This design comes from an exercise in tuning for small area and a short achievable clock period on the open sky130 flow, not from production work.
Where RTL was checked, it was by simulation tests only, not by an equivalence proof against the original.
Not every run is shown, and edits may drop behaviour that the tests do not exercise.
Only the layout flow was run in runs 1 to 9; the RTL was not checked for function there.

==> flow/design.v <==
`timescale 1ns/1ns
module datapath(
    input clk , rst , ldX , ldT , upd ,
    input signed [6:0] x1in , x2in ,
    input signed [1:0] tin ,
    output [1:0] tout ,
    output eq
);
    reg signed [6:0] x1 , x2 ;
    reg t1 ;
    reg [11:0] w1h , w2h ;
    reg [7:0] bhp ;
    wire ng = upd & tin[1] ;
    wire [11:0] w1n , w2n ;
    wire [7:0] bhn = bhp + {{6{ng}}, upd & ~tin[1], upd} ;
    wire [6:0] x1n = ldX ? x1in : x1 ;
    wire [6:0] x2n = ldX ? x2in : x2 ;
    always @(posedge clk, posedge rst) begin
        if (rst) begin
            x1 <= 0 ; x2 <= 0 ; t1 <= 0 ;
            w1h <= 0 ; w2h <= 0 ; bhp <= 8'd16 ;
        end else begin
            x1 <= x1n ; x2 <= x2n ;
            if (ldT) t1 <= tin[1] ;
            w1h <= w1n ; w2h <= w2n ; bhp <= bhn ;
        end
    end
    wire n1 = x1in[0] ^ tin[1];
    wire n2 = upd & n1;
    wire n3 = x1in[1] ^ tin[1];
    wire n4 = upd & n3;
    wire n5 = x1in[2] ^ tin[1];
    wire n6 = upd & n5;
    wire n7 = x1in[3] ^ tin[1];
    wire n8 = upd & n7;
    wire n9 = x1in[4] ^ tin[1];
    wire n10 = upd & n9;
    wire n11 = x1in[5] ^ tin[1];
    wire n12 = upd & n11;
    wire n13 = x1in[6] ^ tin[1];
    wire n14 = upd & n13;
    wire n15, n16;
    fa u_n15 (.a(w1h[0]), .b(n2), .c(ng), .s(n15), .co(n16));
    wire n17, n18;
    fa u_n17 (.a(w1h[1]), .b(n4), .c(n2), .s(n17), .co(n18));
    wire n19, n20;
    fa u_n19 (.a(w1h[2]), .b(n6), .c(n4), .s(n19), .co(n20));
    wire n21, n22;
    fa u_n21 (.a(w1h[3]), .b(n8), .c(n6), .s(n21), .co(n22));
    wire n23, n24;
    fa u_n23 (.a(w1h[4]), .b(n10), .c(n8), .s(n23), .co(n24));
    wire n25, n26;
    fa u_n25 (.a(w1h[5]), .b(n12), .c(n10), .s(n25), .co(n26));
    wire n27, n28;
    fa u_n27 (.a(w1h[6]), .b(n14), .c(n12), .s(n27), .co(n28));
    wire n29 = n15 & ng;
    wire n30 = n17 & n16;
    wire n31 = n19 & n18;
    wire n32 = n21 & n20;
    wire n33 = n23 & n22;
    wire n34 = n25 & n24;
    wire n35 = n27 & n26;
    wire n36 = w1h[7] & n28;
    wire n37 = w1h[8] & n14;
    wire n38 = w1h[9] & n14;
    wire n39 = w1h[10] & n14;
    wire n40 = w1h[11] & n14;
    wire n41 = n15 ^ ng;
    wire n42 = n17 ^ n16;
    wire n43 = n19 ^ n18;
    wire n44 = n21 ^ n20;
    wire n45 = n23 ^ n22;
    wire n46 = n25 ^ n24;
    wire n47 = n27 ^ n26;
    wire n48 = w1h[7] ^ n28;
    wire n49 = w1h[8] ^ n14;
    wire n50 = w1h[9] ^ n14;
    wire n51 = w1h[10] ^ n14;
    wire n52 = w1h[11] ^ n14;
    wire n53;
    ao21 u_n53 (.g(n29), .p(n41), .c(ng), .y(n53));
    wire n54;
    ao21 u_n54 (.g(n30), .p(n42), .c(n53), .y(n54));
    wire n55 = n42 & n41;
    wire n56;
    ao21 u_n56 (.g(n32), .p(n44), .c(n31), .y(n56));
    wire n57 = n44 & n43;
    wire n58;
    ao21 u_n58 (.g(n34), .p(n46), .c(n33), .y(n58));
    wire n59 = n46 & n45;
    wire n60;
    ao21 u_n60 (.g(n36), .p(n48), .c(n35), .y(n60));
    wire n61 = n48 & n47;
    wire n62;
    ao21 u_n62 (.g(n38), .p(n50), .c(n37), .y(n62));
    wire n63 = n50 & n49;
    wire n64;
    ao21 u_n64 (.g(n40), .p(n52), .c(n39), .y(n64));
    wire n65 = n52 & n51;
    wire n66;
    ao21 u_n66 (.g(n31), .p(n43), .c(n54), .y(n66));
    wire n67 = n43 & n55;
    wire n68;
    ao21 u_n68 (.g(n56), .p(n57), .c(n54), .y(n68));
    wire n69 = n57 & n55;
    wire n70;
    ao21 u_n70 (.g(n35), .p(n47), .c(n58), .y(n70));
    wire n71 = n47 & n59;
    wire n72;
    ao21 u_n72 (.g(n60), .p(n61), .c(n58), .y(n72));
    wire n73 = n61 & n59;
    wire n74;
    ao21 u_n74 (.g(n39), .p(n51), .c(n62), .y(n74));
    wire n75 = n51 & n63;
    wire n76;
    ao21 u_n76 (.g(n64), .p(n65), .c(n62), .y(n76));
    wire n77 = n65 & n63;
    wire n78;
    ao21 u_n78 (.g(n33), .p(n45), .c(n68), .y(n78));
    wire n79 = n45 & n69;
    wire n80;
    ao21 u_n80 (.g(n58), .p(n59), .c(n68), .y(n80));
    wire n81 = n59 & n69;
    wire n82;
    ao21 u_n82 (.g(n70), .p(n71), .c(n68), .y(n82));
    wire n83 = n71 & n69;
    wire n84;
    ao21 u_n84 (.g(n72), .p(n73), .c(n68), .y(n84));
    wire n85 = n73 & n69;
    wire n86;
    ao21 u_n86 (.g(n37), .p(n49), .c(n84), .y(n86));
    wire n87 = n49 & n85;
    wire n88;
    ao21 u_n88 (.g(n62), .p(n63), .c(n84), .y(n88));
    wire n89 = n63 & n85;
    wire n90;
    ao21 u_n90 (.g(n74), .p(n75), .c(n84), .y(n90));
    wire n91 = n75 & n85;
    wire n92;
    ao21 u_n92 (.g(n76), .p(n77), .c(n84), .y(n92));
    wire n93 = n77 & n85;
    wire n94 = n41 ^ ng;
    wire n95 = n42 ^ n53;
    wire n96 = n43 ^ n54;
    wire n97 = n44 ^ n66;
    wire n98 = n45 ^ n68;
    wire n99 = n46 ^ n78;
    wire n100 = n47 ^ n80;
    wire n101 = n48 ^ n82;
    wire n102 = n49 ^ n84;
    wire n103 = n50 ^ n86;
    wire n104 = n51 ^ n88;
    wire n105 = n52 ^ n90;
    wire n106 = x2in[0] ^ tin[1];
    wire n107 = upd & n106;
    wire n108 = x2in[1] ^ tin[1];
    wire n109 = upd & n108;
    wire n110 = x2in[2] ^ tin[1];
    wire n111 = upd & n110;
    wire n112 = x2in[3] ^ tin[1];
    wire n113 = upd & n112;
    wire n114 = x2in[4] ^ tin[1];
    wire n115 = upd & n114;
    wire n116 = x2in[5] ^ tin[1];
    wire n117 = upd & n116;
    wire n118 = x2in[6] ^ tin[1];
    wire n119 = upd & n118;
    wire n120, n121;
    fa u_n120 (.a(w2h[0]), .b(n107), .c(ng), .s(n120), .co(n121));
    wire n122, n123;
    fa u_n122 (.a(w2h[1]), .b(n109), .c(n107), .s(n122), .co(n123));
    wire n124, n125;
    fa u_n124 (.a(w2h[2]), .b(n111), .c(n109), .s(n124), .co(n125));
    wire n126, n127;
    fa u_n126 (.a(w2h[3]), .b(n113), .c(n111), .s(n126), .co(n127));
    wire n128, n129;
    fa u_n128 (.a(w2h[4]), .b(n115), .c(n113), .s(n128), .co(n129));
    wire n130, n131;
    fa u_n130 (.a(w2h[5]), .b(n117), .c(n115), .s(n130), .co(n131));
    wire n132, n133;
    fa u_n132 (.a(w2h[6]), .b(n119), .c(n117), .s(n132), .co(n133));
    wire n134 = n120 & ng;
    wire n135 = n122 & n121;
    wire n136 = n124 & n123;
    wire n137 = n126 & n125;
    wire n138 = n128 & n127;
    wire n139 = n130 & n129;
    wire n140 = n132 & n131;
    wire n141 = w2h[7] & n133;
    wire n142 = w2h[8] & n119;
    wire n143 = w2h[9] & n119;
    wire n144 = w2h[10] & n119;
    wire n145 = w2h[11] & n119;
    wire n146 = n120 ^ ng;
    wire n147 = n122 ^ n121;
    wire n148 = n124 ^ n123;
    wire n149 = n126 ^ n125;
    wire n150 = n128 ^ n127;
    wire n151 = n130 ^ n129;
    wire n152 = n132 ^ n131;
    wire n153 = w2h[7] ^ n133;
    wire n154 = w2h[8] ^ n119;
    wire n155 = w2h[9] ^ n119;
    wire n156 = w2h[10] ^ n119;
    wire n157 = w2h[11] ^ n119;
    wire n158;
    ao21 u_n158 (.g(n134), .p(n146), .c(ng), .y(n158));
    wire n159;
    ao21 u_n159 (.g(n135), .p(n147), .c(n158), .y(n159));
    wire n160 = n147 & n146;
    wire n161;
    ao21 u_n161 (.g(n137), .p(n149), .c(n136), .y(n161));
    wire n162 = n149 & n148;
    wire n163;
    ao21 u_n163 (.g(n139), .p(n151), .c(n138), .y(n163));
    wire n164 = n151 & n150;
    wire n165;
    ao21 u_n165 (.g(n141), .p(n153), .c(n140), .y(n165));
    wire n166 = n153 & n152;
    wire n167;
    ao21 u_n167 (.g(n143), .p(n155), .c(n142), .y(n167));
    wire n168 = n155 & n154;
    wire n169;
    ao21 u_n169 (.g(n145), .p(n157), .c(n144), .y(n169));
    wire n170 = n157 & n156;
    wire n171;
    ao21 u_n171 (.g(n136), .p(n148), .c(n159), .y(n171));
    wire n172 = n148 & n160;
    wire n173;
    ao21 u_n173 (.g(n161), .p(n162), .c(n159), .y(n173));
    wire n174 = n162 & n160;
    wire n175;
    ao21 u_n175 (.g(n140), .p(n152), .c(n163), .y(n175));
    wire n176 = n152 & n164;
    wire n177;
    ao21 u_n177 (.g(n165), .p(n166), .c(n163), .y(n177));
    wire n178 = n166 & n164;
    wire n179;
    ao21 u_n179 (.g(n144), .p(n156), .c(n167), .y(n179));
    wire n180 = n156 & n168;
    wire n181;
    ao21 u_n181 (.g(n169), .p(n170), .c(n167), .y(n181));
    wire n182 = n170 & n168;
    wire n183;
    ao21 u_n183 (.g(n138), .p(n150), .c(n173), .y(n183));
    wire n184 = n150 & n174;
    wire n185;
    ao21 u_n185 (.g(n163), .p(n164), .c(n173), .y(n185));
    wire n186 = n164 & n174;
    wire n187;
    ao21 u_n187 (.g(n175), .p(n176), .c(n173), .y(n187));
    wire n188 = n176 & n174;
    wire n189;
    ao21 u_n189 (.g(n177), .p(n178), .c(n173), .y(n189));
    wire n190 = n178 & n174;
    wire n191;
    ao21 u_n191 (.g(n142), .p(n154), .c(n189), .y(n191));
    wire n192 = n154 & n190;
    wire n193;
    ao21 u_n193 (.g(n167), .p(n168), .c(n189), .y(n193));
    wire n194 = n168 & n190;
    wire n195;
    ao21 u_n195 (.g(n179), .p(n180), .c(n189), .y(n195));
    wire n196 = n180 & n190;
    wire n197;
    ao21 u_n197 (.g(n181), .p(n182), .c(n189), .y(n197));
    wire n198 = n182 & n190;
    wire n199 = n146 ^ ng;
    wire n200 = n147 ^ n158;
    wire n201 = n148 ^ n159;
    wire n202 = n149 ^ n171;
    wire n203 = n150 ^ n173;
    wire n204 = n151 ^ n183;
    wire n205 = n152 ^ n185;
    wire n206 = n153 ^ n187;
    wire n207 = n154 ^ n189;
    wire n208 = n155 ^ n191;
    wire n209 = n156 ^ n193;
    wire n210 = n157 ^ n195;
    wire n211 = w1h[0] & w2h[0];
    wire n212 = w1h[1] & w2h[1];
    wire n213 = w1h[2] & w2h[2];
    wire n214 = w1h[3] & w2h[3];
    wire n215 = w1h[4] & w2h[4];
    wire n216 = w1h[5] & w2h[5];
    wire n217 = w1h[6] & w2h[6];
    wire n218 = w1h[7] & w2h[7];
    wire n219 = w1h[8] & w2h[8];
    wire n220 = w1h[9] & w2h[9];
    wire n221 = w1h[10] & w2h[10];
    wire n222 = w1h[11] & w2h[11];
    wire n223 = w1h[11] & w2h[11];
    wire n224 = w1h[0] ^ w2h[0];
    wire n225 = w1h[1] ^ w2h[1];
    wire n226 = w1h[2] ^ w2h[2];
    wire n227 = w1h[3] ^ w2h[3];
    wire n228 = w1h[4] ^ w2h[4];
    wire n229 = w1h[5] ^ w2h[5];
    wire n230 = w1h[6] ^ w2h[6];
    wire n231 = w1h[7] ^ w2h[7];
    wire n232 = w1h[8] ^ w2h[8];
    wire n233 = w1h[9] ^ w2h[9];
    wire n234 = w1h[10] ^ w2h[10];
    wire n235 = w1h[11] ^ w2h[11];
    wire n236 = w1h[11] ^ w2h[11];
    wire n237;
    ao21 u_n237 (.g(n212), .p(n225), .c(n211), .y(n237));
    wire n238 = n225 & n224;
    wire n239;
    ao21 u_n239 (.g(n214), .p(n227), .c(n213), .y(n239));
    wire n240 = n227 & n226;
    wire n241;
    ao21 u_n241 (.g(n216), .p(n229), .c(n215), .y(n241));
    wire n242 = n229 & n228;
    wire n243;
    ao21 u_n243 (.g(n218), .p(n231), .c(n217), .y(n243));
    wire n244 = n231 & n230;
    wire n245;
    ao21 u_n245 (.g(n220), .p(n233), .c(n219), .y(n245));
    wire n246 = n233 & n232;
    wire n247;
    ao21 u_n247 (.g(n222), .p(n235), .c(n221), .y(n247));
    wire n248 = n235 & n234;
    wire n249;
    ao21 u_n249 (.g(n213), .p(n226), .c(n237), .y(n249));
    wire n250 = n226 & n238;
    wire n251;
    ao21 u_n251 (.g(n239), .p(n240), .c(n237), .y(n251));
    wire n252 = n240 & n238;
    wire n253;
    ao21 u_n253 (.g(n217), .p(n230), .c(n241), .y(n253));
    wire n254 = n230 & n242;
    wire n255;
    ao21 u_n255 (.g(n243), .p(n244), .c(n241), .y(n255));
    wire n256 = n244 & n242;
    wire n257;
    ao21 u_n257 (.g(n221), .p(n234), .c(n245), .y(n257));
    wire n258 = n234 & n246;
    wire n259;
    ao21 u_n259 (.g(n247), .p(n248), .c(n245), .y(n259));
    wire n260 = n248 & n246;
    wire n261;
    ao21 u_n261 (.g(n215), .p(n228), .c(n251), .y(n261));
    wire n262 = n228 & n252;
    wire n263;
    ao21 u_n263 (.g(n241), .p(n242), .c(n251), .y(n263));
    wire n264 = n242 & n252;
    wire n265;
    ao21 u_n265 (.g(n253), .p(n254), .c(n251), .y(n265));
    wire n266 = n254 & n252;
    wire n267;
    ao21 u_n267 (.g(n255), .p(n256), .c(n251), .y(n267));
    wire n268 = n256 & n252;
    wire n269;
    ao21 u_n269 (.g(n223), .p(n236), .c(n259), .y(n269));
    wire n270 = n236 & n260;
    wire n271;
    ao21 u_n271 (.g(n219), .p(n232), .c(n267), .y(n271));
    wire n272 = n232 & n268;
    wire n273;
    ao21 u_n273 (.g(n245), .p(n246), .c(n267), .y(n273));
    wire n274 = n246 & n268;
    wire n275;
    ao21 u_n275 (.g(n257), .p(n258), .c(n267), .y(n275));
    wire n276 = n258 & n268;
    wire n277;
    ao21 u_n277 (.g(n259), .p(n260), .c(n267), .y(n277));
    wire n278 = n260 & n268;
    wire n279;
    ao21 u_n279 (.g(n269), .p(n270), .c(n267), .y(n279));
    wire n280 = n270 & n268;
    wire n281 = n225 ^ n211;
    wire n282 = n226 ^ n237;
    wire n283 = n227 ^ n249;
    wire n284 = n228 ^ n251;
    wire n285 = n229 ^ n261;
    wire n286 = n230 ^ n263;
    wire n287 = n231 ^ n265;
    wire n288 = n232 ^ n267;
    wire n289 = n233 ^ n271;
    wire n290 = n234 ^ n273;
    wire n291 = n235 ^ n275;
    wire n292 = n236 ^ n277;
    wire n293 = x1n[0] ? (x2n[0] ? n282 : w1h[2]) : (x2n[0] & w2h[2]);
    wire n294 = x1n[0] ? (x2n[0] ? n283 : w1h[3]) : (x2n[0] & w2h[3]);
    wire n295 = x1n[0] ? (x2n[0] ? n284 : w1h[4]) : (x2n[0] & w2h[4]);
    wire n296 = x1n[0] ? (x2n[0] ? n285 : w1h[5]) : (x2n[0] & w2h[5]);
    wire n297 = x1n[0] ? (x2n[0] ? n286 : w1h[6]) : (x2n[0] & w2h[6]);
    wire n298 = x1n[0] ? (x2n[0] ? n287 : w1h[7]) : (x2n[0] & w2h[7]);
    wire n299 = x1n[0] ? (x2n[0] ? n288 : w1h[8]) : (x2n[0] & w2h[8]);
    wire n300 = x1n[0] ? (x2n[0] ? n289 : w1h[9]) : (x2n[0] & w2h[9]);
    wire n301 = x1n[0] ? (x2n[0] ? n290 : w1h[10]) : (x2n[0] & w2h[10]);
    wire n302 = x1n[0] ? (x2n[0] ? n291 : w1h[11]) : (x2n[0] & w2h[11]);
    wire n303 = x1n[0] ? (x2n[0] ? n292 : w1h[11]) : (x2n[0] & w2h[11]);
    wire n304 = ~n303;
    wire n305 = x1n[1] ? (x2n[1] ? n281 : w1h[1]) : (x2n[1] & w2h[1]);
    wire n306 = x1n[1] ? (x2n[1] ? n282 : w1h[2]) : (x2n[1] & w2h[2]);
    wire n307 = x1n[1] ? (x2n[1] ? n283 : w1h[3]) : (x2n[1] & w2h[3]);
    wire n308 = x1n[1] ? (x2n[1] ? n284 : w1h[4]) : (x2n[1] & w2h[4]);
    wire n309 = x1n[1] ? (x2n[1] ? n285 : w1h[5]) : (x2n[1] & w2h[5]);
    wire n310 = x1n[1] ? (x2n[1] ? n286 : w1h[6]) : (x2n[1] & w2h[6]);
    wire n311 = x1n[1] ? (x2n[1] ? n287 : w1h[7]) : (x2n[1] & w2h[7]);
    wire n312 = x1n[1] ? (x2n[1] ? n288 : w1h[8]) : (x2n[1] & w2h[8]);
    wire n313 = x1n[1] ? (x2n[1] ? n289 : w1h[9]) : (x2n[1] & w2h[9]);
    wire n314 = x1n[1] ? (x2n[1] ? n290 : w1h[10]) : (x2n[1] & w2h[10]);
    wire n315 = x1n[1] ? (x2n[1] ? n291 : w1h[11]) : (x2n[1] & w2h[11]);
    wire n316 = x1n[1] ? (x2n[1] ? n292 : w1h[11]) : (x2n[1] & w2h[11]);
    wire n317 = ~n316;
    wire n318 = x1n[2] ? (x2n[2] ? n224 : w1h[0]) : (x2n[2] & w2h[0]);
    wire n319 = x1n[2] ? (x2n[2] ? n281 : w1h[1]) : (x2n[2] & w2h[1]);
    wire n320 = x1n[2] ? (x2n[2] ? n282 : w1h[2]) : (x2n[2] & w2h[2]);
    wire n321 = x1n[2] ? (x2n[2] ? n283 : w1h[3]) : (x2n[2] & w2h[3]);
    wire n322 = x1n[2] ? (x2n[2] ? n284 : w1h[4]) : (x2n[2] & w2h[4]);
    wire n323 = x1n[2] ? (x2n[2] ? n285 : w1h[5]) : (x2n[2] & w2h[5]);
    wire n324 = x1n[2] ? (x2n[2] ? n286 : w1h[6]) : (x2n[2] & w2h[6]);
    wire n325 = x1n[2] ? (x2n[2] ? n287 : w1h[7]) : (x2n[2] & w2h[7]);
    wire n326 = x1n[2] ? (x2n[2] ? n288 : w1h[8]) : (x2n[2] & w2h[8]);
    wire n327 = x1n[2] ? (x2n[2] ? n289 : w1h[9]) : (x2n[2] & w2h[9]);
    wire n328 = x1n[2] ? (x2n[2] ? n290 : w1h[10]) : (x2n[2] & w2h[10]);
    wire n329 = x1n[2] ? (x2n[2] ? n291 : w1h[11]) : (x2n[2] & w2h[11]);
    wire n330 = x1n[2] ? (x2n[2] ? n292 : w1h[11]) : (x2n[2] & w2h[11]);
    wire n331 = ~n330;
    wire n332 = x1n[3] ? (x2n[3] ? n224 : w1h[0]) : (x2n[3] & w2h[0]);
    wire n333 = x1n[3] ? (x2n[3] ? n281 : w1h[1]) : (x2n[3] & w2h[1]);
    wire n334 = x1n[3] ? (x2n[3] ? n282 : w1h[2]) : (x2n[3] & w2h[2]);
    wire n335 = x1n[3] ? (x2n[3] ? n283 : w1h[3]) : (x2n[3] & w2h[3]);
    wire n336 = x1n[3] ? (x2n[3] ? n284 : w1h[4]) : (x2n[3] & w2h[4]);
    wire n337 = x1n[3] ? (x2n[3] ? n285 : w1h[5]) : (x2n[3] & w2h[5]);
    wire n338 = x1n[3] ? (x2n[3] ? n286 : w1h[6]) : (x2n[3] & w2h[6]);
    wire n339 = x1n[3] ? (x2n[3] ? n287 : w1h[7]) : (x2n[3] & w2h[7]);
    wire n340 = x1n[3] ? (x2n[3] ? n288 : w1h[8]) : (x2n[3] & w2h[8]);
    wire n341 = x1n[3] ? (x2n[3] ? n289 : w1h[9]) : (x2n[3] & w2h[9]);
    wire n342 = x1n[3] ? (x2n[3] ? n290 : w1h[10]) : (x2n[3] & w2h[10]);
    wire n343 = x1n[3] ? (x2n[3] ? n291 : w1h[11]) : (x2n[3] & w2h[11]);
    wire n344 = x1n[3] ? (x2n[3] ? n292 : w1h[11]) : (x2n[3] & w2h[11]);
    wire n345 = ~n344;
    wire n346 = x1n[4] ? (x2n[4] ? n224 : w1h[0]) : (x2n[4] & w2h[0]);
    wire n347 = x1n[4] ? (x2n[4] ? n281 : w1h[1]) : (x2n[4] & w2h[1]);
    wire n348 = x1n[4] ? (x2n[4] ? n282 : w1h[2]) : (x2n[4] & w2h[2]);
    wire n349 = x1n[4] ? (x2n[4] ? n283 : w1h[3]) : (x2n[4] & w2h[3]);
    wire n350 = x1n[4] ? (x2n[4] ? n284 : w1h[4]) : (x2n[4] & w2h[4]);
    wire n351 = x1n[4] ? (x2n[4] ? n285 : w1h[5]) : (x2n[4] & w2h[5]);
    wire n352 = x1n[4] ? (x2n[4] ? n286 : w1h[6]) : (x2n[4] & w2h[6]);
    wire n353 = x1n[4] ? (x2n[4] ? n287 : w1h[7]) : (x2n[4] & w2h[7]);
    wire n354 = x1n[4] ? (x2n[4] ? n288 : w1h[8]) : (x2n[4] & w2h[8]);
    wire n355 = x1n[4] ? (x2n[4] ? n289 : w1h[9]) : (x2n[4] & w2h[9]);
    wire n356 = x1n[4] ? (x2n[4] ? n290 : w1h[10]) : (x2n[4] & w2h[10]);
    wire n357 = x1n[4] ? (x2n[4] ? n291 : w1h[11]) : (x2n[4] & w2h[11]);
    wire n358 = x1n[5] ? (x2n[5] ? n224 : w1h[0]) : (x2n[5] & w2h[0]);
    wire n359 = x1n[5] ? (x2n[5] ? n281 : w1h[1]) : (x2n[5] & w2h[1]);
    wire n360 = x1n[5] ? (x2n[5] ? n282 : w1h[2]) : (x2n[5] & w2h[2]);
    wire n361 = x1n[5] ? (x2n[5] ? n283 : w1h[3]) : (x2n[5] & w2h[3]);
    wire n362 = x1n[5] ? (x2n[5] ? n284 : w1h[4]) : (x2n[5] & w2h[4]);
    wire n363 = x1n[5] ? (x2n[5] ? n285 : w1h[5]) : (x2n[5] & w2h[5]);
    wire n364 = x1n[5] ? (x2n[5] ? n286 : w1h[6]) : (x2n[5] & w2h[6]);
    wire n365 = x1n[5] ? (x2n[5] ? n287 : w1h[7]) : (x2n[5] & w2h[7]);
    wire n366 = x1n[5] ? (x2n[5] ? n288 : w1h[8]) : (x2n[5] & w2h[8]);
    wire n367 = x1n[5] ? (x2n[5] ? n289 : w1h[9]) : (x2n[5] & w2h[9]);
    wire n368 = x1n[5] ? (x2n[5] ? n290 : w1h[10]) : (x2n[5] & w2h[10]);
    wire n369 = x1n[6] ? (x2n[6] ? n224 : w1h[0]) : (x2n[6] & w2h[0]);
    wire n370 = ~n369;
    wire n371 = x1n[6] ? (x2n[6] ? n281 : w1h[1]) : (x2n[6] & w2h[1]);
    wire n372 = ~n371;
    wire n373 = x1n[6] ? (x2n[6] ? n282 : w1h[2]) : (x2n[6] & w2h[2]);
    wire n374 = ~n373;
    wire n375 = x1n[6] ? (x2n[6] ? n283 : w1h[3]) : (x2n[6] & w2h[3]);
    wire n376 = ~n375;
    wire n377 = x1n[6] ? (x2n[6] ? n284 : w1h[4]) : (x2n[6] & w2h[4]);
    wire n378 = ~n377;
    wire n379 = x1n[6] ? (x2n[6] ? n285 : w1h[5]) : (x2n[6] & w2h[5]);
    wire n380 = ~n379;
    wire n381 = x1n[6] ? (x2n[6] ? n286 : w1h[6]) : (x2n[6] & w2h[6]);
    wire n382 = ~n381;
    wire n383 = x1n[6] ? (x2n[6] ? n287 : w1h[7]) : (x2n[6] & w2h[7]);
    wire n384 = ~n383;
    wire n385 = x1n[6] ? (x2n[6] ? n288 : w1h[8]) : (x2n[6] & w2h[8]);
    wire n386 = ~n385;
    wire n387 = x1n[6] ? (x2n[6] ? n289 : w1h[9]) : (x2n[6] & w2h[9]);
    wire n388 = ~n387;
    wire n389 = x1n[0] & w1h[0];
    wire n390 = x2n[0] & w2h[0];
    wire n391 = x1n[1] & w1h[0];
    wire n392 = x1n[0] & w1h[1];
    wire n393 = x2n[1] & w2h[0];
    wire n394 = x2n[0] & w2h[1];
    wire n395 = n391 & n392;
    wire n396 = n393 & n394;
    wire n397 = n391 & n393;
    wire n398 = ~n397;
    wire n399 = n392 & n394;
    wire n400 = ~n399;
    wire n401 = n392 ^ n394;
    wire n402 = n389 & n390 & n401;
    wire n403 = ~n402;
    wire n404 = 1'b1;
    wire n405 = 1'b1;
    wire n406 = 1'b1;
    wire n407, n408;
    fa u_n407 (.a(n404), .b(n293), .c(n305), .s(n407), .co(n408));
    wire n409, n410;
    fa u_n409 (.a(n318), .b(n395), .c(n396), .s(n409), .co(n410));
    wire n411, n412;
    fa u_n411 (.a(n406), .b(n296), .c(n308), .s(n411), .co(n412));
    wire n413, n414;
    fa u_n413 (.a(n297), .b(n309), .c(n322), .s(n413), .co(n414));
    wire n415, n416;
    fa u_n415 (.a(n298), .b(n310), .c(n323), .s(n415), .co(n416));
    wire n417, n418;
    fa u_n417 (.a(bhp[0]), .b(n299), .c(n311), .s(n417), .co(n418));
    wire n419, n420;
    fa u_n419 (.a(n324), .b(n337), .c(n350), .s(n419), .co(n420));
    wire n421, n422;
    fa u_n421 (.a(bhp[1]), .b(n300), .c(n312), .s(n421), .co(n422));
    wire n423, n424;
    fa u_n423 (.a(n325), .b(n338), .c(n351), .s(n423), .co(n424));
    wire n425, n426;
    fa u_n425 (.a(bhp[2]), .b(n301), .c(n313), .s(n425), .co(n426));
    wire n427, n428;
    fa u_n427 (.a(n326), .b(n339), .c(n352), .s(n427), .co(n428));
    wire n429, n430;
    fa u_n429 (.a(bhp[3]), .b(n302), .c(n314), .s(n429), .co(n430));
    wire n431, n432;
    fa u_n431 (.a(n327), .b(n340), .c(n353), .s(n431), .co(n432));
    wire n433, n434;
    fa u_n433 (.a(bhp[4]), .b(n304), .c(n315), .s(n433), .co(n434));
    wire n435, n436;
    fa u_n435 (.a(n328), .b(n341), .c(n354), .s(n435), .co(n436));
    wire n437, n438;
    fa u_n437 (.a(bhp[5]), .b(n317), .c(n329), .s(n437), .co(n438));
    wire n439, n440;
    fa u_n439 (.a(n342), .b(n355), .c(n366), .s(n439), .co(n440));
    wire n441, n442;
    fa u_n441 (.a(bhp[6]), .b(n331), .c(n343), .s(n441), .co(n442));
    wire n443, n444;
    fa u_n443 (.a(n398), .b(n400), .c(n403), .s(n443), .co(n444));
    wire n445, n446;
    fa u_n445 (.a(n294), .b(n306), .c(n319), .s(n445), .co(n446));
    wire n447, n448;
    fa u_n447 (.a(n332), .b(n408), .c(n410), .s(n447), .co(n448));
    wire n449, n450;
    fa u_n449 (.a(n405), .b(n295), .c(n307), .s(n449), .co(n450));
    wire n451, n452;
    fa u_n451 (.a(n320), .b(n333), .c(n346), .s(n451), .co(n452));
    wire n453, n454;
    fa u_n453 (.a(n321), .b(n334), .c(n347), .s(n453), .co(n454));
    wire n455, n456;
    ha u_n455 (.a(n358), .b(n411), .s(n455), .co(n456));
    wire n457, n458;
    fa u_n457 (.a(n335), .b(n348), .c(n359), .s(n457), .co(n458));
    wire n459, n460;
    fa u_n459 (.a(n370), .b(n412), .c(n413), .s(n459), .co(n460));
    wire n461, n462;
    fa u_n461 (.a(n336), .b(n349), .c(n360), .s(n461), .co(n462));
    wire n463, n464;
    fa u_n463 (.a(n372), .b(n414), .c(n415), .s(n463), .co(n464));
    wire n465, n466;
    fa u_n465 (.a(n361), .b(n374), .c(n416), .s(n465), .co(n466));
    wire n467, n468;
    ha u_n467 (.a(n417), .b(n419), .s(n467), .co(n468));
    wire n469, n470;
    fa u_n469 (.a(n362), .b(n376), .c(n418), .s(n469), .co(n470));
    wire n471, n472;
    fa u_n471 (.a(n420), .b(n421), .c(n423), .s(n471), .co(n472));
    wire n473, n474;
    fa u_n473 (.a(n363), .b(n378), .c(n422), .s(n473), .co(n474));
    wire n475, n476;
    fa u_n475 (.a(n424), .b(n425), .c(n427), .s(n475), .co(n476));
    wire n477, n478;
    fa u_n477 (.a(n364), .b(n380), .c(n426), .s(n477), .co(n478));
    wire n479, n480;
    fa u_n479 (.a(n428), .b(n429), .c(n431), .s(n479), .co(n480));
    wire n481, n482;
    fa u_n481 (.a(n365), .b(n382), .c(n430), .s(n481), .co(n482));
    wire n483, n484;
    fa u_n483 (.a(n432), .b(n433), .c(n435), .s(n483), .co(n484));
    wire n485, n486;
    fa u_n485 (.a(n384), .b(n434), .c(n436), .s(n485), .co(n486));
    wire n487, n488;
    ha u_n487 (.a(n437), .b(n439), .s(n487), .co(n488));
    wire n489, n490;
    fa u_n489 (.a(n356), .b(n367), .c(n386), .s(n489), .co(n490));
    wire n491, n492;
    fa u_n491 (.a(n438), .b(n440), .c(n441), .s(n491), .co(n492));
    wire n493, n493_nc;
    fa u_n493 (.a(bhp[7]), .b(n345), .c(n357), .s(n493), .co(n493_nc));
    wire n494, n494_nc;
    fa u_n494 (.a(n368), .b(n388), .c(n442), .s(n494), .co(n494_nc));
    wire n495, n496;
    fa u_n495 (.a(n446), .b(n449), .c(n451), .s(n495), .co(n496));
    wire n497, n498;
    fa u_n497 (.a(n450), .b(n452), .c(n453), .s(n497), .co(n498));
    wire n499, n500;
    fa u_n499 (.a(n454), .b(n457), .c(n456), .s(n499), .co(n500));
    wire n501, n502;
    fa u_n501 (.a(n458), .b(n461), .c(n460), .s(n501), .co(n502));
    wire n503, n504;
    fa u_n503 (.a(n462), .b(n467), .c(n465), .s(n503), .co(n504));
    wire n505, n506;
    fa u_n505 (.a(n468), .b(n466), .c(n469), .s(n505), .co(n506));
    wire n507, n508;
    fa u_n507 (.a(n470), .b(n473), .c(n472), .s(n507), .co(n508));
    wire n509, n510;
    fa u_n509 (.a(n474), .b(n477), .c(n476), .s(n509), .co(n510));
    wire n511, n512;
    fa u_n511 (.a(n478), .b(n481), .c(n480), .s(n511), .co(n512));
    wire n513, n514;
    fa u_n513 (.a(n487), .b(n482), .c(n485), .s(n513), .co(n514));
    wire n515, n516;
    fa u_n515 (.a(n489), .b(n488), .c(n486), .s(n515), .co(n516));
    wire n517, n517_nc;
    fa u_n517 (.a(n490), .b(n493), .c(n494), .s(n517), .co(n517_nc));
    wire n518, n519;
    fa u_n518 (.a(n443), .b(n407), .c(n409), .s(n518), .co(n519));
    wire n520, n521;
    fa u_n520 (.a(n444), .b(n445), .c(n447), .s(n520), .co(n521));
    wire n522, n523;
    ha u_n522 (.a(n448), .b(n495), .s(n522), .co(n523));
    wire n524, n525;
    fa u_n524 (.a(n455), .b(n496), .c(n497), .s(n524), .co(n525));
    wire n526, n527;
    fa u_n526 (.a(n498), .b(n459), .c(n499), .s(n526), .co(n527));
    wire n528, n529;
    fa u_n528 (.a(n463), .b(n500), .c(n501), .s(n528), .co(n529));
    wire n530, n531;
    fa u_n530 (.a(n464), .b(n502), .c(n503), .s(n530), .co(n531));
    wire n532, n533;
    fa u_n532 (.a(n471), .b(n504), .c(n505), .s(n532), .co(n533));
    wire n534, n535;
    fa u_n534 (.a(n475), .b(n506), .c(n507), .s(n534), .co(n535));
    wire n536, n537;
    fa u_n536 (.a(n479), .b(n508), .c(n509), .s(n536), .co(n537));
    wire n538, n539;
    fa u_n538 (.a(n483), .b(n510), .c(n511), .s(n538), .co(n539));
    wire n540, n541;
    fa u_n540 (.a(n484), .b(n512), .c(n513), .s(n540), .co(n541));
    wire n542, n543;
    fa u_n542 (.a(n491), .b(n514), .c(n515), .s(n542), .co(n543));
    wire n544, n544_nc;
    fa u_n544 (.a(n492), .b(n516), .c(n517), .s(n544), .co(n544_nc));
    wire n545 = n519 & n520;
    wire n546 = n519 ^ n520;
    wire n547 = n521 & n522;
    wire n548 = n521 ^ n522;
    wire n549;
    ao21 u_n549 (.g(n547), .p(n548), .c(n545), .y(n549));
    wire n550 = n548 & n546;
    wire n551 = n550 & n518;
    assign w1n = {n105, n104, n103, n102, n101, n100, n99, n98, n97, n96, n95, n94} ;
    assign w2n = {n210, n209, n208, n207, n206, n205, n204, n203, n202, n201, n200, n199} ;
    reg [22:0] cs ;
    always @(posedge clk, posedge rst) begin
        if (rst) cs <= 23'b11010101010101010101010 ;
        else cs <= {n549, n544, n543, n542, n541, n540, n539, n538, n537, n536, n535, n534, n533, n532, n531, n530, n529, n528, n527, n526, n525, n524, n523} ;
    end
    wire n552 = cs[0] & cs[1];
    wire n553 = cs[0] ^ cs[1];
    wire n554 = cs[2] & cs[3];
    wire n555 = cs[2] ^ cs[3];
    wire n556 = cs[4] & cs[5];
    wire n557 = cs[4] ^ cs[5];
    wire n558 = cs[6] & cs[7];
    wire n559 = cs[6] ^ cs[7];
    wire n560 = cs[8] & cs[9];
    wire n561 = cs[8] ^ cs[9];
    wire n562 = cs[10] & cs[11];
    wire n563 = cs[10] ^ cs[11];
    wire n564 = cs[12] & cs[13];
    wire n565 = cs[12] ^ cs[13];
    wire n566 = cs[14] & cs[15];
    wire n567 = cs[14] ^ cs[15];
    wire n568 = cs[16] & cs[17];
    wire n569 = cs[16] ^ cs[17];
    wire n570 = cs[18] & cs[19];
    wire n571 = cs[18] ^ cs[19];
    wire n572 = cs[20] & cs[21];
    wire n573 = cs[20] ^ cs[21];
    wire n574;
    ao21 u_n574 (.g(n552), .p(n553), .c(cs[22]), .y(n574));
    wire n575;
    ao21 u_n575 (.g(n558), .p(n559), .c(n556), .y(n575));
    wire n576 = n559 & n557;
    wire n577;
    ao21 u_n577 (.g(n575), .p(n576), .c(n554), .y(n577));
    wire n578 = n576 & n555;
    wire n579;
    ao21 u_n579 (.g(n577), .p(n578), .c(n574), .y(n579));
    wire n580;
    ao21 u_n580 (.g(n564), .p(n565), .c(n562), .y(n580));
    wire n581 = n565 & n563;
    wire n582;
    ao21 u_n582 (.g(n580), .p(n581), .c(n560), .y(n582));
    wire n583 = n581 & n561;
    wire n584;
    ao21 u_n584 (.g(n570), .p(n571), .c(n568), .y(n584));
    wire n585 = n571 & n569;
    wire n586;
    ao21 u_n586 (.g(n584), .p(n585), .c(n566), .y(n586));
    wire n587 = n585 & n567;
    wire n588;
    ao21 u_n588 (.g(n586), .p(n587), .c(n582), .y(n588));
    wire n589 = n587 & n583;
    wire n590;
    ao21 u_n590 (.g(n588), .p(n589), .c(n579), .y(n590));
    wire n591, n591_nc;
    fa u_n591 (.a(cs[20]), .b(cs[21]), .c(n590), .s(n591), .co(n591_nc));
    assign eq = ~(n591 ^ t1) ;
    assign tout = { n591 , 1'b1 } ;
endmodule
module ao21(input g, p, c, output y);
    assign y = g | p & c ;
endmodule
module ha(input a, b, output s, co);
    assign s = a ^ b ;
    assign co = a & b ;
endmodule
module fa(input a, b, c, output s, co);
    assign s = a ^ b ^ c ;
    assign co = a & b | a & c | b & c ;
endmodule
`timescale 1ns/1ns
module controller(
    input clk , rst , eq , start , EOF , EOI ,
    output ldX , ldT , upd , updating ,
    output reg learned
);
    reg [2:0] ps, ns;
    localparam [2:0] idle = 0, starting = 1, toLearn = 2, getX = 3, update = 4, test = 5;
    always @(*) begin
        case (ps)
            idle     : ns = start ? starting : idle;
            starting : ns = learned ? test : toLearn;
            toLearn  : ns = getX;
            getX     : ns = EOF ? starting : (eq ? getX : update);
            update   : ns = getX;
            test     : ns = EOI ? idle : test;
            default  : ns = idle;
        endcase
    end
    assign ldX = (ps == getX) | (ps == test);
    assign ldT = (ps == getX);
    assign upd = (ps == getX) & ~EOF & ~eq;
    assign updating = (ps == getX) & ~eq;
    always @(posedge clk, posedge rst) begin
        if (rst) learned <= 1'b0;
        else if (ns == toLearn) learned <= 1'b1;
        else if (ns == update) learned <= 1'b0;
    end
    always @(posedge clk, posedge rst) begin
        if (rst) ps <= idle;
        else ps <= ns;
    end
endmodule
`timescale 1ns/1ns
module neuron(
    input clk , rst , start , EOI , EOF ,
    input signed [6:0] x1 , x2 ,
    input signed [1:0] tin ,
    output learned , updating ,
    output signed [1:0] tout
);
    wire ldX, ldT, upd, eq;
    datapath dp(
        .clk(clk), .rst(rst), .ldX(ldX), .ldT(ldT), .upd(upd),
        .x1in(x1), .x2in(x2), .tin(tin), .tout(tout), .eq(eq)
    );
    controller ct(
        .clk(clk), .rst(rst), .eq(eq), .start(start), .EOF(EOF), .EOI(EOI),
        .ldX(ldX), .ldT(ldT), .upd(upd), .updating(updating), .learned(learned)
    );
endmodule
==> flow/run.sh <==
#!/bin/bash
# synth_recipe.tcl (not shown) runs the flow's synth.tcl, then flattens the netlist and writes it again
# the make line also repeats each setting of config.mk as NAME=value (left out here)
make -C /OpenROAD-flow-scripts/flow DESIGN_CONFIG=/design/flow/config.mk WORK_HOME=/design/flow/orfs CLKGATE_MAP_FILE= SYNTH_SCRIPT=/design/flow/synth_recipe.tcl finish
==> flow/config.mk <==
export PLATFORM = sky130hd
export DESIGN_NAME = neuron
export DESIGN_NICKNAME = neuron
export VERILOG_FILES = /design/flow/design.v
export SDC_FILE = /design/flow/constraint.sdc
export NUM_CORES = 4
export LEC_CHECK = 0
export CAP_MARGIN = 20
export CORE_MARGIN = 2
export CORE_UTILIZATION = 40
export SETUP_SLACK_MARGIN = 4.5
export SLEW_MARGIN = 20
export SYNTH_HIERARCHICAL = 1
export TNS_END_PERCENT = 5
==> flow/constraint.sdc <==
create_clock -name core_clock -period 9.5 [get_ports {clk}]
set_input_delay 1.9000 -clock core_clock [delete_from_list [all_inputs] [get_ports {clk}]]
set_output_delay 1.9000 -clock core_clock [all_outputs]
set_load 0.01 [all_outputs]
==> metrics.md, run 1 <==
| Metric | Value |
|---|---|
| CP Data Arrival Time | 5.27 ns |
| CTS tree | yes |
| Worst r2r path cells | 20 |
| Fin crit share | 52.5% |
| Post-DRT Antenna Nets | 0 |
| Crit Path Max Fanout | 20 |
| Status | finished clean |
| Yosys top cell area share | 21.3% |
| Starting DRT DRC Count | 337 |
| Vias | 5,913 |
| Fin Clk Skew | 0.0115 ns |
| Hold Fails Final Rpt | 0 |
| DRC viols | 0 |
| DP Wirelength | 14.9 mm |
| R2R Setup Slk | 4.53 ns |
| Number of diodes | 0 |
| Clock Path Buffers | 2 |
| Met3 Use GR | 3.60% |
| Startpoint Class | input port |
| Headroom to the max-slew limit | 38.8% |
| Post-synth top area cell | fa_1 |
| Critical Path RT | 9.78 ns |
| Setup Crit Path Kind | input port to flop |
| Most frequent CP cell | fa_1 |
| Area grow syn2layout | 12.6% |
| Root Buffer | clkbuf_16 |
| Total gr overflow | 0 |
| Post-route setup TNS | 0 ns |
| Routability Congestion | 0.914 |
| Post-synth EDFFs | 0 |
| Htree depth | 3 |
| Initial antenna violation count | 0 |
| CP max-delay cell | fa_1 |
| WHS Path Cells | 1 |
| Placed cell count | 1,078 |
| Initial Utilization | 40.5% |
| Clock transition at path regs | 0.06 ns |
| Tot GR Track Use | 20.3% |
| Grt met1 use | 29.2% |
| Met2 Usage GRT | 31.0% |
| Period minus WS final | 4.98 ns |
| Max stage delay on crit path | 0.49 ns |
| Unrepaired setup endpoints after global routing | true |
| Hold endpoint | dp.bhp[7] |
| Syn_area_per_cell | 9.59 sq um |
| Nets | 992 |
| CTS sink cnt | 74 |
| Worst-Margin Slew | 0.919 ns |
| Chip Width | 144 um |
| IO buf count | 22 |
| Synthesized area | 7800 sq um |
| Share of layout cells above drive strength 1 | 10.1% |
| Global-route wire length before repair | 31.8 mm |
| Worst Setup End Kind | flop |
| Core area | 19,300 sq um |
| DRT Pass-1 Iters | 8 |
| WL final | 19.7 mm |
| DR WL/cell | 17.8 um |
| Unique masters post-synth | 45 |
| Fmax | 0.201 GHz |
| Vias per cell | 5.35 |
| Max cap viols | 0 |
| Endpoints failing setup | 0 |
| Synthesis Warnings | 8 |
| Cts bufs inserted | 9 |
| Crit path cell chain | clkdlybuf4s50_1, mux2i_1, buf_4, clkinvlp_4, nand2_1, o21ai_0, o21ai_1, fa_1, fa_1, fa_1, fa_1 |
| Asr flop ratio synth | 100% |
| Hold crit path type | flop to flop |
| Top cells by area, synth | fa_1, dfrtp_1, ha_1, a21o_1, dfstp_2 |
| Top FF cell, synth | dfrtp_1 |
| Final std cells w/o fill | 1,106 |
| Hold Startpoint | dp.bhp[7] |
| Grt peak-use layer | met2 |
| RR Startpoint | dp.cs[7] |
| #FFs+latches synth | 74 |
| Vias in the first global route | 5,713 |
| Pin count of the biggest net entering global routing | 71 |
| Critical R2R Capture | dp.w1h[11] |
| IO Pins | 25 |
| Max Slew Vio Count | 0 |
| Synthesized instance count | 813 |
| Clock Latency Late Sink | 0.35 ns |
| Register area share after synthesis | 24.0% |
## run 1: worst max-delay path by stage
stage | cells after the start | slack (ns) | start | end
final | 11 | 4.52 | x1[1] | dp.cs[15]
after global routing | 20 | 4.34 | dp.cs[7] | dp.w2h[11]
after CTS | 9 | 4.41 | dp.cs[7] | updating
after detailed placement | 10 | 3.27 | x2[3] | dp.cs[11]
after global placement | 10 | 3.34 | x2[3] | dp.cs[13]
after floorplan | 19 | 4.60 | dp.cs[13] | dp.w2h[11]
## run 1: Yosys stat by module, one instance, submodules excluded, a selection
module | cell area, sq um | flops+latches | times used | cells
datapath | 5340 | 70 | 1 | 629
controller | 263 | 4 | 1 | 31
fa | 20.0 | 0 | 82 | 1
ha | 12.5 | 0 | 4 | 1
ao21 | 7.51 | 0 | 67 | 1
## run 1: placed cells by master, fill, tap and decap left out, types with 14 or more instances in the layout
master           instances
o21ai_0                 56
nor2_1                  71
o21ai_1                 27
xnor2_1                 23
nand2_1                 81
a21oi_1                 63
dfrtp_1                 61
inv_1                   14
buf_4                   17
and2_1                  36
clkdlybuf4s50_1         20
fa_1                    82
a21o_1                  67
xor2_1                  37
ha_1                    52
## run 1: flip-flops by register name, indices dropped and copies added (netlist names)
name	count
dp.cs	23
dp.w1h	12
dp.w2h	12
dp.bhp	8
dp.x1	7
dp.x2	7
ct.ps	3
ct.learned	1
dp.t1	1
## run 1: cell type report
type                            count  area [sq um]
Tap cell                          265           332
Clock inverter                      6          90.1
Sequential cell                    74          1870
Clock buffer                       10           229
Inverter                           22          91.3
Fill cell                        1893         10500
Multi-Input combinational cell    687          5770
Timing Repair Buffer               42           400
## run 1: through the flow
step	utilization, %	area, sq um	setup slack, ns	hold slack, ns
global placement	42.6	8200	3.34	0.501
detailed placement	42.6	8200	3.27	0.505
finish	45.6	8780	4.52	0.511
floorplan	-	7810	4.60	0.480
CTS	45.1	8680	4.41	0.517
global route	45.6	8780	4.34	0.558
## run 1: per-layer routing
layer / wire (um) / part of all wire (%)
met4: 567 / 2.9
met5: 0 / 0
met1: 9080 / 46
met3: 1140 / 5.8
met2: 8930 / 45
## run 1: cells in the mapped netlist, drive strengths merged, types with 24 or more instances
master  instances
a21oi          63
nor2           75
fa             83
buf            25
ha             52
dfrtp          61
xor2           37
o21ai          83
and2           40
nand2          82
a21o           68
xnor2          24
## run 1: repair_timing
item,CTS,global route
gates cloned,1,1
endpoints found under the setup margin,42,25
buffers inserted,6,4
pin swaps,0,3
resized for setup,21,11
hold buffers,0,0
## run 1: cell families after synthesis
logic type	count (synthesis)	share of synthesized area, %
flops	74	24.0
other cells	1	0.0481
xor+xnor	61	6.85
fa+ha+maj	135	29.7
simple gates	226	13.5
mux	24	3.96
buf+inv	57	4.09
compound gates	235	17.9
## run 1: critical path: cells and delay by family
kind / cells / cell delay (ns)
buf+inv: 3 / 1.02
mux: 1 / 0.15
compound gates: 2 / 0.24
fa+ha+maj: 4 / 1.84
simple gates: 1 / 0.10
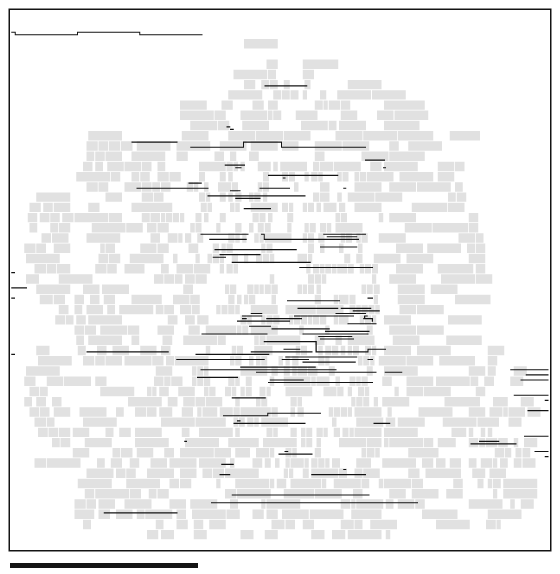
Fig. 1. The metal 3 layer (run 1).
The bar under the picture is 50 um long. Cells faint in the background.
wire length on this layer: 1,140 um
main direction: horizontal

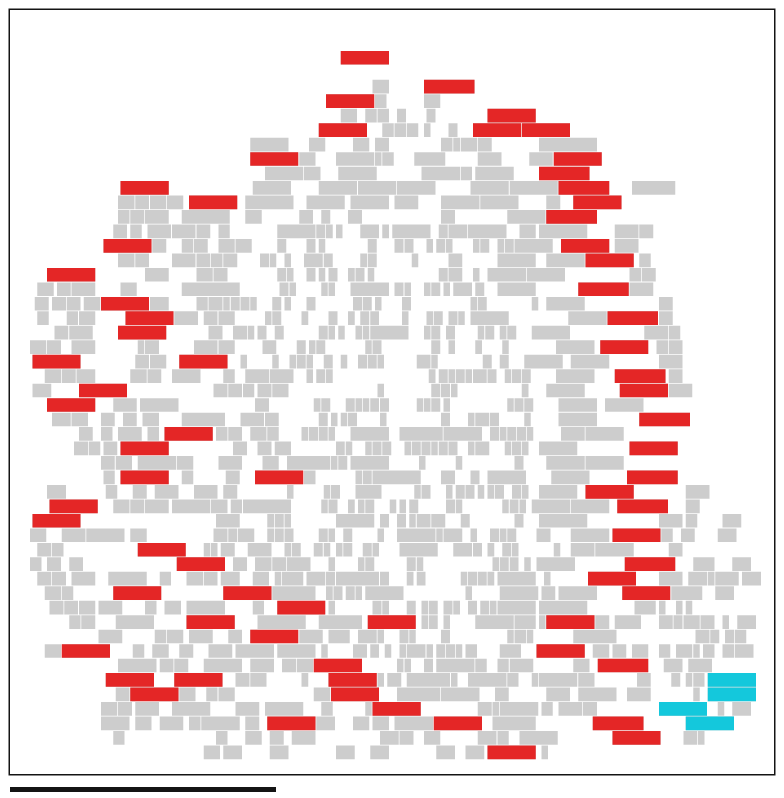
Fig. 2. Hierarchy map of the flops (run 1).
The bar under the picture is 50 um long.
| scope | color | sequential cells | where |
|---|---|---|---|
| dp | red | 70 | all over the die |
| ct | cyan | 4 | bottom right |

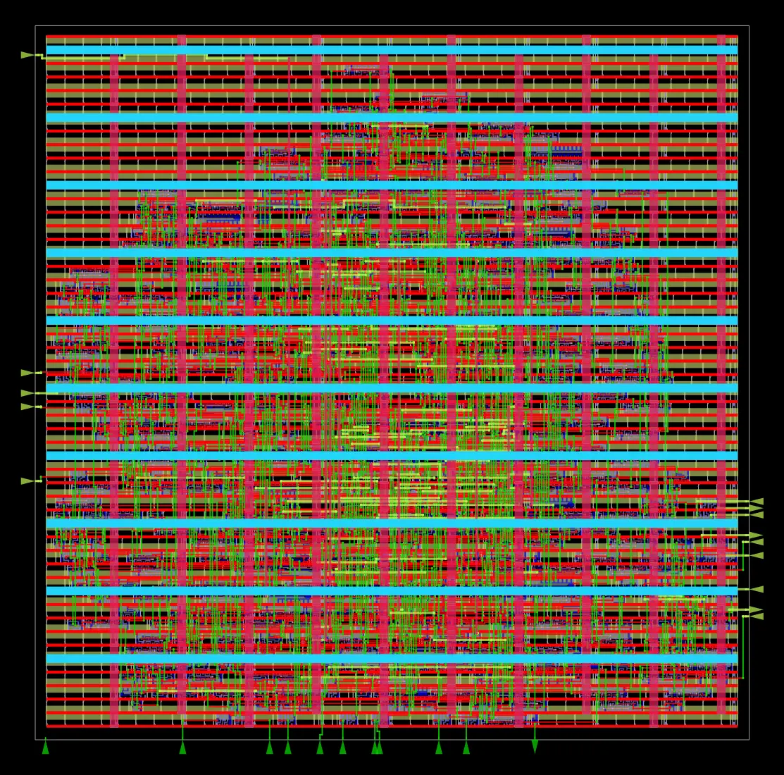
Fig. 3. Finished layout with every layer on (run 1).
row count: 51
Final Core Density: 45.6%
Post-Layout Inst Area: 8780 sq um
DIE HEIGHT: 144 um
full die area: 20,600 sq um

==> run 1 -> run 2 <==
==> flow/flow/run.sh (new file) <==
#!/bin/bash
# The standard layout (standard.sh: standard synthesis, ORFS floorplan to finish),
# with one change: the buffers ORFS puts on the input and output ports are buf_4 cells
# instead of the delay-buffer cell that buffer_ports picks by default.
set -euo pipefail
export BUFFER_PORTS_ARGS="-buffer_cell sky130_fd_sc_hd__buf_4"
bash standard.sh finish > standard_flow.log 2>&1
==> flow/standard.sh (new file) <==
#!/bin/bash
# synth_recipe.tcl (not shown) runs the flow's synth.tcl, then flattens the netlist and writes it again
# the make line also repeats each setting of config.mk as NAME=value (left out here)
make -C /OpenROAD-flow-scripts/flow DESIGN_CONFIG=/design/flow/config.mk WORK_HOME=/design/flow/orfs CLKGATE_MAP_FILE= SYNTH_SCRIPT=/design/flow/synth_recipe.tcl "${@:-finish}"
removed: flow/run.sh
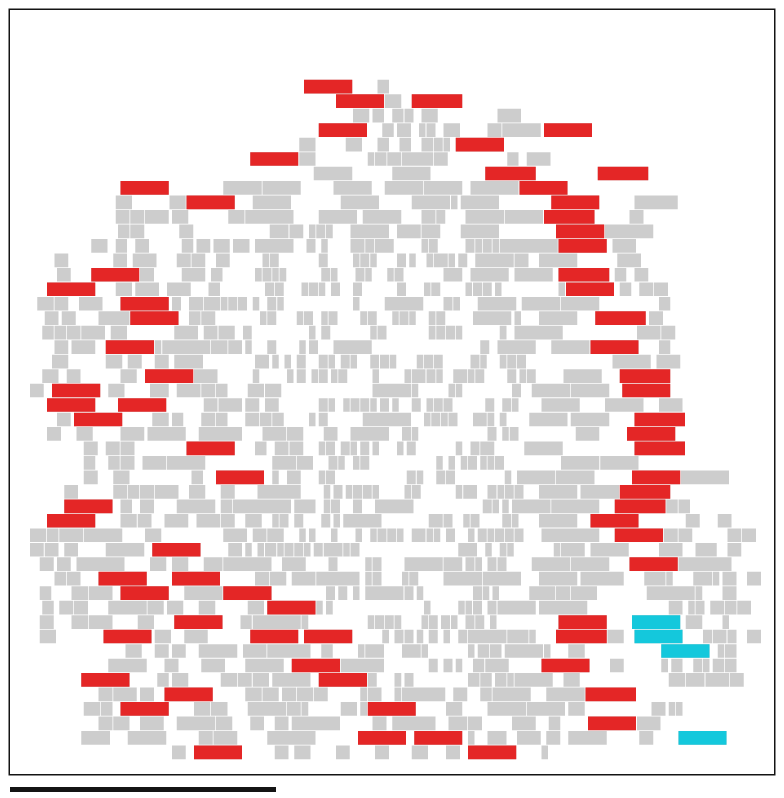
Fig. 4. Hierarchy map of the flops (run 2).
The bar under the picture is 50 um long.
| scope | color | sequential cells | where |
|---|---|---|---|
| ct | cyan | 4 | bottom right |
| dp | red | 70 | all over the die |
Final Core Density: 45.7%
final std cells w/o fill: 1,107

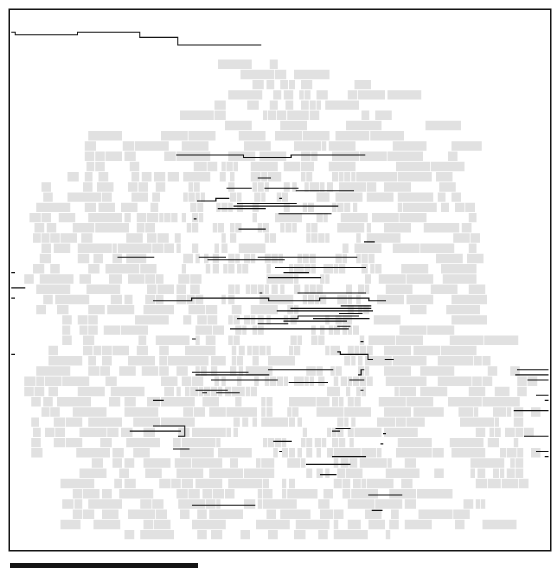
Fig. 5. The metal 3 layer (run 2).
The bar under the picture is 50 um long. Cells faint in the background.
nets with wire on the layer: 57
longest straight run: 31.3 um

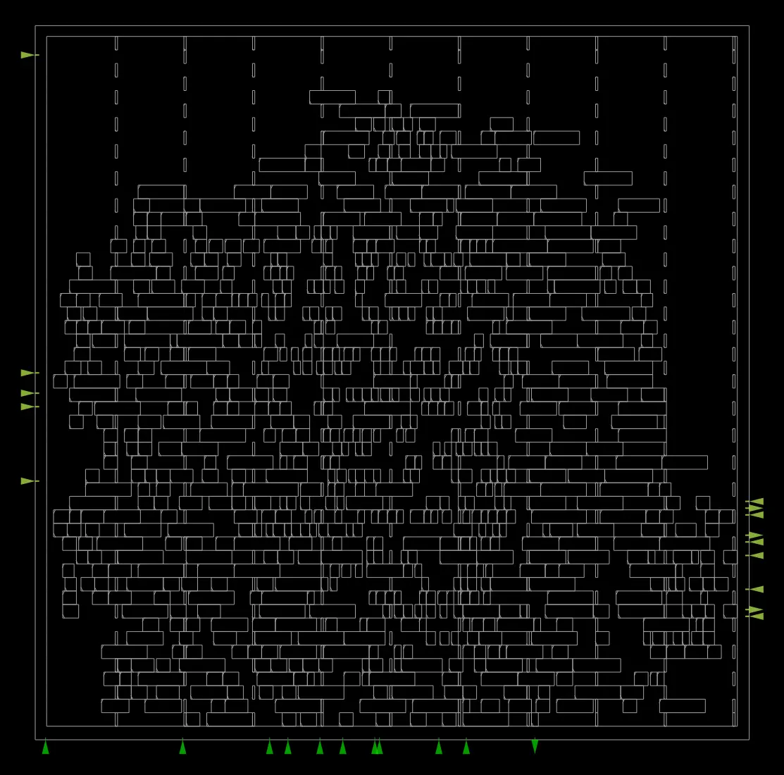
Fig. 6. Placed standard cells (run 2).
num sequential: 74
Seq/total area: 21.2%
TAP cells: 265
FILL cells: 1,878

==> run 2 against run 1 <==
Compared with the run above: still clean on timing, DRC and antenna; register-to-register slack better by 0.06 ns; synthesized cell count stayed put; worst hold slack worse by 0.0026 ns; setup slack better by 0.077 ns; highest routed layer unchanged; area after synthesis stayed put; global-route usage hardly changed; sequential share of layout area is 0.085 points lower; die area stayed put; via count is 1.6% lower; largest cell class unchanged.
==> metrics.md, run 2 <==
| Metric | Value |
|---|---|
| Chip Width | 144 um |
| Crit Path Max Fanout | 8 |
| Hold Fails Final Rpt | 0 |
| Worst r2r path cells | 19 |
| CP bufs+invs | 1 |
| Syn_area_per_cell | 9.59 sq um |
| Vias per cell | 5.26 |
| CTS sink cnt | 74 |
| CP Data Arrival Time | 5.13 ns |
| Yosys top cell area share | 21.3% |
| IO Pins | 25 |
| Unrepaired setup endpoints after global routing | true |
| Status | finished clean |
| Cts bufs inserted | 9 |
| Post-synth top area cell | fa_1 |
| Crit path cell chain | ha_4, a21o_1, a21o_1, a21o_1, a21o_1, fa_2, xnor2_4, nor3_2, buf_6, and2_4, fa_1, ha_4, a21o_1, a21o_1, a21o_1, a21o_1, a21o_1, xnor2_1, xnor2_1 |
| Hold slack | 0.508 ns |
| Largest Register | dp.cs |
| Regs by FF count | dp.cs x23, dp.w1h x12, dp.w2h x12 |
| Full die area | 20,600 sq um |
| Synthesized instance count | 813 |
| Initial antenna violation count | 0 |
| Root Buffer | clkbuf_16 |
| Core area | 19,300 sq um |
| Routability Congestion | 0.917 |
| Worst-Margin Slew | 0.914 ns |
| WHS Path Cells | 1 |
| PnR worst setup slack | 4.59 ns |
| DP Wirelength | 14.9 mm |
| Setup Crit Path Kind | flop to flop |
| Global-route wire length before repair | 31.9 mm |
| Most numerous cell in the Yosys netlist | fa_1 |
| Critical Path RT | 9.73 ns |
| Synthesis Warnings | 8 |
| Vias in the first global route | 5,845 |
| Post-DRT Antenna Nets | 0 |
| Placed cell count | 1,077 |
| Fmax | 0.204 GHz |
| Starting DRT DRC Count | 411 |
| WL final | 19.5 mm |
| DP Area | 8140 sq um |
| DRC viols | 0 |
| Top FF cell, synth | dfrtp_1 |
| Unique masters post-synth | 45 |
| Max Slew Vio Count | 0 |
| DIE HEIGHT | 144 um |
| Fin Clk Skew | 0.0120 ns |
| Area grow syn2layout | 13.1% |
| Register area share after synthesis | 24.0% |
| Hold crit path type | flop to flop |
| Clock transition at path regs | 0.05 ns |
| Post-synth top cells | fa_1, nand2_1, nor2_1 |
| Commonest non-fill, non-tap cell in the layout | fa_1 |
| Most frequent CP cell | a21o_1 |
| Post-Layout Inst Area | 8810 sq um |
| Share of layout cells above drive strength 1 | 14.6% |
| Most frequent cells in the layout | fa_1, nand2_1, nor2_1, a21o_1, a21oi_1 |
| Pin count of the biggest net entering global routing | 71 |
| Post-route setup TNS | 0 ns |
| Initial Utilization | 40.5% |
| DR WL/cell | 17.7 um |
| Fin crit share | 51.6% |
| Worst Setup End Kind | flop |
| Endpoints failing setup | 0 |
| Headroom to the max-slew limit | 39.0% |
| Max cap viols | 0 |
| Max stage delay on crit path | 0.63 ns |
| Tot GR Track Use | 20.2% |
| Number of diodes | 0 |
| Top cells by area, synth | fa_1, dfrtp_1, ha_1, a21o_1, dfstp_2 |
| #FFs+latches synth | 74 |
| Asr flop ratio synth | 100% |
| CP Depth | 19 |
| Vias | 5,820 |
| CP delay by family, top | compound AO/OA/AOI/OAI gates |
| CP max-delay cell | fa_2 |
| Clock Latency Late Sink | 0.35 ns |
| Max reg flops | 23 |
| Startpoint Class | flop |
| Htree depth | 3 |
| DRT Pass-1 Iters | 5 |
| Total gr overflow | 0 |
| CTS tree | yes |
| Clock Path Buffers | 2 |
| Dpl ws | 3.69 ns |
| Post-synth EDFFs | 0 |
| Period minus WS final | 4.91 ns |
| Synthesized area | 7800 sq um |
| Nets | 993 |
| Row count | 51 |
| IO buf count | 22 |
==> run 2: worst paths after layout <==
| check | startpoint | endpoint | slack, ns |
|---|---|---|---|
| min | dp.bhp[7] | dp.bhp[7] | 0.51 |
| max in group asynchronous | rst | dp.w1h[11] | 7.06 |
| max reg2reg | dp.cs[7] | dp.w1h[11] | 4.59 |
| max | dp.cs[7] | dp.w1h[11] | 4.59 |
| min in group asynchronous | rst | ct.ps[1] | 1.45 |
| min reg2reg | dp.bhp[7] | dp.bhp[7] | 0.51 |
==> run 2: timing repair <==
item | CTS | global route
setup endpoints to repair | 40 | 25
pin swaps | 1 | 18
setup buffers | 4 | 10
hold buffers | 0 | 0
gates resized for setup | 14 | 31
endpoints found under the hold margin | 0 | 0
==> run 2: area by class of cell <==
type / count / area, sq um
fill: 1878 / 10500
multi-input combinational: 685 / 5820
sequential: 74 / 1870
timing repair buffer: 45 / 352
tap: 265 / 332
clock buffer: 10 / 239
clock inverter: 6 / 111
inverter: 22 / 90.1
==> run 2: logic make-up (layout without fill, tap and decap cells) <==
family,count (synthesis),in the layout,share of synthesized area [%]
buffers and inverters,57,83,4.09
other,1,4,0.0481
AND/OR/NAND/NOR,226,226,13.5
multiplexers,24,24,3.96
flip-flops,74,74,24.0
XOR/XNOR,61,61,6.85
adder cells (fa/ha/maj),135,135,29.7
AO/OA/AOI/OAI,235,235,17.9
==> run 2: layer usage <==
metal  GRT usage (%)  part of all wire (%)  vias up
li1                -                     -     2816
met4            6.50                   1.6        0
met1            29.0                    47     2847
met5               0                     0        -
met3            3.13                   4.4       20
met2            31.6                    47      137
==> run 2: Yosys stat by module, one instance, submodules excluded, a selection <==
module | cells | flip-flops and latches | times used
ha | 1 | 0 | 4
datapath | 629 | 70 | 1
fa | 1 | 0 | 82
controller | 31 | 4 | 1
ao21 | 1 | 0 | 67
==> run 2: worst reg2reg max path: stages (launching register included) <==
cell and delay, ns:
dfstp_2 0.54, ha_4 0.19, a21o_1 0.17, a21o_1 0.14
a21o_1 0.17, a21o_1 0.20, fa_2 0.63, xnor2_4 0.10
nor3_2 0.20, buf_6 0.21, and2_4 0.21, fa_1 0.46
ha_4 0.24, a21o_1 0.19, a21o_1 0.19, a21o_1 0.24
a21o_1 0.25, a21o_1 0.19, xnor2_1 0.13, xnor2_1 0.13
## Run 3: files that changed since run 2, shown whole
removed: flow/flow/run.sh
removed: flow/standard.sh
==> flow/design.v <==
`timescale 1ns/1ns
module datapath(
    input clk , rst , ldX , ldT , upd ,
    input signed [6:0] x1in , x2in ,
    input signed [1:0] tin ,
    output [1:0] tout ,
    output eq
);
    reg signed [6:0] x1 , x2 ;
    reg t1 ;
    reg [11:0] w1h , w2h ;
    reg [7:0] bhp ;
    wire ng = tin[1] ;
    wire [11:0] w1n , w2n ;
    wire [7:0] bhn = bhp + {{6{ng}}, ~tin[1], 1'b1} ;
    wire [6:0] x1n = ldX ? x1in : x1 ;
    wire [6:0] x2n = ldX ? x2in : x2 ;
    wire t1n = ldT ? tin[1] : t1 ;
    always @(posedge clk, posedge rst) begin
        if (rst) begin
            x1 <= 0 ; x2 <= 0 ; t1 <= 0 ;
            w1h <= 0 ; w2h <= 0 ; bhp <= 8'd16 ;
        end else begin
            x1 <= x1n ; x2 <= x2n ;
            t1 <= t1n ;
            if (upd) begin w1h <= w1n ; w2h <= w2n ; bhp <= bhn ; end
        end
    end
    wire n1 = x1in[0] ^ tin[1];
    wire n2 = x1in[1] ^ tin[1];
    wire n3 = x1in[2] ^ tin[1];
    wire n4 = x1in[3] ^ tin[1];
    wire n5 = x1in[4] ^ tin[1];
    wire n6 = x1in[5] ^ tin[1];
    wire n7 = x1in[6] ^ tin[1];
    wire n8, n9;
    fa u_n8 (.a(w1h[0]), .b(n1), .c(ng), .s(n8), .co(n9));
    wire n10, n11;
    fa u_n10 (.a(w1h[1]), .b(n2), .c(n1), .s(n10), .co(n11));
    wire n12, n13;
    fa u_n12 (.a(w1h[2]), .b(n3), .c(n2), .s(n12), .co(n13));
    wire n14, n15;
    fa u_n14 (.a(w1h[3]), .b(n4), .c(n3), .s(n14), .co(n15));
    wire n16, n17;
    fa u_n16 (.a(w1h[4]), .b(n5), .c(n4), .s(n16), .co(n17));
    wire n18, n19;
    fa u_n18 (.a(w1h[5]), .b(n6), .c(n5), .s(n18), .co(n19));
    wire n20, n21;
    fa u_n20 (.a(w1h[6]), .b(n7), .c(n6), .s(n20), .co(n21));
    wire n22 = n8 & ng;
    wire n23 = n10 & n9;
    wire n24 = n12 & n11;
    wire n25 = n14 & n13;
    wire n26 = n16 & n15;
    wire n27 = n18 & n17;
    wire n28 = n20 & n19;
    wire n29 = w1h[7] & n21;
    wire n30 = w1h[8] & n7;
    wire n31 = w1h[9] & n7;
    wire n32 = w1h[10] & n7;
    wire n33 = w1h[11] & n7;
    wire n34 = n8 ^ ng;
    wire n35 = n10 ^ n9;
    wire n36 = n12 ^ n11;
    wire n37 = n14 ^ n13;
    wire n38 = n16 ^ n15;
    wire n39 = n18 ^ n17;
    wire n40 = n20 ^ n19;
    wire n41 = w1h[7] ^ n21;
    wire n42 = w1h[8] ^ n7;
    wire n43 = w1h[9] ^ n7;
    wire n44 = w1h[10] ^ n7;
    wire n45 = w1h[11] ^ n7;
    wire n46;
    ao21 u_n46 (.g(n22), .p(n34), .c(ng), .y(n46));
    wire n47;
    ao21 u_n47 (.g(n23), .p(n35), .c(n46), .y(n47));
    wire n48 = n35 & n34;
    wire n49;
    ao21 u_n49 (.g(n25), .p(n37), .c(n24), .y(n49));
    wire n50 = n37 & n36;
    wire n51;
    ao21 u_n51 (.g(n27), .p(n39), .c(n26), .y(n51));
    wire n52 = n39 & n38;
    wire n53;
    ao21 u_n53 (.g(n29), .p(n41), .c(n28), .y(n53));
    wire n54 = n41 & n40;
    wire n55;
    ao21 u_n55 (.g(n31), .p(n43), .c(n30), .y(n55));
    wire n56 = n43 & n42;
    wire n57;
    ao21 u_n57 (.g(n33), .p(n45), .c(n32), .y(n57));
    wire n58 = n45 & n44;
    wire n59;
    ao21 u_n59 (.g(n24), .p(n36), .c(n47), .y(n59));
    wire n60 = n36 & n48;
    wire n61;
    ao21 u_n61 (.g(n49), .p(n50), .c(n47), .y(n61));
    wire n62 = n50 & n48;
    wire n63;
    ao21 u_n63 (.g(n28), .p(n40), .c(n51), .y(n63));
    wire n64 = n40 & n52;
    wire n65;
    ao21 u_n65 (.g(n53), .p(n54), .c(n51), .y(n65));
    wire n66 = n54 & n52;
    wire n67;
    ao21 u_n67 (.g(n32), .p(n44), .c(n55), .y(n67));
    wire n68 = n44 & n56;
    wire n69;
    ao21 u_n69 (.g(n57), .p(n58), .c(n55), .y(n69));
    wire n70 = n58 & n56;
    wire n71;
    ao21 u_n71 (.g(n26), .p(n38), .c(n61), .y(n71));
    wire n72 = n38 & n62;
    wire n73;
    ao21 u_n73 (.g(n51), .p(n52), .c(n61), .y(n73));
    wire n74 = n52 & n62;
    wire n75;
    ao21 u_n75 (.g(n63), .p(n64), .c(n61), .y(n75));
    wire n76 = n64 & n62;
    wire n77;
    ao21 u_n77 (.g(n65), .p(n66), .c(n61), .y(n77));
    wire n78 = n66 & n62;
    wire n79;
    ao21 u_n79 (.g(n30), .p(n42), .c(n77), .y(n79));
    wire n80 = n42 & n78;
    wire n81;
    ao21 u_n81 (.g(n55), .p(n56), .c(n77), .y(n81));
    wire n82 = n56 & n78;
    wire n83;
    ao21 u_n83 (.g(n67), .p(n68), .c(n77), .y(n83));
    wire n84 = n68 & n78;
    wire n85;
    ao21 u_n85 (.g(n69), .p(n70), .c(n77), .y(n85));
    wire n86 = n70 & n78;
    wire n87 = n34 ^ ng;
    wire n88 = n35 ^ n46;
    wire n89 = n36 ^ n47;
    wire n90 = n37 ^ n59;
    wire n91 = n38 ^ n61;
    wire n92 = n39 ^ n71;
    wire n93 = n40 ^ n73;
    wire n94 = n41 ^ n75;
    wire n95 = n42 ^ n77;
    wire n96 = n43 ^ n79;
    wire n97 = n44 ^ n81;
    wire n98 = n45 ^ n83;
    wire n99 = x2in[0] ^ tin[1];
    wire n100 = x2in[1] ^ tin[1];
    wire n101 = x2in[2] ^ tin[1];
    wire n102 = x2in[3] ^ tin[1];
    wire n103 = x2in[4] ^ tin[1];
    wire n104 = x2in[5] ^ tin[1];
    wire n105 = x2in[6] ^ tin[1];
    wire n106, n107;
    fa u_n106 (.a(w2h[0]), .b(n99), .c(ng), .s(n106), .co(n107));
    wire n108, n109;
    fa u_n108 (.a(w2h[1]), .b(n100), .c(n99), .s(n108), .co(n109));
    wire n110, n111;
    fa u_n110 (.a(w2h[2]), .b(n101), .c(n100), .s(n110), .co(n111));
    wire n112, n113;
    fa u_n112 (.a(w2h[3]), .b(n102), .c(n101), .s(n112), .co(n113));
    wire n114, n115;
    fa u_n114 (.a(w2h[4]), .b(n103), .c(n102), .s(n114), .co(n115));
    wire n116, n117;
    fa u_n116 (.a(w2h[5]), .b(n104), .c(n103), .s(n116), .co(n117));
    wire n118, n119;
    fa u_n118 (.a(w2h[6]), .b(n105), .c(n104), .s(n118), .co(n119));
    wire n120 = n106 & ng;
    wire n121 = n108 & n107;
    wire n122 = n110 & n109;
    wire n123 = n112 & n111;
    wire n124 = n114 & n113;
    wire n125 = n116 & n115;
    wire n126 = n118 & n117;
    wire n127 = w2h[7] & n119;
    wire n128 = w2h[8] & n105;
    wire n129 = w2h[9] & n105;
    wire n130 = w2h[10] & n105;
    wire n131 = w2h[11] & n105;
    wire n132 = n106 ^ ng;
    wire n133 = n108 ^ n107;
    wire n134 = n110 ^ n109;
    wire n135 = n112 ^ n111;
    wire n136 = n114 ^ n113;
    wire n137 = n116 ^ n115;
    wire n138 = n118 ^ n117;
    wire n139 = w2h[7] ^ n119;
    wire n140 = w2h[8] ^ n105;
    wire n141 = w2h[9] ^ n105;
    wire n142 = w2h[10] ^ n105;
    wire n143 = w2h[11] ^ n105;
    wire n144;
    ao21 u_n144 (.g(n120), .p(n132), .c(ng), .y(n144));
    wire n145;
    ao21 u_n145 (.g(n121), .p(n133), .c(n144), .y(n145));
    wire n146 = n133 & n132;
    wire n147;
    ao21 u_n147 (.g(n123), .p(n135), .c(n122), .y(n147));
    wire n148 = n135 & n134;
    wire n149;
    ao21 u_n149 (.g(n125), .p(n137), .c(n124), .y(n149));
    wire n150 = n137 & n136;
    wire n151;
    ao21 u_n151 (.g(n127), .p(n139), .c(n126), .y(n151));
    wire n152 = n139 & n138;
    wire n153;
    ao21 u_n153 (.g(n129), .p(n141), .c(n128), .y(n153));
    wire n154 = n141 & n140;
    wire n155;
    ao21 u_n155 (.g(n131), .p(n143), .c(n130), .y(n155));
    wire n156 = n143 & n142;
    wire n157;
    ao21 u_n157 (.g(n122), .p(n134), .c(n145), .y(n157));
    wire n158 = n134 & n146;
    wire n159;
    ao21 u_n159 (.g(n147), .p(n148), .c(n145), .y(n159));
    wire n160 = n148 & n146;
    wire n161;
    ao21 u_n161 (.g(n126), .p(n138), .c(n149), .y(n161));
    wire n162 = n138 & n150;
    wire n163;
    ao21 u_n163 (.g(n151), .p(n152), .c(n149), .y(n163));
    wire n164 = n152 & n150;
    wire n165;
    ao21 u_n165 (.g(n130), .p(n142), .c(n153), .y(n165));
    wire n166 = n142 & n154;
    wire n167;
    ao21 u_n167 (.g(n155), .p(n156), .c(n153), .y(n167));
    wire n168 = n156 & n154;
    wire n169;
    ao21 u_n169 (.g(n124), .p(n136), .c(n159), .y(n169));
    wire n170 = n136 & n160;
    wire n171;
    ao21 u_n171 (.g(n149), .p(n150), .c(n159), .y(n171));
    wire n172 = n150 & n160;
    wire n173;
    ao21 u_n173 (.g(n161), .p(n162), .c(n159), .y(n173));
    wire n174 = n162 & n160;
    wire n175;
    ao21 u_n175 (.g(n163), .p(n164), .c(n159), .y(n175));
    wire n176 = n164 & n160;
    wire n177;
    ao21 u_n177 (.g(n128), .p(n140), .c(n175), .y(n177));
    wire n178 = n140 & n176;
    wire n179;
    ao21 u_n179 (.g(n153), .p(n154), .c(n175), .y(n179));
    wire n180 = n154 & n176;
    wire n181;
    ao21 u_n181 (.g(n165), .p(n166), .c(n175), .y(n181));
    wire n182 = n166 & n176;
    wire n183;
    ao21 u_n183 (.g(n167), .p(n168), .c(n175), .y(n183));
    wire n184 = n168 & n176;
    wire n185 = n132 ^ ng;
    wire n186 = n133 ^ n144;
    wire n187 = n134 ^ n145;
    wire n188 = n135 ^ n157;
    wire n189 = n136 ^ n159;
    wire n190 = n137 ^ n169;
    wire n191 = n138 ^ n171;
    wire n192 = n139 ^ n173;
    wire n193 = n140 ^ n175;
    wire n194 = n141 ^ n177;
    wire n195 = n142 ^ n179;
    wire n196 = n143 ^ n181;
    wire n197 = w1h[0] & w2h[0];
    wire n198 = w1h[1] & w2h[1];
    wire n199 = w1h[2] & w2h[2];
    wire n200 = w1h[3] & w2h[3];
    wire n201 = w1h[4] & w2h[4];
    wire n202 = w1h[5] & w2h[5];
    wire n203 = w1h[6] & w2h[6];
    wire n204 = w1h[7] & w2h[7];
    wire n205 = w1h[8] & w2h[8];
    wire n206 = w1h[9] & w2h[9];
    wire n207 = w1h[10] & w2h[10];
    wire n208 = w1h[11] & w2h[11];
    wire n209 = w1h[11] & w2h[11];
    wire n210 = w1h[0] ^ w2h[0];
    wire n211 = w1h[1] ^ w2h[1];
    wire n212 = w1h[2] ^ w2h[2];
    wire n213 = w1h[3] ^ w2h[3];
    wire n214 = w1h[4] ^ w2h[4];
    wire n215 = w1h[5] ^ w2h[5];
    wire n216 = w1h[6] ^ w2h[6];
    wire n217 = w1h[7] ^ w2h[7];
    wire n218 = w1h[8] ^ w2h[8];
    wire n219 = w1h[9] ^ w2h[9];
    wire n220 = w1h[10] ^ w2h[10];
    wire n221 = w1h[11] ^ w2h[11];
    wire n222 = w1h[11] ^ w2h[11];
    wire n223;
    ao21 u_n223 (.g(n198), .p(n211), .c(n197), .y(n223));
    wire n224 = n211 & n210;
    wire n225;
    ao21 u_n225 (.g(n200), .p(n213), .c(n199), .y(n225));
    wire n226 = n213 & n212;
    wire n227;
    ao21 u_n227 (.g(n202), .p(n215), .c(n201), .y(n227));
    wire n228 = n215 & n214;
    wire n229;
    ao21 u_n229 (.g(n204), .p(n217), .c(n203), .y(n229));
    wire n230 = n217 & n216;
    wire n231;
    ao21 u_n231 (.g(n206), .p(n219), .c(n205), .y(n231));
    wire n232 = n219 & n218;
    wire n233;
    ao21 u_n233 (.g(n208), .p(n221), .c(n207), .y(n233));
    wire n234 = n221 & n220;
    wire n235;
    ao21 u_n235 (.g(n199), .p(n212), .c(n223), .y(n235));
    wire n236 = n212 & n224;
    wire n237;
    ao21 u_n237 (.g(n225), .p(n226), .c(n223), .y(n237));
    wire n238 = n226 & n224;
    wire n239;
    ao21 u_n239 (.g(n203), .p(n216), .c(n227), .y(n239));
    wire n240 = n216 & n228;
    wire n241;
    ao21 u_n241 (.g(n229), .p(n230), .c(n227), .y(n241));
    wire n242 = n230 & n228;
    wire n243;
    ao21 u_n243 (.g(n207), .p(n220), .c(n231), .y(n243));
    wire n244 = n220 & n232;
    wire n245;
    ao21 u_n245 (.g(n233), .p(n234), .c(n231), .y(n245));
    wire n246 = n234 & n232;
    wire n247;
    ao21 u_n247 (.g(n201), .p(n214), .c(n237), .y(n247));
    wire n248 = n214 & n238;
    wire n249;
    ao21 u_n249 (.g(n227), .p(n228), .c(n237), .y(n249));
    wire n250 = n228 & n238;
    wire n251;
    ao21 u_n251 (.g(n239), .p(n240), .c(n237), .y(n251));
    wire n252 = n240 & n238;
    wire n253;
    ao21 u_n253 (.g(n241), .p(n242), .c(n237), .y(n253));
    wire n254 = n242 & n238;
    wire n255;
    ao21 u_n255 (.g(n209), .p(n222), .c(n245), .y(n255));
    wire n256 = n222 & n246;
    wire n257;
    ao21 u_n257 (.g(n205), .p(n218), .c(n253), .y(n257));
    wire n258 = n218 & n254;
    wire n259;
    ao21 u_n259 (.g(n231), .p(n232), .c(n253), .y(n259));
    wire n260 = n232 & n254;
    wire n261;
    ao21 u_n261 (.g(n243), .p(n244), .c(n253), .y(n261));
    wire n262 = n244 & n254;
    wire n263;
    ao21 u_n263 (.g(n245), .p(n246), .c(n253), .y(n263));
    wire n264 = n246 & n254;
    wire n265;
    ao21 u_n265 (.g(n255), .p(n256), .c(n253), .y(n265));
    wire n266 = n256 & n254;
    wire n267 = n211 ^ n197;
    wire n268 = n212 ^ n223;
    wire n269 = n213 ^ n235;
    wire n270 = n214 ^ n237;
    wire n271 = n215 ^ n247;
    wire n272 = n216 ^ n249;
    wire n273 = n217 ^ n251;
    wire n274 = n218 ^ n253;
    wire n275 = n219 ^ n257;
    wire n276 = n220 ^ n259;
    wire n277 = n221 ^ n261;
    wire n278 = n222 ^ n263;
    wire n279 = x1n[0] ? (x2n[0] ? n268 : w1h[2]) : (x2n[0] & w2h[2]);
    wire n280 = x1n[0] ? (x2n[0] ? n269 : w1h[3]) : (x2n[0] & w2h[3]);
    wire n281 = x1n[0] ? (x2n[0] ? n270 : w1h[4]) : (x2n[0] & w2h[4]);
    wire n282 = x1n[0] ? (x2n[0] ? n271 : w1h[5]) : (x2n[0] & w2h[5]);
    wire n283 = x1n[0] ? (x2n[0] ? n272 : w1h[6]) : (x2n[0] & w2h[6]);
    wire n284 = x1n[0] ? (x2n[0] ? n273 : w1h[7]) : (x2n[0] & w2h[7]);
    wire n285 = x1n[0] ? (x2n[0] ? n274 : w1h[8]) : (x2n[0] & w2h[8]);
    wire n286 = x1n[0] ? (x2n[0] ? n275 : w1h[9]) : (x2n[0] & w2h[9]);
    wire n287 = x1n[0] ? (x2n[0] ? n276 : w1h[10]) : (x2n[0] & w2h[10]);
    wire n288 = x1n[0] ? (x2n[0] ? n277 : w1h[11]) : (x2n[0] & w2h[11]);
    wire n289 = x1n[0] ? (x2n[0] ? n278 : w1h[11]) : (x2n[0] & w2h[11]);
    wire n290 = ~n289;
    wire n291 = x1n[1] ? (x2n[1] ? n267 : w1h[1]) : (x2n[1] & w2h[1]);
    wire n292 = x1n[1] ? (x2n[1] ? n268 : w1h[2]) : (x2n[1] & w2h[2]);
    wire n293 = x1n[1] ? (x2n[1] ? n269 : w1h[3]) : (x2n[1] & w2h[3]);
    wire n294 = x1n[1] ? (x2n[1] ? n270 : w1h[4]) : (x2n[1] & w2h[4]);
    wire n295 = x1n[1] ? (x2n[1] ? n271 : w1h[5]) : (x2n[1] & w2h[5]);
    wire n296 = x1n[1] ? (x2n[1] ? n272 : w1h[6]) : (x2n[1] & w2h[6]);
    wire n297 = x1n[1] ? (x2n[1] ? n273 : w1h[7]) : (x2n[1] & w2h[7]);
    wire n298 = x1n[1] ? (x2n[1] ? n274 : w1h[8]) : (x2n[1] & w2h[8]);
    wire n299 = x1n[1] ? (x2n[1] ? n275 : w1h[9]) : (x2n[1] & w2h[9]);
    wire n300 = x1n[1] ? (x2n[1] ? n276 : w1h[10]) : (x2n[1] & w2h[10]);
    wire n301 = x1n[1] ? (x2n[1] ? n277 : w1h[11]) : (x2n[1] & w2h[11]);
    wire n302 = x1n[1] ? (x2n[1] ? n278 : w1h[11]) : (x2n[1] & w2h[11]);
    wire n303 = ~n302;
    wire n304 = x1n[2] ? (x2n[2] ? n210 : w1h[0]) : (x2n[2] & w2h[0]);
    wire n305 = x1n[2] ? (x2n[2] ? n267 : w1h[1]) : (x2n[2] & w2h[1]);
    wire n306 = x1n[2] ? (x2n[2] ? n268 : w1h[2]) : (x2n[2] & w2h[2]);
    wire n307 = x1n[2] ? (x2n[2] ? n269 : w1h[3]) : (x2n[2] & w2h[3]);
    wire n308 = x1n[2] ? (x2n[2] ? n270 : w1h[4]) : (x2n[2] & w2h[4]);
    wire n309 = x1n[2] ? (x2n[2] ? n271 : w1h[5]) : (x2n[2] & w2h[5]);
    wire n310 = x1n[2] ? (x2n[2] ? n272 : w1h[6]) : (x2n[2] & w2h[6]);
    wire n311 = x1n[2] ? (x2n[2] ? n273 : w1h[7]) : (x2n[2] & w2h[7]);
    wire n312 = x1n[2] ? (x2n[2] ? n274 : w1h[8]) : (x2n[2] & w2h[8]);
    wire n313 = x1n[2] ? (x2n[2] ? n275 : w1h[9]) : (x2n[2] & w2h[9]);
    wire n314 = x1n[2] ? (x2n[2] ? n276 : w1h[10]) : (x2n[2] & w2h[10]);
    wire n315 = x1n[2] ? (x2n[2] ? n277 : w1h[11]) : (x2n[2] & w2h[11]);
    wire n316 = x1n[2] ? (x2n[2] ? n278 : w1h[11]) : (x2n[2] & w2h[11]);
    wire n317 = ~n316;
    wire n318 = x1n[3] ? (x2n[3] ? n210 : w1h[0]) : (x2n[3] & w2h[0]);
    wire n319 = x1n[3] ? (x2n[3] ? n267 : w1h[1]) : (x2n[3] & w2h[1]);
    wire n320 = x1n[3] ? (x2n[3] ? n268 : w1h[2]) : (x2n[3] & w2h[2]);
    wire n321 = x1n[3] ? (x2n[3] ? n269 : w1h[3]) : (x2n[3] & w2h[3]);
    wire n322 = x1n[3] ? (x2n[3] ? n270 : w1h[4]) : (x2n[3] & w2h[4]);
    wire n323 = x1n[3] ? (x2n[3] ? n271 : w1h[5]) : (x2n[3] & w2h[5]);
    wire n324 = x1n[3] ? (x2n[3] ? n272 : w1h[6]) : (x2n[3] & w2h[6]);
    wire n325 = x1n[3] ? (x2n[3] ? n273 : w1h[7]) : (x2n[3] & w2h[7]);
    wire n326 = x1n[3] ? (x2n[3] ? n274 : w1h[8]) : (x2n[3] & w2h[8]);
    wire n327 = x1n[3] ? (x2n[3] ? n275 : w1h[9]) : (x2n[3] & w2h[9]);
    wire n328 = x1n[3] ? (x2n[3] ? n276 : w1h[10]) : (x2n[3] & w2h[10]);
    wire n329 = x1n[3] ? (x2n[3] ? n277 : w1h[11]) : (x2n[3] & w2h[11]);
    wire n330 = x1n[3] ? (x2n[3] ? n278 : w1h[11]) : (x2n[3] & w2h[11]);
    wire n331 = ~n330;
    wire n332 = x1n[4] ? (x2n[4] ? n210 : w1h[0]) : (x2n[4] & w2h[0]);
    wire n333 = x1n[4] ? (x2n[4] ? n267 : w1h[1]) : (x2n[4] & w2h[1]);
    wire n334 = x1n[4] ? (x2n[4] ? n268 : w1h[2]) : (x2n[4] & w2h[2]);
    wire n335 = x1n[4] ? (x2n[4] ? n269 : w1h[3]) : (x2n[4] & w2h[3]);
    wire n336 = x1n[4] ? (x2n[4] ? n270 : w1h[4]) : (x2n[4] & w2h[4]);
    wire n337 = x1n[4] ? (x2n[4] ? n271 : w1h[5]) : (x2n[4] & w2h[5]);
    wire n338 = x1n[4] ? (x2n[4] ? n272 : w1h[6]) : (x2n[4] & w2h[6]);
    wire n339 = x1n[4] ? (x2n[4] ? n273 : w1h[7]) : (x2n[4] & w2h[7]);
    wire n340 = x1n[4] ? (x2n[4] ? n274 : w1h[8]) : (x2n[4] & w2h[8]);
    wire n341 = x1n[4] ? (x2n[4] ? n275 : w1h[9]) : (x2n[4] & w2h[9]);
    wire n342 = x1n[4] ? (x2n[4] ? n276 : w1h[10]) : (x2n[4] & w2h[10]);
    wire n343 = x1n[4] ? (x2n[4] ? n277 : w1h[11]) : (x2n[4] & w2h[11]);
    wire n344 = x1n[5] ? (x2n[5] ? n210 : w1h[0]) : (x2n[5] & w2h[0]);
    wire n345 = x1n[5] ? (x2n[5] ? n267 : w1h[1]) : (x2n[5] & w2h[1]);
    wire n346 = x1n[5] ? (x2n[5] ? n268 : w1h[2]) : (x2n[5] & w2h[2]);
    wire n347 = x1n[5] ? (x2n[5] ? n269 : w1h[3]) : (x2n[5] & w2h[3]);
    wire n348 = x1n[5] ? (x2n[5] ? n270 : w1h[4]) : (x2n[5] & w2h[4]);
    wire n349 = x1n[5] ? (x2n[5] ? n271 : w1h[5]) : (x2n[5] & w2h[5]);
    wire n350 = x1n[5] ? (x2n[5] ? n272 : w1h[6]) : (x2n[5] & w2h[6]);
    wire n351 = x1n[5] ? (x2n[5] ? n273 : w1h[7]) : (x2n[5] & w2h[7]);
    wire n352 = x1n[5] ? (x2n[5] ? n274 : w1h[8]) : (x2n[5] & w2h[8]);
    wire n353 = x1n[5] ? (x2n[5] ? n275 : w1h[9]) : (x2n[5] & w2h[9]);
    wire n354 = x1n[5] ? (x2n[5] ? n276 : w1h[10]) : (x2n[5] & w2h[10]);
    wire n355 = x1n[6] ? (x2n[6] ? n210 : w1h[0]) : (x2n[6] & w2h[0]);
    wire n356 = ~n355;
    wire n357 = x1n[6] ? (x2n[6] ? n267 : w1h[1]) : (x2n[6] & w2h[1]);
    wire n358 = ~n357;
    wire n359 = x1n[6] ? (x2n[6] ? n268 : w1h[2]) : (x2n[6] & w2h[2]);
    wire n360 = ~n359;
    wire n361 = x1n[6] ? (x2n[6] ? n269 : w1h[3]) : (x2n[6] & w2h[3]);
    wire n362 = ~n361;
    wire n363 = x1n[6] ? (x2n[6] ? n270 : w1h[4]) : (x2n[6] & w2h[4]);
    wire n364 = ~n363;
    wire n365 = x1n[6] ? (x2n[6] ? n271 : w1h[5]) : (x2n[6] & w2h[5]);
    wire n366 = ~n365;
    wire n367 = x1n[6] ? (x2n[6] ? n272 : w1h[6]) : (x2n[6] & w2h[6]);
    wire n368 = ~n367;
    wire n369 = x1n[6] ? (x2n[6] ? n273 : w1h[7]) : (x2n[6] & w2h[7]);
    wire n370 = ~n369;
    wire n371 = x1n[6] ? (x2n[6] ? n274 : w1h[8]) : (x2n[6] & w2h[8]);
    wire n372 = ~n371;
    wire n373 = x1n[6] ? (x2n[6] ? n275 : w1h[9]) : (x2n[6] & w2h[9]);
    wire n374 = ~n373;
    wire n375 = x1n[0] & w1h[0];
    wire n376 = x2n[0] & w2h[0];
    wire n377 = x1n[1] & w1h[0];
    wire n378 = x1n[0] & w1h[1];
    wire n379 = x2n[1] & w2h[0];
    wire n380 = x2n[0] & w2h[1];
    wire n381 = n377 & n378;
    wire n382 = n379 & n380;
    wire n383 = n377 & n379;
    wire n384 = ~n383;
    wire n385 = n378 & n380;
    wire n386 = ~n385;
    wire n387 = n378 ^ n380;
    wire n388 = n375 & n376 & n387;
    wire n389 = ~n388;
    wire n390 = 1'b1;
    wire n391 = 1'b1;
    wire n392 = 1'b1;
    wire n393, n394;
    fa u_n393 (.a(n390), .b(n279), .c(n291), .s(n393), .co(n394));
    wire n395, n396;
    fa u_n395 (.a(n304), .b(n381), .c(n382), .s(n395), .co(n396));
    wire n397, n398;
    fa u_n397 (.a(n392), .b(n282), .c(n294), .s(n397), .co(n398));
    wire n399, n400;
    fa u_n399 (.a(n283), .b(n295), .c(n308), .s(n399), .co(n400));
    wire n401, n402;
    fa u_n401 (.a(n284), .b(n296), .c(n309), .s(n401), .co(n402));
    wire n403, n404;
    fa u_n403 (.a(bhp[0]), .b(n285), .c(n297), .s(n403), .co(n404));
    wire n405, n406;
    fa u_n405 (.a(n310), .b(n323), .c(n336), .s(n405), .co(n406));
    wire n407, n408;
    fa u_n407 (.a(bhp[1]), .b(n286), .c(n298), .s(n407), .co(n408));
    wire n409, n410;
    fa u_n409 (.a(n311), .b(n324), .c(n337), .s(n409), .co(n410));
    wire n411, n412;
    fa u_n411 (.a(bhp[2]), .b(n287), .c(n299), .s(n411), .co(n412));
    wire n413, n414;
    fa u_n413 (.a(n312), .b(n325), .c(n338), .s(n413), .co(n414));
    wire n415, n416;
    fa u_n415 (.a(bhp[3]), .b(n288), .c(n300), .s(n415), .co(n416));
    wire n417, n418;
    fa u_n417 (.a(n313), .b(n326), .c(n339), .s(n417), .co(n418));
    wire n419, n420;
    fa u_n419 (.a(bhp[4]), .b(n290), .c(n301), .s(n419), .co(n420));
    wire n421, n422;
    fa u_n421 (.a(n314), .b(n327), .c(n340), .s(n421), .co(n422));
    wire n423, n424;
    fa u_n423 (.a(bhp[5]), .b(n303), .c(n315), .s(n423), .co(n424));
    wire n425, n426;
    fa u_n425 (.a(n328), .b(n341), .c(n352), .s(n425), .co(n426));
    wire n427, n428;
    fa u_n427 (.a(bhp[6]), .b(n317), .c(n329), .s(n427), .co(n428));
    wire n429, n429_nc;
    fa u_n429 (.a(bhp[7]), .b(t1n), .c(n331), .s(n429), .co(n429_nc));
    wire n430, n431;
    fa u_n430 (.a(n384), .b(n386), .c(n389), .s(n430), .co(n431));
    wire n432, n433;
    fa u_n432 (.a(n280), .b(n292), .c(n305), .s(n432), .co(n433));
    wire n434, n435;
    fa u_n434 (.a(n318), .b(n394), .c(n396), .s(n434), .co(n435));
    wire n436, n437;
    fa u_n436 (.a(n391), .b(n281), .c(n293), .s(n436), .co(n437));
    wire n438, n439;
    fa u_n438 (.a(n306), .b(n319), .c(n332), .s(n438), .co(n439));
    wire n440, n441;
    fa u_n440 (.a(n307), .b(n320), .c(n333), .s(n440), .co(n441));
    wire n442, n443;
    ha u_n442 (.a(n344), .b(n397), .s(n442), .co(n443));
    wire n444, n445;
    fa u_n444 (.a(n321), .b(n334), .c(n345), .s(n444), .co(n445));
    wire n446, n447;
    fa u_n446 (.a(n356), .b(n398), .c(n399), .s(n446), .co(n447));
    wire n448, n449;
    fa u_n448 (.a(n322), .b(n335), .c(n346), .s(n448), .co(n449));
    wire n450, n451;
    fa u_n450 (.a(n358), .b(n400), .c(n401), .s(n450), .co(n451));
    wire n452, n453;
    fa u_n452 (.a(n347), .b(n360), .c(n402), .s(n452), .co(n453));
    wire n454, n455;
    ha u_n454 (.a(n403), .b(n405), .s(n454), .co(n455));
    wire n456, n457;
    fa u_n456 (.a(n348), .b(n362), .c(n404), .s(n456), .co(n457));
    wire n458, n459;
    fa u_n458 (.a(n406), .b(n407), .c(n409), .s(n458), .co(n459));
    wire n460, n461;
    fa u_n460 (.a(n349), .b(n364), .c(n408), .s(n460), .co(n461));
    wire n462, n463;
    fa u_n462 (.a(n410), .b(n411), .c(n413), .s(n462), .co(n463));
    wire n464, n465;
    fa u_n464 (.a(n350), .b(n366), .c(n412), .s(n464), .co(n465));
    wire n466, n467;
    fa u_n466 (.a(n414), .b(n415), .c(n417), .s(n466), .co(n467));
    wire n468, n469;
    fa u_n468 (.a(n351), .b(n368), .c(n416), .s(n468), .co(n469));
    wire n470, n471;
    fa u_n470 (.a(n418), .b(n419), .c(n421), .s(n470), .co(n471));
    wire n472, n473;
    fa u_n472 (.a(n370), .b(n420), .c(n422), .s(n472), .co(n473));
    wire n474, n475;
    ha u_n474 (.a(n423), .b(n425), .s(n474), .co(n475));
    wire n476, n477;
    fa u_n476 (.a(n342), .b(n353), .c(n372), .s(n476), .co(n477));
    wire n478, n479;
    fa u_n478 (.a(n424), .b(n426), .c(n427), .s(n478), .co(n479));
    wire n480, n480_nc;
    fa u_n480 (.a(n343), .b(n354), .c(n374), .s(n480), .co(n480_nc));
    wire n481 = n428 ^ n429;
    wire n482, n483;
    fa u_n482 (.a(n433), .b(n436), .c(n438), .s(n482), .co(n483));
    wire n484, n485;
    fa u_n484 (.a(n437), .b(n439), .c(n440), .s(n484), .co(n485));
    wire n486, n487;
    fa u_n486 (.a(n441), .b(n444), .c(n443), .s(n486), .co(n487));
    wire n488, n489;
    fa u_n488 (.a(n445), .b(n448), .c(n447), .s(n488), .co(n489));
    wire n490, n491;
    fa u_n490 (.a(n449), .b(n454), .c(n452), .s(n490), .co(n491));
    wire n492, n493;
    fa u_n492 (.a(n455), .b(n453), .c(n456), .s(n492), .co(n493));
    wire n494, n495;
    fa u_n494 (.a(n457), .b(n460), .c(n459), .s(n494), .co(n495));
    wire n496, n497;
    fa u_n496 (.a(n461), .b(n464), .c(n463), .s(n496), .co(n497));
    wire n498, n499;
    fa u_n498 (.a(n465), .b(n468), .c(n467), .s(n498), .co(n499));
    wire n500, n501;
    fa u_n500 (.a(n474), .b(n469), .c(n472), .s(n500), .co(n501));
    wire n502, n503;
    fa u_n502 (.a(n476), .b(n475), .c(n473), .s(n502), .co(n503));
    wire n504, n504_nc;
    fa u_n504 (.a(n477), .b(n480), .c(n481), .s(n504), .co(n504_nc));
    wire n505, n506;
    fa u_n505 (.a(n430), .b(n393), .c(n395), .s(n505), .co(n506));
    wire n507, n508;
    fa u_n507 (.a(n431), .b(n432), .c(n434), .s(n507), .co(n508));
    wire n509, n510;
    ha u_n509 (.a(n435), .b(n482), .s(n509), .co(n510));
    wire n511, n512;
    fa u_n511 (.a(n442), .b(n483), .c(n484), .s(n511), .co(n512));
    wire n513, n514;
    fa u_n513 (.a(n485), .b(n446), .c(n486), .s(n513), .co(n514));
    wire n515, n516;
    fa u_n515 (.a(n450), .b(n487), .c(n488), .s(n515), .co(n516));
    wire n517, n518;
    fa u_n517 (.a(n451), .b(n489), .c(n490), .s(n517), .co(n518));
    wire n519, n520;
    fa u_n519 (.a(n458), .b(n491), .c(n492), .s(n519), .co(n520));
    wire n521, n522;
    fa u_n521 (.a(n462), .b(n493), .c(n494), .s(n521), .co(n522));
    wire n523, n524;
    fa u_n523 (.a(n466), .b(n495), .c(n496), .s(n523), .co(n524));
    wire n525, n526;
    fa u_n525 (.a(n470), .b(n497), .c(n498), .s(n525), .co(n526));
    wire n527, n528;
    fa u_n527 (.a(n471), .b(n499), .c(n500), .s(n527), .co(n528));
    wire n529, n530;
    fa u_n529 (.a(n478), .b(n501), .c(n502), .s(n529), .co(n530));
    wire n531, n531_nc;
    fa u_n531 (.a(n479), .b(n503), .c(n504), .s(n531), .co(n531_nc));
    wire n532 = n506 & n507;
    wire n533 = n506 ^ n507;
    wire n534 = n508 & n509;
    wire n535 = n508 ^ n509;
    wire n536;
    ao21 u_n536 (.g(n534), .p(n535), .c(n532), .y(n536));
    wire n537 = n535 & n533;
    wire n538 = n537 & n505;
    assign w1n = {n98, n97, n96, n95, n94, n93, n92, n91, n90, n89, n88, n87} ;
    assign w2n = {n196, n195, n194, n193, n192, n191, n190, n189, n188, n187, n186, n185} ;
    reg [22:0] cs ;
    always @(posedge clk, posedge rst) begin
        if (rst) cs <= 23'b10110101010101010101010 ;
        else cs <= {n531, n530, n536, n529, n528, n527, n526, n525, n524, n523, n522, n521, n520, n519, n518, n517, n516, n515, n514, n513, n512, n511, n510} ;
    end
    wire n539 = cs[0] & cs[1];
    wire n540 = cs[0] ^ cs[1];
    wire n541 = cs[2] & cs[3];
    wire n542 = cs[2] ^ cs[3];
    wire n543 = cs[4] & cs[5];
    wire n544 = cs[4] ^ cs[5];
    wire n545 = cs[6] & cs[7];
    wire n546 = cs[6] ^ cs[7];
    wire n547 = cs[8] & cs[9];
    wire n548 = cs[8] ^ cs[9];
    wire n549 = cs[10] & cs[11];
    wire n550 = cs[10] ^ cs[11];
    wire n551 = cs[12] & cs[13];
    wire n552 = cs[12] ^ cs[13];
    wire n553 = cs[14] & cs[15];
    wire n554 = cs[14] ^ cs[15];
    wire n555 = cs[16] & cs[17];
    wire n556 = cs[16] ^ cs[17];
    wire n557 = cs[18] & cs[19];
    wire n558 = cs[18] ^ cs[19];
    wire n559;
    ao21 u_n559 (.g(n539), .p(n540), .c(cs[20]), .y(n559));
    wire n560;
    ao21 u_n560 (.g(n545), .p(n546), .c(n543), .y(n560));
    wire n561 = n546 & n544;
    wire n562;
    ao21 u_n562 (.g(n560), .p(n561), .c(n541), .y(n562));
    wire n563 = n561 & n542;
    wire n564;
    ao21 u_n564 (.g(n562), .p(n563), .c(n559), .y(n564));
    wire n565;
    ao21 u_n565 (.g(n551), .p(n552), .c(n549), .y(n565));
    wire n566 = n552 & n550;
    wire n567;
    ao21 u_n567 (.g(n565), .p(n566), .c(n547), .y(n567));
    wire n568 = n566 & n548;
    wire n569;
    ao21 u_n569 (.g(n557), .p(n558), .c(n555), .y(n569));
    wire n570 = n558 & n556;
    wire n571;
    ao21 u_n571 (.g(n569), .p(n570), .c(n553), .y(n571));
    wire n572 = n570 & n554;
    wire n573;
    ao21 u_n573 (.g(n571), .p(n572), .c(n567), .y(n573));
    wire n574 = n572 & n568;
    wire n575;
    ao21 u_n575 (.g(n573), .p(n574), .c(n564), .y(n575));
    wire n576, n576_nc;
    fa u_n576 (.a(cs[21]), .b(cs[22]), .c(n575), .s(n576), .co(n576_nc));
    wire ne = n576 ;
    assign eq = ~ne ;
    assign tout = { ne ^ t1 , 1'b1 } ;
endmodule
module ao21(input g, p, c, output y);
    assign y = g | p & c ;
endmodule
module ha(input a, b, output s, co);
    assign s = a ^ b ;
    assign co = a & b ;
endmodule
module fa(input a, b, c, output s, co);
    assign s = a ^ b ^ c ;
    assign co = a & b | a & c | b & c ;
endmodule
`timescale 1ns/1ns
module controller(
    input clk , rst , eq , start , EOF , EOI ,
    output ldX , ldT , upd , updating ,
    output reg learned
);
    reg [2:0] ps, ns;
    localparam [2:0] idle = 0, starting = 1, toLearn = 2, getX = 3, update = 4, test = 5;
    always @(*) begin
        case (ps)
            idle     : ns = start ? starting : idle;
            starting : ns = learned ? test : toLearn;
            toLearn  : ns = getX;
            getX     : ns = EOF ? starting : (eq ? getX : update);
            update   : ns = getX;
            test     : ns = EOI ? idle : test;
            default  : ns = idle;
        endcase
    end
    assign ldX = (ps == getX) | (ps == test);
    assign ldT = (ps == getX);
    assign upd = (ps == getX) & ~EOF & ~eq;
    assign updating = (ps == getX) & ~eq;
    always @(posedge clk, posedge rst) begin
        if (rst) learned <= 1'b0;
        else if (ns == toLearn) learned <= 1'b1;
        else if (ns == update) learned <= 1'b0;
    end
    always @(posedge clk, posedge rst) begin
        if (rst) ps <= idle;
        else ps <= ns;
    end
endmodule
`timescale 1ns/1ns
module neuron(
    input clk , rst , start , EOI , EOF ,
    input signed [6:0] x1 , x2 ,
    input signed [1:0] tin ,
    output learned , updating ,
    output signed [1:0] tout
);
    wire ldX, ldT, upd, eq;
    datapath dp(
        .clk(clk), .rst(rst), .ldX(ldX), .ldT(ldT), .upd(upd),
        .x1in(x1), .x2in(x2), .tin(tin), .tout(tout), .eq(eq)
    );
    controller ct(
        .clk(clk), .rst(rst), .eq(eq), .start(start), .EOF(EOF), .EOI(EOI),
        .ldX(ldX), .ldT(ldT), .upd(upd), .updating(updating), .learned(learned)
    );
endmodule
==> flow/run.sh <==
#!/bin/bash
# synth_recipe.tcl (not shown) runs the flow's synth.tcl, then flattens the netlist and writes it again
# the make line also repeats each setting of config.mk as NAME=value (left out here)
make -C /OpenROAD-flow-scripts/flow DESIGN_CONFIG=/design/flow/config.mk WORK_HOME=/design/flow/orfs CLKGATE_MAP_FILE= SYNTH_SCRIPT=/design/flow/synth_recipe.tcl finish
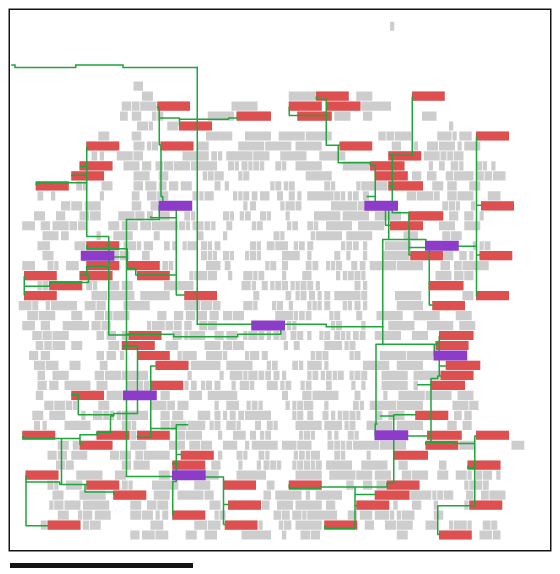
Fig. 7. Clock wires, drivers and flops (run 3).
The bar under the picture is 50 um long.
[clock drivers] purple | count: 9
[flip-flops] red | count: 74
[clock wires] green | length: 1,300 um
flops lie: all over the die
routed clock nets: 10

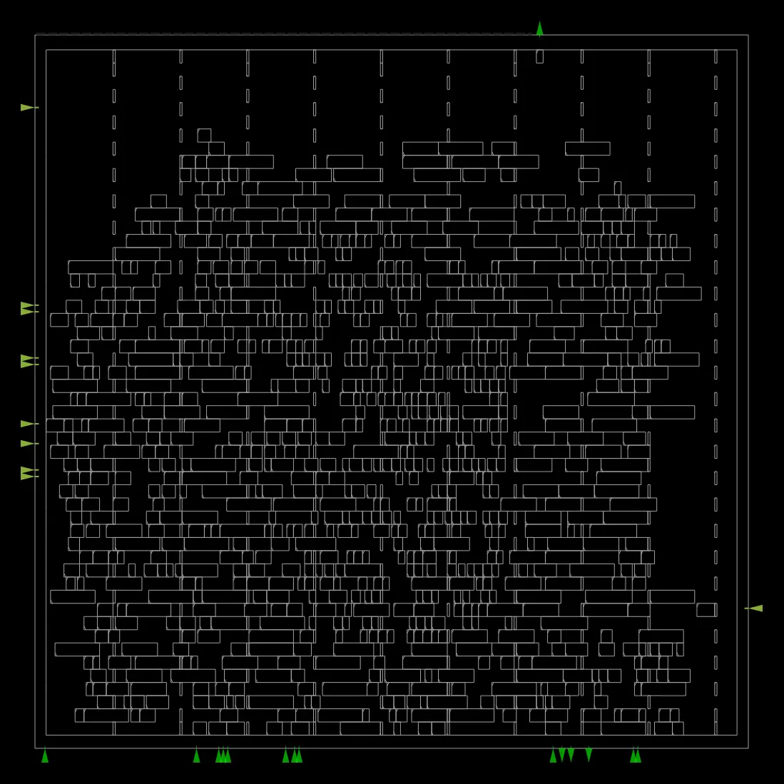
Fig. 8. Placed standard cells (run 3).
Final Core Density: 44.7%
final std cells w/o fill: 1,175

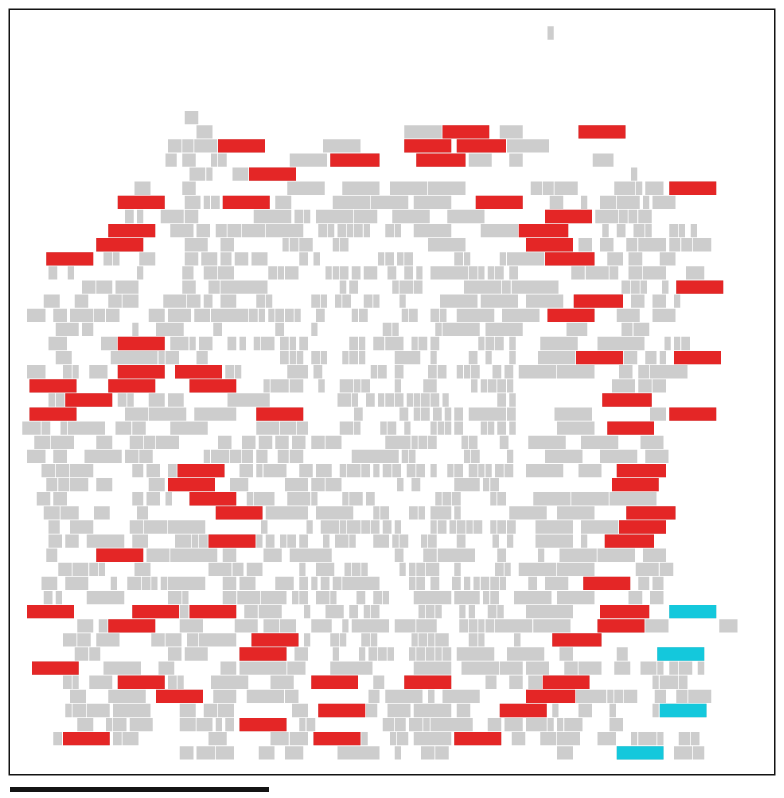
Fig. 9. Hierarchy map of the flops (run 3).
The bar under the picture is 50 um long.
full die area: 21,700 sq um

==> run 3 against run 2 <==
Compared with the run above: setup slack got worse by 0.16 ns; global-route usage fell by 0.066 points; synthesized cell count rose by 10%; flip-flop and latch count did not move; sequential share of layout area fell by 0.46 points; via count rose by 10%; area after synthesis rose by 5.3%; utilization fell by 1.1 points; still clean; final cell count rose by 6.1%.
==> metrics.md, run 3 <==
| Metric | Value |
|---|---|
| Status | finished clean |
| Reg area | 1870 sq um |
| Hold endpoint | dp.x2[5] |
| Initial Utilization | 40.7% |
| Synthesized instance count | 897 |
| Dpl ws | 3.57 ns |
| Fin crit share | 53.3% |
| R2R Setup Slk | 4.73 ns |
| Endpoints failing setup | 0 |
| CTS sink cnt | 74 |
| Post-synth EDFFs | 0 |
| Most numerous cell in the Yosys netlist | nor2_1 |
| Unique masters post-synth | 52 |
| Post-synth top area cell | fa_1 |
| Largest Register | dp.cs |
| Critical Path RT | 9.77 ns |
| Post-route setup TNS | 0 ns |
| Number of diodes | 0 |
| Worst Setup End Kind | flop |
| Post-synth top cells | nor2_1, nand2_1, a21oi_1 |
| Cts bufs inserted | 9 |
| Post-DRT Antenna Nets | 0 |
| Chip Width | 147 um |
| Max reg flops | 23 |
| Fin Clk Skew | 0.0103 ns |
| Area grow syn2layout | 9.77% |
| Global-route wire length before repair | 33.6 mm |
| Share of layout cells above drive strength 1 | 9.83% |
| DIE HEIGHT | 147 um |
| Syn_area_per_cell | 9.15 sq um |
| PnR worst setup slack | 4.44 ns |
| Core area | 20,200 sq um |
| Setup Crit Path Kind | input port to flop |
| Most frequent cells in the layout | nor2_1, nand2_1, a21oi_1, o21ai_1, fa_1 |
| Vias per cell | 5.47 |
| Nets | 1,060 |
| FILL cells | 1,996 |
| Period minus WS final | 5.06 ns |
| Hold crit path type | flop to flop |
| Initial antenna violation count | 0 |
| Headroom to the max-slew limit | 40.7% |
| #FFs+latches synth | 74 |
| Row count | 52 |
| Clock transition at path regs | 0.06 ns |
| Regs by FF count | dp.cs x23, dp.w1h x12, dp.w2h x12 |
| Placed cell count | 1,143 |
| Vias | 6,425 |
| Critical R2R Capture | dp.cs[11] |
| Root Buffer | clkbuf_16 |
| Unrepaired setup endpoints after global routing | true |
| Total gr overflow | 0 |
| Register area share after synthesis | 22.8% |
| Yosys top cell area share | 20.2% |
| Top FF cell, synth | dfrtp_1 |
| Tot GR Track Use | 20.2% |
| Fmax | 0.197 GHz |
| Crit Path Max Fanout | 11 |
| Area occupied by multi-input gates | 6050 sq um |
| Hold Startpoint | dp.x2[5] |
| Routability Congestion | 0.884 |
| Asr flop ratio synth | 100% |
| Worst-Margin Slew | 0.890 ns |
| Startpoint Class | input port |
| Commonest non-fill, non-tap cell in the layout | nor2_1 |
| Hold-fix buffers, CTS | 0 |
| Starting DRT DRC Count | 436 |
| Max Slew Vio Count | 0 |
| WL final | 22.1 mm |
==> run 3: how the worst max path moves through the flow <==
| stage | startpoint | endpoint |
|---|---|---|
| 4_1_cts | x2[1] | dp.cs[17] |
| 3_5_place_dp | x2[1] | dp.cs[17] |
| 6_report | x1[1] | dp.cs[11] |
| 5_1_grt | x2[1] | dp.cs[11] |
| 3_3_place_gp | x2[0] | dp.cs[17] |
| 2_1_floorplan | tin[1] | dp.w1h[11] |
==> run 3: kinds of logic after synthesis <==
family / synth area share (%)
AOI/OAI and AO/OA: 20.2
xor gates and xnor gates: 6.30
adders and majority gates: 28.8
buffers and inverters: 5.05
DFF: 22.8
muxes: 3.96
other: 0.0457
and+or+nand+nor: 12.9
==> run 3: Yosys stat by module (local to each module, per instance), a selection <==
module	flip-flops and latches	cell area, sq um
ao21	0	7.51
datapath	70	5750
ha	0	12.5
fa	0	20.0
controller	4	263
==> run 3: routing by layer <==
metal / vias to the layer above / global-route usage (%) / routed length, um
li1: 3071 / - / -
met1: 3073 / 28.2 / 9790
met2: 244 / 32.0 / 10100
met3: 37 / 3.94 / 1690
met4: 0 / 5.96 / 522
met5: - / 0 / 0
==> run 3: timing repair <==
| item | CTS | global route |
|---|---|---|
| pin swaps | 1 | 2 |
| setup buffers | 1 | 10 |
| resized for setup | 7 | 6 |
| gates cloned | 0 | 5 |
| hold endpoints to repair | 0 | 0 |
| setup endpoints to repair | 25 | 23 |
==> run 3: through the flow <==
stage          hold WS [ns]
3_3_place_gp          0.491
5_1_grt               0.546
4_1_cts               0.515
3_5_place_dp          0.500
2_1_floorplan         0.495
6_report              0.514
==> run 3: layout make-up <==
cell class | instances | area share (%)
clock buffers | 13 | 2.78
clock inverters | 3 | 0.167
inverters | 25 | 1.08
multi-input cells | 748 | 67.1
flip-flops and latches | 74 | 20.7
well taps | 270 | 3.75
repair buffers | 42 | 4.38
==> run 3: worst max-delay path, cell delays in order <==
cell and delay [ns]:
clkdlybuf4s50_1 0.59, mux2i_2 0.69, nor2_1 0.12, a21oi_1 0.15, o21ai_1 0.10, fa_1 0.38
fa_1 0.42, fa_1 0.56, fa_1 0.41
==> run 3 -> run 4 <==
--- a/flow/config.mk
+++ b/flow/config.mk
@@ -8,7 +8,7 @@
 export CAP_MARGIN = 20
 export CORE_MARGIN = 2
 export CORE_UTILIZATION = 40
-export SETUP_SLACK_MARGIN = 4.5
+export SETUP_SLACK_MARGIN = 5
 export SLEW_MARGIN = 20
 export SYNTH_HIERARCHICAL = 1
 export TNS_END_PERCENT = 5
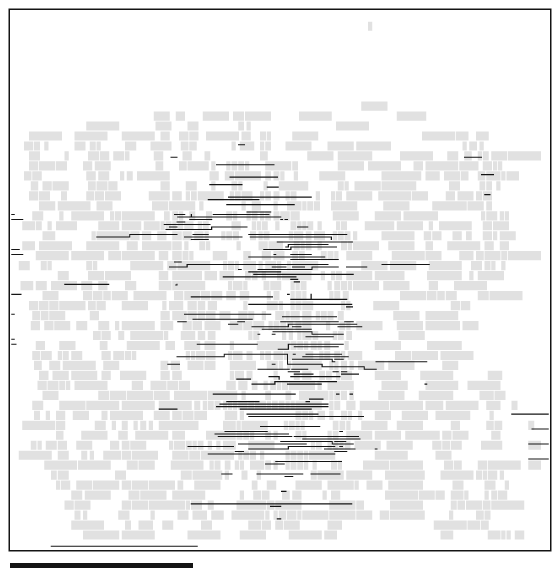
Fig. 10. The metal 3 layer (run 4).
The bar under the picture is 50 um long. Cells faint in the background.
vias: 6,592
met3 Use GR: 3.17%
WL final: 22.5 mm

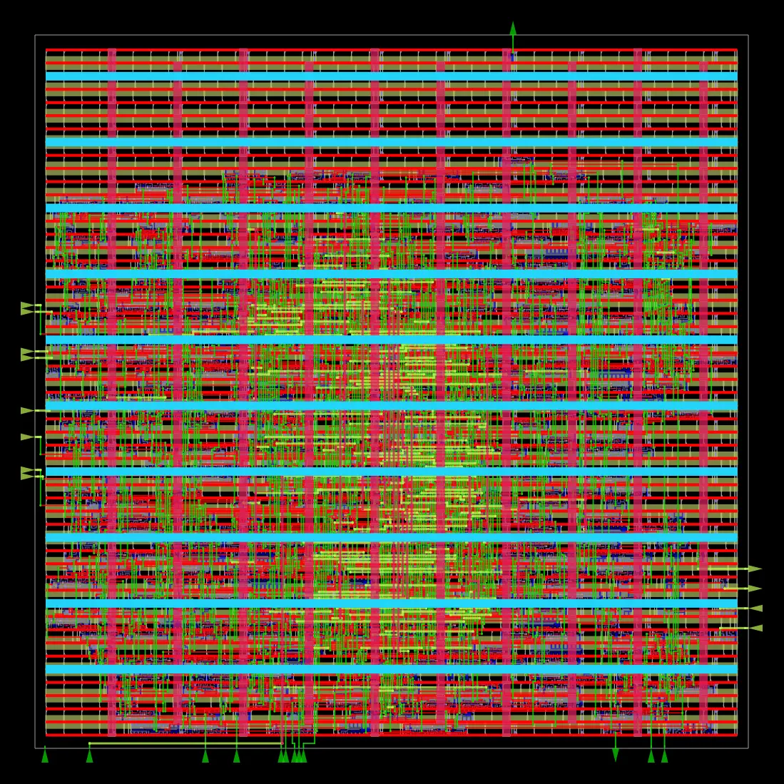
Fig. 11. Finished layout with every layer on (run 4).
Post-Layout Inst Area: 9560 sq um
Final Core Density: 47.4%
Chip Width: 147 um
DIE HEIGHT: 147 um

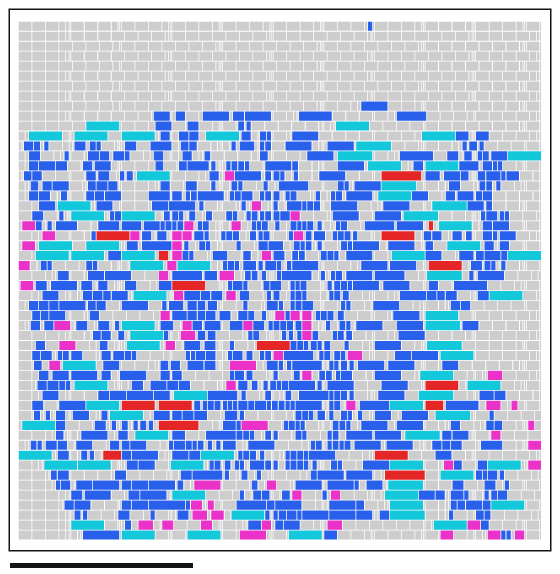
Fig. 12. Placement by cell class (run 4).
The bar under the picture is 50 um long. Fill, decap, tap and diode cells in gray.
| class | color | cells |
|---|---|---|
| clock drivers and dummy loads | red | 16 |
| sequential cells | cyan | 74 |
| combinational and other logic | blue | 775 |
| remaining buffers and delay cells | magenta | 68 |
core area: 20,200 sq um
Seq/total area: 19.5%

==> run 4 against run 3 <==
Compared with the run above: maximum frequency up 8.8%; global-route usage up 1.5 points; critical path depth up 2; non-clock buffer count up 26; flip-flop and latch count unchanged; setup slack better by 0.41 ns; die area unchanged; sequential share of layout area down 1.2 points; wire length up 2.2%; largest cell class unchanged.
==> metrics.md, run 4 <==
| Metric | Value |
|---|---|
| Post-synth top cells | nor2_1, nand2_1, a21oi_1 |
| Headroom to the max-slew limit | 35.3% |
| Critical R2R Capture | dp.cs[13] |
| #FFs+latches synth | 74 |
| Htree depth | 3 |
| Pin count of the biggest net entering global routing | 71 |
| Synthesis Warnings | 8 |
| Share of layout cells above drive strength 1 | 16.3% |
| Crit Path Max Fanout | 9 |
| Initial antenna violation count | 0 |
| IO Pins | 25 |
| Post-synth EDFFs | 0 |
| CP max-delay cell | fa_1 |
| Max stage delay on crit path | 0.52 ns |
| Startpoint Class | input port |
| DRT Pass-1 Iters | 5 |
| Clock Path Buffers | 2 |
| Setup Crit Path Kind | input port to flop |
| Clock Latency Late Sink | 0.35 ns |
| Critical Path RT | 9.79 ns |
| Status | finished clean |
| Hold crit path type | flop to flop |
| Fin crit share | 49.0% |
| Fin Clk Skew | 0.00978 ns |
| RR Startpoint | dp.w2h[1] |
| Clock transition at path regs | 0.06 ns |
| Total gr overflow | 0 |
| DR WL/cell | 18.7 um |
| Hold Startpoint | dp.bhp[4] |
| Fmax | 0.215 GHz |
| Hold-fix buffers, CTS | 0 |
| Full die area | 21,700 sq um |
| Worst r2r path cells | 12 |
| CTS tree | yes |
| Vias in the first global route | 6,377 |
| Number of diodes | 0 |
| Area grow syn2layout | 16.4% |
| DRC viols | 0 |
| Cts bufs inserted | 9 |
| Largest Register | dp.cs |
| Post-synth top area cell | fa_1 |
| Unique masters post-synth | 52 |
| Most frequent CP cell | fa_1 |
| Crit path cell chain | clkdlybuf4s15_1, mux2i_4, buf_12, nor2_4, buf_4, nand2_1, o21ai_2, fa_1, fa_1, fa_1, fa_1 |
| Row count | 52 |
| Routability Congestion | 0.890 |
| DP Wirelength | 15.7 mm |
| Commonest non-fill, non-tap cell in the layout | nor2_1 |
| Top FF cell, synth | dfrtp_1 |
| Max Slew Vio Count | 0 |
| WHS Path Cells | 1 |
| Max reg flops | 23 |
| Yosys top cell area share | 20.2% |
| Worst-Margin Slew | 0.970 ns |
| Tot GR Track Use | 21.6% |
| IO buf count | 22 |
| Root Buffer | clkbuf_16 |
| Post-DRT Antenna Nets | 0 |
| Hold endpoint | dp.bhp[4] |
| Reg area | 1870 sq um |
| Post-route setup TNS | 0 ns |
| Max cap viols | 0 |
| Global-route wire length before repair | 36.2 mm |
| Area occupied by multi-input gates | 6270 sq um |
| Asr flop ratio synth | 100% |
| Nets | 1,088 |
| Most frequent cells in the layout | nor2_1, nand2_1, a21oi_1, fa_1, o21ai_1 |
| Most numerous cell in the Yosys netlist | nor2_1 |
| Initial Utilization | 40.7% |
| DP Area | 8570 sq um |
| Syn_area_per_cell | 9.15 sq um |
| Endpoints failing setup | 0 |
| Synthesized instance count | 897 |
| Top cells by area, synth | fa_1, dfrtp_1, ha_1, a21o_1, a21oi_1 |
| FILL cells | 1,901 |
| Unrepaired setup endpoints after global routing | true |
| CTS sink cnt | 74 |
| R2R Setup Slk | 4.97 ns |
| Register area share after synthesis | 22.8% |
| Starting DRT DRC Count | 591 |
| CP Data Arrival Time | 4.94 ns |
| Synthesized area | 8210 sq um |
| Worst Setup End Kind | flop |
| Vias per cell | 5.48 |
| Regs by FF count | dp.cs x23, dp.w1h x12, dp.w2h x12 |
| Period minus WS final | 4.65 ns |
| Hold Fails Final Rpt | 0 |
## run 4: cell counts after synthesis
Identical to the previous run, type by type.
## run 4: worst max-delay path: cells and delay by family
kind / cells / cell delay [ns]
adder cells (fa/ha/maj): 4 / 1.89
AND/OR/NAND/NOR: 2 / 0.13
multiplexers: 1 / 0.28
buffers and inverters: 3 / 0.64
AO/OA/AOI/OAI: 1 / 0.08
## run 4: layout make-up
class                      instances  share of cell area [%]
sequential                        74                    19.5
clock buffer                      12                    2.68
inverter                          25                    1.05
timing repair buffer              68                    6.53
clock inverter                     4                    1.02
multi-input combinational        750                    65.6
tap                              270                    3.54
## run 4: kinds of logic after synthesis
kind of cell	share of synthesized area [%]
AO/OA/AOI/OAI	20.2
AND/OR/NAND/NOR	12.9
buffers and inverters	5.05
XOR/XNOR	6.30
other	0.0457
adder cells (fa/ha/maj)	28.8
multiplexers	3.96
flip-flops	22.8
## run 4: worst max-delay path by stage
stage / from / to / slack, ns
after floorplan: x2[3] / dp.cs[11] / 4.99
after global placement: x2[1] / dp.cs[17] / 3.66
after detailed placement: x2[1] / dp.cs[15] / 3.62
after CTS: dp.cs[7] / tout[1] / 4.77
after global routing: dp.cs[7] / tout[1] / 4.76
final: x1[1] / dp.cs[7] / 4.85
## run 4: per-module statistics from Yosys, one instance, submodules excluded, excerpt
module	cells inside	cell area, sq um	flops+latches
datapath	713	5750	70
fa	1	20.0	0
ha	1	12.5	0
ao21	1	7.51	0
controller	31	263	4
## run 4: what timing repair did
| item | 4_1_cts | 5_1_grt |
|---|---|---|
| gates resized for setup | 42 | 32 |
| endpoints found under the setup margin | 38 | 32 |
| cloned | 7 | 0 |
| buffers inserted | 29 | 7 |
| pin swaps | 12 | 16 |
## run 4: stage by stage
step / std cells / hold WS (ns) / setup slack, ns / utilization [%]
floorplan: 900 / 0.495 / 4.99 / -
global placement: 1144 / 0.556 / 3.66 / 42.5
detailed placement: 1144 / 0.561 / 3.62 / 42.5
CTS: 1196 / 0.570 / 4.77 / 46.4
global route: 1203 / 0.592 / 4.76 / 47.4
finish: 1203 / 0.567 / 4.85 / 47.4
## run 4: metal layers
layer / global-route usage [%] / wire length, um / vias to the layer above
li1: - / - / 3128
met1: 30.7 / 10000 / 3147
met2: 33.9 / 10200 / 266
met3: 3.17 / 1610 / 51
met4: 7.60 / 696 / 0
met5: 0 / 0 / -
## Run 5: files that changed since run 4, shown whole
==> flow/design.v <==
`timescale 1ns/1ns
module datapath(
    input clk , rst , ldX , ldT , upd ,
    input signed [6:0] x1in , x2in ,
    input signed [1:0] tin ,
    output [1:0] tout ,
    output eq
);
    reg signed [6:0] x1 , x2 ;
    reg t1 ;
    reg [11:0] w1h , w2h ;
    reg [7:0] bhp ;
    wire ng = upd & tin[1] ;
    wire [11:0] w1n , w2n ;
    wire [7:0] bhn = bhp + {{6{ng}}, upd & ~tin[1], upd} ;
    wire [6:0] x1n = ldX ? x1in : x1 ;
    wire [6:0] x2n = ldX ? x2in : x2 ;
    always @(posedge clk, posedge rst) begin
        if (rst) begin
            x1 <= 0 ; x2 <= 0 ; t1 <= 0 ;
            w1h <= 0 ; w2h <= 0 ; bhp <= 8'd16 ;
        end else begin
            x1 <= x1n ; x2 <= x2n ;
            if (ldT) t1 <= tin[1] ;
            w1h <= w1n ; w2h <= w2n ; bhp <= bhn ;
        end
    end
    wire [1:0] lo1 = {x1n[0] & w1h[1], x1n[0] & w1h[0]} ;
    wire [1:0] lo2 = {x2n[0] & w2h[1], x2n[0] & w2h[0]} ;
    wire [2:0] tlo = {1'b0, lo1 + lo2} + {1'b0, (x1n[1] & w1h[0]) ^ (x2n[1] & w2h[0]), 1'b0} ;
    wire [1:0] m1 = {(x1n[1] & w1h[0]) ^ (x1n[0] & w1h[1]), x1n[0] & w1h[0]} ;
    wire [1:0] m2 = {(x2n[1] & w2h[0]) ^ (x2n[0] & w2h[1]), x2n[0] & w2h[0]} ;
    wire [3:0] kq = {1'b0, tlo} + 4'd4 - {2'b0, m1} - {2'b0, m2} ;
    wire n1 = x1in[0] ^ tin[1];
    wire n2 = upd & n1;
    wire n3 = x1in[1] ^ tin[1];
    wire n4 = upd & n3;
    wire n5 = x1in[2] ^ tin[1];
    wire n6 = upd & n5;
    wire n7 = x1in[3] ^ tin[1];
    wire n8 = upd & n7;
    wire n9 = x1in[4] ^ tin[1];
    wire n10 = upd & n9;
    wire n11 = x1in[5] ^ tin[1];
    wire n12 = upd & n11;
    wire n13 = x1in[6] ^ tin[1];
    wire n14 = upd & n13;
    wire n15, n16;
    fa u_n15 (.a(w1h[0]), .b(n2), .c(ng), .s(n15), .co(n16));
    wire n17, n18;
    fa u_n17 (.a(w1h[1]), .b(n4), .c(n2), .s(n17), .co(n18));
    wire n19, n20;
    fa u_n19 (.a(w1h[2]), .b(n6), .c(n4), .s(n19), .co(n20));
    wire n21, n22;
    fa u_n21 (.a(w1h[3]), .b(n8), .c(n6), .s(n21), .co(n22));
    wire n23, n24;
    fa u_n23 (.a(w1h[4]), .b(n10), .c(n8), .s(n23), .co(n24));
    wire n25, n26;
    fa u_n25 (.a(w1h[5]), .b(n12), .c(n10), .s(n25), .co(n26));
    wire n27, n28;
    fa u_n27 (.a(w1h[6]), .b(n14), .c(n12), .s(n27), .co(n28));
    wire n29, n30;
    fa u_n29 (.a(w1h[7]), .b(n14), .c(n14), .s(n29), .co(n30));
    wire n31, n32;
    fa u_n31 (.a(w1h[8]), .b(n14), .c(n14), .s(n31), .co(n32));
    wire n33, n34;
    fa u_n33 (.a(w1h[9]), .b(n14), .c(n14), .s(n33), .co(n34));
    wire n35, n36;
    fa u_n35 (.a(w1h[10]), .b(n14), .c(n14), .s(n35), .co(n36));
    wire n37 = w1h[11] ^ n14 ^ n14;
    wire n38 = n15 & ng;
    wire n39 = n17 & n16;
    wire n40 = n19 & n18;
    wire n41 = n21 & n20;
    wire n42 = n23 & n22;
    wire n43 = n25 & n24;
    wire n44 = n27 & n26;
    wire n45 = n29 & n28;
    wire n46 = n31 & n30;
    wire n47 = n33 & n32;
    wire n48 = n35 & n34;
    wire n49 = n37 & n36;
    wire n50 = n15 ^ ng;
    wire n51 = n17 ^ n16;
    wire n52 = n19 ^ n18;
    wire n53 = n21 ^ n20;
    wire n54 = n23 ^ n22;
    wire n55 = n25 ^ n24;
    wire n56 = n27 ^ n26;
    wire n57 = n29 ^ n28;
    wire n58 = n31 ^ n30;
    wire n59 = n33 ^ n32;
    wire n60 = n35 ^ n34;
    wire n61 = n37 ^ n36;
    wire n62 = n38 | n50 & ng;
    wire n63 = n39 | n51 & n62;
    wire n64 = n51 & n50;
    wire n65 = n41 | n53 & n40;
    wire n66 = n53 & n52;
    wire n67 = n43 | n55 & n42;
    wire n68 = n55 & n54;
    wire n69 = n45 | n57 & n44;
    wire n70 = n57 & n56;
    wire n71 = n47 | n59 & n46;
    wire n72 = n59 & n58;
    wire n73 = n49 | n61 & n48;
    wire n74 = n61 & n60;
    wire n75 = n40 | n52 & n63;
    wire n76 = n52 & n64;
    wire n77 = n65 | n66 & n63;
    wire n78 = n66 & n64;
    wire n79 = n44 | n56 & n67;
    wire n80 = n56 & n68;
    wire n81 = n69 | n70 & n67;
    wire n82 = n70 & n68;
    wire n83 = n48 | n60 & n71;
    wire n84 = n60 & n72;
    wire n85 = n73 | n74 & n71;
    wire n86 = n74 & n72;
    wire n87 = n42 | n54 & n77;
    wire n88 = n54 & n78;
    wire n89 = n67 | n68 & n77;
    wire n90 = n68 & n78;
    wire n91 = n79 | n80 & n77;
    wire n92 = n80 & n78;
    wire n93 = n81 | n82 & n77;
    wire n94 = n82 & n78;
    wire n95 = n46 | n58 & n93;
    wire n96 = n58 & n94;
    wire n97 = n71 | n72 & n93;
    wire n98 = n72 & n94;
    wire n99 = n83 | n84 & n93;
    wire n100 = n84 & n94;
    wire n101 = n85 | n86 & n93;
    wire n102 = n86 & n94;
    wire n103 = n50 ^ ng;
    wire n104 = n51 ^ n62;
    wire n105 = n52 ^ n63;
    wire n106 = n53 ^ n75;
    wire n107 = n54 ^ n77;
    wire n108 = n55 ^ n87;
    wire n109 = n56 ^ n89;
    wire n110 = n57 ^ n91;
    wire n111 = n58 ^ n93;
    wire n112 = n59 ^ n95;
    wire n113 = n60 ^ n97;
    wire n114 = n61 ^ n99;
    wire n115 = x2in[0] ^ tin[1];
    wire n116 = upd & n115;
    wire n117 = x2in[1] ^ tin[1];
    wire n118 = upd & n117;
    wire n119 = x2in[2] ^ tin[1];
    wire n120 = upd & n119;
    wire n121 = x2in[3] ^ tin[1];
    wire n122 = upd & n121;
    wire n123 = x2in[4] ^ tin[1];
    wire n124 = upd & n123;
    wire n125 = x2in[5] ^ tin[1];
    wire n126 = upd & n125;
    wire n127 = x2in[6] ^ tin[1];
    wire n128 = upd & n127;
    wire n129, n130;
    fa u_n129 (.a(w2h[0]), .b(n116), .c(ng), .s(n129), .co(n130));
    wire n131, n132;
    fa u_n131 (.a(w2h[1]), .b(n118), .c(n116), .s(n131), .co(n132));
    wire n133, n134;
    fa u_n133 (.a(w2h[2]), .b(n120), .c(n118), .s(n133), .co(n134));
    wire n135, n136;
    fa u_n135 (.a(w2h[3]), .b(n122), .c(n120), .s(n135), .co(n136));
    wire n137, n138;
    fa u_n137 (.a(w2h[4]), .b(n124), .c(n122), .s(n137), .co(n138));
    wire n139, n140;
    fa u_n139 (.a(w2h[5]), .b(n126), .c(n124), .s(n139), .co(n140));
    wire n141, n142;
    fa u_n141 (.a(w2h[6]), .b(n128), .c(n126), .s(n141), .co(n142));
    wire n143, n144;
    fa u_n143 (.a(w2h[7]), .b(n128), .c(n128), .s(n143), .co(n144));
    wire n145, n146;
    fa u_n145 (.a(w2h[8]), .b(n128), .c(n128), .s(n145), .co(n146));
    wire n147, n148;
    fa u_n147 (.a(w2h[9]), .b(n128), .c(n128), .s(n147), .co(n148));
    wire n149, n150;
    fa u_n149 (.a(w2h[10]), .b(n128), .c(n128), .s(n149), .co(n150));
    wire n151 = w2h[11] ^ n128 ^ n128;
    wire n152 = n129 & ng;
    wire n153 = n131 & n130;
    wire n154 = n133 & n132;
    wire n155 = n135 & n134;
    wire n156 = n137 & n136;
    wire n157 = n139 & n138;
    wire n158 = n141 & n140;
    wire n159 = n143 & n142;
    wire n160 = n145 & n144;
    wire n161 = n147 & n146;
    wire n162 = n149 & n148;
    wire n163 = n151 & n150;
    wire n164 = n129 ^ ng;
    wire n165 = n131 ^ n130;
    wire n166 = n133 ^ n132;
    wire n167 = n135 ^ n134;
    wire n168 = n137 ^ n136;
    wire n169 = n139 ^ n138;
    wire n170 = n141 ^ n140;
    wire n171 = n143 ^ n142;
    wire n172 = n145 ^ n144;
    wire n173 = n147 ^ n146;
    wire n174 = n149 ^ n148;
    wire n175 = n151 ^ n150;
    wire n176 = n152 | n164 & ng;
    wire n177 = n153 | n165 & n176;
    wire n178 = n165 & n164;
    wire n179 = n155 | n167 & n154;
    wire n180 = n167 & n166;
    wire n181 = n157 | n169 & n156;
    wire n182 = n169 & n168;
    wire n183 = n159 | n171 & n158;
    wire n184 = n171 & n170;
    wire n185 = n161 | n173 & n160;
    wire n186 = n173 & n172;
    wire n187 = n163 | n175 & n162;
    wire n188 = n175 & n174;
    wire n189 = n154 | n166 & n177;
    wire n190 = n166 & n178;
    wire n191 = n179 | n180 & n177;
    wire n192 = n180 & n178;
    wire n193 = n158 | n170 & n181;
    wire n194 = n170 & n182;
    wire n195 = n183 | n184 & n181;
    wire n196 = n184 & n182;
    wire n197 = n162 | n174 & n185;
    wire n198 = n174 & n186;
    wire n199 = n187 | n188 & n185;
    wire n200 = n188 & n186;
    wire n201 = n156 | n168 & n191;
    wire n202 = n168 & n192;
    wire n203 = n181 | n182 & n191;
    wire n204 = n182 & n192;
    wire n205 = n193 | n194 & n191;
    wire n206 = n194 & n192;
    wire n207 = n195 | n196 & n191;
    wire n208 = n196 & n192;
    wire n209 = n160 | n172 & n207;
    wire n210 = n172 & n208;
    wire n211 = n185 | n186 & n207;
    wire n212 = n186 & n208;
    wire n213 = n197 | n198 & n207;
    wire n214 = n198 & n208;
    wire n215 = n199 | n200 & n207;
    wire n216 = n200 & n208;
    wire n217 = n164 ^ ng;
    wire n218 = n165 ^ n176;
    wire n219 = n166 ^ n177;
    wire n220 = n167 ^ n189;
    wire n221 = n168 ^ n191;
    wire n222 = n169 ^ n201;
    wire n223 = n170 ^ n203;
    wire n224 = n171 ^ n205;
    wire n225 = n172 ^ n207;
    wire n226 = n173 ^ n209;
    wire n227 = n174 ^ n211;
    wire n228 = n175 ^ n213;
    wire n229 = w1h[0] & w2h[0];
    wire n230 = w1h[1] & w2h[1];
    wire n231 = w1h[2] & w2h[2];
    wire n232 = w1h[3] & w2h[3];
    wire n233 = w1h[4] & w2h[4];
    wire n234 = w1h[5] & w2h[5];
    wire n235 = w1h[6] & w2h[6];
    wire n236 = w1h[7] & w2h[7];
    wire n237 = w1h[8] & w2h[8];
    wire n238 = w1h[9] & w2h[9];
    wire n239 = w1h[10] & w2h[10];
    wire n240 = w1h[11] & w2h[11];
    wire n241 = w1h[11] & w2h[11];
    wire n242 = w1h[0] ^ w2h[0];
    wire n243 = w1h[1] ^ w2h[1];
    wire n244 = w1h[2] ^ w2h[2];
    wire n245 = w1h[3] ^ w2h[3];
    wire n246 = w1h[4] ^ w2h[4];
    wire n247 = w1h[5] ^ w2h[5];
    wire n248 = w1h[6] ^ w2h[6];
    wire n249 = w1h[7] ^ w2h[7];
    wire n250 = w1h[8] ^ w2h[8];
    wire n251 = w1h[9] ^ w2h[9];
    wire n252 = w1h[10] ^ w2h[10];
    wire n253 = w1h[11] ^ w2h[11];
    wire n254 = w1h[11] ^ w2h[11];
    wire n255 = n230 | n243 & n229;
    wire n256 = n243 & n242;
    wire n257 = n232 | n245 & n231;
    wire n258 = n245 & n244;
    wire n259 = n234 | n247 & n233;
    wire n260 = n247 & n246;
    wire n261 = n236 | n249 & n235;
    wire n262 = n249 & n248;
    wire n263 = n238 | n251 & n237;
    wire n264 = n251 & n250;
    wire n265 = n240 | n253 & n239;
    wire n266 = n253 & n252;
    wire n267 = n231 | n244 & n255;
    wire n268 = n244 & n256;
    wire n269 = n257 | n258 & n255;
    wire n270 = n258 & n256;
    wire n271 = n235 | n248 & n259;
    wire n272 = n248 & n260;
    wire n273 = n261 | n262 & n259;
    wire n274 = n262 & n260;
    wire n275 = n239 | n252 & n263;
    wire n276 = n252 & n264;
    wire n277 = n265 | n266 & n263;
    wire n278 = n266 & n264;
    wire n279 = n233 | n246 & n269;
    wire n280 = n246 & n270;
    wire n281 = n259 | n260 & n269;
    wire n282 = n260 & n270;
    wire n283 = n271 | n272 & n269;
    wire n284 = n272 & n270;
    wire n285 = n273 | n274 & n269;
    wire n286 = n274 & n270;
    wire n287 = n241 | n254 & n277;
    wire n288 = n254 & n278;
    wire n289 = n237 | n250 & n285;
    wire n290 = n250 & n286;
    wire n291 = n263 | n264 & n285;
    wire n292 = n264 & n286;
    wire n293 = n275 | n276 & n285;
    wire n294 = n276 & n286;
    wire n295 = n277 | n278 & n285;
    wire n296 = n278 & n286;
    wire n297 = n287 | n288 & n285;
    wire n298 = n288 & n286;
    wire n299 = n243 ^ n229;
    wire n300 = n244 ^ n255;
    wire n301 = n245 ^ n267;
    wire n302 = n246 ^ n269;
    wire n303 = n247 ^ n279;
    wire n304 = n248 ^ n281;
    wire n305 = n249 ^ n283;
    wire n306 = n250 ^ n285;
    wire n307 = n251 ^ n289;
    wire n308 = n252 ^ n291;
    wire n309 = n253 ^ n293;
    wire n310 = n254 ^ n295;
    wire n311 = x1n[0] ? (x2n[0] ? n300 : w1h[2]) : (x2n[0] & w2h[2]);
    wire n312 = x1n[0] ? (x2n[0] ? n301 : w1h[3]) : (x2n[0] & w2h[3]);
    wire n313 = x1n[0] ? (x2n[0] ? n302 : w1h[4]) : (x2n[0] & w2h[4]);
    wire n314 = x1n[0] ? (x2n[0] ? n303 : w1h[5]) : (x2n[0] & w2h[5]);
    wire n315 = x1n[0] ? (x2n[0] ? n304 : w1h[6]) : (x2n[0] & w2h[6]);
    wire n316 = x1n[0] ? (x2n[0] ? n305 : w1h[7]) : (x2n[0] & w2h[7]);
    wire n317 = x1n[0] ? (x2n[0] ? n306 : w1h[8]) : (x2n[0] & w2h[8]);
    wire n318 = x1n[0] ? (x2n[0] ? n307 : w1h[9]) : (x2n[0] & w2h[9]);
    wire n319 = x1n[0] ? (x2n[0] ? n308 : w1h[10]) : (x2n[0] & w2h[10]);
    wire n320 = x1n[0] ? (x2n[0] ? n309 : w1h[11]) : (x2n[0] & w2h[11]);
    wire n321 = x1n[0] ? (x2n[0] ? n310 : w1h[11]) : (x2n[0] & w2h[11]);
    wire n322 = ~n321;
    wire n323 = x1n[1] ? (x2n[1] ? n299 : w1h[1]) : (x2n[1] & w2h[1]);
    wire n324 = x1n[1] ? (x2n[1] ? n300 : w1h[2]) : (x2n[1] & w2h[2]);
    wire n325 = x1n[1] ? (x2n[1] ? n301 : w1h[3]) : (x2n[1] & w2h[3]);
    wire n326 = x1n[1] ? (x2n[1] ? n302 : w1h[4]) : (x2n[1] & w2h[4]);
    wire n327 = x1n[1] ? (x2n[1] ? n303 : w1h[5]) : (x2n[1] & w2h[5]);
    wire n328 = x1n[1] ? (x2n[1] ? n304 : w1h[6]) : (x2n[1] & w2h[6]);
    wire n329 = x1n[1] ? (x2n[1] ? n305 : w1h[7]) : (x2n[1] & w2h[7]);
    wire n330 = x1n[1] ? (x2n[1] ? n306 : w1h[8]) : (x2n[1] & w2h[8]);
    wire n331 = x1n[1] ? (x2n[1] ? n307 : w1h[9]) : (x2n[1] & w2h[9]);
    wire n332 = x1n[1] ? (x2n[1] ? n308 : w1h[10]) : (x2n[1] & w2h[10]);
    wire n333 = x1n[1] ? (x2n[1] ? n309 : w1h[11]) : (x2n[1] & w2h[11]);
    wire n334 = x1n[1] ? (x2n[1] ? n310 : w1h[11]) : (x2n[1] & w2h[11]);
    wire n335 = ~n334;
    wire n336 = x1n[2] ? (x2n[2] ? n242 : w1h[0]) : (x2n[2] & w2h[0]);
    wire n337 = x1n[2] ? (x2n[2] ? n299 : w1h[1]) : (x2n[2] & w2h[1]);
    wire n338 = x1n[2] ? (x2n[2] ? n300 : w1h[2]) : (x2n[2] & w2h[2]);
    wire n339 = x1n[2] ? (x2n[2] ? n301 : w1h[3]) : (x2n[2] & w2h[3]);
    wire n340 = x1n[2] ? (x2n[2] ? n302 : w1h[4]) : (x2n[2] & w2h[4]);
    wire n341 = x1n[2] ? (x2n[2] ? n303 : w1h[5]) : (x2n[2] & w2h[5]);
    wire n342 = x1n[2] ? (x2n[2] ? n304 : w1h[6]) : (x2n[2] & w2h[6]);
    wire n343 = x1n[2] ? (x2n[2] ? n305 : w1h[7]) : (x2n[2] & w2h[7]);
    wire n344 = x1n[2] ? (x2n[2] ? n306 : w1h[8]) : (x2n[2] & w2h[8]);
    wire n345 = x1n[2] ? (x2n[2] ? n307 : w1h[9]) : (x2n[2] & w2h[9]);
    wire n346 = x1n[2] ? (x2n[2] ? n308 : w1h[10]) : (x2n[2] & w2h[10]);
    wire n347 = x1n[2] ? (x2n[2] ? n309 : w1h[11]) : (x2n[2] & w2h[11]);
    wire n348 = x1n[2] ? (x2n[2] ? n310 : w1h[11]) : (x2n[2] & w2h[11]);
    wire n349 = ~n348;
    wire n350 = x1n[3] ? (x2n[3] ? n242 : w1h[0]) : (x2n[3] & w2h[0]);
    wire n351 = x1n[3] ? (x2n[3] ? n299 : w1h[1]) : (x2n[3] & w2h[1]);
    wire n352 = x1n[3] ? (x2n[3] ? n300 : w1h[2]) : (x2n[3] & w2h[2]);
    wire n353 = x1n[3] ? (x2n[3] ? n301 : w1h[3]) : (x2n[3] & w2h[3]);
    wire n354 = x1n[3] ? (x2n[3] ? n302 : w1h[4]) : (x2n[3] & w2h[4]);
    wire n355 = x1n[3] ? (x2n[3] ? n303 : w1h[5]) : (x2n[3] & w2h[5]);
    wire n356 = x1n[3] ? (x2n[3] ? n304 : w1h[6]) : (x2n[3] & w2h[6]);
    wire n357 = x1n[3] ? (x2n[3] ? n305 : w1h[7]) : (x2n[3] & w2h[7]);
    wire n358 = x1n[3] ? (x2n[3] ? n306 : w1h[8]) : (x2n[3] & w2h[8]);
    wire n359 = x1n[3] ? (x2n[3] ? n307 : w1h[9]) : (x2n[3] & w2h[9]);
    wire n360 = x1n[3] ? (x2n[3] ? n308 : w1h[10]) : (x2n[3] & w2h[10]);
    wire n361 = x1n[3] ? (x2n[3] ? n309 : w1h[11]) : (x2n[3] & w2h[11]);
    wire n362 = x1n[3] ? (x2n[3] ? n310 : w1h[11]) : (x2n[3] & w2h[11]);
    wire n363 = ~n362;
    wire n364 = x1n[4] ? (x2n[4] ? n242 : w1h[0]) : (x2n[4] & w2h[0]);
    wire n365 = x1n[4] ? (x2n[4] ? n299 : w1h[1]) : (x2n[4] & w2h[1]);
    wire n366 = x1n[4] ? (x2n[4] ? n300 : w1h[2]) : (x2n[4] & w2h[2]);
    wire n367 = x1n[4] ? (x2n[4] ? n301 : w1h[3]) : (x2n[4] & w2h[3]);
    wire n368 = x1n[4] ? (x2n[4] ? n302 : w1h[4]) : (x2n[4] & w2h[4]);
    wire n369 = x1n[4] ? (x2n[4] ? n303 : w1h[5]) : (x2n[4] & w2h[5]);
    wire n370 = x1n[4] ? (x2n[4] ? n304 : w1h[6]) : (x2n[4] & w2h[6]);
    wire n371 = x1n[4] ? (x2n[4] ? n305 : w1h[7]) : (x2n[4] & w2h[7]);
    wire n372 = x1n[4] ? (x2n[4] ? n306 : w1h[8]) : (x2n[4] & w2h[8]);
    wire n373 = x1n[4] ? (x2n[4] ? n307 : w1h[9]) : (x2n[4] & w2h[9]);
    wire n374 = x1n[4] ? (x2n[4] ? n308 : w1h[10]) : (x2n[4] & w2h[10]);
    wire n375 = x1n[4] ? (x2n[4] ? n309 : w1h[11]) : (x2n[4] & w2h[11]);
    wire n376 = x1n[5] ? (x2n[5] ? n242 : w1h[0]) : (x2n[5] & w2h[0]);
    wire n377 = x1n[5] ? (x2n[5] ? n299 : w1h[1]) : (x2n[5] & w2h[1]);
    wire n378 = x1n[5] ? (x2n[5] ? n300 : w1h[2]) : (x2n[5] & w2h[2]);
    wire n379 = x1n[5] ? (x2n[5] ? n301 : w1h[3]) : (x2n[5] & w2h[3]);
    wire n380 = x1n[5] ? (x2n[5] ? n302 : w1h[4]) : (x2n[5] & w2h[4]);
    wire n381 = x1n[5] ? (x2n[5] ? n303 : w1h[5]) : (x2n[5] & w2h[5]);
    wire n382 = x1n[5] ? (x2n[5] ? n304 : w1h[6]) : (x2n[5] & w2h[6]);
    wire n383 = x1n[5] ? (x2n[5] ? n305 : w1h[7]) : (x2n[5] & w2h[7]);
    wire n384 = x1n[5] ? (x2n[5] ? n306 : w1h[8]) : (x2n[5] & w2h[8]);
    wire n385 = x1n[5] ? (x2n[5] ? n307 : w1h[9]) : (x2n[5] & w2h[9]);
    wire n386 = x1n[5] ? (x2n[5] ? n308 : w1h[10]) : (x2n[5] & w2h[10]);
    wire n387 = x1n[6] ? (x2n[6] ? n242 : w1h[0]) : (x2n[6] & w2h[0]);
    wire n388 = ~n387;
    wire n389 = x1n[6] ? (x2n[6] ? n299 : w1h[1]) : (x2n[6] & w2h[1]);
    wire n390 = ~n389;
    wire n391 = x1n[6] ? (x2n[6] ? n300 : w1h[2]) : (x2n[6] & w2h[2]);
    wire n392 = ~n391;
    wire n393 = x1n[6] ? (x2n[6] ? n301 : w1h[3]) : (x2n[6] & w2h[3]);
    wire n394 = ~n393;
    wire n395 = x1n[6] ? (x2n[6] ? n302 : w1h[4]) : (x2n[6] & w2h[4]);
    wire n396 = ~n395;
    wire n397 = x1n[6] ? (x2n[6] ? n303 : w1h[5]) : (x2n[6] & w2h[5]);
    wire n398 = ~n397;
    wire n399 = x1n[6] ? (x2n[6] ? n304 : w1h[6]) : (x2n[6] & w2h[6]);
    wire n400 = ~n399;
    wire n401 = x1n[6] ? (x2n[6] ? n305 : w1h[7]) : (x2n[6] & w2h[7]);
    wire n402 = ~n401;
    wire n403 = x1n[6] ? (x2n[6] ? n306 : w1h[8]) : (x2n[6] & w2h[8]);
    wire n404 = ~n403;
    wire n405 = x1n[6] ? (x2n[6] ? n307 : w1h[9]) : (x2n[6] & w2h[9]);
    wire n406 = ~n405;
    wire n407 = 1'b1;
    wire n408 = 1'b1;
    wire n409 = 1'b1;
    wire n410 = 1'b1;
    wire n411, n412;
    fa u_n411 (.a(n407), .b(n311), .c(n323), .s(n411), .co(n412));
    wire n413, n414;
    fa u_n413 (.a(n336), .b(kq[2]), .c(n411), .s(n413), .co(n414));
    wire n415, n416;
    fa u_n415 (.a(n408), .b(n312), .c(n324), .s(n415), .co(n416));
    wire n417, n418;
    fa u_n417 (.a(n337), .b(n350), .c(kq[3]), .s(n417), .co(n418));
    wire n419, n420;
    fa u_n419 (.a(n412), .b(n415), .c(n417), .s(n419), .co(n420));
    wire n421, n422;
    fa u_n421 (.a(n409), .b(n313), .c(n325), .s(n421), .co(n422));
    wire n423, n424;
    fa u_n423 (.a(n338), .b(n351), .c(n364), .s(n423), .co(n424));
    wire n425, n426;
    fa u_n425 (.a(n416), .b(n421), .c(n423), .s(n425), .co(n426));
    wire n427, n428;
    fa u_n427 (.a(n418), .b(n425), .c(n420), .s(n427), .co(n428));
    wire n429, n430;
    fa u_n429 (.a(n410), .b(n314), .c(n326), .s(n429), .co(n430));
    wire n431, n432;
    fa u_n431 (.a(n339), .b(n352), .c(n365), .s(n431), .co(n432));
    wire n433, n434;
    fa u_n433 (.a(n376), .b(n422), .c(n424), .s(n433), .co(n434));
    wire n435, n436;
    fa u_n435 (.a(n429), .b(n431), .c(n433), .s(n435), .co(n436));
    wire n437, n438;
    fa u_n437 (.a(n426), .b(n435), .c(n428), .s(n437), .co(n438));
    wire n439, n440;
    fa u_n439 (.a(n315), .b(n327), .c(n340), .s(n439), .co(n440));
    wire n441, n442;
    fa u_n441 (.a(n353), .b(n366), .c(n377), .s(n441), .co(n442));
    wire n443, n444;
    fa u_n443 (.a(n388), .b(n430), .c(n432), .s(n443), .co(n444));
    wire n445, n446;
    fa u_n445 (.a(n439), .b(n441), .c(n434), .s(n445), .co(n446));
    wire n447, n448;
    fa u_n447 (.a(n443), .b(n436), .c(n445), .s(n447), .co(n448));
    wire n449, n450;
    fa u_n449 (.a(n316), .b(n328), .c(n341), .s(n449), .co(n450));
    wire n451, n452;
    fa u_n451 (.a(n354), .b(n367), .c(n378), .s(n451), .co(n452));
    wire n453, n454;
    fa u_n453 (.a(n390), .b(n440), .c(n442), .s(n453), .co(n454));
    wire n455, n456;
    fa u_n455 (.a(n449), .b(n451), .c(n444), .s(n455), .co(n456));
    wire n457, n458;
    fa u_n457 (.a(n453), .b(n446), .c(n455), .s(n457), .co(n458));
    wire n459, n460;
    fa u_n459 (.a(bhp[0]), .b(n317), .c(n329), .s(n459), .co(n460));
    wire n461, n462;
    fa u_n461 (.a(n342), .b(n355), .c(n368), .s(n461), .co(n462));
    wire n463, n464;
    fa u_n463 (.a(n379), .b(n392), .c(n450), .s(n463), .co(n464));
    wire n465, n466;
    fa u_n465 (.a(n452), .b(n459), .c(n461), .s(n465), .co(n466));
    wire n467, n468;
    fa u_n467 (.a(n454), .b(n463), .c(n465), .s(n467), .co(n468));
    wire n469, n470;
    fa u_n469 (.a(n456), .b(n467), .c(n458), .s(n469), .co(n470));
    wire n471, n472;
    fa u_n471 (.a(bhp[1]), .b(n318), .c(n330), .s(n471), .co(n472));
    wire n473, n474;
    fa u_n473 (.a(n343), .b(n356), .c(n369), .s(n473), .co(n474));
    wire n475, n476;
    fa u_n475 (.a(n380), .b(n394), .c(n460), .s(n475), .co(n476));
    wire n477, n478;
    fa u_n477 (.a(n462), .b(n471), .c(n473), .s(n477), .co(n478));
    wire n479, n480;
    fa u_n479 (.a(n464), .b(n475), .c(n466), .s(n479), .co(n480));
    wire n481, n482;
    fa u_n481 (.a(n477), .b(n468), .c(n479), .s(n481), .co(n482));
    wire n483, n484;
    fa u_n483 (.a(bhp[2]), .b(n319), .c(n331), .s(n483), .co(n484));
    wire n485, n486;
    fa u_n485 (.a(n344), .b(n357), .c(n370), .s(n485), .co(n486));
    wire n487, n488;
    fa u_n487 (.a(n381), .b(n396), .c(n472), .s(n487), .co(n488));
    wire n489, n490;
    fa u_n489 (.a(n474), .b(n483), .c(n485), .s(n489), .co(n490));
    wire n491, n492;
    fa u_n491 (.a(n476), .b(n487), .c(n478), .s(n491), .co(n492));
    wire n493, n494;
    fa u_n493 (.a(n489), .b(n480), .c(n491), .s(n493), .co(n494));
    wire n495, n496;
    fa u_n495 (.a(bhp[3]), .b(n320), .c(n332), .s(n495), .co(n496));
    wire n497, n498;
    fa u_n497 (.a(n345), .b(n358), .c(n371), .s(n497), .co(n498));
    wire n499, n500;
    fa u_n499 (.a(n382), .b(n398), .c(n484), .s(n499), .co(n500));
    wire n501, n502;
    fa u_n501 (.a(n486), .b(n495), .c(n497), .s(n501), .co(n502));
    wire n503, n504;
    fa u_n503 (.a(n488), .b(n499), .c(n490), .s(n503), .co(n504));
    wire n505, n506;
    fa u_n505 (.a(n501), .b(n492), .c(n503), .s(n505), .co(n506));
    wire n507, n508;
    fa u_n507 (.a(bhp[4]), .b(n322), .c(n333), .s(n507), .co(n508));
    wire n509, n510;
    fa u_n509 (.a(n346), .b(n359), .c(n372), .s(n509), .co(n510));
    wire n511, n512;
    fa u_n511 (.a(n383), .b(n400), .c(n496), .s(n511), .co(n512));
    wire n513, n514;
    fa u_n513 (.a(n498), .b(n507), .c(n509), .s(n513), .co(n514));
    wire n515, n516;
    fa u_n515 (.a(n500), .b(n511), .c(n502), .s(n515), .co(n516));
    wire n517, n518;
    fa u_n517 (.a(n513), .b(n504), .c(n515), .s(n517), .co(n518));
    wire n519, n520;
    fa u_n519 (.a(bhp[5]), .b(n335), .c(n347), .s(n519), .co(n520));
    wire n521, n522;
    fa u_n521 (.a(n360), .b(n373), .c(n384), .s(n521), .co(n522));
    wire n523, n524;
    fa u_n523 (.a(n402), .b(n508), .c(n510), .s(n523), .co(n524));
    wire n525, n526;
    fa u_n525 (.a(n519), .b(n521), .c(n512), .s(n525), .co(n526));
    wire n527, n528;
    fa u_n527 (.a(n523), .b(n514), .c(n516), .s(n527), .co(n528));
    wire n529, n530;
    fa u_n529 (.a(n525), .b(n518), .c(n527), .s(n529), .co(n530));
    wire n531, n532;
    fa u_n531 (.a(bhp[6]), .b(n349), .c(n361), .s(n531), .co(n532));
    wire n533, n534;
    fa u_n533 (.a(n374), .b(n385), .c(n404), .s(n533), .co(n534));
    wire n535, n536;
    fa u_n535 (.a(n520), .b(n522), .c(n531), .s(n535), .co(n536));
    wire n537, n538;
    fa u_n537 (.a(n533), .b(n524), .c(n535), .s(n537), .co(n538));
    wire n539, n540;
    fa u_n539 (.a(n526), .b(n537), .c(n528), .s(n539), .co(n540));
    wire n541 = bhp[7] ^ n363 ^ n375;
    wire n542 = n386 ^ n406 ^ n532;
    wire n543 = n534 ^ n541 ^ n542;
    wire n544 = n536 ^ n538 ^ n543;
    assign w1n = {n114, n113, n112, n111, n110, n109, n108, n107, n106, n105, n104, n103} ;
    assign w2n = {n228, n227, n226, n225, n224, n223, n222, n221, n220, n219, n218, n217} ;
    reg [22:0] cs ;
    always @(posedge clk, posedge rst) begin
        if (rst) cs <= 23'b11101101010101010101011 ;
        else cs <= {n529, n469, n437, n413, n427, n544, n540, n539, n530, n517, n506, n505, n494, n493, n482, n481, n470, n457, n448, n447, n438, n419, n414} ;
    end
    wire n545 = cs[0] & cs[1];
    wire n546 = cs[0] ^ cs[1];
    wire n547 = cs[2] & cs[3];
    wire n548 = cs[2] ^ cs[3];
    wire n549 = cs[4] & cs[5];
    wire n550 = cs[4] ^ cs[5];
    wire n551 = cs[6] & cs[7];
    wire n552 = cs[6] ^ cs[7];
    wire n553 = cs[8] & cs[9];
    wire n554 = cs[8] ^ cs[9];
    wire n555 = cs[10] & cs[11];
    wire n556 = cs[10] ^ cs[11];
    wire n557 = cs[12] & cs[13];
    wire n558 = cs[12] ^ cs[13];
    wire n559 = cs[14] & cs[15];
    wire n560 = cs[14] ^ cs[15];
    wire n561 = cs[16] & cs[17];
    wire n562 = cs[16] ^ cs[17];
    wire n563 = cs[18] & n545;
    wire n564 = cs[18] & n546;
    wire n565 = n564 & cs[19];
    wire n566 = n549 | n550 & n547;
    wire n567 = n550 & n548;
    wire n568 = n567 & cs[20];
    wire n569 = n566 | n568 & n563;
    wire n570 = n568 & n565;
    wire n571 = n553 | n554 & n551;
    wire n572 = n554 & n552;
    wire n573 = n572 & cs[21];
    wire n574 = n557 | n558 & n555;
    wire n575 = n558 & n556;
    wire n576 = n560 & cs[22];
    wire n577 = n559 | n576 & n574;
    wire n578 = n576 & n575;
    wire n579 = n577 | n578 & n571;
    wire n580 = n578 & n573;
    wire n581 = n579 | n580 & n569;
    wire n582 = n580 & n570;
    wire n583 = cs[16] ^ cs[17] ^ n581;
    assign eq = ~(n583 ^ t1) ;
    assign tout = { n583 , 1'b1 } ;
endmodule
module fa(input a, b, c, output s, co);
    assign s = a ^ b ^ c ;
    assign co = a & b | a & c | b & c ;
endmodule
`timescale 1ns/1ns
module controller(
    input clk , rst , eq , start , EOF , EOI ,
    output ldX , ldT , upd , updating ,
    output reg learned
);
    reg [2:0] ps, ns;
    localparam [2:0] idle = 0, starting = 1, toLearn = 2, getX = 3, update = 4, test = 5;
    always @(*) begin
        case (ps)
            idle     : ns = start ? starting : idle;
            starting : ns = learned ? test : toLearn;
            toLearn  : ns = getX;
            getX     : ns = EOF ? starting : (eq ? getX : update);
            update   : ns = getX;
            test     : ns = EOI ? idle : test;
            default  : ns = idle;
        endcase
    end
    assign ldX = (ps == getX) | (ps == test);
    assign ldT = (ps == getX);
    assign upd = (ps == getX) & ~EOF & ~eq;
    assign updating = (ps == getX) & ~eq;
    always @(posedge clk, posedge rst) begin
        if (rst) learned <= 1'b0;
        else if (ns == toLearn) learned <= 1'b1;
        else if (ns == update) learned <= 1'b0;
    end
    always @(posedge clk, posedge rst) begin
        if (rst) ps <= idle;
        else ps <= ns;
    end
endmodule
`timescale 1ns/1ns
module neuron(
    input clk , rst , start , EOI , EOF ,
    input signed [6:0] x1 , x2 ,
    input signed [1:0] tin ,
    output learned , updating ,
    output signed [1:0] tout
);
    wire ldX, ldT, upd, eq;
    datapath dp(
        .clk(clk), .rst(rst), .ldX(ldX), .ldT(ldT), .upd(upd),
        .x1in(x1), .x2in(x2), .tin(tin), .tout(tout), .eq(eq)
    );
    controller ct(
        .clk(clk), .rst(rst), .eq(eq), .start(start), .EOF(EOF), .EOI(EOI),
        .ldX(ldX), .ldT(ldT), .upd(upd), .updating(updating), .learned(learned)
    );
endmodule
==> flow/config.mk <==
export PLATFORM = sky130hd
export DESIGN_NAME = neuron
export DESIGN_NICKNAME = neuron
export VERILOG_FILES = /design/flow/design.v
export SDC_FILE = /design/flow/constraint.sdc
export NUM_CORES = 4
export LEC_CHECK = 0
export CAP_MARGIN = 20
export CORE_MARGIN = 2
export CORE_UTILIZATION = 40
export SETUP_SLACK_MARGIN = 5
export SLEW_MARGIN = 20
export SYNTH_HIERARCHICAL = 1
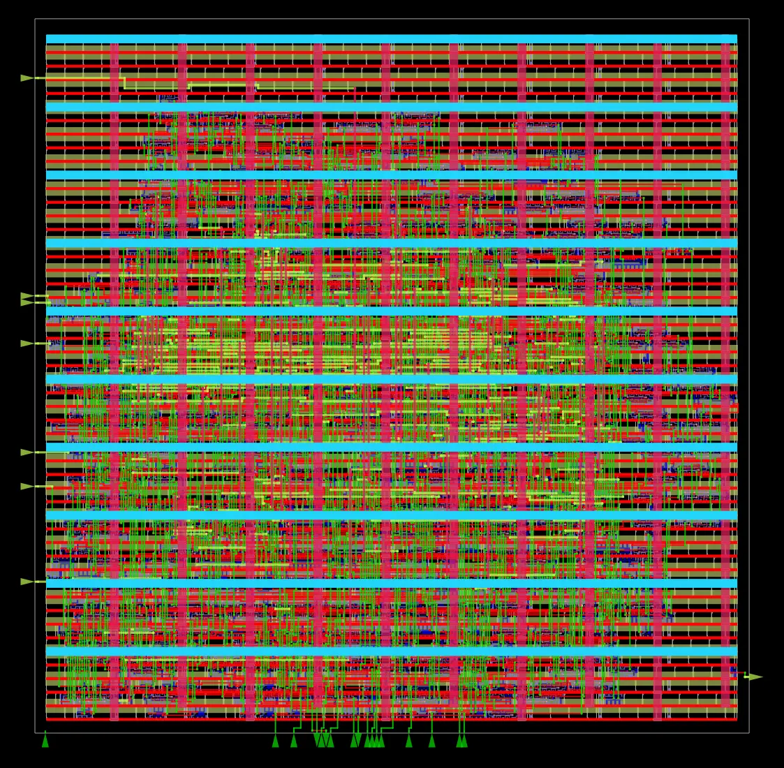
Fig. 13. Finished layout with every layer on (run 5).
full die area: 20,400 sq um
final std cells w/o fill: 1,111

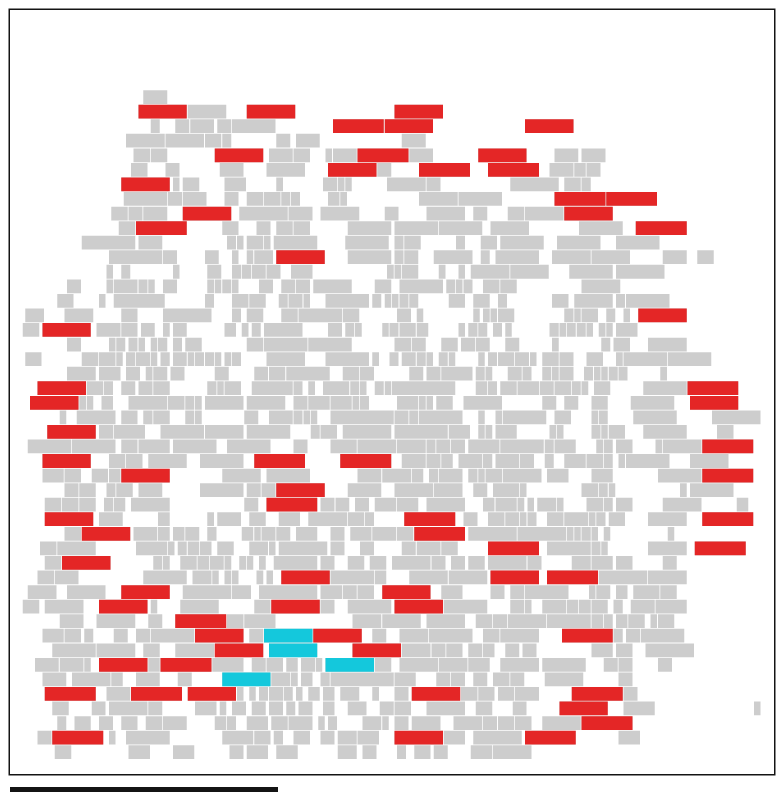
Fig. 14. Hierarchy map of the flops (run 5).
The bar under the picture is 50 um long.
| scope | color | sequential cells |
|---|---|---|
| dp | red | 69 |
| ct | cyan | 4 |
Final Core Density: 54.6%

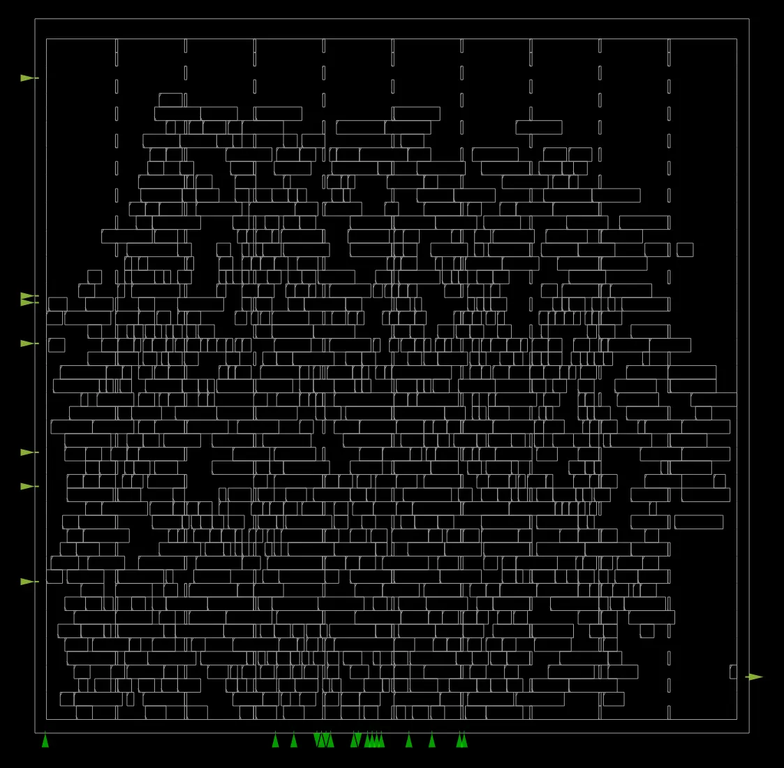
Fig. 15. Placed standard cells (run 5).
row count: 50
Seq/total area: 18.2%

==> run 5 against run 4 <==
Compared with the run above: die area decreased by 6.0%; flip-flop and latch count is 1 lower; count of clock-buffer cells in the layout down 3; via count decreased by 1.7%; first-iteration DRC count grew 15%; largest cell class unchanged; maximum frequency is 7.9% lower; clock skew increased by 0.0039 ns; wire length up 12%.
==> metrics.md, run 5 <==
| Metric | Value |
|---|---|
| IO buf count | 22 |
| Number of diodes | 0 |
| Vias | 6,477 |
| Crit path cell chain | buf_4, mux2i_4, inv_2, nand2_2, xnor2_1, ha_1, inv_2, fa_2, nor2b_4, a21oi_2, xnor2_2, fa_1, fa_2, fa_2, fa_1 |
| Unique masters post-synth | 59 |
| Clock transition at path regs | 0.06 ns |
| CP Data Arrival Time | 5.35 ns |
| Asr flop ratio synth | 100% |
| Status | finished clean |
| DRT Pass-1 Iters | 6 |
| Chip Width | 143 um |
| Synthesized area | 7700 sq um |
| Worst-Margin Slew | 0.942 ns |
| Hold slack | 0.560 ns |
| Total gr overflow | 0 |
| Yosys top cell area share | 26.3% |
| Post-route setup TNS | 0 ns |
| Startpoint Class | input port |
| Post-DRT Antenna Nets | 0 |
| Nets | 1,039 |
| DIE HEIGHT | 143 um |
| CTS tree | yes |
| Htree depth | 3 |
| Hold crit path type | flop to flop |
| Initial antenna violation count | 0 |
| Synthesized instance count | 751 |
| Cts bufs inserted | 9 |
| Commonest non-fill, non-tap cell in the layout | buf_4 |
| Headroom to the max-slew limit | 37.2% |
| CTS sink cnt | 73 |
| Worst Setup End Kind | flop |
| Hold-fix buffers, CTS | 0 |
| Starting DRT DRC Count | 681 |
| DP Area | 8330 sq um |
| Max cap viols | 0 |
| Top FF cell, synth | dfrtp_1 |
| Register area share after synthesis | 24.0% |
| Synthesis Warnings | 8 |
| Area occupied by multi-input gates | 6260 sq um |
| Vias per cell | 5.83 |
| Pin count of the biggest net entering global routing | 70 |
| Most numerous cell in the Yosys netlist | fa_1 |
| Max reg flops | 22 |
| Fin Clk Skew | 0.0137 ns |
| Reg area | 1860 sq um |
| Routability Congestion | 0.890 |
| Max Slew Vio Count | 0 |
| Initial Utilization | 41.0% |
| CP max-delay cell | fa_2 |
| Largest Register | dp.cs |
| Hold Fails Final Rpt | 0 |
| Crit Path Max Fanout | 3 |
| Regs by FF count | dp.cs x22, dp.w1h x12, dp.w2h x12 |
| IO Pins | 25 |
| DR WL/cell | 22.7 um |
| #FFs+latches synth | 73 |
| Area grow syn2layout | 33.0% |
| Top cells by area, synth | fa_1, dfrtp_1, ha_1, a22o_1, dfstp_2 |
| Post-synth EDFFs | 0 |
| Fmax | 0.198 GHz |
| Clock Path Buffers | 2 |
| Vias in the first global route | 6,761 |
| Setup Crit Path Kind | input port to flop |
| Post-synth top area cell | fa_1 |
| Critical Path RT | 9.80 ns |
| Post-synth top cells | fa_1, nand2_1, dfrtp_1 |
| Tot GR Track Use | 26.4% |
| DRC viols | 0 |
| FILL cells | 1,551 |
| Period minus WS final | 5.06 ns |
| Most frequent CP cell | fa_2 |
| Share of layout cells above drive strength 1 | 37.3% |
| Root Buffer | clkbuf_16 |
| Most frequent cells in the layout | buf_4, nand2_1, fa_1, a22o_1, fa_2 |
| Max stage delay on crit path | 0.51 ns |
| Endpoints failing setup | 0 |
| WL final | 25.2 mm |
| Unrepaired setup endpoints after global routing | true |
| DP Wirelength | 15.2 mm |
| Clock Latency Late Sink | 0.36 ns |
| Core area | 18,800 sq um |
| Fin crit share | 53.2% |
| Post-Layout Inst Area | 10,200 sq um |
| Syn_area_per_cell | 10.3 sq um |
| Global-route wire length before repair | 39.8 mm |
-- run 5: kinds of logic after synthesis --
| kind of cell | synth area share (%) |
|---|---|
| AO/OA/AOI/OAI | 18.6 |
| XOR/XNOR | 7.23 |
| adder cells (fa/ha/maj) | 33.6 |
| buffers and inverters | 3.96 |
| flip-flops | 24.0 |
| multiplexers | 3.07 |
| other | 0.0487 |
| AND/OR/NAND/NOR | 9.51 |
-- run 5: repair_timing --
action	in CTS	in global routing
setup buffers	91	23
cloned	9	0
resized for setup	172	52
endpoints found under the setup margin	51	32
pin swaps	54	50
-- run 5: path summary, 6_finish.rpt --
kind	cells after the start	start	endpoint	slack, ns
setup / recovery	15	x2[1]	dp.cs[20]	4.44
hold / removal	1	dp.bhp[0]	dp.bhp[0]	0.56
setup reg to reg	17	ct.ps[2]	dp.cs[20]	4.66
hold reg to reg	1	dp.bhp[0]	dp.bhp[0]	0.56
max in group asynchronous	3	rst	dp.w2h[7]	6.64
min in group asynchronous	2	rst	ct.ps[2]	1.78
-- run 5: through the flow --
step | setup WS, ns | instances
finish | 4.44 | 1111
global route | 4.34 | 1111
CTS | 4.36 | 1088
detailed placement | 2.88 | 972
global placement | 2.91 | 972
floorplan | 4.11 | 755
-- run 5: per-layer routing --
layer	up-vias	track usage (%)	routed length, um
met4	0	10.5	1150
met5	-	0	0
met3	96	4.69	1960
li1	2829	-	-
met2	333	42.6	11800
met1	3219	35.6	10300
-- run 5: worst max-delay path, delay by kind of cell --
kind | cells | cell delay, ns
xor+xnor | 2 | 0.22
buf+inv | 3 | 0.26
compound gates | 1 | 0.08
fa+ha+maj | 6 | 2.50
mux | 1 | 0.17
simple gates | 2 | 0.23
-- run 5: cell type report --
| cell class | instances | share of cell area [%] |
|---|---|---|
| Clock buffer | 9 | 2.20 |
| Clock inverter | 7 | 0.819 |
| Inverter | 34 | 1.30 |
| Multi-Input combinational cell | 609 | 61.1 |
| Sequential cell | 73 | 18.2 |
| Tap cell | 234 | 2.86 |
| Timing Repair Buffer | 145 | 13.5 |
-- run 5: per-module statistics from Yosys, one instance, submodules excluded, a selection --
module,cells,flops+latches,cell area [sq um]
controller,31,4,263
datapath,633,69,5700
fa,1,0,20.0
==> run 5 -> run 6 <==
--- a/flow/design.v
+++ b/flow/design.v
@@ -467,8 +467,6 @@
     fa u_n433 (.a(n376), .b(n422), .c(n424), .s(n433), .co(n434));
     wire n435, n436;
     fa u_n435 (.a(n429), .b(n431), .c(n433), .s(n435), .co(n436));
-    wire n437, n438;
-    fa u_n437 (.a(n426), .b(n435), .c(n428), .s(n437), .co(n438));
     wire n439, n440;
     fa u_n439 (.a(n315), .b(n327), .c(n340), .s(n439), .co(n440));
     wire n441, n442;
@@ -499,8 +497,6 @@
     fa u_n465 (.a(n452), .b(n459), .c(n461), .s(n465), .co(n466));
     wire n467, n468;
     fa u_n467 (.a(n454), .b(n463), .c(n465), .s(n467), .co(n468));
-    wire n469, n470;
-    fa u_n469 (.a(n456), .b(n467), .c(n458), .s(n469), .co(n470));
     wire n471, n472;
     fa u_n471 (.a(bhp[1]), .b(n318), .c(n330), .s(n471), .co(n472));
     wire n473, n474;
@@ -559,8 +555,6 @@
     fa u_n525 (.a(n519), .b(n521), .c(n512), .s(n525), .co(n526));
     wire n527, n528;
     fa u_n527 (.a(n523), .b(n514), .c(n516), .s(n527), .co(n528));
-    wire n529, n530;
-    fa u_n529 (.a(n525), .b(n518), .c(n527), .s(n529), .co(n530));
     wire n531, n532;
     fa u_n531 (.a(bhp[6]), .b(n349), .c(n361), .s(n531), .co(n532));
     wire n533, n534;
@@ -569,58 +563,64 @@
     fa u_n535 (.a(n520), .b(n522), .c(n531), .s(n535), .co(n536));
     wire n537, n538;
     fa u_n537 (.a(n533), .b(n524), .c(n535), .s(n537), .co(n538));
-    wire n539, n540;
-    fa u_n539 (.a(n526), .b(n537), .c(n528), .s(n539), .co(n540));
     wire n541 = bhp[7] ^ n363 ^ n375;
     wire n542 = n386 ^ n406 ^ n532;
     wire n543 = n534 ^ n541 ^ n542;
     wire n544 = n536 ^ n538 ^ n543;
     assign w1n = {n114, n113, n112, n111, n110, n109, n108, n107, n106, n105, n104, n103} ;
     assign w2n = {n228, n227, n226, n225, n224, n223, n222, n221, n220, n219, n218, n217} ;
-    reg [22:0] cs ;
+    reg [26:0] cs ;
     always @(posedge clk, posedge rst) begin
-        if (rst) cs <= 23'b11101101010101010101011 ;
-        else cs <= {n529, n469, n437, n413, n427, n544, n540, n539, n530, n517, n506, n505, n494, n493, n482, n481, n470, n457, n448, n447, n438, n419, n414} ;
+        if (rst) cs <= 27'b011101010110111010001010010 ;
+        else cs <= {n413, n427, n544, n517, n506, n505, n494, n493, n482, n481, n457, n448, n447, n419, n414, n528, n537, n526, n527, n518, n525, n458, n467, n456, n428, n435, n426} ;
     end
-    wire n545 = cs[0] & cs[1];
-    wire n546 = cs[0] ^ cs[1];
-    wire n547 = cs[2] & cs[3];
-    wire n548 = cs[2] ^ cs[3];
-    wire n549 = cs[4] & cs[5];
-    wire n550 = cs[4] ^ cs[5];
-    wire n551 = cs[6] & cs[7];
-    wire n552 = cs[6] ^ cs[7];
-    wire n553 = cs[8] & cs[9];
-    wire n554 = cs[8] ^ cs[9];
-    wire n555 = cs[10] & cs[11];
-    wire n556 = cs[10] ^ cs[11];
-    wire n557 = cs[12] & cs[13];
-    wire n558 = cs[12] ^ cs[13];
-    wire n559 = cs[14] & cs[15];
-    wire n560 = cs[14] ^ cs[15];
-    wire n561 = cs[16] & cs[17];
-    wire n562 = cs[16] ^ cs[17];
-    wire n563 = cs[18] & n545;
-    wire n564 = cs[18] & n546;
-    wire n565 = n564 & cs[19];
+    wire n437, n438;
+    fa u_n437 (.a(cs[0]), .b(cs[1]), .c(cs[2]), .s(n437), .co(n438));
+    wire n469, n470;
+    fa u_n469 (.a(cs[3]), .b(cs[4]), .c(cs[5]), .s(n469), .co(n470));
+    wire n529, n530;
+    fa u_n529 (.a(cs[6]), .b(cs[7]), .c(cs[8]), .s(n529), .co(n530));
+    wire n539, n540;
+    fa u_n539 (.a(cs[9]), .b(cs[10]), .c(cs[11]), .s(n539), .co(n540));
+    wire n545 = cs[12] & cs[13];
+    wire n546 = cs[12] ^ cs[13];
+    wire n547 = n438 & cs[14];
+    wire n548 = n438 ^ cs[14];
+    wire n549 = cs[15] & cs[16];
+    wire n550 = cs[15] ^ cs[16];
+    wire n551 = n470 & cs[17];
+    wire n552 = n470 ^ cs[17];
+    wire n553 = cs[18] & cs[19];
+    wire n554 = cs[18] ^ cs[19];
+    wire n555 = cs[20] & cs[21];
+    wire n556 = cs[20] ^ cs[21];
+    wire n557 = cs[22] & cs[23];
+    wire n558 = cs[22] ^ cs[23];
+    wire n559 = n530 & n539;
+    wire n560 = n530 ^ n539;
+    wire n561 = n540 & cs[24];
+    wire n562 = n540 ^ cs[24];
+    wire n563 = cs[25] & n545;
+    wire n564 = cs[25] & n546;
+    wire n565 = n564 & cs[26];
     wire n566 = n549 | n550 & n547;
     wire n567 = n550 & n548;
-    wire n568 = n567 & cs[20];
+    wire n568 = n567 & n437;
     wire n569 = n566 | n568 & n563;
     wire n570 = n568 & n565;
     wire n571 = n553 | n554 & n551;
     wire n572 = n554 & n552;
-    wire n573 = n572 & cs[21];
+    wire n573 = n572 & n469;
     wire n574 = n557 | n558 & n555;
     wire n575 = n558 & n556;
-    wire n576 = n560 & cs[22];
+    wire n576 = n560 & n529;
     wire n577 = n559 | n576 & n574;
     wire n578 = n576 & n575;
     wire n579 = n577 | n578 & n571;
     wire n580 = n578 & n573;
     wire n581 = n579 | n580 & n569;
     wire n582 = n580 & n570;
-    wire n583 = cs[16] ^ cs[17] ^ n581;
+    wire n583 = n540 ^ cs[24] ^ n581;
     assign eq = ~(n583 ^ t1) ;
     assign tout = { n583 , 1'b1 } ;
 endmodule
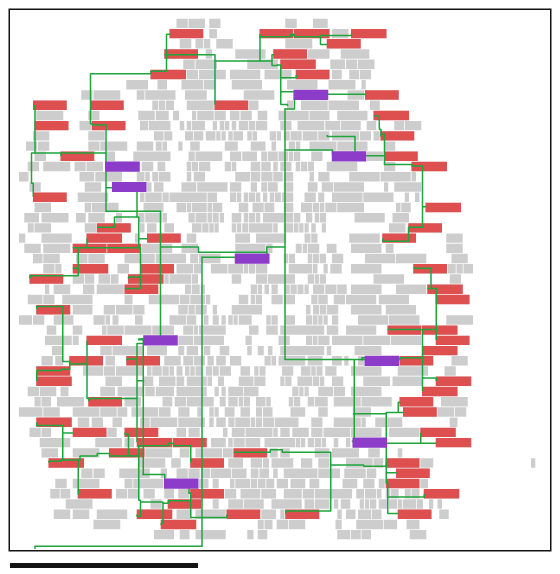
Fig. 16. Clock wires, drivers and flops (run 6).
The bar under the picture is 50 um long.
[clock wires] green | length: 1,290 um
[clock drivers] purple | count: 9
[flip-flops] red | count: 77
routed clock nets: 10
flops lie: all over the die
Clock Latency Late Sink: 0.36 ns
Fin Clk Skew: 0.0114 ns

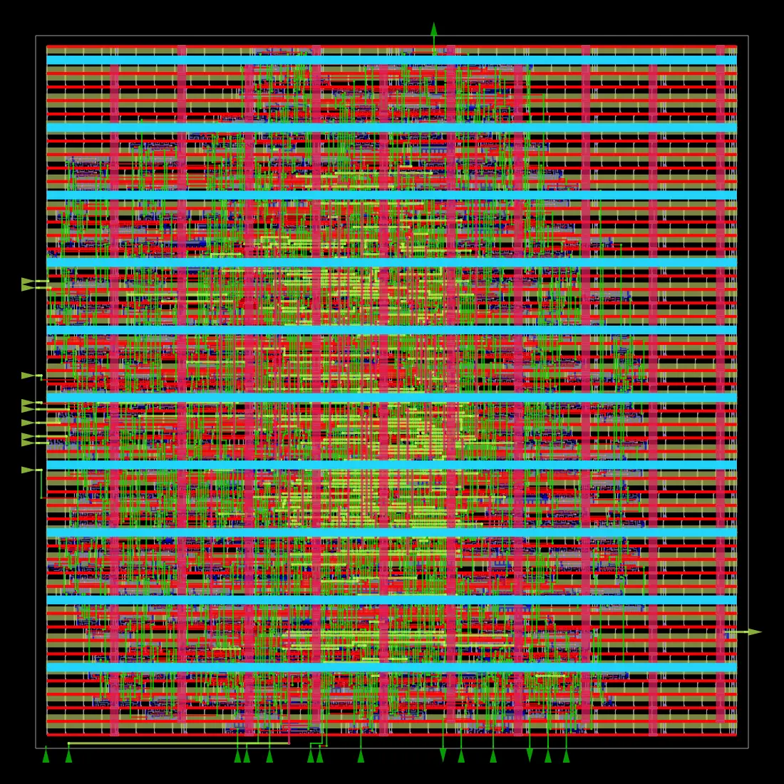
Fig. 17. Finished layout with every layer on (run 6).
Post-Layout Inst Area: 10,100 sq um
final std cells w/o fill: 1,120
full die area: 20,600 sq um

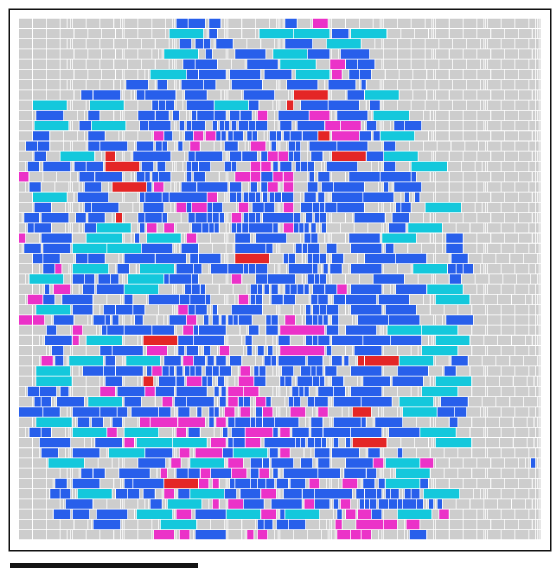
Fig. 18. Placement by cell class (run 6).
The bar under the picture is 50 um long. Fill, decap, tap and diode cells in gray.
| class | color | cells |
|---|---|---|
| clock drivers and dummy loads | red | 16 |
| remaining buffers and delay cells | magenta | 120 |
| sequential cells | cyan | 77 |
| combinational and other logic | blue | 642 |

==> run 6 against run 5 <==
Compared with the run above: critical path depth unchanged; via count down 0.43%; area after synthesis increased by 1.3%; final cell count increased by 0.81%; count of clock-buffer cells in the layout up 1; sequential share of layout area rose by 1.3 points; still clean; setup slack got worse by 0.088 ns; first-iteration DRC count down 25%; worst hold slack lost 0.0024 ns.
==> metrics.md, run 6 <==
| Metric | Value |
|---|---|
| Routability Congestion | 0.872 |
| Fmax | 0.194 GHz |
| CTS sink cnt | 77 |
| Register area share after synthesis | 24.9% |
| Core area | 19,300 sq um |
| Grt peak-use layer | met2 |
| Most frequent cells in the layout | nand2_1, buf_4, fa_2, dfrtp_1 |
| R2R Setup Slk | 4.36 ns |
| Number of diodes | 0 |
| Pin count of the biggest net entering global routing | 74 |
| Most numerous cell in the Yosys netlist | fa_1 |
| Headroom to the max-slew limit | 35.9% |
| Setup Crit Path Kind | flop to primary output |
| Root Buffer | clkbuf_16 |
| Total gr overflow | 0 |
| Initial Utilization | 40.5% |
| Largest Register | dp.cs |
| Clock transition at path regs | 0.07 ns |
| Crit path cell chain | fa_1, ha_1, a31o_1, a21oi_2, o21ai_2, a21o_1, a31oi_4, xnor2_2, buf_6, xnor2_4, buf_4, buf_6, buf_4, nor2_1, buf_2 |
| Worst-Margin Slew | 0.961 ns |
| Share of layout cells above drive strength 1 | 34.9% |
| Hold-fix buffers, CTS | 0 |
| Status | finished clean |
| WL final | 23.8 mm |
| Area grow syn2layout | 29.2% |
| Capture point of the worst path | updating |
| Max reg flops | 26 |
| CP Data Arrival Time | 3.24 ns |
| Clock Path Buffers | 2 |
| Regs by FF count | dp.cs x26, dp.w1h x12, dp.w2h x12 |
| Starting DRT DRC Count | 514 |
| Vias per cell | 5.76 |
| CP delay by family, top | compound AO/OA/AOI/OAI gates |
| Post-DRT Antenna Nets | 0 |
| IO Pins | 25 |
| Post-synth top cells | fa_1, nand2_1, dfrtp_1 |
| Htree depth | 3 |
| Top FF cell, synth | dfrtp_1 |
| Endpoints failing setup | 0 |
| Critical Path RT | 7.60 ns |
| RR Startpoint | dp.cs[0] |
| Yosys top cell area share | 25.9% |
| Chip Width | 144 um |
| Row count | 51 |
| Fin crit share | 54.2% |
| FILL cells | 1,691 |
| IO buf count | 22 |
| CP bufs+invs | 5 |
| Period minus WS final | 5.14 ns |
| CTS tree | yes |
| DRT Pass-1 Iters | 6 |
| Critical R2R Capture | dp.w2h[9] |
| Global-route wire length before repair | 37.8 mm |
| Initial antenna violation count | 0 |
| Startpoint Class | flop |
| Met2 Usage GRT | 39.1% |
| CP max-delay cell | fa_1 |
| Syn_area_per_cell | 10.3 sq um |
| DR WL/cell | 21.2 um |
| Unique masters post-synth | 59 |
| Unrepaired setup endpoints after global routing | true |
| Worst r2r path cells | 22 |
| CP Depth | 15 |
| DRC viols | 0 |
| Vias | 6,449 |
| DIE HEIGHT | 144 um |
| Max Slew Vio Count | 0 |
| Post-synth top area cell | fa_1 |
| Synthesis Warnings | 8 |
| Top cells by area, synth | fa_1, dfrtp_1, ha_1, a22o_1, dfstp_2 |
| Synthesized instance count | 755 |
| Worst Setup End Kind | primary output |
| Critical Path Source | dp.cs[0] |
| Hold Fails Final Rpt | 0 |
| Max cap viols | 0 |
| Vias in the first global route | 6,835 |
| Asr flop ratio synth | 100% |
| Grt met1 use | 31.6% |
| #FFs+latches synth | 77 |
| Nets | 1,017 |
| Met3 Use GR | 4.07% |
| DP Wirelength | 15.2 mm |
| Post-route setup TNS | 0 ns |
| Crit Path Max Fanout | 2 |
| Hold crit path type | flop to flop |
| Max stage delay on crit path | 0.42 ns |
| Tot GR Track Use | 24.5% |
| Commonest non-fill, non-tap cell in the layout | nand2_1 |
| WHS Path Cells | 1 |
| Synthesized area | 7800 sq um |
| Cts bufs inserted | 9 |
| Post-synth EDFFs | 0 |
## run 6: cell count changes after synthesis, sizes merged
cell   previous run  this run
dfrtp            58        62
## run 6: logic make-up (layout without fill, tap and decap cells)
kind of cell,count (synthesis),after routing,synth area share (%)
AO/OA/AOI/OAI,214,214,18.4
AND/OR/NAND/NOR,159,159,9.38
adder cells (fa/ha/maj),146,146,33.1
buffers and inverters,78,170,3.91
flip-flops,77,77,24.9
XOR/XNOR,59,59,7.14
multiplexers,21,25,3.03
other,1,5,0.0481
## run 6: per-stage QoR
| stage | instances | setup slack (ns) | util, % | hold slack (ns) | area, sq um |
|---|---|---|---|---|---|
| 2_1_floorplan | 759 | 4.45 | - | 0.507 | 8130 |
| 3_3_place_gp | 1007 | 2.94 | 43.8 | 0.528 | 8450 |
| 3_5_place_dp | 1007 | 2.92 | 43.8 | 0.545 | 8450 |
| 4_1_cts | 1100 | 4.26 | 50.6 | 0.566 | 9760 |
| 5_1_grt | 1120 | 4.08 | 52.3 | 0.596 | 10100 |
| 6_report | 1120 | 4.36 | 52.3 | 0.557 | 10100 |
## run 6: worst min path at each step
stage	from	to	slack, ns
3_3_place_gp	dp.bhp[0]	dp.bhp[0]	0.53
3_5_place_dp	dp.bhp[0]	dp.bhp[0]	0.55
5_1_grt	dp.bhp[0]	dp.bhp[0]	0.60
6_report	dp.bhp[0]	dp.bhp[0]	0.56
2_1_floorplan	dp.bhp[0]	dp.bhp[0]	0.51
4_1_cts	dp.bhp[0]	dp.bhp[0]	0.57
## run 6: what timing repair did
item | CTS | global route
gates cloned | 6 | 0
pin swaps | 41 | 44
setup endpoints to repair | 58 | 42
buffers inserted | 71 | 20
resized for setup | 143 | 65
## run 6: cell type report
type / count / area, sq um / area share, %
multi-input combinational: 608 / 6230 / 61.8
tap: 265 / 332 / 3.29
clock inverter: 6 / 38.8 / 0.385
sequential: 77 / 1960 / 19.4
timing repair buffer: 120 / 1140 / 11.3
inverter: 34 / 136 / 1.35
clock buffer: 10 / 239 / 2.37
## run 6: routing by layer
metal	wire (um)	vias to the layer above
met5	0	-
met4	1190	0
met3	1880	92
met2	11200	326
met1	9500	3220
li1	-	2811
## run 6: Yosys stat by module (local to each module, per instance), excerpt
module | cell area, sq um | times used
fa | 20.0 | 87
controller | 263 | 1
datapath | 5800 | 1
==> run 6 -> run 7 <==
--- a/flow/design.v
+++ b/flow/design.v
@@ -67,7 +67,8 @@
     fa u_n33 (.a(w1h[9]), .b(n14), .c(n14), .s(n33), .co(n34));
     wire n35, n36;
     fa u_n35 (.a(w1h[10]), .b(n14), .c(n14), .s(n35), .co(n36));
-    wire n37 = w1h[11] ^ n14 ^ n14;
+    wire n37, n37_nc;
+    fa u_n37 (.a(w1h[11]), .b(n14), .c(n14), .s(n37), .co(n37_nc));
     wire n38 = n15 & ng;
     wire n39 = n17 & n16;
     wire n40 = n19 & n18;
@@ -92,46 +93,67 @@
     wire n59 = n33 ^ n32;
     wire n60 = n35 ^ n34;
     wire n61 = n37 ^ n36;
-    wire n62 = n38 | n50 & ng;
-    wire n63 = n39 | n51 & n62;
+    wire n62;
+    ao21 u_n62 (.g(n38), .p(n50), .c(ng), .y(n62));
+    wire n63;
+    ao21 u_n63 (.g(n39), .p(n51), .c(n62), .y(n63));
     wire n64 = n51 & n50;
-    wire n65 = n41 | n53 & n40;
+    wire n65;
+    ao21 u_n65 (.g(n41), .p(n53), .c(n40), .y(n65));
     wire n66 = n53 & n52;
-    wire n67 = n43 | n55 & n42;
+    wire n67;
+    ao21 u_n67 (.g(n43), .p(n55), .c(n42), .y(n67));
     wire n68 = n55 & n54;
-    wire n69 = n45 | n57 & n44;
+    wire n69;
+    ao21 u_n69 (.g(n45), .p(n57), .c(n44), .y(n69));
     wire n70 = n57 & n56;
-    wire n71 = n47 | n59 & n46;
+    wire n71;
+    ao21 u_n71 (.g(n47), .p(n59), .c(n46), .y(n71));
     wire n72 = n59 & n58;
-    wire n73 = n49 | n61 & n48;
+    wire n73;
+    ao21 u_n73 (.g(n49), .p(n61), .c(n48), .y(n73));
     wire n74 = n61 & n60;
-    wire n75 = n40 | n52 & n63;
+    wire n75;
+    ao21 u_n75 (.g(n40), .p(n52), .c(n63), .y(n75));
     wire n76 = n52 & n64;
-    wire n77 = n65 | n66 & n63;
+    wire n77;
+    ao21 u_n77 (.g(n65), .p(n66), .c(n63), .y(n77));
     wire n78 = n66 & n64;
-    wire n79 = n44 | n56 & n67;
+    wire n79;
+    ao21 u_n79 (.g(n44), .p(n56), .c(n67), .y(n79));
     wire n80 = n56 & n68;
-    wire n81 = n69 | n70 & n67;
+    wire n81;
+    ao21 u_n81 (.g(n69), .p(n70), .c(n67), .y(n81));
     wire n82 = n70 & n68;
-    wire n83 = n48 | n60 & n71;
+    wire n83;
+    ao21 u_n83 (.g(n48), .p(n60), .c(n71), .y(n83));
     wire n84 = n60 & n72;
-    wire n85 = n73 | n74 & n71;
+    wire n85;
+    ao21 u_n85 (.g(n73), .p(n74), .c(n71), .y(n85));
     wire n86 = n74 & n72;
-    wire n87 = n42 | n54 & n77;
+    wire n87;
+    ao21 u_n87 (.g(n42), .p(n54), .c(n77), .y(n87));
     wire n88 = n54 & n78;
-    wire n89 = n67 | n68 & n77;
+    wire n89;
+    ao21 u_n89 (.g(n67), .p(n68), .c(n77), .y(n89));
     wire n90 = n68 & n78;
-    wire n91 = n79 | n80 & n77;
+    wire n91;
+    ao21 u_n91 (.g(n79), .p(n80), .c(n77), .y(n91));
     wire n92 = n80 & n78;
-    wire n93 = n81 | n82 & n77;
+    wire n93;
+    ao21 u_n93 (.g(n81), .p(n82), .c(n77), .y(n93));
     wire n94 = n82 & n78;
-    wire n95 = n46 | n58 & n93;
+    wire n95;
+    ao21 u_n95 (.g(n46), .p(n58), .c(n93), .y(n95));
     wire n96 = n58 & n94;
-    wire n97 = n71 | n72 & n93;
+    wire n97;
+    ao21 u_n97 (.g(n71), .p(n72), .c(n93), .y(n97));
     wire n98 = n72 & n94;
-    wire n99 = n83 | n84 & n93;
+    wire n99;
+    ao21 u_n99 (.g(n83), .p(n84), .c(n93), .y(n99));
     wire n100 = n84 & n94;
-    wire n101 = n85 | n86 & n93;
+    wire n101;
+    ao21 u_n101 (.g(n85), .p(n86), .c(n93), .y(n101));
     wire n102 = n86 & n94;
     wire n103 = n50 ^ ng;
     wire n104 = n51 ^ n62;
@@ -181,7 +203,8 @@
     fa u_n147 (.a(w2h[9]), .b(n128), .c(n128), .s(n147), .co(n148));
     wire n149, n150;
     fa u_n149 (.a(w2h[10]), .b(n128), .c(n128), .s(n149), .co(n150));
-    wire n151 = w2h[11] ^ n128 ^ n128;
+    wire n151, n151_nc;
+    fa u_n151 (.a(w2h[11]), .b(n128), .c(n128), .s(n151), .co(n151_nc));
     wire n152 = n129 & ng;
     wire n153 = n131 & n130;
     wire n154 = n133 & n132;
@@ -206,46 +229,67 @@
     wire n173 = n147 ^ n146;
     wire n174 = n149 ^ n148;
     wire n175 = n151 ^ n150;
-    wire n176 = n152 | n164 & ng;
-    wire n177 = n153 | n165 & n176;
+    wire n176;
+    ao21 u_n176 (.g(n152), .p(n164), .c(ng), .y(n176));
+    wire n177;
+    ao21 u_n177 (.g(n153), .p(n165), .c(n176), .y(n177));
     wire n178 = n165 & n164;
-    wire n179 = n155 | n167 & n154;
+    wire n179;
+    ao21 u_n179 (.g(n155), .p(n167), .c(n154), .y(n179));
     wire n180 = n167 & n166;
-    wire n181 = n157 | n169 & n156;
+    wire n181;
+    ao21 u_n181 (.g(n157), .p(n169), .c(n156), .y(n181));
     wire n182 = n169 & n168;
-    wire n183 = n159 | n171 & n158;
+    wire n183;
+    ao21 u_n183 (.g(n159), .p(n171), .c(n158), .y(n183));
     wire n184 = n171 & n170;
-    wire n185 = n161 | n173 & n160;
+    wire n185;
+    ao21 u_n185 (.g(n161), .p(n173), .c(n160), .y(n185));
     wire n186 = n173 & n172;
-    wire n187 = n163 | n175 & n162;
+    wire n187;
+    ao21 u_n187 (.g(n163), .p(n175), .c(n162), .y(n187));
     wire n188 = n175 & n174;
-    wire n189 = n154 | n166 & n177;
+    wire n189;
+    ao21 u_n189 (.g(n154), .p(n166), .c(n177), .y(n189));
     wire n190 = n166 & n178;
-    wire n191 = n179 | n180 & n177;
+    wire n191;
+    ao21 u_n191 (.g(n179), .p(n180), .c(n177), .y(n191));
     wire n192 = n180 & n178;
-    wire n193 = n158 | n170 & n181;
+    wire n193;
+    ao21 u_n193 (.g(n158), .p(n170), .c(n181), .y(n193));
     wire n194 = n170 & n182;
-    wire n195 = n183 | n184 & n181;
+    wire n195;
+    ao21 u_n195 (.g(n183), .p(n184), .c(n181), .y(n195));
     wire n196 = n184 & n182;
-    wire n197 = n162 | n174 & n185;
+    wire n197;
+    ao21 u_n197 (.g(n162), .p(n174), .c(n185), .y(n197));
     wire n198 = n174 & n186;
-    wire n199 = n187 | n188 & n185;
+    wire n199;
+    ao21 u_n199 (.g(n187), .p(n188), .c(n185), .y(n199));
     wire n200 = n188 & n186;
-    wire n201 = n156 | n168 & n191;
+    wire n201;
+    ao21 u_n201 (.g(n156), .p(n168), .c(n191), .y(n201));
     wire n202 = n168 & n192;
-    wire n203 = n181 | n182 & n191;
+    wire n203;
+    ao21 u_n203 (.g(n181), .p(n182), .c(n191), .y(n203));
     wire n204 = n182 & n192;
-    wire n205 = n193 | n194 & n191;
+    wire n205;
+    ao21 u_n205 (.g(n193), .p(n194), .c(n191), .y(n205));
     wire n206 = n194 & n192;
-    wire n207 = n195 | n196 & n191;
+    wire n207;
+    ao21 u_n207 (.g(n195), .p(n196), .c(n191), .y(n207));
     wire n208 = n196 & n192;
-    wire n209 = n160 | n172 & n207;
+    wire n209;
+    ao21 u_n209 (.g(n160), .p(n172), .c(n207), .y(n209));
     wire n210 = n172 & n208;
-    wire n211 = n185 | n186 & n207;
+    wire n211;
+    ao21 u_n211 (.g(n185), .p(n186), .c(n207), .y(n211));
     wire n212 = n186 & n208;
-    wire n213 = n197 | n198 & n207;
+    wire n213;
+    ao21 u_n213 (.g(n197), .p(n198), .c(n207), .y(n213));
     wire n214 = n198 & n208;
-    wire n215 = n199 | n200 & n207;
+    wire n215;
+    ao21 u_n215 (.g(n199), .p(n200), .c(n207), .y(n215));
     wire n216 = n200 & n208;
     wire n217 = n164 ^ ng;
     wire n218 = n165 ^ n176;
@@ -285,49 +329,71 @@
     wire n252 = w1h[10] ^ w2h[10];
     wire n253 = w1h[11] ^ w2h[11];
     wire n254 = w1h[11] ^ w2h[11];
-    wire n255 = n230 | n243 & n229;
+    wire n255;
+    ao21 u_n255 (.g(n230), .p(n243), .c(n229), .y(n255));
     wire n256 = n243 & n242;
-    wire n257 = n232 | n245 & n231;
+    wire n257;
+    ao21 u_n257 (.g(n232), .p(n245), .c(n231), .y(n257));
     wire n258 = n245 & n244;
-    wire n259 = n234 | n247 & n233;
+    wire n259;
+    ao21 u_n259 (.g(n234), .p(n247), .c(n233), .y(n259));
     wire n260 = n247 & n246;
-    wire n261 = n236 | n249 & n235;
+    wire n261;
+    ao21 u_n261 (.g(n236), .p(n249), .c(n235), .y(n261));
     wire n262 = n249 & n248;
-    wire n263 = n238 | n251 & n237;
+    wire n263;
+    ao21 u_n263 (.g(n238), .p(n251), .c(n237), .y(n263));
     wire n264 = n251 & n250;
-    wire n265 = n240 | n253 & n239;
+    wire n265;
+    ao21 u_n265 (.g(n240), .p(n253), .c(n239), .y(n265));
     wire n266 = n253 & n252;
-    wire n267 = n231 | n244 & n255;
+    wire n267;
+    ao21 u_n267 (.g(n231), .p(n244), .c(n255), .y(n267));
     wire n268 = n244 & n256;
-    wire n269 = n257 | n258 & n255;
+    wire n269;
+    ao21 u_n269 (.g(n257), .p(n258), .c(n255), .y(n269));
     wire n270 = n258 & n256;
-    wire n271 = n235 | n248 & n259;
+    wire n271;
+    ao21 u_n271 (.g(n235), .p(n248), .c(n259), .y(n271));
     wire n272 = n248 & n260;
-    wire n273 = n261 | n262 & n259;
+    wire n273;
+    ao21 u_n273 (.g(n261), .p(n262), .c(n259), .y(n273));
     wire n274 = n262 & n260;
-    wire n275 = n239 | n252 & n263;
+    wire n275;
+    ao21 u_n275 (.g(n239), .p(n252), .c(n263), .y(n275));
     wire n276 = n252 & n264;
-    wire n277 = n265 | n266 & n263;
+    wire n277;
+    ao21 u_n277 (.g(n265), .p(n266), .c(n263), .y(n277));
     wire n278 = n266 & n264;
-    wire n279 = n233 | n246 & n269;
+    wire n279;
+    ao21 u_n279 (.g(n233), .p(n246), .c(n269), .y(n279));
     wire n280 = n246 & n270;
-    wire n281 = n259 | n260 & n269;
+    wire n281;
+    ao21 u_n281 (.g(n259), .p(n260), .c(n269), .y(n281));
     wire n282 = n260 & n270;
-    wire n283 = n271 | n272 & n269;
+    wire n283;
+    ao21 u_n283 (.g(n271), .p(n272), .c(n269), .y(n283));
     wire n284 = n272 & n270;
-    wire n285 = n273 | n274 & n269;
+    wire n285;
+    ao21 u_n285 (.g(n273), .p(n274), .c(n269), .y(n285));
     wire n286 = n274 & n270;
-    wire n287 = n241 | n254 & n277;
+    wire n287;
+    ao21 u_n287 (.g(n241), .p(n254), .c(n277), .y(n287));
     wire n288 = n254 & n278;
-    wire n289 = n237 | n250 & n285;
+    wire n289;
+    ao21 u_n289 (.g(n237), .p(n250), .c(n285), .y(n289));
     wire n290 = n250 & n286;
-    wire n291 = n263 | n264 & n285;
+    wire n291;
+    ao21 u_n291 (.g(n263), .p(n264), .c(n285), .y(n291));
     wire n292 = n264 & n286;
-    wire n293 = n275 | n276 & n285;
+    wire n293;
+    ao21 u_n293 (.g(n275), .p(n276), .c(n285), .y(n293));
     wire n294 = n276 & n286;
-    wire n295 = n277 | n278 & n285;
+    wire n295;
+    ao21 u_n295 (.g(n277), .p(n278), .c(n285), .y(n295));
     wire n296 = n278 & n286;
-    wire n297 = n287 | n288 & n285;
+    wire n297;
+    ao21 u_n297 (.g(n287), .p(n288), .c(n285), .y(n297));
     wire n298 = n288 & n286;
     wire n299 = n243 ^ n229;
     wire n300 = n244 ^ n255;
@@ -563,10 +629,14 @@
     fa u_n535 (.a(n520), .b(n522), .c(n531), .s(n535), .co(n536));
     wire n537, n538;
     fa u_n537 (.a(n533), .b(n524), .c(n535), .s(n537), .co(n538));
-    wire n541 = bhp[7] ^ n363 ^ n375;
-    wire n542 = n386 ^ n406 ^ n532;
-    wire n543 = n534 ^ n541 ^ n542;
-    wire n544 = n536 ^ n538 ^ n543;
+    wire n541, n541_nc;
+    fa u_n541 (.a(bhp[7]), .b(n363), .c(n375), .s(n541), .co(n541_nc));
+    wire n542, n542_nc;
+    fa u_n542 (.a(n386), .b(n406), .c(n532), .s(n542), .co(n542_nc));
+    wire n543, n543_nc;
+    fa u_n543 (.a(n534), .b(n541), .c(n542), .s(n543), .co(n543_nc));
+    wire n544, n544_nc;
+    fa u_n544 (.a(n536), .b(n538), .c(n543), .s(n544), .co(n544_nc));
     assign w1n = {n114, n113, n112, n111, n110, n109, n108, n107, n106, n105, n104, n103} ;
     assign w2n = {n228, n227, n226, n225, n224, n223, n222, n221, n220, n219, n218, n217} ;
     reg [26:0] cs ;
@@ -603,27 +673,38 @@
     wire n563 = cs[25] & n545;
     wire n564 = cs[25] & n546;
     wire n565 = n564 & cs[26];
-    wire n566 = n549 | n550 & n547;
+    wire n566;
+    ao21 u_n566 (.g(n549), .p(n550), .c(n547), .y(n566));
     wire n567 = n550 & n548;
     wire n568 = n567 & n437;
-    wire n569 = n566 | n568 & n563;
+    wire n569;
+    ao21 u_n569 (.g(n566), .p(n568), .c(n563), .y(n569));
     wire n570 = n568 & n565;
-    wire n571 = n553 | n554 & n551;
+    wire n571;
+    ao21 u_n571 (.g(n553), .p(n554), .c(n551), .y(n571));
     wire n572 = n554 & n552;
     wire n573 = n572 & n469;
-    wire n574 = n557 | n558 & n555;
+    wire n574;
+    ao21 u_n574 (.g(n557), .p(n558), .c(n555), .y(n574));
     wire n575 = n558 & n556;
     wire n576 = n560 & n529;
-    wire n577 = n559 | n576 & n574;
+    wire n577;
+    ao21 u_n577 (.g(n559), .p(n576), .c(n574), .y(n577));
     wire n578 = n576 & n575;
-    wire n579 = n577 | n578 & n571;
+    wire n579;
+    ao21 u_n579 (.g(n577), .p(n578), .c(n571), .y(n579));
     wire n580 = n578 & n573;
-    wire n581 = n579 | n580 & n569;
+    wire n581;
+    ao21 u_n581 (.g(n579), .p(n580), .c(n569), .y(n581));
     wire n582 = n580 & n570;
-    wire n583 = n540 ^ cs[24] ^ n581;
+    wire n583, n583_nc;
+    fa u_n583 (.a(n540), .b(cs[24]), .c(n581), .s(n583), .co(n583_nc));
     assign eq = ~(n583 ^ t1) ;
     assign tout = { n583 , 1'b1 } ;
 endmodule
+module ao21(input g, p, c, output y);
+    assign y = g | p & c ;
+endmodule
 module fa(input a, b, c, output s, co);
     assign s = a ^ b ^ c ;
     assign co = a & b | a & c | b & c ;
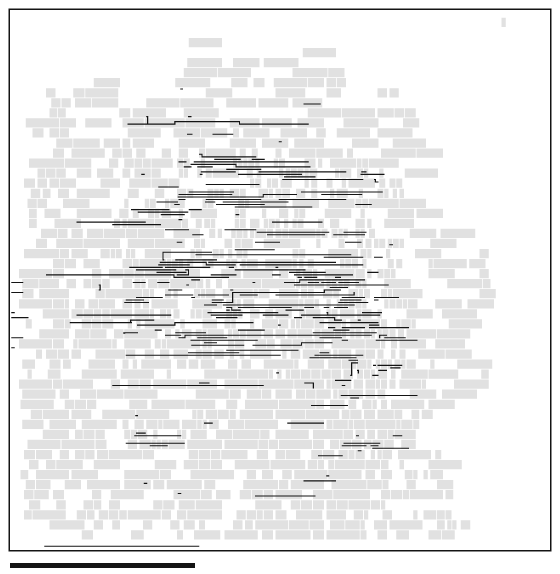
Fig. 19. The metal 3 layer (run 7).
The bar under the picture is 50 um long. Cells faint in the background.
longest straight run: 50.4 um
wire length on this layer: 2,010 um
vias: 7,039
WL final: 24.9 mm

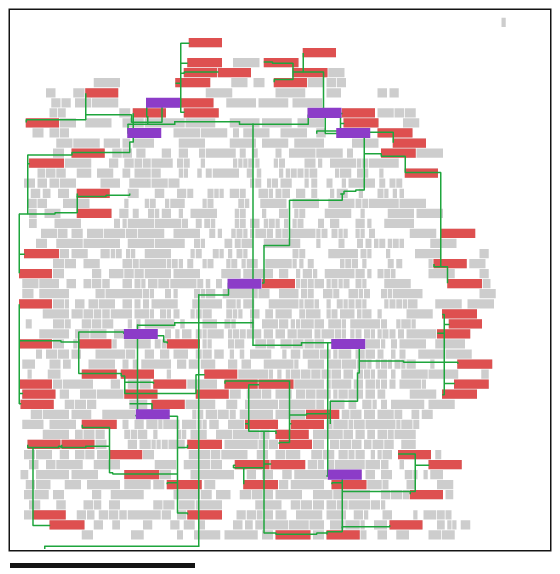
Fig. 20. Clock wires, drivers and flops (run 7).
The bar under the picture is 50 um long.
[flip-flops] red | count: 77
[clock drivers] purple | count: 9
[clock wires] green | length: 1,350 um
routed clock nets: 10

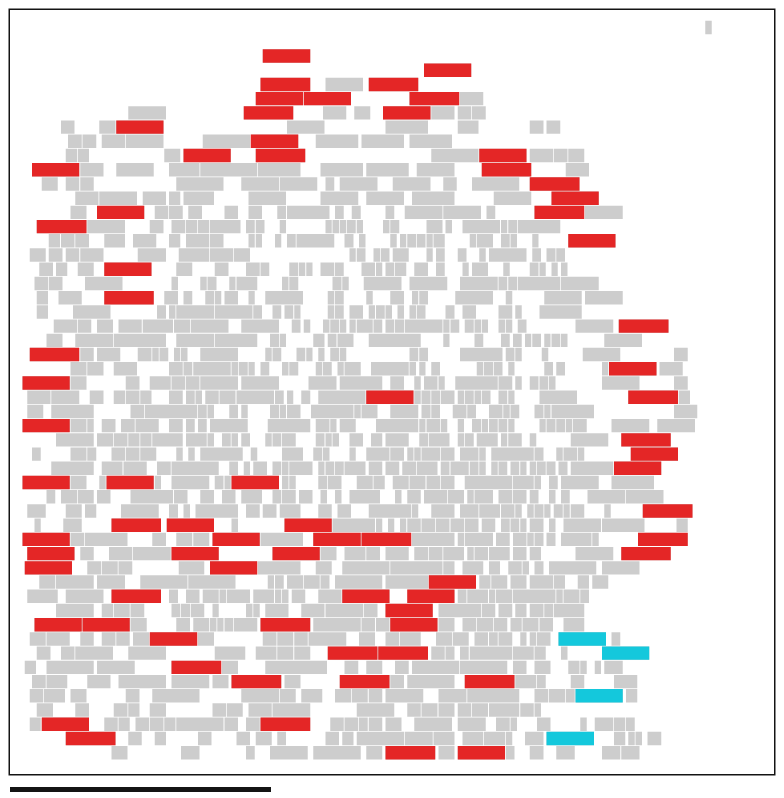
Fig. 21. Hierarchy map of the flops (run 7).
The bar under the picture is 50 um long.
Final Core Density: 53.4%
full die area: 21,400 sq um
final std cells w/o fill: 1,252

==> run 7 against run 6 <==
Compared with the run above: synthesized cell count grew 13%; count of clock-buffer cells in the layout is the same; utilization grew 1.1 points; critical path depth grew 6; still clean; highest routed layer unchanged; first-iteration DRC count grew 58%.
==> metrics.md, run 7 <==
| Metric | Value |
|---|---|
| Nets | 1,145 |
| IO Pins | 25 |
| Clock Latency Late Sink | 0.36 ns |
| Fin crit share | 55.1% |
| Cts bufs inserted | 9 |
| Post-synth EDFFs | 0 |
| IO buf count | 22 |
| Setup Crit Path Kind | flop to flop |
| Asr flop ratio synth | 100% |
| Worst-Margin Slew | 0.819 ns |
| Hold Fails Final Rpt | 0 |
| Largest Register | dp.cs |
| Startpoint Class | flop |
| Row count | 52 |
| Top cells by area, synth | fa_1, dfrtp_1, ha_1, a21o_1, o21ai_0 |
| Tot GR Track Use | 22.8% |
| Endpoints failing setup | 0 |
| Area grow syn2layout | 32.4% |
| CP Data Arrival Time | 5.47 ns |
| Most frequent cells in the layout | buf_4, nand2_1, o21ai_0, fa_1, nor2_1 |
| DP Wirelength | 15.6 mm |
| Hold-fix buffers, CTS | 0 |
| Yosys top cell area share | 23.8% |
| Hold Startpoint | dp.x2[4] |
| RR Startpoint | dp.cs[10] |
| Vias in the first global route | 6,760 |
| CTS sink cnt | 77 |
| Max reg flops | 26 |
| DRC viols | 0 |
| DIE HEIGHT | 146 um |
| CTS tree | yes |
| Post-DRT Antenna Nets | 0 |
| Pin count of the biggest net entering global routing | 74 |
| Commonest non-fill, non-tap cell in the layout | buf_4 |
| Syn_area_per_cell | 9.49 sq um |
| Routability Congestion | 0.901 |
| Post-synth top cells | fa_1, nand2_1, o21ai_0 |
| Initial antenna violation count | 0 |
| Max cap viols | 0 |
| Status | finished clean |
| Worst Setup End Kind | flop |
| Starting DRT DRC Count | 810 |
| FILL cells | 1,772 |
| Most numerous cell in the Yosys netlist | fa_1 |
| Share of layout cells above drive strength 1 | 32.0% |
| DRT Pass-1 Iters | 6 |
| Post-route setup TNS | 0 ns |
| Top FF cell, synth | dfrtp_1 |
| Period minus WS final | 5.23 ns |
| Vias per cell | 5.62 |
| Global-route wire length before repair | 37.5 mm |
| Core area | 20,000 sq um |
| Unique masters post-synth | 52 |
| Htree depth | 3 |
| Synthesis Warnings | 8 |
| Total gr overflow | 0 |
| Fin Clk Skew | 0.0136 ns |
| Synthesized instance count | 852 |
| Max Slew Vio Count | 0 |
| Headroom to the max-slew limit | 45.0% |
| Critical Path RT | 9.74 ns |
| Synthesized area | 8080 sq um |
| Root Buffer | clkbuf_16 |
| Unrepaired setup endpoints after global routing | true |
| Clock Path Buffers | 2 |
| Regs by FF count | dp.cs x26, dp.w1h x12, dp.w2h x12 |
| Initial Utilization | 40.3% |
| DR WL/cell | 19.9 um |
| Crit Path Max Fanout | 4 |
| Register area share after synthesis | 24.1% |
| Post-synth top area cell | fa_1 |
| #FFs+latches synth | 77 |
| Clock transition at path regs | 0.06 ns |
| Fmax | 0.191 GHz |
| Number of diodes | 0 |
| Chip Width | 146 um |
| Hold crit path type | flop to flop |
| Critical Path Source | dp.cs[10] |
## run 7: metal layers
metal	vias up	part of all wire, %	GRT usage (%)	wire, um
met5	-	0	0	0
met4	0	4.8	8.98	1200
met3	91	8.0	3.28	2010
met2	374	46	36.8	11600
met1	3425	41	31.1	10200
li1	3149	-	-	-
## run 7: per-stage QoR
stage	instance area, sq um	setup slack (ns)	instances	hold slack [ns]
CTS	10100	4.13	1211	0.560
global placement	8620	3.11	1114	0.542
finish	10700	4.27	1252	0.559
detailed placement	8620	3.08	1114	0.548
floorplan	8260	4.26	856	0.478
global route	10700	4.08	1252	0.583
## run 7: final cells by class
| class | instances | area (sq um) | share of cell area, % |
|---|---|---|---|
| clock buffer | 10 | 239 | 2.23 |
| clock inverter | 5 | 60.1 | 0.561 |
| inverter | 28 | 119 | 1.11 |
| multi-input combinational | 720 | 6670 | 62.4 |
| sequential | 77 | 1960 | 18.4 |
| tap | 270 | 338 | 3.16 |
| timing repair buffer | 142 | 1310 | 12.2 |
## run 7: Yosys stat by module (local to each module, per instance), excerpt
module,cell area [sq um],times used
datapath,5470,1
fa,20.0,94
ao21,7.51,63
controller,263,1
## run 7: worst paths after layout
check	endpoint	slack (ns)	cells past startpoint
max in group asynchronous	dp.cs[21]	6.91	4
worst max-delay path	dp.w1h[11]	4.27	21
worst max register to register	dp.w1h[11]	4.27	21
min in group asynchronous	ct.ps[2]	1.77	2
worst min-delay path	dp.x2[4]	0.56	2
worst min register to register	dp.x2[4]	0.56	2
## run 7: repair_timing
action / 4_1_cts / 5_1_grt
setup endpoints to repair: 59 / 46
pin swaps: 54 / 48
setup buffers: 74 / 37
resized for setup: 159 / 87
gates cloned: 8 / 3
## run 7: logic make-up (layout without fill, tap and decap cells)
family                   after synthesis  count (layout)  synth area share [%]
flip-flops                            77              77                  24.1
XOR/XNOR                              64              64                  6.93
AO/OA/AOI/OAI                        245             245                  18.0
multiplexers                          20              26                  2.91
AND/OR/NAND/NOR                      233             234                  12.9
other                                  1               5                0.0464
buffers and inverters                 66             185                  3.62
adder cells (fa/ha/maj)              146             146                  31.5
## run 7: worst max-delay path, stage by stage, from the launching register on
cell,delay (ns)
dfstp_2,0.52
fa_1,0.40
ha_1,0.28
and2_4,0.14
and3_4,0.16
and4_1,0.14
a21o_1,0.17
fa_2,0.66
xnor2_4,0.11
nor3_4,0.15
buf_6,0.15
nand2_4,0.10
inv_8,0.10
fa_1,0.45
ha_4,0.25
a21o_1,0.20
a21o_1,0.23
a21o_4,0.23
a21o_1,0.20
a21o_1,0.19
xnor2_2,0.14
xnor2_1,0.12
==> run 7 -> run 8 <==
--- a/flow/design.v
+++ b/flow/design.v
@@ -533,6 +533,8 @@
     fa u_n433 (.a(n376), .b(n422), .c(n424), .s(n433), .co(n434));
     wire n435, n436;
     fa u_n435 (.a(n429), .b(n431), .c(n433), .s(n435), .co(n436));
+    wire n437, n438;
+    fa u_n437 (.a(n426), .b(n435), .c(n428), .s(n437), .co(n438));
     wire n439, n440;
     fa u_n439 (.a(n315), .b(n327), .c(n340), .s(n439), .co(n440));
     wire n441, n442;
@@ -563,6 +565,8 @@
     fa u_n465 (.a(n452), .b(n459), .c(n461), .s(n465), .co(n466));
     wire n467, n468;
     fa u_n467 (.a(n454), .b(n463), .c(n465), .s(n467), .co(n468));
+    wire n469, n470;
+    fa u_n469 (.a(n456), .b(n467), .c(n458), .s(n469), .co(n470));
     wire n471, n472;
     fa u_n471 (.a(bhp[1]), .b(n318), .c(n330), .s(n471), .co(n472));
     wire n473, n474;
@@ -621,6 +625,8 @@
     fa u_n525 (.a(n519), .b(n521), .c(n512), .s(n525), .co(n526));
     wire n527, n528;
     fa u_n527 (.a(n523), .b(n514), .c(n516), .s(n527), .co(n528));
+    wire n529, n530;
+    fa u_n529 (.a(n525), .b(n518), .c(n527), .s(n529), .co(n530));
     wire n531, n532;
     fa u_n531 (.a(bhp[6]), .b(n349), .c(n361), .s(n531), .co(n532));
     wire n533, n534;
@@ -629,6 +635,8 @@
     fa u_n535 (.a(n520), .b(n522), .c(n531), .s(n535), .co(n536));
     wire n537, n538;
     fa u_n537 (.a(n533), .b(n524), .c(n535), .s(n537), .co(n538));
+    wire n539, n540;
+    fa u_n539 (.a(n526), .b(n537), .c(n528), .s(n539), .co(n540));
     wire n541, n541_nc;
     fa u_n541 (.a(bhp[7]), .b(n363), .c(n375), .s(n541), .co(n541_nc));
     wire n542, n542_nc;
@@ -639,55 +647,47 @@
     fa u_n544 (.a(n536), .b(n538), .c(n543), .s(n544), .co(n544_nc));
     assign w1n = {n114, n113, n112, n111, n110, n109, n108, n107, n106, n105, n104, n103} ;
     assign w2n = {n228, n227, n226, n225, n224, n223, n222, n221, n220, n219, n218, n217} ;
-    reg [26:0] cs ;
+    reg [22:0] cs ;
     always @(posedge clk, posedge rst) begin
-        if (rst) cs <= 27'b011101010110111010001010010 ;
-        else cs <= {n413, n427, n544, n517, n506, n505, n494, n493, n482, n481, n457, n448, n447, n419, n414, n528, n537, n526, n527, n518, n525, n458, n467, n456, n428, n435, n426} ;
+        if (rst) cs <= 23'b11101101010101010101011 ;
+        else cs <= {n529, n469, n437, n413, n427, n544, n540, n539, n530, n517, n506, n505, n494, n493, n482, n481, n470, n457, n448, n447, n438, n419, n414} ;
     end
-    wire n437, n438;
-    fa u_n437 (.a(cs[0]), .b(cs[1]), .c(cs[2]), .s(n437), .co(n438));
-    wire n469, n470;
-    fa u_n469 (.a(cs[3]), .b(cs[4]), .c(cs[5]), .s(n469), .co(n470));
-    wire n529, n530;
-    fa u_n529 (.a(cs[6]), .b(cs[7]), .c(cs[8]), .s(n529), .co(n530));
-    wire n539, n540;
-    fa u_n539 (.a(cs[9]), .b(cs[10]), .c(cs[11]), .s(n539), .co(n540));
-    wire n545 = cs[12] & cs[13];
-    wire n546 = cs[12] ^ cs[13];
-    wire n547 = n438 & cs[14];
-    wire n548 = n438 ^ cs[14];
-    wire n549 = cs[15] & cs[16];
-    wire n550 = cs[15] ^ cs[16];
-    wire n551 = n470 & cs[17];
-    wire n552 = n470 ^ cs[17];
-    wire n553 = cs[18] & cs[19];
-    wire n554 = cs[18] ^ cs[19];
-    wire n555 = cs[20] & cs[21];
-    wire n556 = cs[20] ^ cs[21];
-    wire n557 = cs[22] & cs[23];
-    wire n558 = cs[22] ^ cs[23];
-    wire n559 = n530 & n539;
-    wire n560 = n530 ^ n539;
-    wire n561 = n540 & cs[24];
-    wire n562 = n540 ^ cs[24];
-    wire n563 = cs[25] & n545;
-    wire n564 = cs[25] & n546;
-    wire n565 = n564 & cs[26];
+    wire n545 = cs[0] & cs[1];
+    wire n546 = cs[0] ^ cs[1];
+    wire n547 = cs[2] & cs[3];
+    wire n548 = cs[2] ^ cs[3];
+    wire n549 = cs[4] & cs[5];
+    wire n550 = cs[4] ^ cs[5];
+    wire n551 = cs[6] & cs[7];
+    wire n552 = cs[6] ^ cs[7];
+    wire n553 = cs[8] & cs[9];
+    wire n554 = cs[8] ^ cs[9];
+    wire n555 = cs[10] & cs[11];
+    wire n556 = cs[10] ^ cs[11];
+    wire n557 = cs[12] & cs[13];
+    wire n558 = cs[12] ^ cs[13];
+    wire n559 = cs[14] & cs[15];
+    wire n560 = cs[14] ^ cs[15];
+    wire n561 = cs[16] & cs[17];
+    wire n562 = cs[16] ^ cs[17];
+    wire n563 = cs[18] & n545;
+    wire n564 = cs[18] & n546;
+    wire n565 = n564 & cs[19];
     wire n566;
     ao21 u_n566 (.g(n549), .p(n550), .c(n547), .y(n566));
     wire n567 = n550 & n548;
-    wire n568 = n567 & n437;
+    wire n568 = n567 & cs[20];
     wire n569;
     ao21 u_n569 (.g(n566), .p(n568), .c(n563), .y(n569));
     wire n570 = n568 & n565;
     wire n571;
     ao21 u_n571 (.g(n553), .p(n554), .c(n551), .y(n571));
     wire n572 = n554 & n552;
-    wire n573 = n572 & n469;
+    wire n573 = n572 & cs[21];
     wire n574;
     ao21 u_n574 (.g(n557), .p(n558), .c(n555), .y(n574));
     wire n575 = n558 & n556;
-    wire n576 = n560 & n529;
+    wire n576 = n560 & cs[22];
     wire n577;
     ao21 u_n577 (.g(n559), .p(n576), .c(n574), .y(n577));
     wire n578 = n576 & n575;
@@ -698,7 +698,7 @@
     ao21 u_n581 (.g(n579), .p(n580), .c(n569), .y(n581));
     wire n582 = n580 & n570;
     wire n583, n583_nc;
-    fa u_n583 (.a(n540), .b(cs[24]), .c(n581), .s(n583), .co(n583_nc));
+    fa u_n583 (.a(cs[16]), .b(cs[17]), .c(n581), .s(n583), .co(n583_nc));
     assign eq = ~(n583 ^ t1) ;
     assign tout = { n583 , 1'b1 } ;
 endmodule
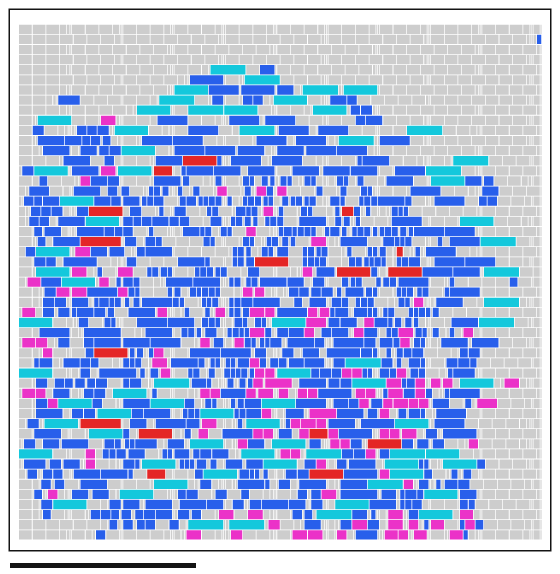
Fig. 22. Placement by cell class (run 8).
The bar under the picture is 50 um long. Fill, decap, tap and diode cells in gray.
| class | color | cells |
|---|---|---|
| remaining buffers and delay cells | magenta | 125 |
| combinational and other logic | blue | 743 |
| clock drivers and dummy loads | red | 16 |
| sequential cells | cyan | 73 |

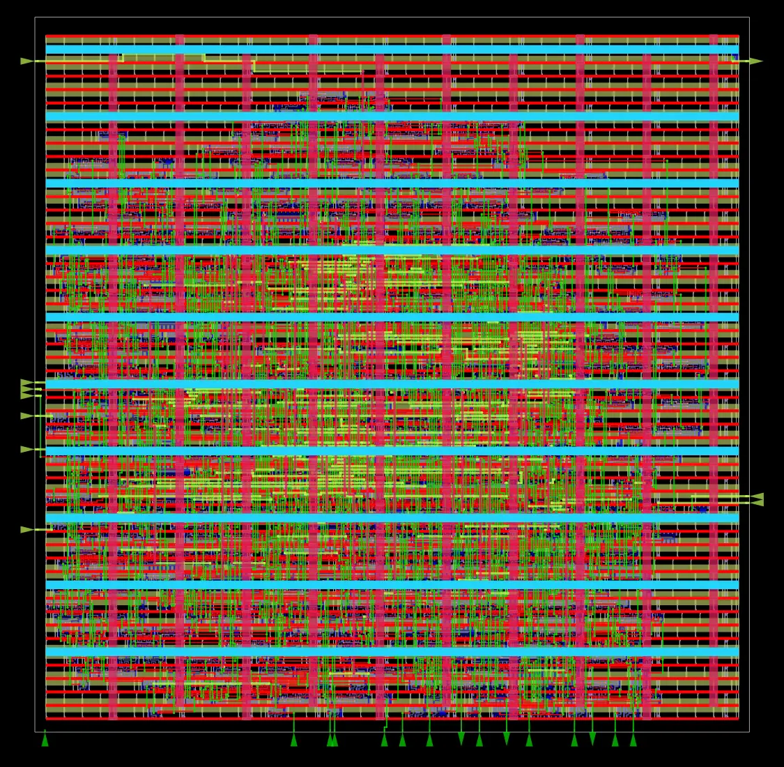
Fig. 23. Finished layout with every layer on (run 8).
row count: 51
Chip Width: 145 um
full die area: 21,100 sq um

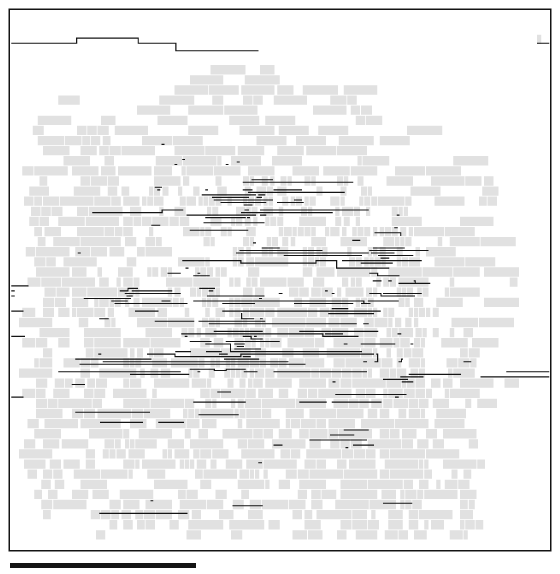
Fig. 24. The metal 3 layer (run 8).
The bar under the picture is 50 um long. Cells faint in the background.
share of all routed wire: 7.2%
main direction: horizontal
wire length on this layer: 1,690 um
nets with wire on the layer: 102
longest straight run: 60.5 um

==> run 8 against run 7 <==
Compared with the run above: first-iteration DRC count down 12%; final area down 4.4%; critical path depth down 3; still clean on timing, DRC and antenna; global-route usage about the same; utilization down 1.0 points.
==> metrics.md, run 8 <==
| Metric | Value |
|---|---|
| Headroom to the max-slew limit | 36.6% |
| Post-synth EDFFs | 0 |
| Hold Fails Final Rpt | 0 |
| Most frequent cells in the layout | nand2_1, buf_4, nor2_1, o21ai_0, a21oi_1 |
| Pin count of the biggest net entering global routing | 70 |
| #FFs+latches synth | 73 |
| Met3 routed WL | 1.69 mm |
| Crit Path Max Fanout | 2 |
| Routability Congestion | 0.890 |
| Post-DRT Antenna Nets | 0 |
| Htree depth | 3 |
| Vias | 6,735 |
| Starting DRT DRC Count | 709 |
| DR WL/cell | 19.2 um |
| IO Pins | 25 |
| Clock Latency Late Sink | 0.35 ns |
| Unique masters post-synth | 52 |
| Hold crit path type | flop to flop |
| PnR worst setup slack | 4.06 ns |
| Commonest non-fill, non-tap cell in the layout | nand2_1 |
| Unrepaired setup endpoints after global routing | true |
| Total gr overflow | 0 |
| Status | finished clean |
| Synthesized area | 7980 sq um |
| Syn_area_per_cell | 9.41 sq um |
| CTS sink cnt | 73 |
| DRC viols | 0 |
| Initial antenna violation count | 0 |
| Root Buffer | clkbuf_16 |
| Dpl ws | 2.74 ns |
| WL final | 23.5 mm |
| CP Data Arrival Time | 5.74 ns |
| Top FF cell, synth | dfrtp_1 |
| Post-route setup TNS | 0 ns |
| Cts bufs inserted | 9 |
| Max cap viols | 0 |
| Yosys top cell area share | 24.1% |
| Period minus WS final | 5.44 ns |
| Placed cell count | 1,110 |
| FILL cells | 1,751 |
| Fin crit share | 57.3% |
| DP Area | 8530 sq um |
| DP Wirelength | 15.6 mm |
| Core area | 19,500 sq um |
| Critical Path RT | 9.79 ns |
| Area occupied by multi-input gates | 6470 sq um |
| Tot GR Track Use | 22.8% |
| Met2 wire length | 11.0 mm |
| Clock Path Buffers | 2 |
| Met1 Routed Length | 9.63 mm |
| Worst Setup End Kind | flop |
| Fin Clk Skew | 0.00501 ns |
| Nets | 1,119 |
| Asr flop ratio synth | 100% |
| Max reg flops | 22 |
| Vias per cell | 5.51 |
| DR top layer | met4 |
| Register area share after synthesis | 23.1% |
| Share of layout cells above drive strength 1 | 28.9% |
| Number of diodes | 0 |
| Post-synth top area cell | fa_1 |
| Regs by FF count | dp.cs x22, dp.w1h x12, dp.w2h x12 |
| Max Slew Vio Count | 0 |
| Post-synth top cells | fa_1, nand2_1, o21ai_0 |
| Top cells by area, synth | fa_1, dfrtp_1, ha_1, a21o_1, o21ai_0 |
| DRT Pass-1 Iters | 5 |
| Final std cells w/o fill | 1,222 |
| Global-route wire length before repair | 37.2 mm |
| Largest Register | dp.cs |
| Post-Layout Inst Area | 10,200 sq um |
| IO buf count | 22 |
| Worst-Margin Slew | 0.952 ns |
| Endpoints failing setup | 0 |
| Synthesis Warnings | 8 |
| CTS tree | yes |
| Initial Utilization | 40.9% |
| Vias in the first global route | 6,800 |
| Reg area | 1850 sq um |
| Area grow syn2layout | 28.1% |
| Synthesized instance count | 848 |
| Hold-fix buffers, CTS | 0 |
| Most numerous cell in the Yosys netlist | fa_1 |
| Clock transition at path regs | 0.06 ns |
| Fmax | 0.184 GHz |
| Startpoint Class | input port |
-- run 8: cell count changes after synthesis --
cell,previous run,this run
dfrtp_1,62,58
-- run 8: cells by family (layout without fill, tap and decap cells) --
group	after synthesis	in the layout	synth area share, %
AOI/OAI and AO/OA	245	245	18.3
and+or+nand+nor	233	233	13.0
DFF	73	73	23.1
xor gates and xnor gates	64	64	7.02
buffers and inverters	66	169	3.67
other	1	5	0.0470
adders and majority gates	146	146	31.9
muxes	20	22	2.95
-- run 8: worst max-delay path, cell delays in order --
cell and delay, ns:
buf_8 0.10, mux2i_4 0.20, inv_2 0.10, nand2_2 0.10, xor2_1 0.18, ha_1 0.27, fa_2 0.34, inv_2 0.07
ha_4 0.19, inv_2 0.06, nor2_2 0.04, a41oi_2 0.18, o31a_1 0.16, xnor2_1 0.14, fa_1 0.46, fa_2 0.36
fa_2 0.34, fa_2 0.52
-- run 8: stage by stage --
| step | hold WS, ns | util (%) |
|---|---|---|
| floorplan | 0.478 | - |
| global placement | 0.552 | 43.7 |
| detailed placement | 0.560 | 43.7 |
| CTS | 0.586 | 50.9 |
| global route | 0.599 | 52.4 |
| finish | 0.584 | 52.4 |
-- run 8: Yosys stat by module, one instance, submodules excluded, a selection --
module / flip-flops and latches / area, sq um
ao21: 0 / 7.51
controller: 4 / 263
datapath: 69 / 5370
fa: 0 / 20.0
-- run 8: path summary, 6_finish.rpt --
| kind | start | endpoint | slack (ns) | cells past startpoint |
|---|---|---|---|---|
| min in group asynchronous | rst | ct.ps[2] | 1.78 | 2 |
| max in group asynchronous | rst | dp.w2h[5] | 6.66 | 3 |
| setup / recovery | x2[1] | dp.cs[20] | 4.06 | 18 |
| setup reg to reg | ct.ps[2] | dp.cs[20] | 4.30 | 20 |
| hold / removal | dp.bhp[0] | dp.bhp[0] | 0.58 | 1 |
| hold reg to reg | dp.bhp[0] | dp.bhp[0] | 0.58 | 1 |
-- run 8: cell type report --
type                       count  share of cell area (%)
clock inverter                 4                   0.722
clock buffer                  12                    2.61
timing repair buffer         125                    10.9
multi-input combinational    715                    63.2
inverter                      28                    1.17
sequential                    73                    18.1
tap                          265                    3.24
-- run 8: layer usage --
| metal | vias to the layer above | GRT usage (%) |
|---|---|---|
| met1 | 3300 | 29.8 |
| met5 | - | 0 |
| met2 | 276 | 36.2 |
| met4 | 0 | 11.3 |
| li1 | 3083 | - |
| met3 | 76 | 4.59 |
-- run 8: timing repair --
action	CTS	global route
gates resized for setup	177	43
pin swaps	42	39
setup buffers	78	14
endpoints found under the hold margin	0	0
cloned	4	0
setup endpoints to repair	52	45
==> run 9: too many edits to list; what changed since run 8 <==
flow/design.v: 762 -> 774 lines; modules unchanged: 4
  datapath: edited, 703 -> 715 lines
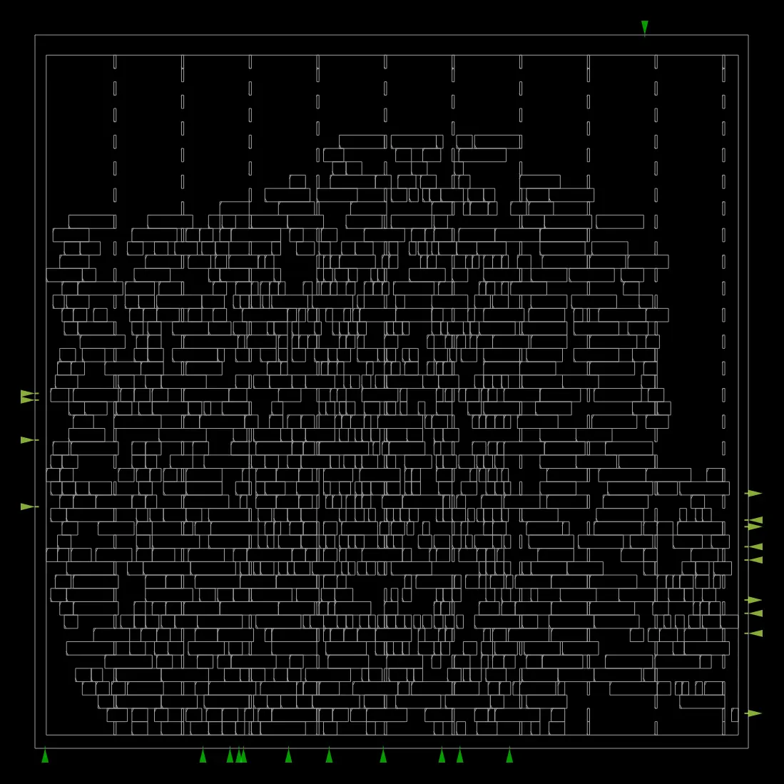
Fig. 25. Placed standard cells (run 9).
Seq/total area: 19.3%
core area: 19,600 sq um
Final Core Density: 51.9%
final std cells w/o fill: 1,188

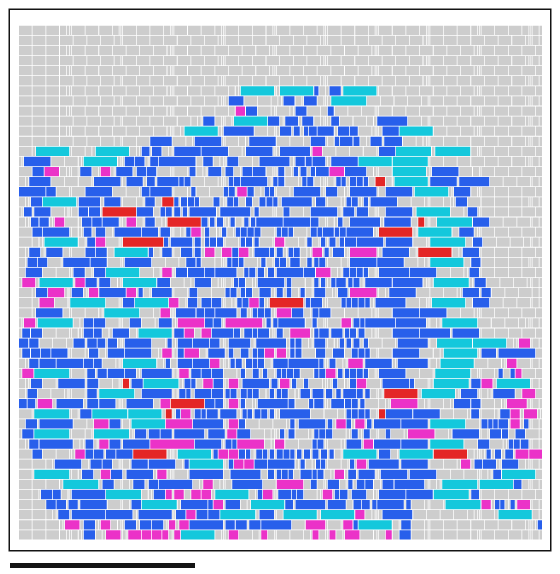
Fig. 26. Placement by cell class (run 9).
The bar under the picture is 50 um long. Fill, decap, tap and diode cells in gray.
| class | color | cells |
|---|---|---|
| combinational and other logic | blue | 712 |
| sequential cells | cyan | 77 |
| remaining buffers and delay cells | magenta | 118 |
| clock drivers and dummy loads | red | 16 |

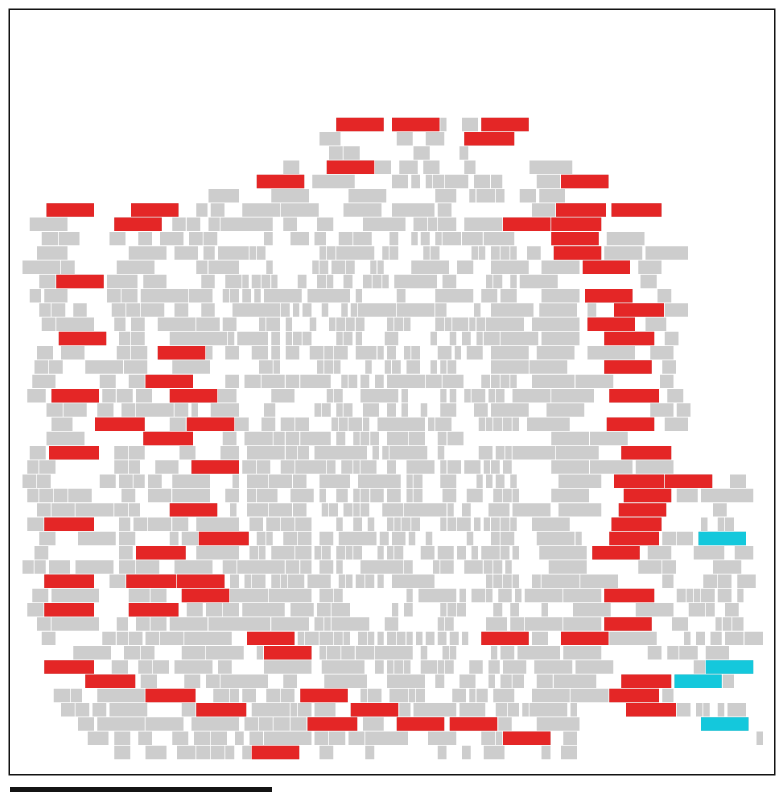
Fig. 27. Hierarchy map of the flops (run 9).
The bar under the picture is 50 um long.
full die area: 21,200 sq um

==> run 9 against run 8 <==
Compared with the run above: area after synthesis is 0.39% higher; largest cell class unchanged; critical path depth is 3 higher; clock skew is 0.0063 ns higher; still clean on timing, DRC and antenna.
==> metrics.md, run 9 <==
| Metric | Value |
|---|---|
| Status | finished clean |
| CP Data Arrival Time | 5.56 ns |
| Hold Startpoint | dp.bhp[7] |
| Post-synth top cells | fa_1, nand2_1, nor2_1 |
| Clock Path Buffers | 2 |
| Post-route setup TNS | 0 ns |
| WL final | 22.6 mm |
| Unique masters post-synth | 48 |
| Vias per cell | 5.39 |
| Cts bufs inserted | 9 |
| IO Pins | 25 |
| DRC viols | 0 |
| Headroom to the max-slew limit | 39.1% |
| Most numerous cell in the Yosys netlist | fa_1 |
| Top FF cell, synth | dfrtp_1 |
| Largest Register | dp.cs |
| Synthesized area | 8020 sq um |
| Startpoint Class | flop |
| Number of diodes | 0 |
| Endpoints failing setup | 0 |
| Area occupied by multi-input gates | 6380 sq um |
| Pin count of the biggest net entering global routing | 74 |
| CTS sink cnt | 77 |
| Synthesized instance count | 818 |
| Post-synth EDFFs | 0 |
| DRT Pass-1 Iters | 5 |
| Hold Fails Final Rpt | 0 |
| Fin Clk Skew | 0.0113 ns |
| Worst Setup End Kind | flop |
| Area grow syn2layout | 26.9% |
| Critical Path RT | 9.74 ns |
| Period minus WS final | 5.32 ns |
| Setup Crit Path Kind | flop to flop |
| Asr flop ratio synth | 100% |
| Most frequent cells in the layout | nand2_1, fa_1, buf_4, nor2_1, a21o_1 |
| Root Buffer | clkbuf_16 |
| IO buf count | 22 |
| CTS tree | yes |
| Clock transition at path regs | 0.06 ns |
| Share of layout cells above drive strength 1 | 29.8% |
| Chip Width | 146 um |
| DP Area | 8440 sq um |
| Vias in the first global route | 6,529 |
| Synthesis Warnings | 8 |
| Top cells by area, synth | fa_1, dfrtp_1, ha_1, a21o_1, dfstp_2 |
| Initial Utilization | 40.9% |
| Yosys top cell area share | 24.2% |
| Initial antenna violation count | 0 |
| Post-Layout Inst Area | 10,200 sq um |
| Placed cell count | 1,079 |
| Total gr overflow | 0 |
| Starting DRT DRC Count | 490 |
| Reg area | 1960 sq um |
| Max reg flops | 26 |
| DP Wirelength | 15.2 mm |
| Hold-fix buffers, CTS | 0 |
| DR WL/cell | 19.1 um |
| Unrepaired setup endpoints after global routing | true |
| Max cap viols | 0 |
| FILL cells | 1,763 |
| Post-DRT Antenna Nets | 0 |
| Tot GR Track Use | 21.6% |
| DIE HEIGHT | 146 um |
| Register area share after synthesis | 24.3% |
| #FFs+latches synth | 77 |
| Clock Latency Late Sink | 0.35 ns |
| Fmax | 0.188 GHz |
| Crit Path Max Fanout | 4 |
| Post-synth top area cell | fa_1 |
| Critical Path Source | dp.cs[10] |
| Fin crit share | 56.0% |
| Max Slew Vio Count | 0 |
| Global-route wire length before repair | 35.6 mm |
| Regs by FF count | dp.cs x26, dp.w1h x12, dp.w2h x12 |
| Routability Congestion | 0.911 |
| Row count | 51 |
| Syn_area_per_cell | 9.80 sq um |
| Htree depth | 3 |
| Nets | 1,080 |
| Hold crit path type | flop to flop |
| Vias | 6,405 |
| RR Startpoint | dp.cs[10] |
| Worst-Margin Slew | 0.914 ns |
## run 9: cells by family after synthesis
group | share of synthesized area, %
other | 0.0468
AND/OR/NAND/NOR | 12.8
multiplexers | 4.00
buffers and inverters | 4.04
AO/OA/AOI/OAI | 17.1
XOR/XNOR | 6.67
adder cells (fa/ha/maj) | 31.1
flip-flops | 24.3
## run 9: area by class of cell
class | count | area share (%)
inverter | 22 | 1.03
clock inverter | 7 | 0.652
multi-input combinational | 690 | 62.7
sequential | 77 | 19.3
clock buffer | 9 | 2.21
timing repair buffer | 118 | 10.8
tap | 265 | 3.26
## run 9: routing by layer
| metal | wire (um) | GRT usage [%] | up-vias | part of all wire, % |
|---|---|---|---|---|
| met4 | 1060 | 12.2 | 0 | 4.7 |
| met2 | 10500 | 33.4 | 246 | 46 |
| met3 | 1350 | 3.13 | 68 | 6.0 |
| met1 | 9700 | 29.2 | 3109 | 43 |
| li1 | - | - | 2982 | - |
| met5 | 0 | 0 | - | 0 |
## run 9: final timing paths
kind                         endpoint  slack [ns]  cells after the start
max                        dp.w2h[11]        4.18                     21
min                         dp.bhp[7]        0.51                      1
max reg2reg                dp.w2h[11]        4.18                     21
min reg2reg                 dp.bhp[7]        0.51                      1
max in group asynchronous   dp.w2h[6]        6.67                      3
min in group asynchronous  ct.learned        1.79                      2
## run 9: worst max-delay path, stage by stage (launching register included)
cell and delay, ns:
dfstp_2 0.53, fa_1 0.42, ha_1 0.30, and2_4 0.14
and3_4 0.14, and4_1 0.14, a21o_1 0.20, fa_2 0.62
xnor2_4 0.10, nor3_4 0.21, buf_8 0.18, buf_12 0.12
and2_4 0.17, fa_1 0.46, ha_4 0.27, a21o_1 0.19
a21o_1 0.18, a21o_1 0.19, a21o_1 0.20, a21o_1 0.19
xnor2_2 0.14, xnor2_1 0.12
## run 9: per-module statistics from Yosys, one instance, submodules excluded, a selection
module,copies in the design,area (sq um),flops+latches
datapath,1,5360,73
controller,1,263,4
fa,96,20.0,0
ao21,63,7.51,0
## run 9: stage by stage
| step | setup slack, ns | hold slack [ns] |
|---|---|---|
| after global placement | 3.55 | 0.503 |
| after floorplan | 4.22 | 0.480 |
| final | 4.18 | 0.508 |
| after global routing | 3.95 | 0.535 |
| after detailed placement | 3.52 | 0.499 |
| after CTS | 4.23 | 0.511 |
## run 9: repair_timing
action	CTS	global route
gates resized for setup	106	106
gates cloned	8	2
pin swaps	43	46
endpoints found under the hold margin	0	0
setup buffers	58	25
endpoints found under the setup margin	54	44
==> run 9 -> run 10 <==
--- a/flow/design.v
+++ b/flow/design.v
@@ -545,6 +545,8 @@
     fa u_n451 (.a(n376), .b(n440), .c(n442), .s(n451), .co(n452));
     wire n453, n454;
     fa u_n453 (.a(n447), .b(n449), .c(n451), .s(n453), .co(n454));
+    wire n455, n456;
+    fa u_n455 (.a(n444), .b(n453), .c(n446), .s(n455), .co(n456));
     wire n457, n458;
     fa u_n457 (.a(n315), .b(n327), .c(n340), .s(n457), .co(n458));
     wire n459, n460;
@@ -575,6 +577,8 @@
     fa u_n483 (.a(n470), .b(n477), .c(n479), .s(n483), .co(n484));
     wire n485, n486;
     fa u_n485 (.a(n472), .b(n481), .c(n483), .s(n485), .co(n486));
+    wire n487, n488;
+    fa u_n487 (.a(n474), .b(n485), .c(n476), .s(n487), .co(n488));
     wire n489, n490;
     fa u_n489 (.a(bhp[1]), .b(n318), .c(n330), .s(n489), .co(n490));
     wire n491, n492;
@@ -633,6 +637,8 @@
     fa u_n543 (.a(n537), .b(n539), .c(n530), .s(n543), .co(n544));
     wire n545, n546;
     fa u_n545 (.a(n541), .b(n532), .c(n534), .s(n545), .co(n546));
+    wire n547, n548;
+    fa u_n547 (.a(n543), .b(n536), .c(n545), .s(n547), .co(n548));
     wire n549, n550;
     fa u_n549 (.a(bhp[6]), .b(n349), .c(n361), .s(n549), .co(n550));
     wire n551, n552;
@@ -641,6 +647,8 @@
     fa u_n553 (.a(n538), .b(n540), .c(n549), .s(n553), .co(n554));
     wire n555, n556;
     fa u_n555 (.a(n551), .b(n542), .c(n553), .s(n555), .co(n556));
+    wire n557, n558;
+    fa u_n557 (.a(n544), .b(n555), .c(n546), .s(n557), .co(n558));
     wire n559, n559_nc;
     fa u_n559 (.a(bhp[7]), .b(n363), .c(n375), .s(n559), .co(n559_nc));
     wire n560, n560_nc;
@@ -651,55 +659,47 @@
     fa u_n562 (.a(n554), .b(n556), .c(n561), .s(n562), .co(n562_nc));
     assign w1n = {n114, n113, n112, n111, n110, n109, n108, n107, n106, n105, n104, n103} ;
     assign w2n = {n228, n227, n226, n225, n224, n223, n222, n221, n220, n219, n218, n217} ;
-    reg [26:0] cs ;
+    reg [22:0] cs ;
     always @(posedge clk, posedge rst) begin
-        if (rst) cs <= 27'b011101010110111010001010010 ;
-        else cs <= {n431, n445, n562, n535, n524, n523, n512, n511, n500, n499, n475, n466, n465, n437, n432, n546, n555, n544, n545, n536, n543, n476, n485, n474, n446, n453, n444} ;
+        if (rst) cs <= 23'b11101101010101010101011 ;
+        else cs <= {n547, n487, n455, n431, n445, n562, n558, n557, n548, n535, n524, n523, n512, n511, n500, n499, n488, n475, n466, n465, n456, n437, n432} ;
     end
-    wire n455, n456;
-    fa u_n455 (.a(cs[0]), .b(cs[1]), .c(cs[2]), .s(n455), .co(n456));
-    wire n487, n488;
-    fa u_n487 (.a(cs[3]), .b(cs[4]), .c(cs[5]), .s(n487), .co(n488));
-    wire n547, n548;
-    fa u_n547 (.a(cs[6]), .b(cs[7]), .c(cs[8]), .s(n547), .co(n548));
-    wire n557, n558;
-    fa u_n557 (.a(cs[9]), .b(cs[10]), .c(cs[11]), .s(n557), .co(n558));
-    wire n563 = cs[12] & cs[13];
-    wire n564 = cs[12] ^ cs[13];
-    wire n565 = n456 & cs[14];
-    wire n566 = n456 ^ cs[14];
-    wire n567 = cs[15] & cs[16];
-    wire n568 = cs[15] ^ cs[16];
-    wire n569 = n488 & cs[17];
-    wire n570 = n488 ^ cs[17];
-    wire n571 = cs[18] & cs[19];
-    wire n572 = cs[18] ^ cs[19];
-    wire n573 = cs[20] & cs[21];
-    wire n574 = cs[20] ^ cs[21];
-    wire n575 = cs[22] & cs[23];
-    wire n576 = cs[22] ^ cs[23];
-    wire n577 = n548 & n557;
-    wire n578 = n548 ^ n557;
-    wire n579 = n558 & cs[24];
-    wire n580 = n558 ^ cs[24];
-    wire n581 = cs[25] & n563;
-    wire n582 = cs[25] & n564;
-    wire n583 = n582 & cs[26];
+    wire n563 = cs[0] & cs[1];
+    wire n564 = cs[0] ^ cs[1];
+    wire n565 = cs[2] & cs[3];
+    wire n566 = cs[2] ^ cs[3];
+    wire n567 = cs[4] & cs[5];
+    wire n568 = cs[4] ^ cs[5];
+    wire n569 = cs[6] & cs[7];
+    wire n570 = cs[6] ^ cs[7];
+    wire n571 = cs[8] & cs[9];
+    wire n572 = cs[8] ^ cs[9];
+    wire n573 = cs[10] & cs[11];
+    wire n574 = cs[10] ^ cs[11];
+    wire n575 = cs[12] & cs[13];
+    wire n576 = cs[12] ^ cs[13];
+    wire n577 = cs[14] & cs[15];
+    wire n578 = cs[14] ^ cs[15];
+    wire n579 = cs[16] & cs[17];
+    wire n580 = cs[16] ^ cs[17];
+    wire n581 = cs[18] & n563;
+    wire n582 = cs[18] & n564;
+    wire n583 = n582 & cs[19];
     wire n584;
     ao21 u_n584 (.g(n567), .p(n568), .c(n565), .y(n584));
     wire n585 = n568 & n566;
-    wire n586 = n585 & n455;
+    wire n586 = n585 & cs[20];
     wire n587;
     ao21 u_n587 (.g(n584), .p(n586), .c(n581), .y(n587));
     wire n588 = n586 & n583;
     wire n589;
     ao21 u_n589 (.g(n571), .p(n572), .c(n569), .y(n589));
     wire n590 = n572 & n570;
-    wire n591 = n590 & n487;
+    wire n591 = n590 & cs[21];
     wire n592;
     ao21 u_n592 (.g(n575), .p(n576), .c(n573), .y(n592));
     wire n593 = n576 & n574;
-    wire n594 = n578 & n547;
+    wire n594 = n578 & cs[22];
     wire n595;
     ao21 u_n595 (.g(n577), .p(n594), .c(n592), .y(n595));
     wire n596 = n594 & n593;
@@ -710,7 +710,7 @@
     ao21 u_n599 (.g(n597), .p(n598), .c(n587), .y(n599));
     wire n600 = n598 & n588;
     wire n601, n601_nc;
-    fa u_n601 (.a(n558), .b(cs[24]), .c(n599), .s(n601), .co(n601_nc));
+    fa u_n601 (.a(cs[16]), .b(cs[17]), .c(n599), .s(n601), .co(n601_nc));
     assign eq = ~(n601 ^ t1) ;
     assign tout = { n601 , 1'b1 } ;
 endmodule
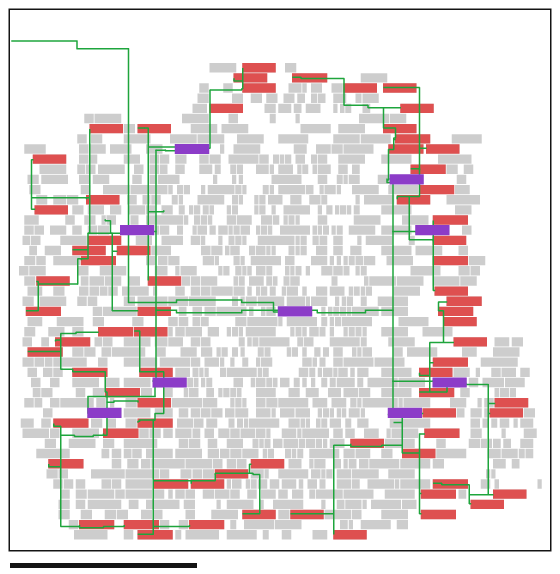
Fig. 28. Clock wires, drivers and flops (run 10).
The bar under the picture is 50 um long.
[flip-flops] red | count: 73
[clock wires] green | length: 1,290 um
[clock drivers] purple | count: 9
flops lie: all over the die
routed clock nets: 10

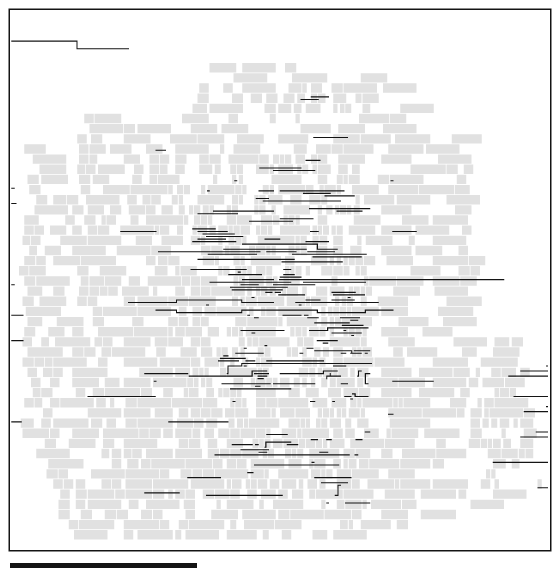
Fig. 29. The metal 3 layer (run 10).
The bar under the picture is 50 um long. Cells faint in the background.
share of all routed wire: 5.9%
wire length on this layer: 1,400 um
met3 Use GR: 3.69%
vias: 6,690
WL final: 23.7 mm

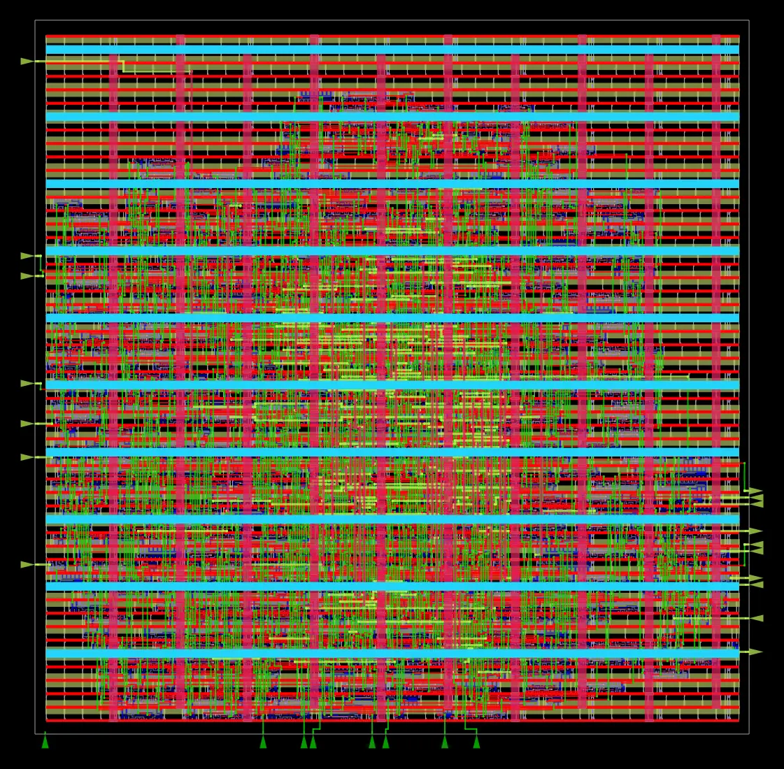
Fig. 30. Finished layout with every layer on (run 10).
Chip Width: 145 um
IO Pins: 25

==> run 10 against run 9 <==
Compared with the run above: global-route usage rose by 2.0 points; maximum frequency rose by 14%; final area rose by 4.9%; still clean; synthesized cell count fell by 0.49%; wire length rose by 4.8%; count of clock-buffer cells in the layout rose by 3; sequential share of layout area fell by 1.8 points; final cell count rose by 2.8%; critical path depth fell by 8; non-clock buffer count rose by 33.
==> metrics.md, run 10 <==
| Metric | Value |
|---|---|
| CP bufs+invs | 3 |
| Pin count of the biggest net entering global routing | 70 |
| Startpoint Class | input port |
| Post-route setup TNS | 0 ns |
| Max reg flops | 22 |
| Fin crit share | 49.3% |
| Full die area | 20,900 sq um |
| Crit Path Max Fanout | 10 |
| Regs by FF count | dp.cs x22, dp.w1h x12, dp.w2h x12 |
| Most frequent CP cell | a21o_1 |
| DP Wirelength | 15.2 mm |
| Status | finished clean |
| Max Slew Vio Count | 0 |
| Synthesized instance count | 814 |
| Hold Fails Final Rpt | 0 |
| Area occupied by multi-input gates | 6680 sq um |
| CTS tree | yes |
| Clock Path Buffers | 2 |
| CP Data Arrival Time | 4.93 ns |
| Period minus WS final | 4.69 ns |
| Htree depth | 3 |
| Total gr overflow | 0 |
| Top FF cell, synth | dfrtp_1 |
| Clock Latency Late Sink | 0.35 ns |
| Post-synth EDFFs | 0 |
| Post-synth top area cell | fa_1 |
| DRC viols | 0 |
| DR WL/cell | 19.4 um |
| Initial antenna violation count | 0 |
| Register area share after synthesis | 23.3% |
| Commonest non-fill, non-tap cell in the layout | buf_4 |
| Core area | 19,500 sq um |
| IO buf count | 22 |
| Worst Setup End Kind | flop |
| Synthesized area | 7920 sq um |
| Area grow syn2layout | 34.9% |
| #FFs+latches synth | 73 |
| Asr flop ratio synth | 100% |
| Unrepaired setup endpoints after global routing | true |
| Fin Clk Skew | 0.0106 ns |
| Largest Register | dp.cs |
| Initial Utilization | 40.7% |
| Root Buffer | clkbuf_16 |
| Critical Path RT | 9.74 ns |
| Endpoints failing setup | 0 |
| Row count | 51 |
| Number of diodes | 0 |
| Worst-Margin Slew | 0.918 ns |
| Headroom to the max-slew limit | 38.8% |
| Vias in the first global route | 6,632 |
| Vias per cell | 5.48 |
| Share of layout cells above drive strength 1 | 36.6% |
| Most frequent cells in the layout | buf_4, nand2_1, nor2_1, a21o_1, fa_1 |
| Max stage delay on crit path | 0.50 ns |
| Starting DRT DRC Count | 497 |
| CP delay by family, top | buffers and inverters |
| Clock transition at path regs | 0.06 ns |
| Tot GR Track Use | 23.6% |
| Setup Crit Path Kind | input port to flop |
| CTS sink cnt | 73 |
| Nets | 1,113 |
| DRT Pass-1 Iters | 5 |
| FILL cells | 1,698 |
| Global-route wire length before repair | 36.7 mm |
| Syn_area_per_cell | 9.72 sq um |
| Post-DRT Antenna Nets | 0 |
| Most numerous cell in the Yosys netlist | fa_1 |
| Yosys top cell area share | 24.5% |
| Post-synth top cells | fa_1, nand2_1, nor2_1 |
| Fmax | 0.213 GHz |
| Hold-fix buffers, CTS | 0 |
| Cts bufs inserted | 9 |
| Reg area | 1870 sq um |
| Top cells by area, synth | fa_1, dfrtp_1, ha_1, a21o_1, dfstp_2 |
| Hold crit path type | flop to flop |
| Routability Congestion | 0.918 |
| Synthesis Warnings | 8 |
## run 10: cell count changes after synthesis, sizes merged
cell and change:
dfrtp -4
## run 10: final cells by class
cell class / instances / area share (%)
well taps: 265 / 3.11
clock inverters: 4 / 0.492
clock buffers: 12 / 2.31
inverters: 22 / 0.891
flip-flops and latches: 73 / 17.5
multi-input cells: 694 / 62.5
repair buffers: 151 / 13.2
## run 10: path summary, 6_finish.rpt
path	from	endpoint	slack (ns)	depth (start not counted)
setup / recovery	tin[1]	dp.w2h[11]	4.81	13
hold / removal	dp.bhp[7]	dp.bhp[7]	0.52	1
setup reg to reg	dp.cs[13]	dp.w2h[11]	4.82	20
hold reg to reg	dp.bhp[7]	dp.bhp[7]	0.52	1
max in group asynchronous	rst	dp.w1h[7]	6.66	3
min in group asynchronous	rst	ct.ps[1]	1.79	2
## run 10: modules after synthesis, one instance, submodules excluded, excerpt
module      copies in the design  area (sq um)  flip-flops and latches
datapath                       1          5260                      69
controller                     1           263                       4
fa                            96          20.0                       0
ao21                          63          7.51                       0
## run 10: worst register-to-register path, cell delays in order (launching register included)
cell	delay, ns
dfstp_2	0.54
ha_4	0.19
a21o_1	0.15
a21o_1	0.15
a21o_1	0.15
a21o_1	0.18
fa_2	0.61
xnor2_4	0.15
nor3_4	0.07
buf_4	0.14
buf_6	0.12
buf_16	0.14
and2_4	0.15
fa_1	0.59
ha_4	0.22
and2_4	0.15
a21o_1	0.20
a21o_1	0.22
a21o_1	0.20
xnor2_2	0.14
xnor2_1	0.12
## run 10: what timing repair did
item,in CTS,in global routing
gates resized for setup,176,88
pin swaps,60,55
cloned,7,3
buffers inserted,78,45
endpoints found under the setup margin,46,32
## run 10: per-layer routing
metal / wire, um / global-route usage (%) / up-vias
li1: - / - / 3049
met4: 1030 / 11.0 / 0
met2: 11500 / 38.8 / 272
met5: 0 / 0 / -
met3: 1400 / 3.69 / 72
met1: 9800 / 30.7 / 3297
## run 10: stage by stage
step	hold WS (ns)	area [sq um]	std cells	setup slack, ns	utilization [%]
2_1_floorplan	0.480	8160	817	4.69	-
3_3_place_gp	0.503	8450	1072	3.50	43.4
3_5_place_dp	0.500	8450	1072	3.47	43.4
4_1_cts	0.511	9970	1173	4.71	51.2
5_1_grt	0.555	10700	1221	4.68	54.8
6_report	0.516	10700	1221	4.81	54.8
## run 10: cell families after synthesis
| kind of cell | Yosys count | synth area share (%) |
|---|---|---|
| AO/OA/AOI/OAI | 231 | 17.3 |
| XOR/XNOR | 61 | 6.75 |
| adder cells (fa/ha/maj) | 141 | 31.5 |
| buffers and inverters | 59 | 4.09 |
| flip-flops | 73 | 23.3 |
| multiplexers | 26 | 4.05 |
| other | 1 | 0.0474 |
| AND/OR/NAND/NOR | 222 | 12.9 |

==> notes/layouts.md <==
Pictures saved along the way, in no particular order.

Placement by cell class.
The bar under the picture is 50 um long. Fill, decap, tap and diode cells in gray.
image #1
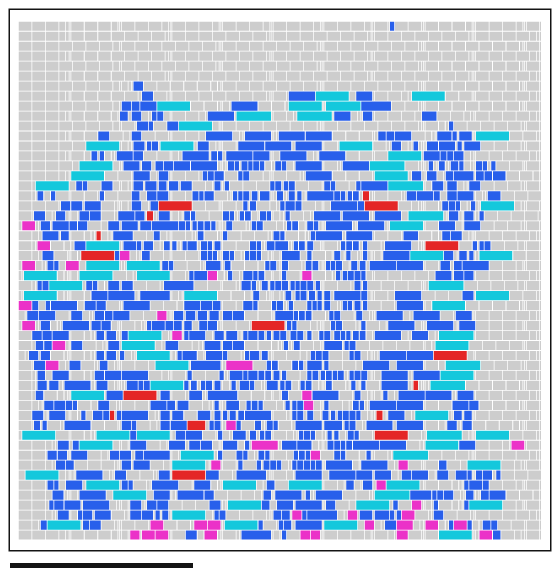
image #2
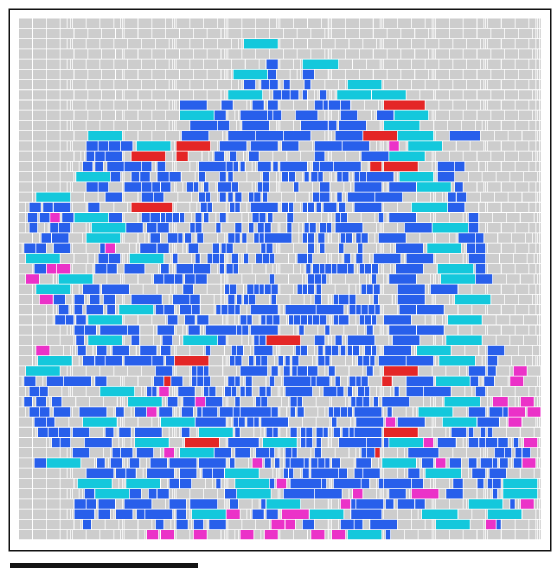
image #3
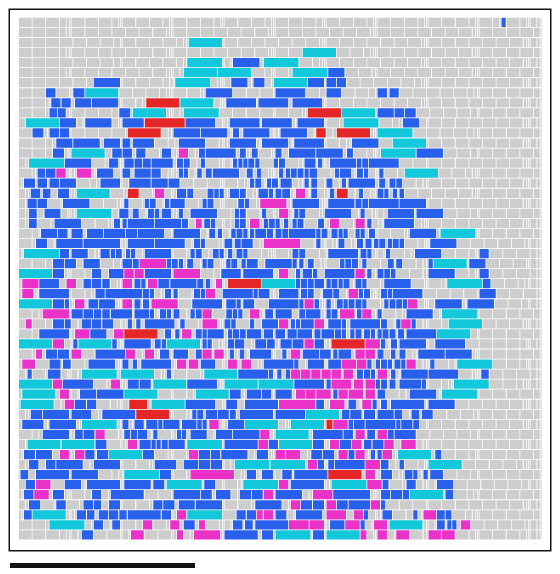
| picture | from |
|---|---|
| image #3 | run 7 |
| image #2 | run 1 |
| image #1 | run 3 |
The one with the highest utilization is image #3.

Key to image #3:
| class | color | cells |
|---|---|---|
| remaining buffers and delay cells | magenta | 142 |
| combinational and other logic | blue | 748 |
| clock drivers and dummy loads | red | 15 |
| sequential cells | cyan | 77 |

[separate check: timing with driven ports]
How much do the figures lean on ideal ports? The routed layouts below were timed once more, with nothing changed but the port constraints.
Step 1, drivers: a clkbuf_16 drives clk and a buf_2 each remaining input, both assumed.
Step 2 times the ports against the registers' clock, not the clock port: input delays grow and output delays shrink by t, the midpoint of the rising clock arrivals with the driver on.
Slacks: ideal / step 1 / step 2; pairs: ideal / step 1.
| run | t (ns) | setup WS [ns] | hold slack, ns | slew at the worst register clock pin (ns) | worst slew at a driven data input, ns |
|---|---|---|---|---|---|
| run 1 | 0.392 | 4.516 / 4.530 / 4.151 | 0.511 / 0.511 / 0.511 | 0.06 / 0.06 | 0.03 |
| run 2 | 0.389 | 4.594 / 4.594 / 4.280 | 0.508 / 0.508 / 0.508 | 0.06 / 0.06 | 0.03 |
| run 3 | 0.394 | 4.436 / 4.458 / 4.064 | 0.514 / 0.514 / 0.514 | 0.06 / 0.06 | 0.03 |
| run 4 | 0.385 | 4.845 / 4.812 / 4.471 | 0.567 / 0.567 / 0.567 | 0.06 / 0.06 | 0.04 |
| run 5 | 0.396 | 4.444 / 4.466 / 4.070 | 0.560 / 0.560 / 0.560 | 0.07 / 0.07 | 0.05 |
| run 6 | 0.397 | 4.356 / 4.312 / 4.137 | 0.557 / 0.557 / 0.557 | 0.07 / 0.07 | 0.05 |
| run 7 | 0.391 | 4.269 / 4.248 / 4.106 | 0.559 / 0.559 / 0.559 | 0.07 / 0.07 | 0.06 |
| run 8 | 0.390 | 4.058 / 4.051 / 3.661 | 0.584 / 0.584 / 0.584 | 0.06 / 0.06 | 0.06 |
| run 9 | 0.394 | 4.182 / 4.182 / 4.182 | 0.508 / 0.508 / 0.508 | 0.06 / 0.06 | 0.04 |
| run 10 | 0.394 | 4.815 / 4.801 / 4.436 | 0.516 / 0.516 / 0.516 | 0.06 / 0.06 | 0.06 |
After both steps setup and hold are still met in every run listed. For run 8, which loses most, drivers alone change the setup slack by -0.007 ns; drivers and shift together by -0.397 ns.
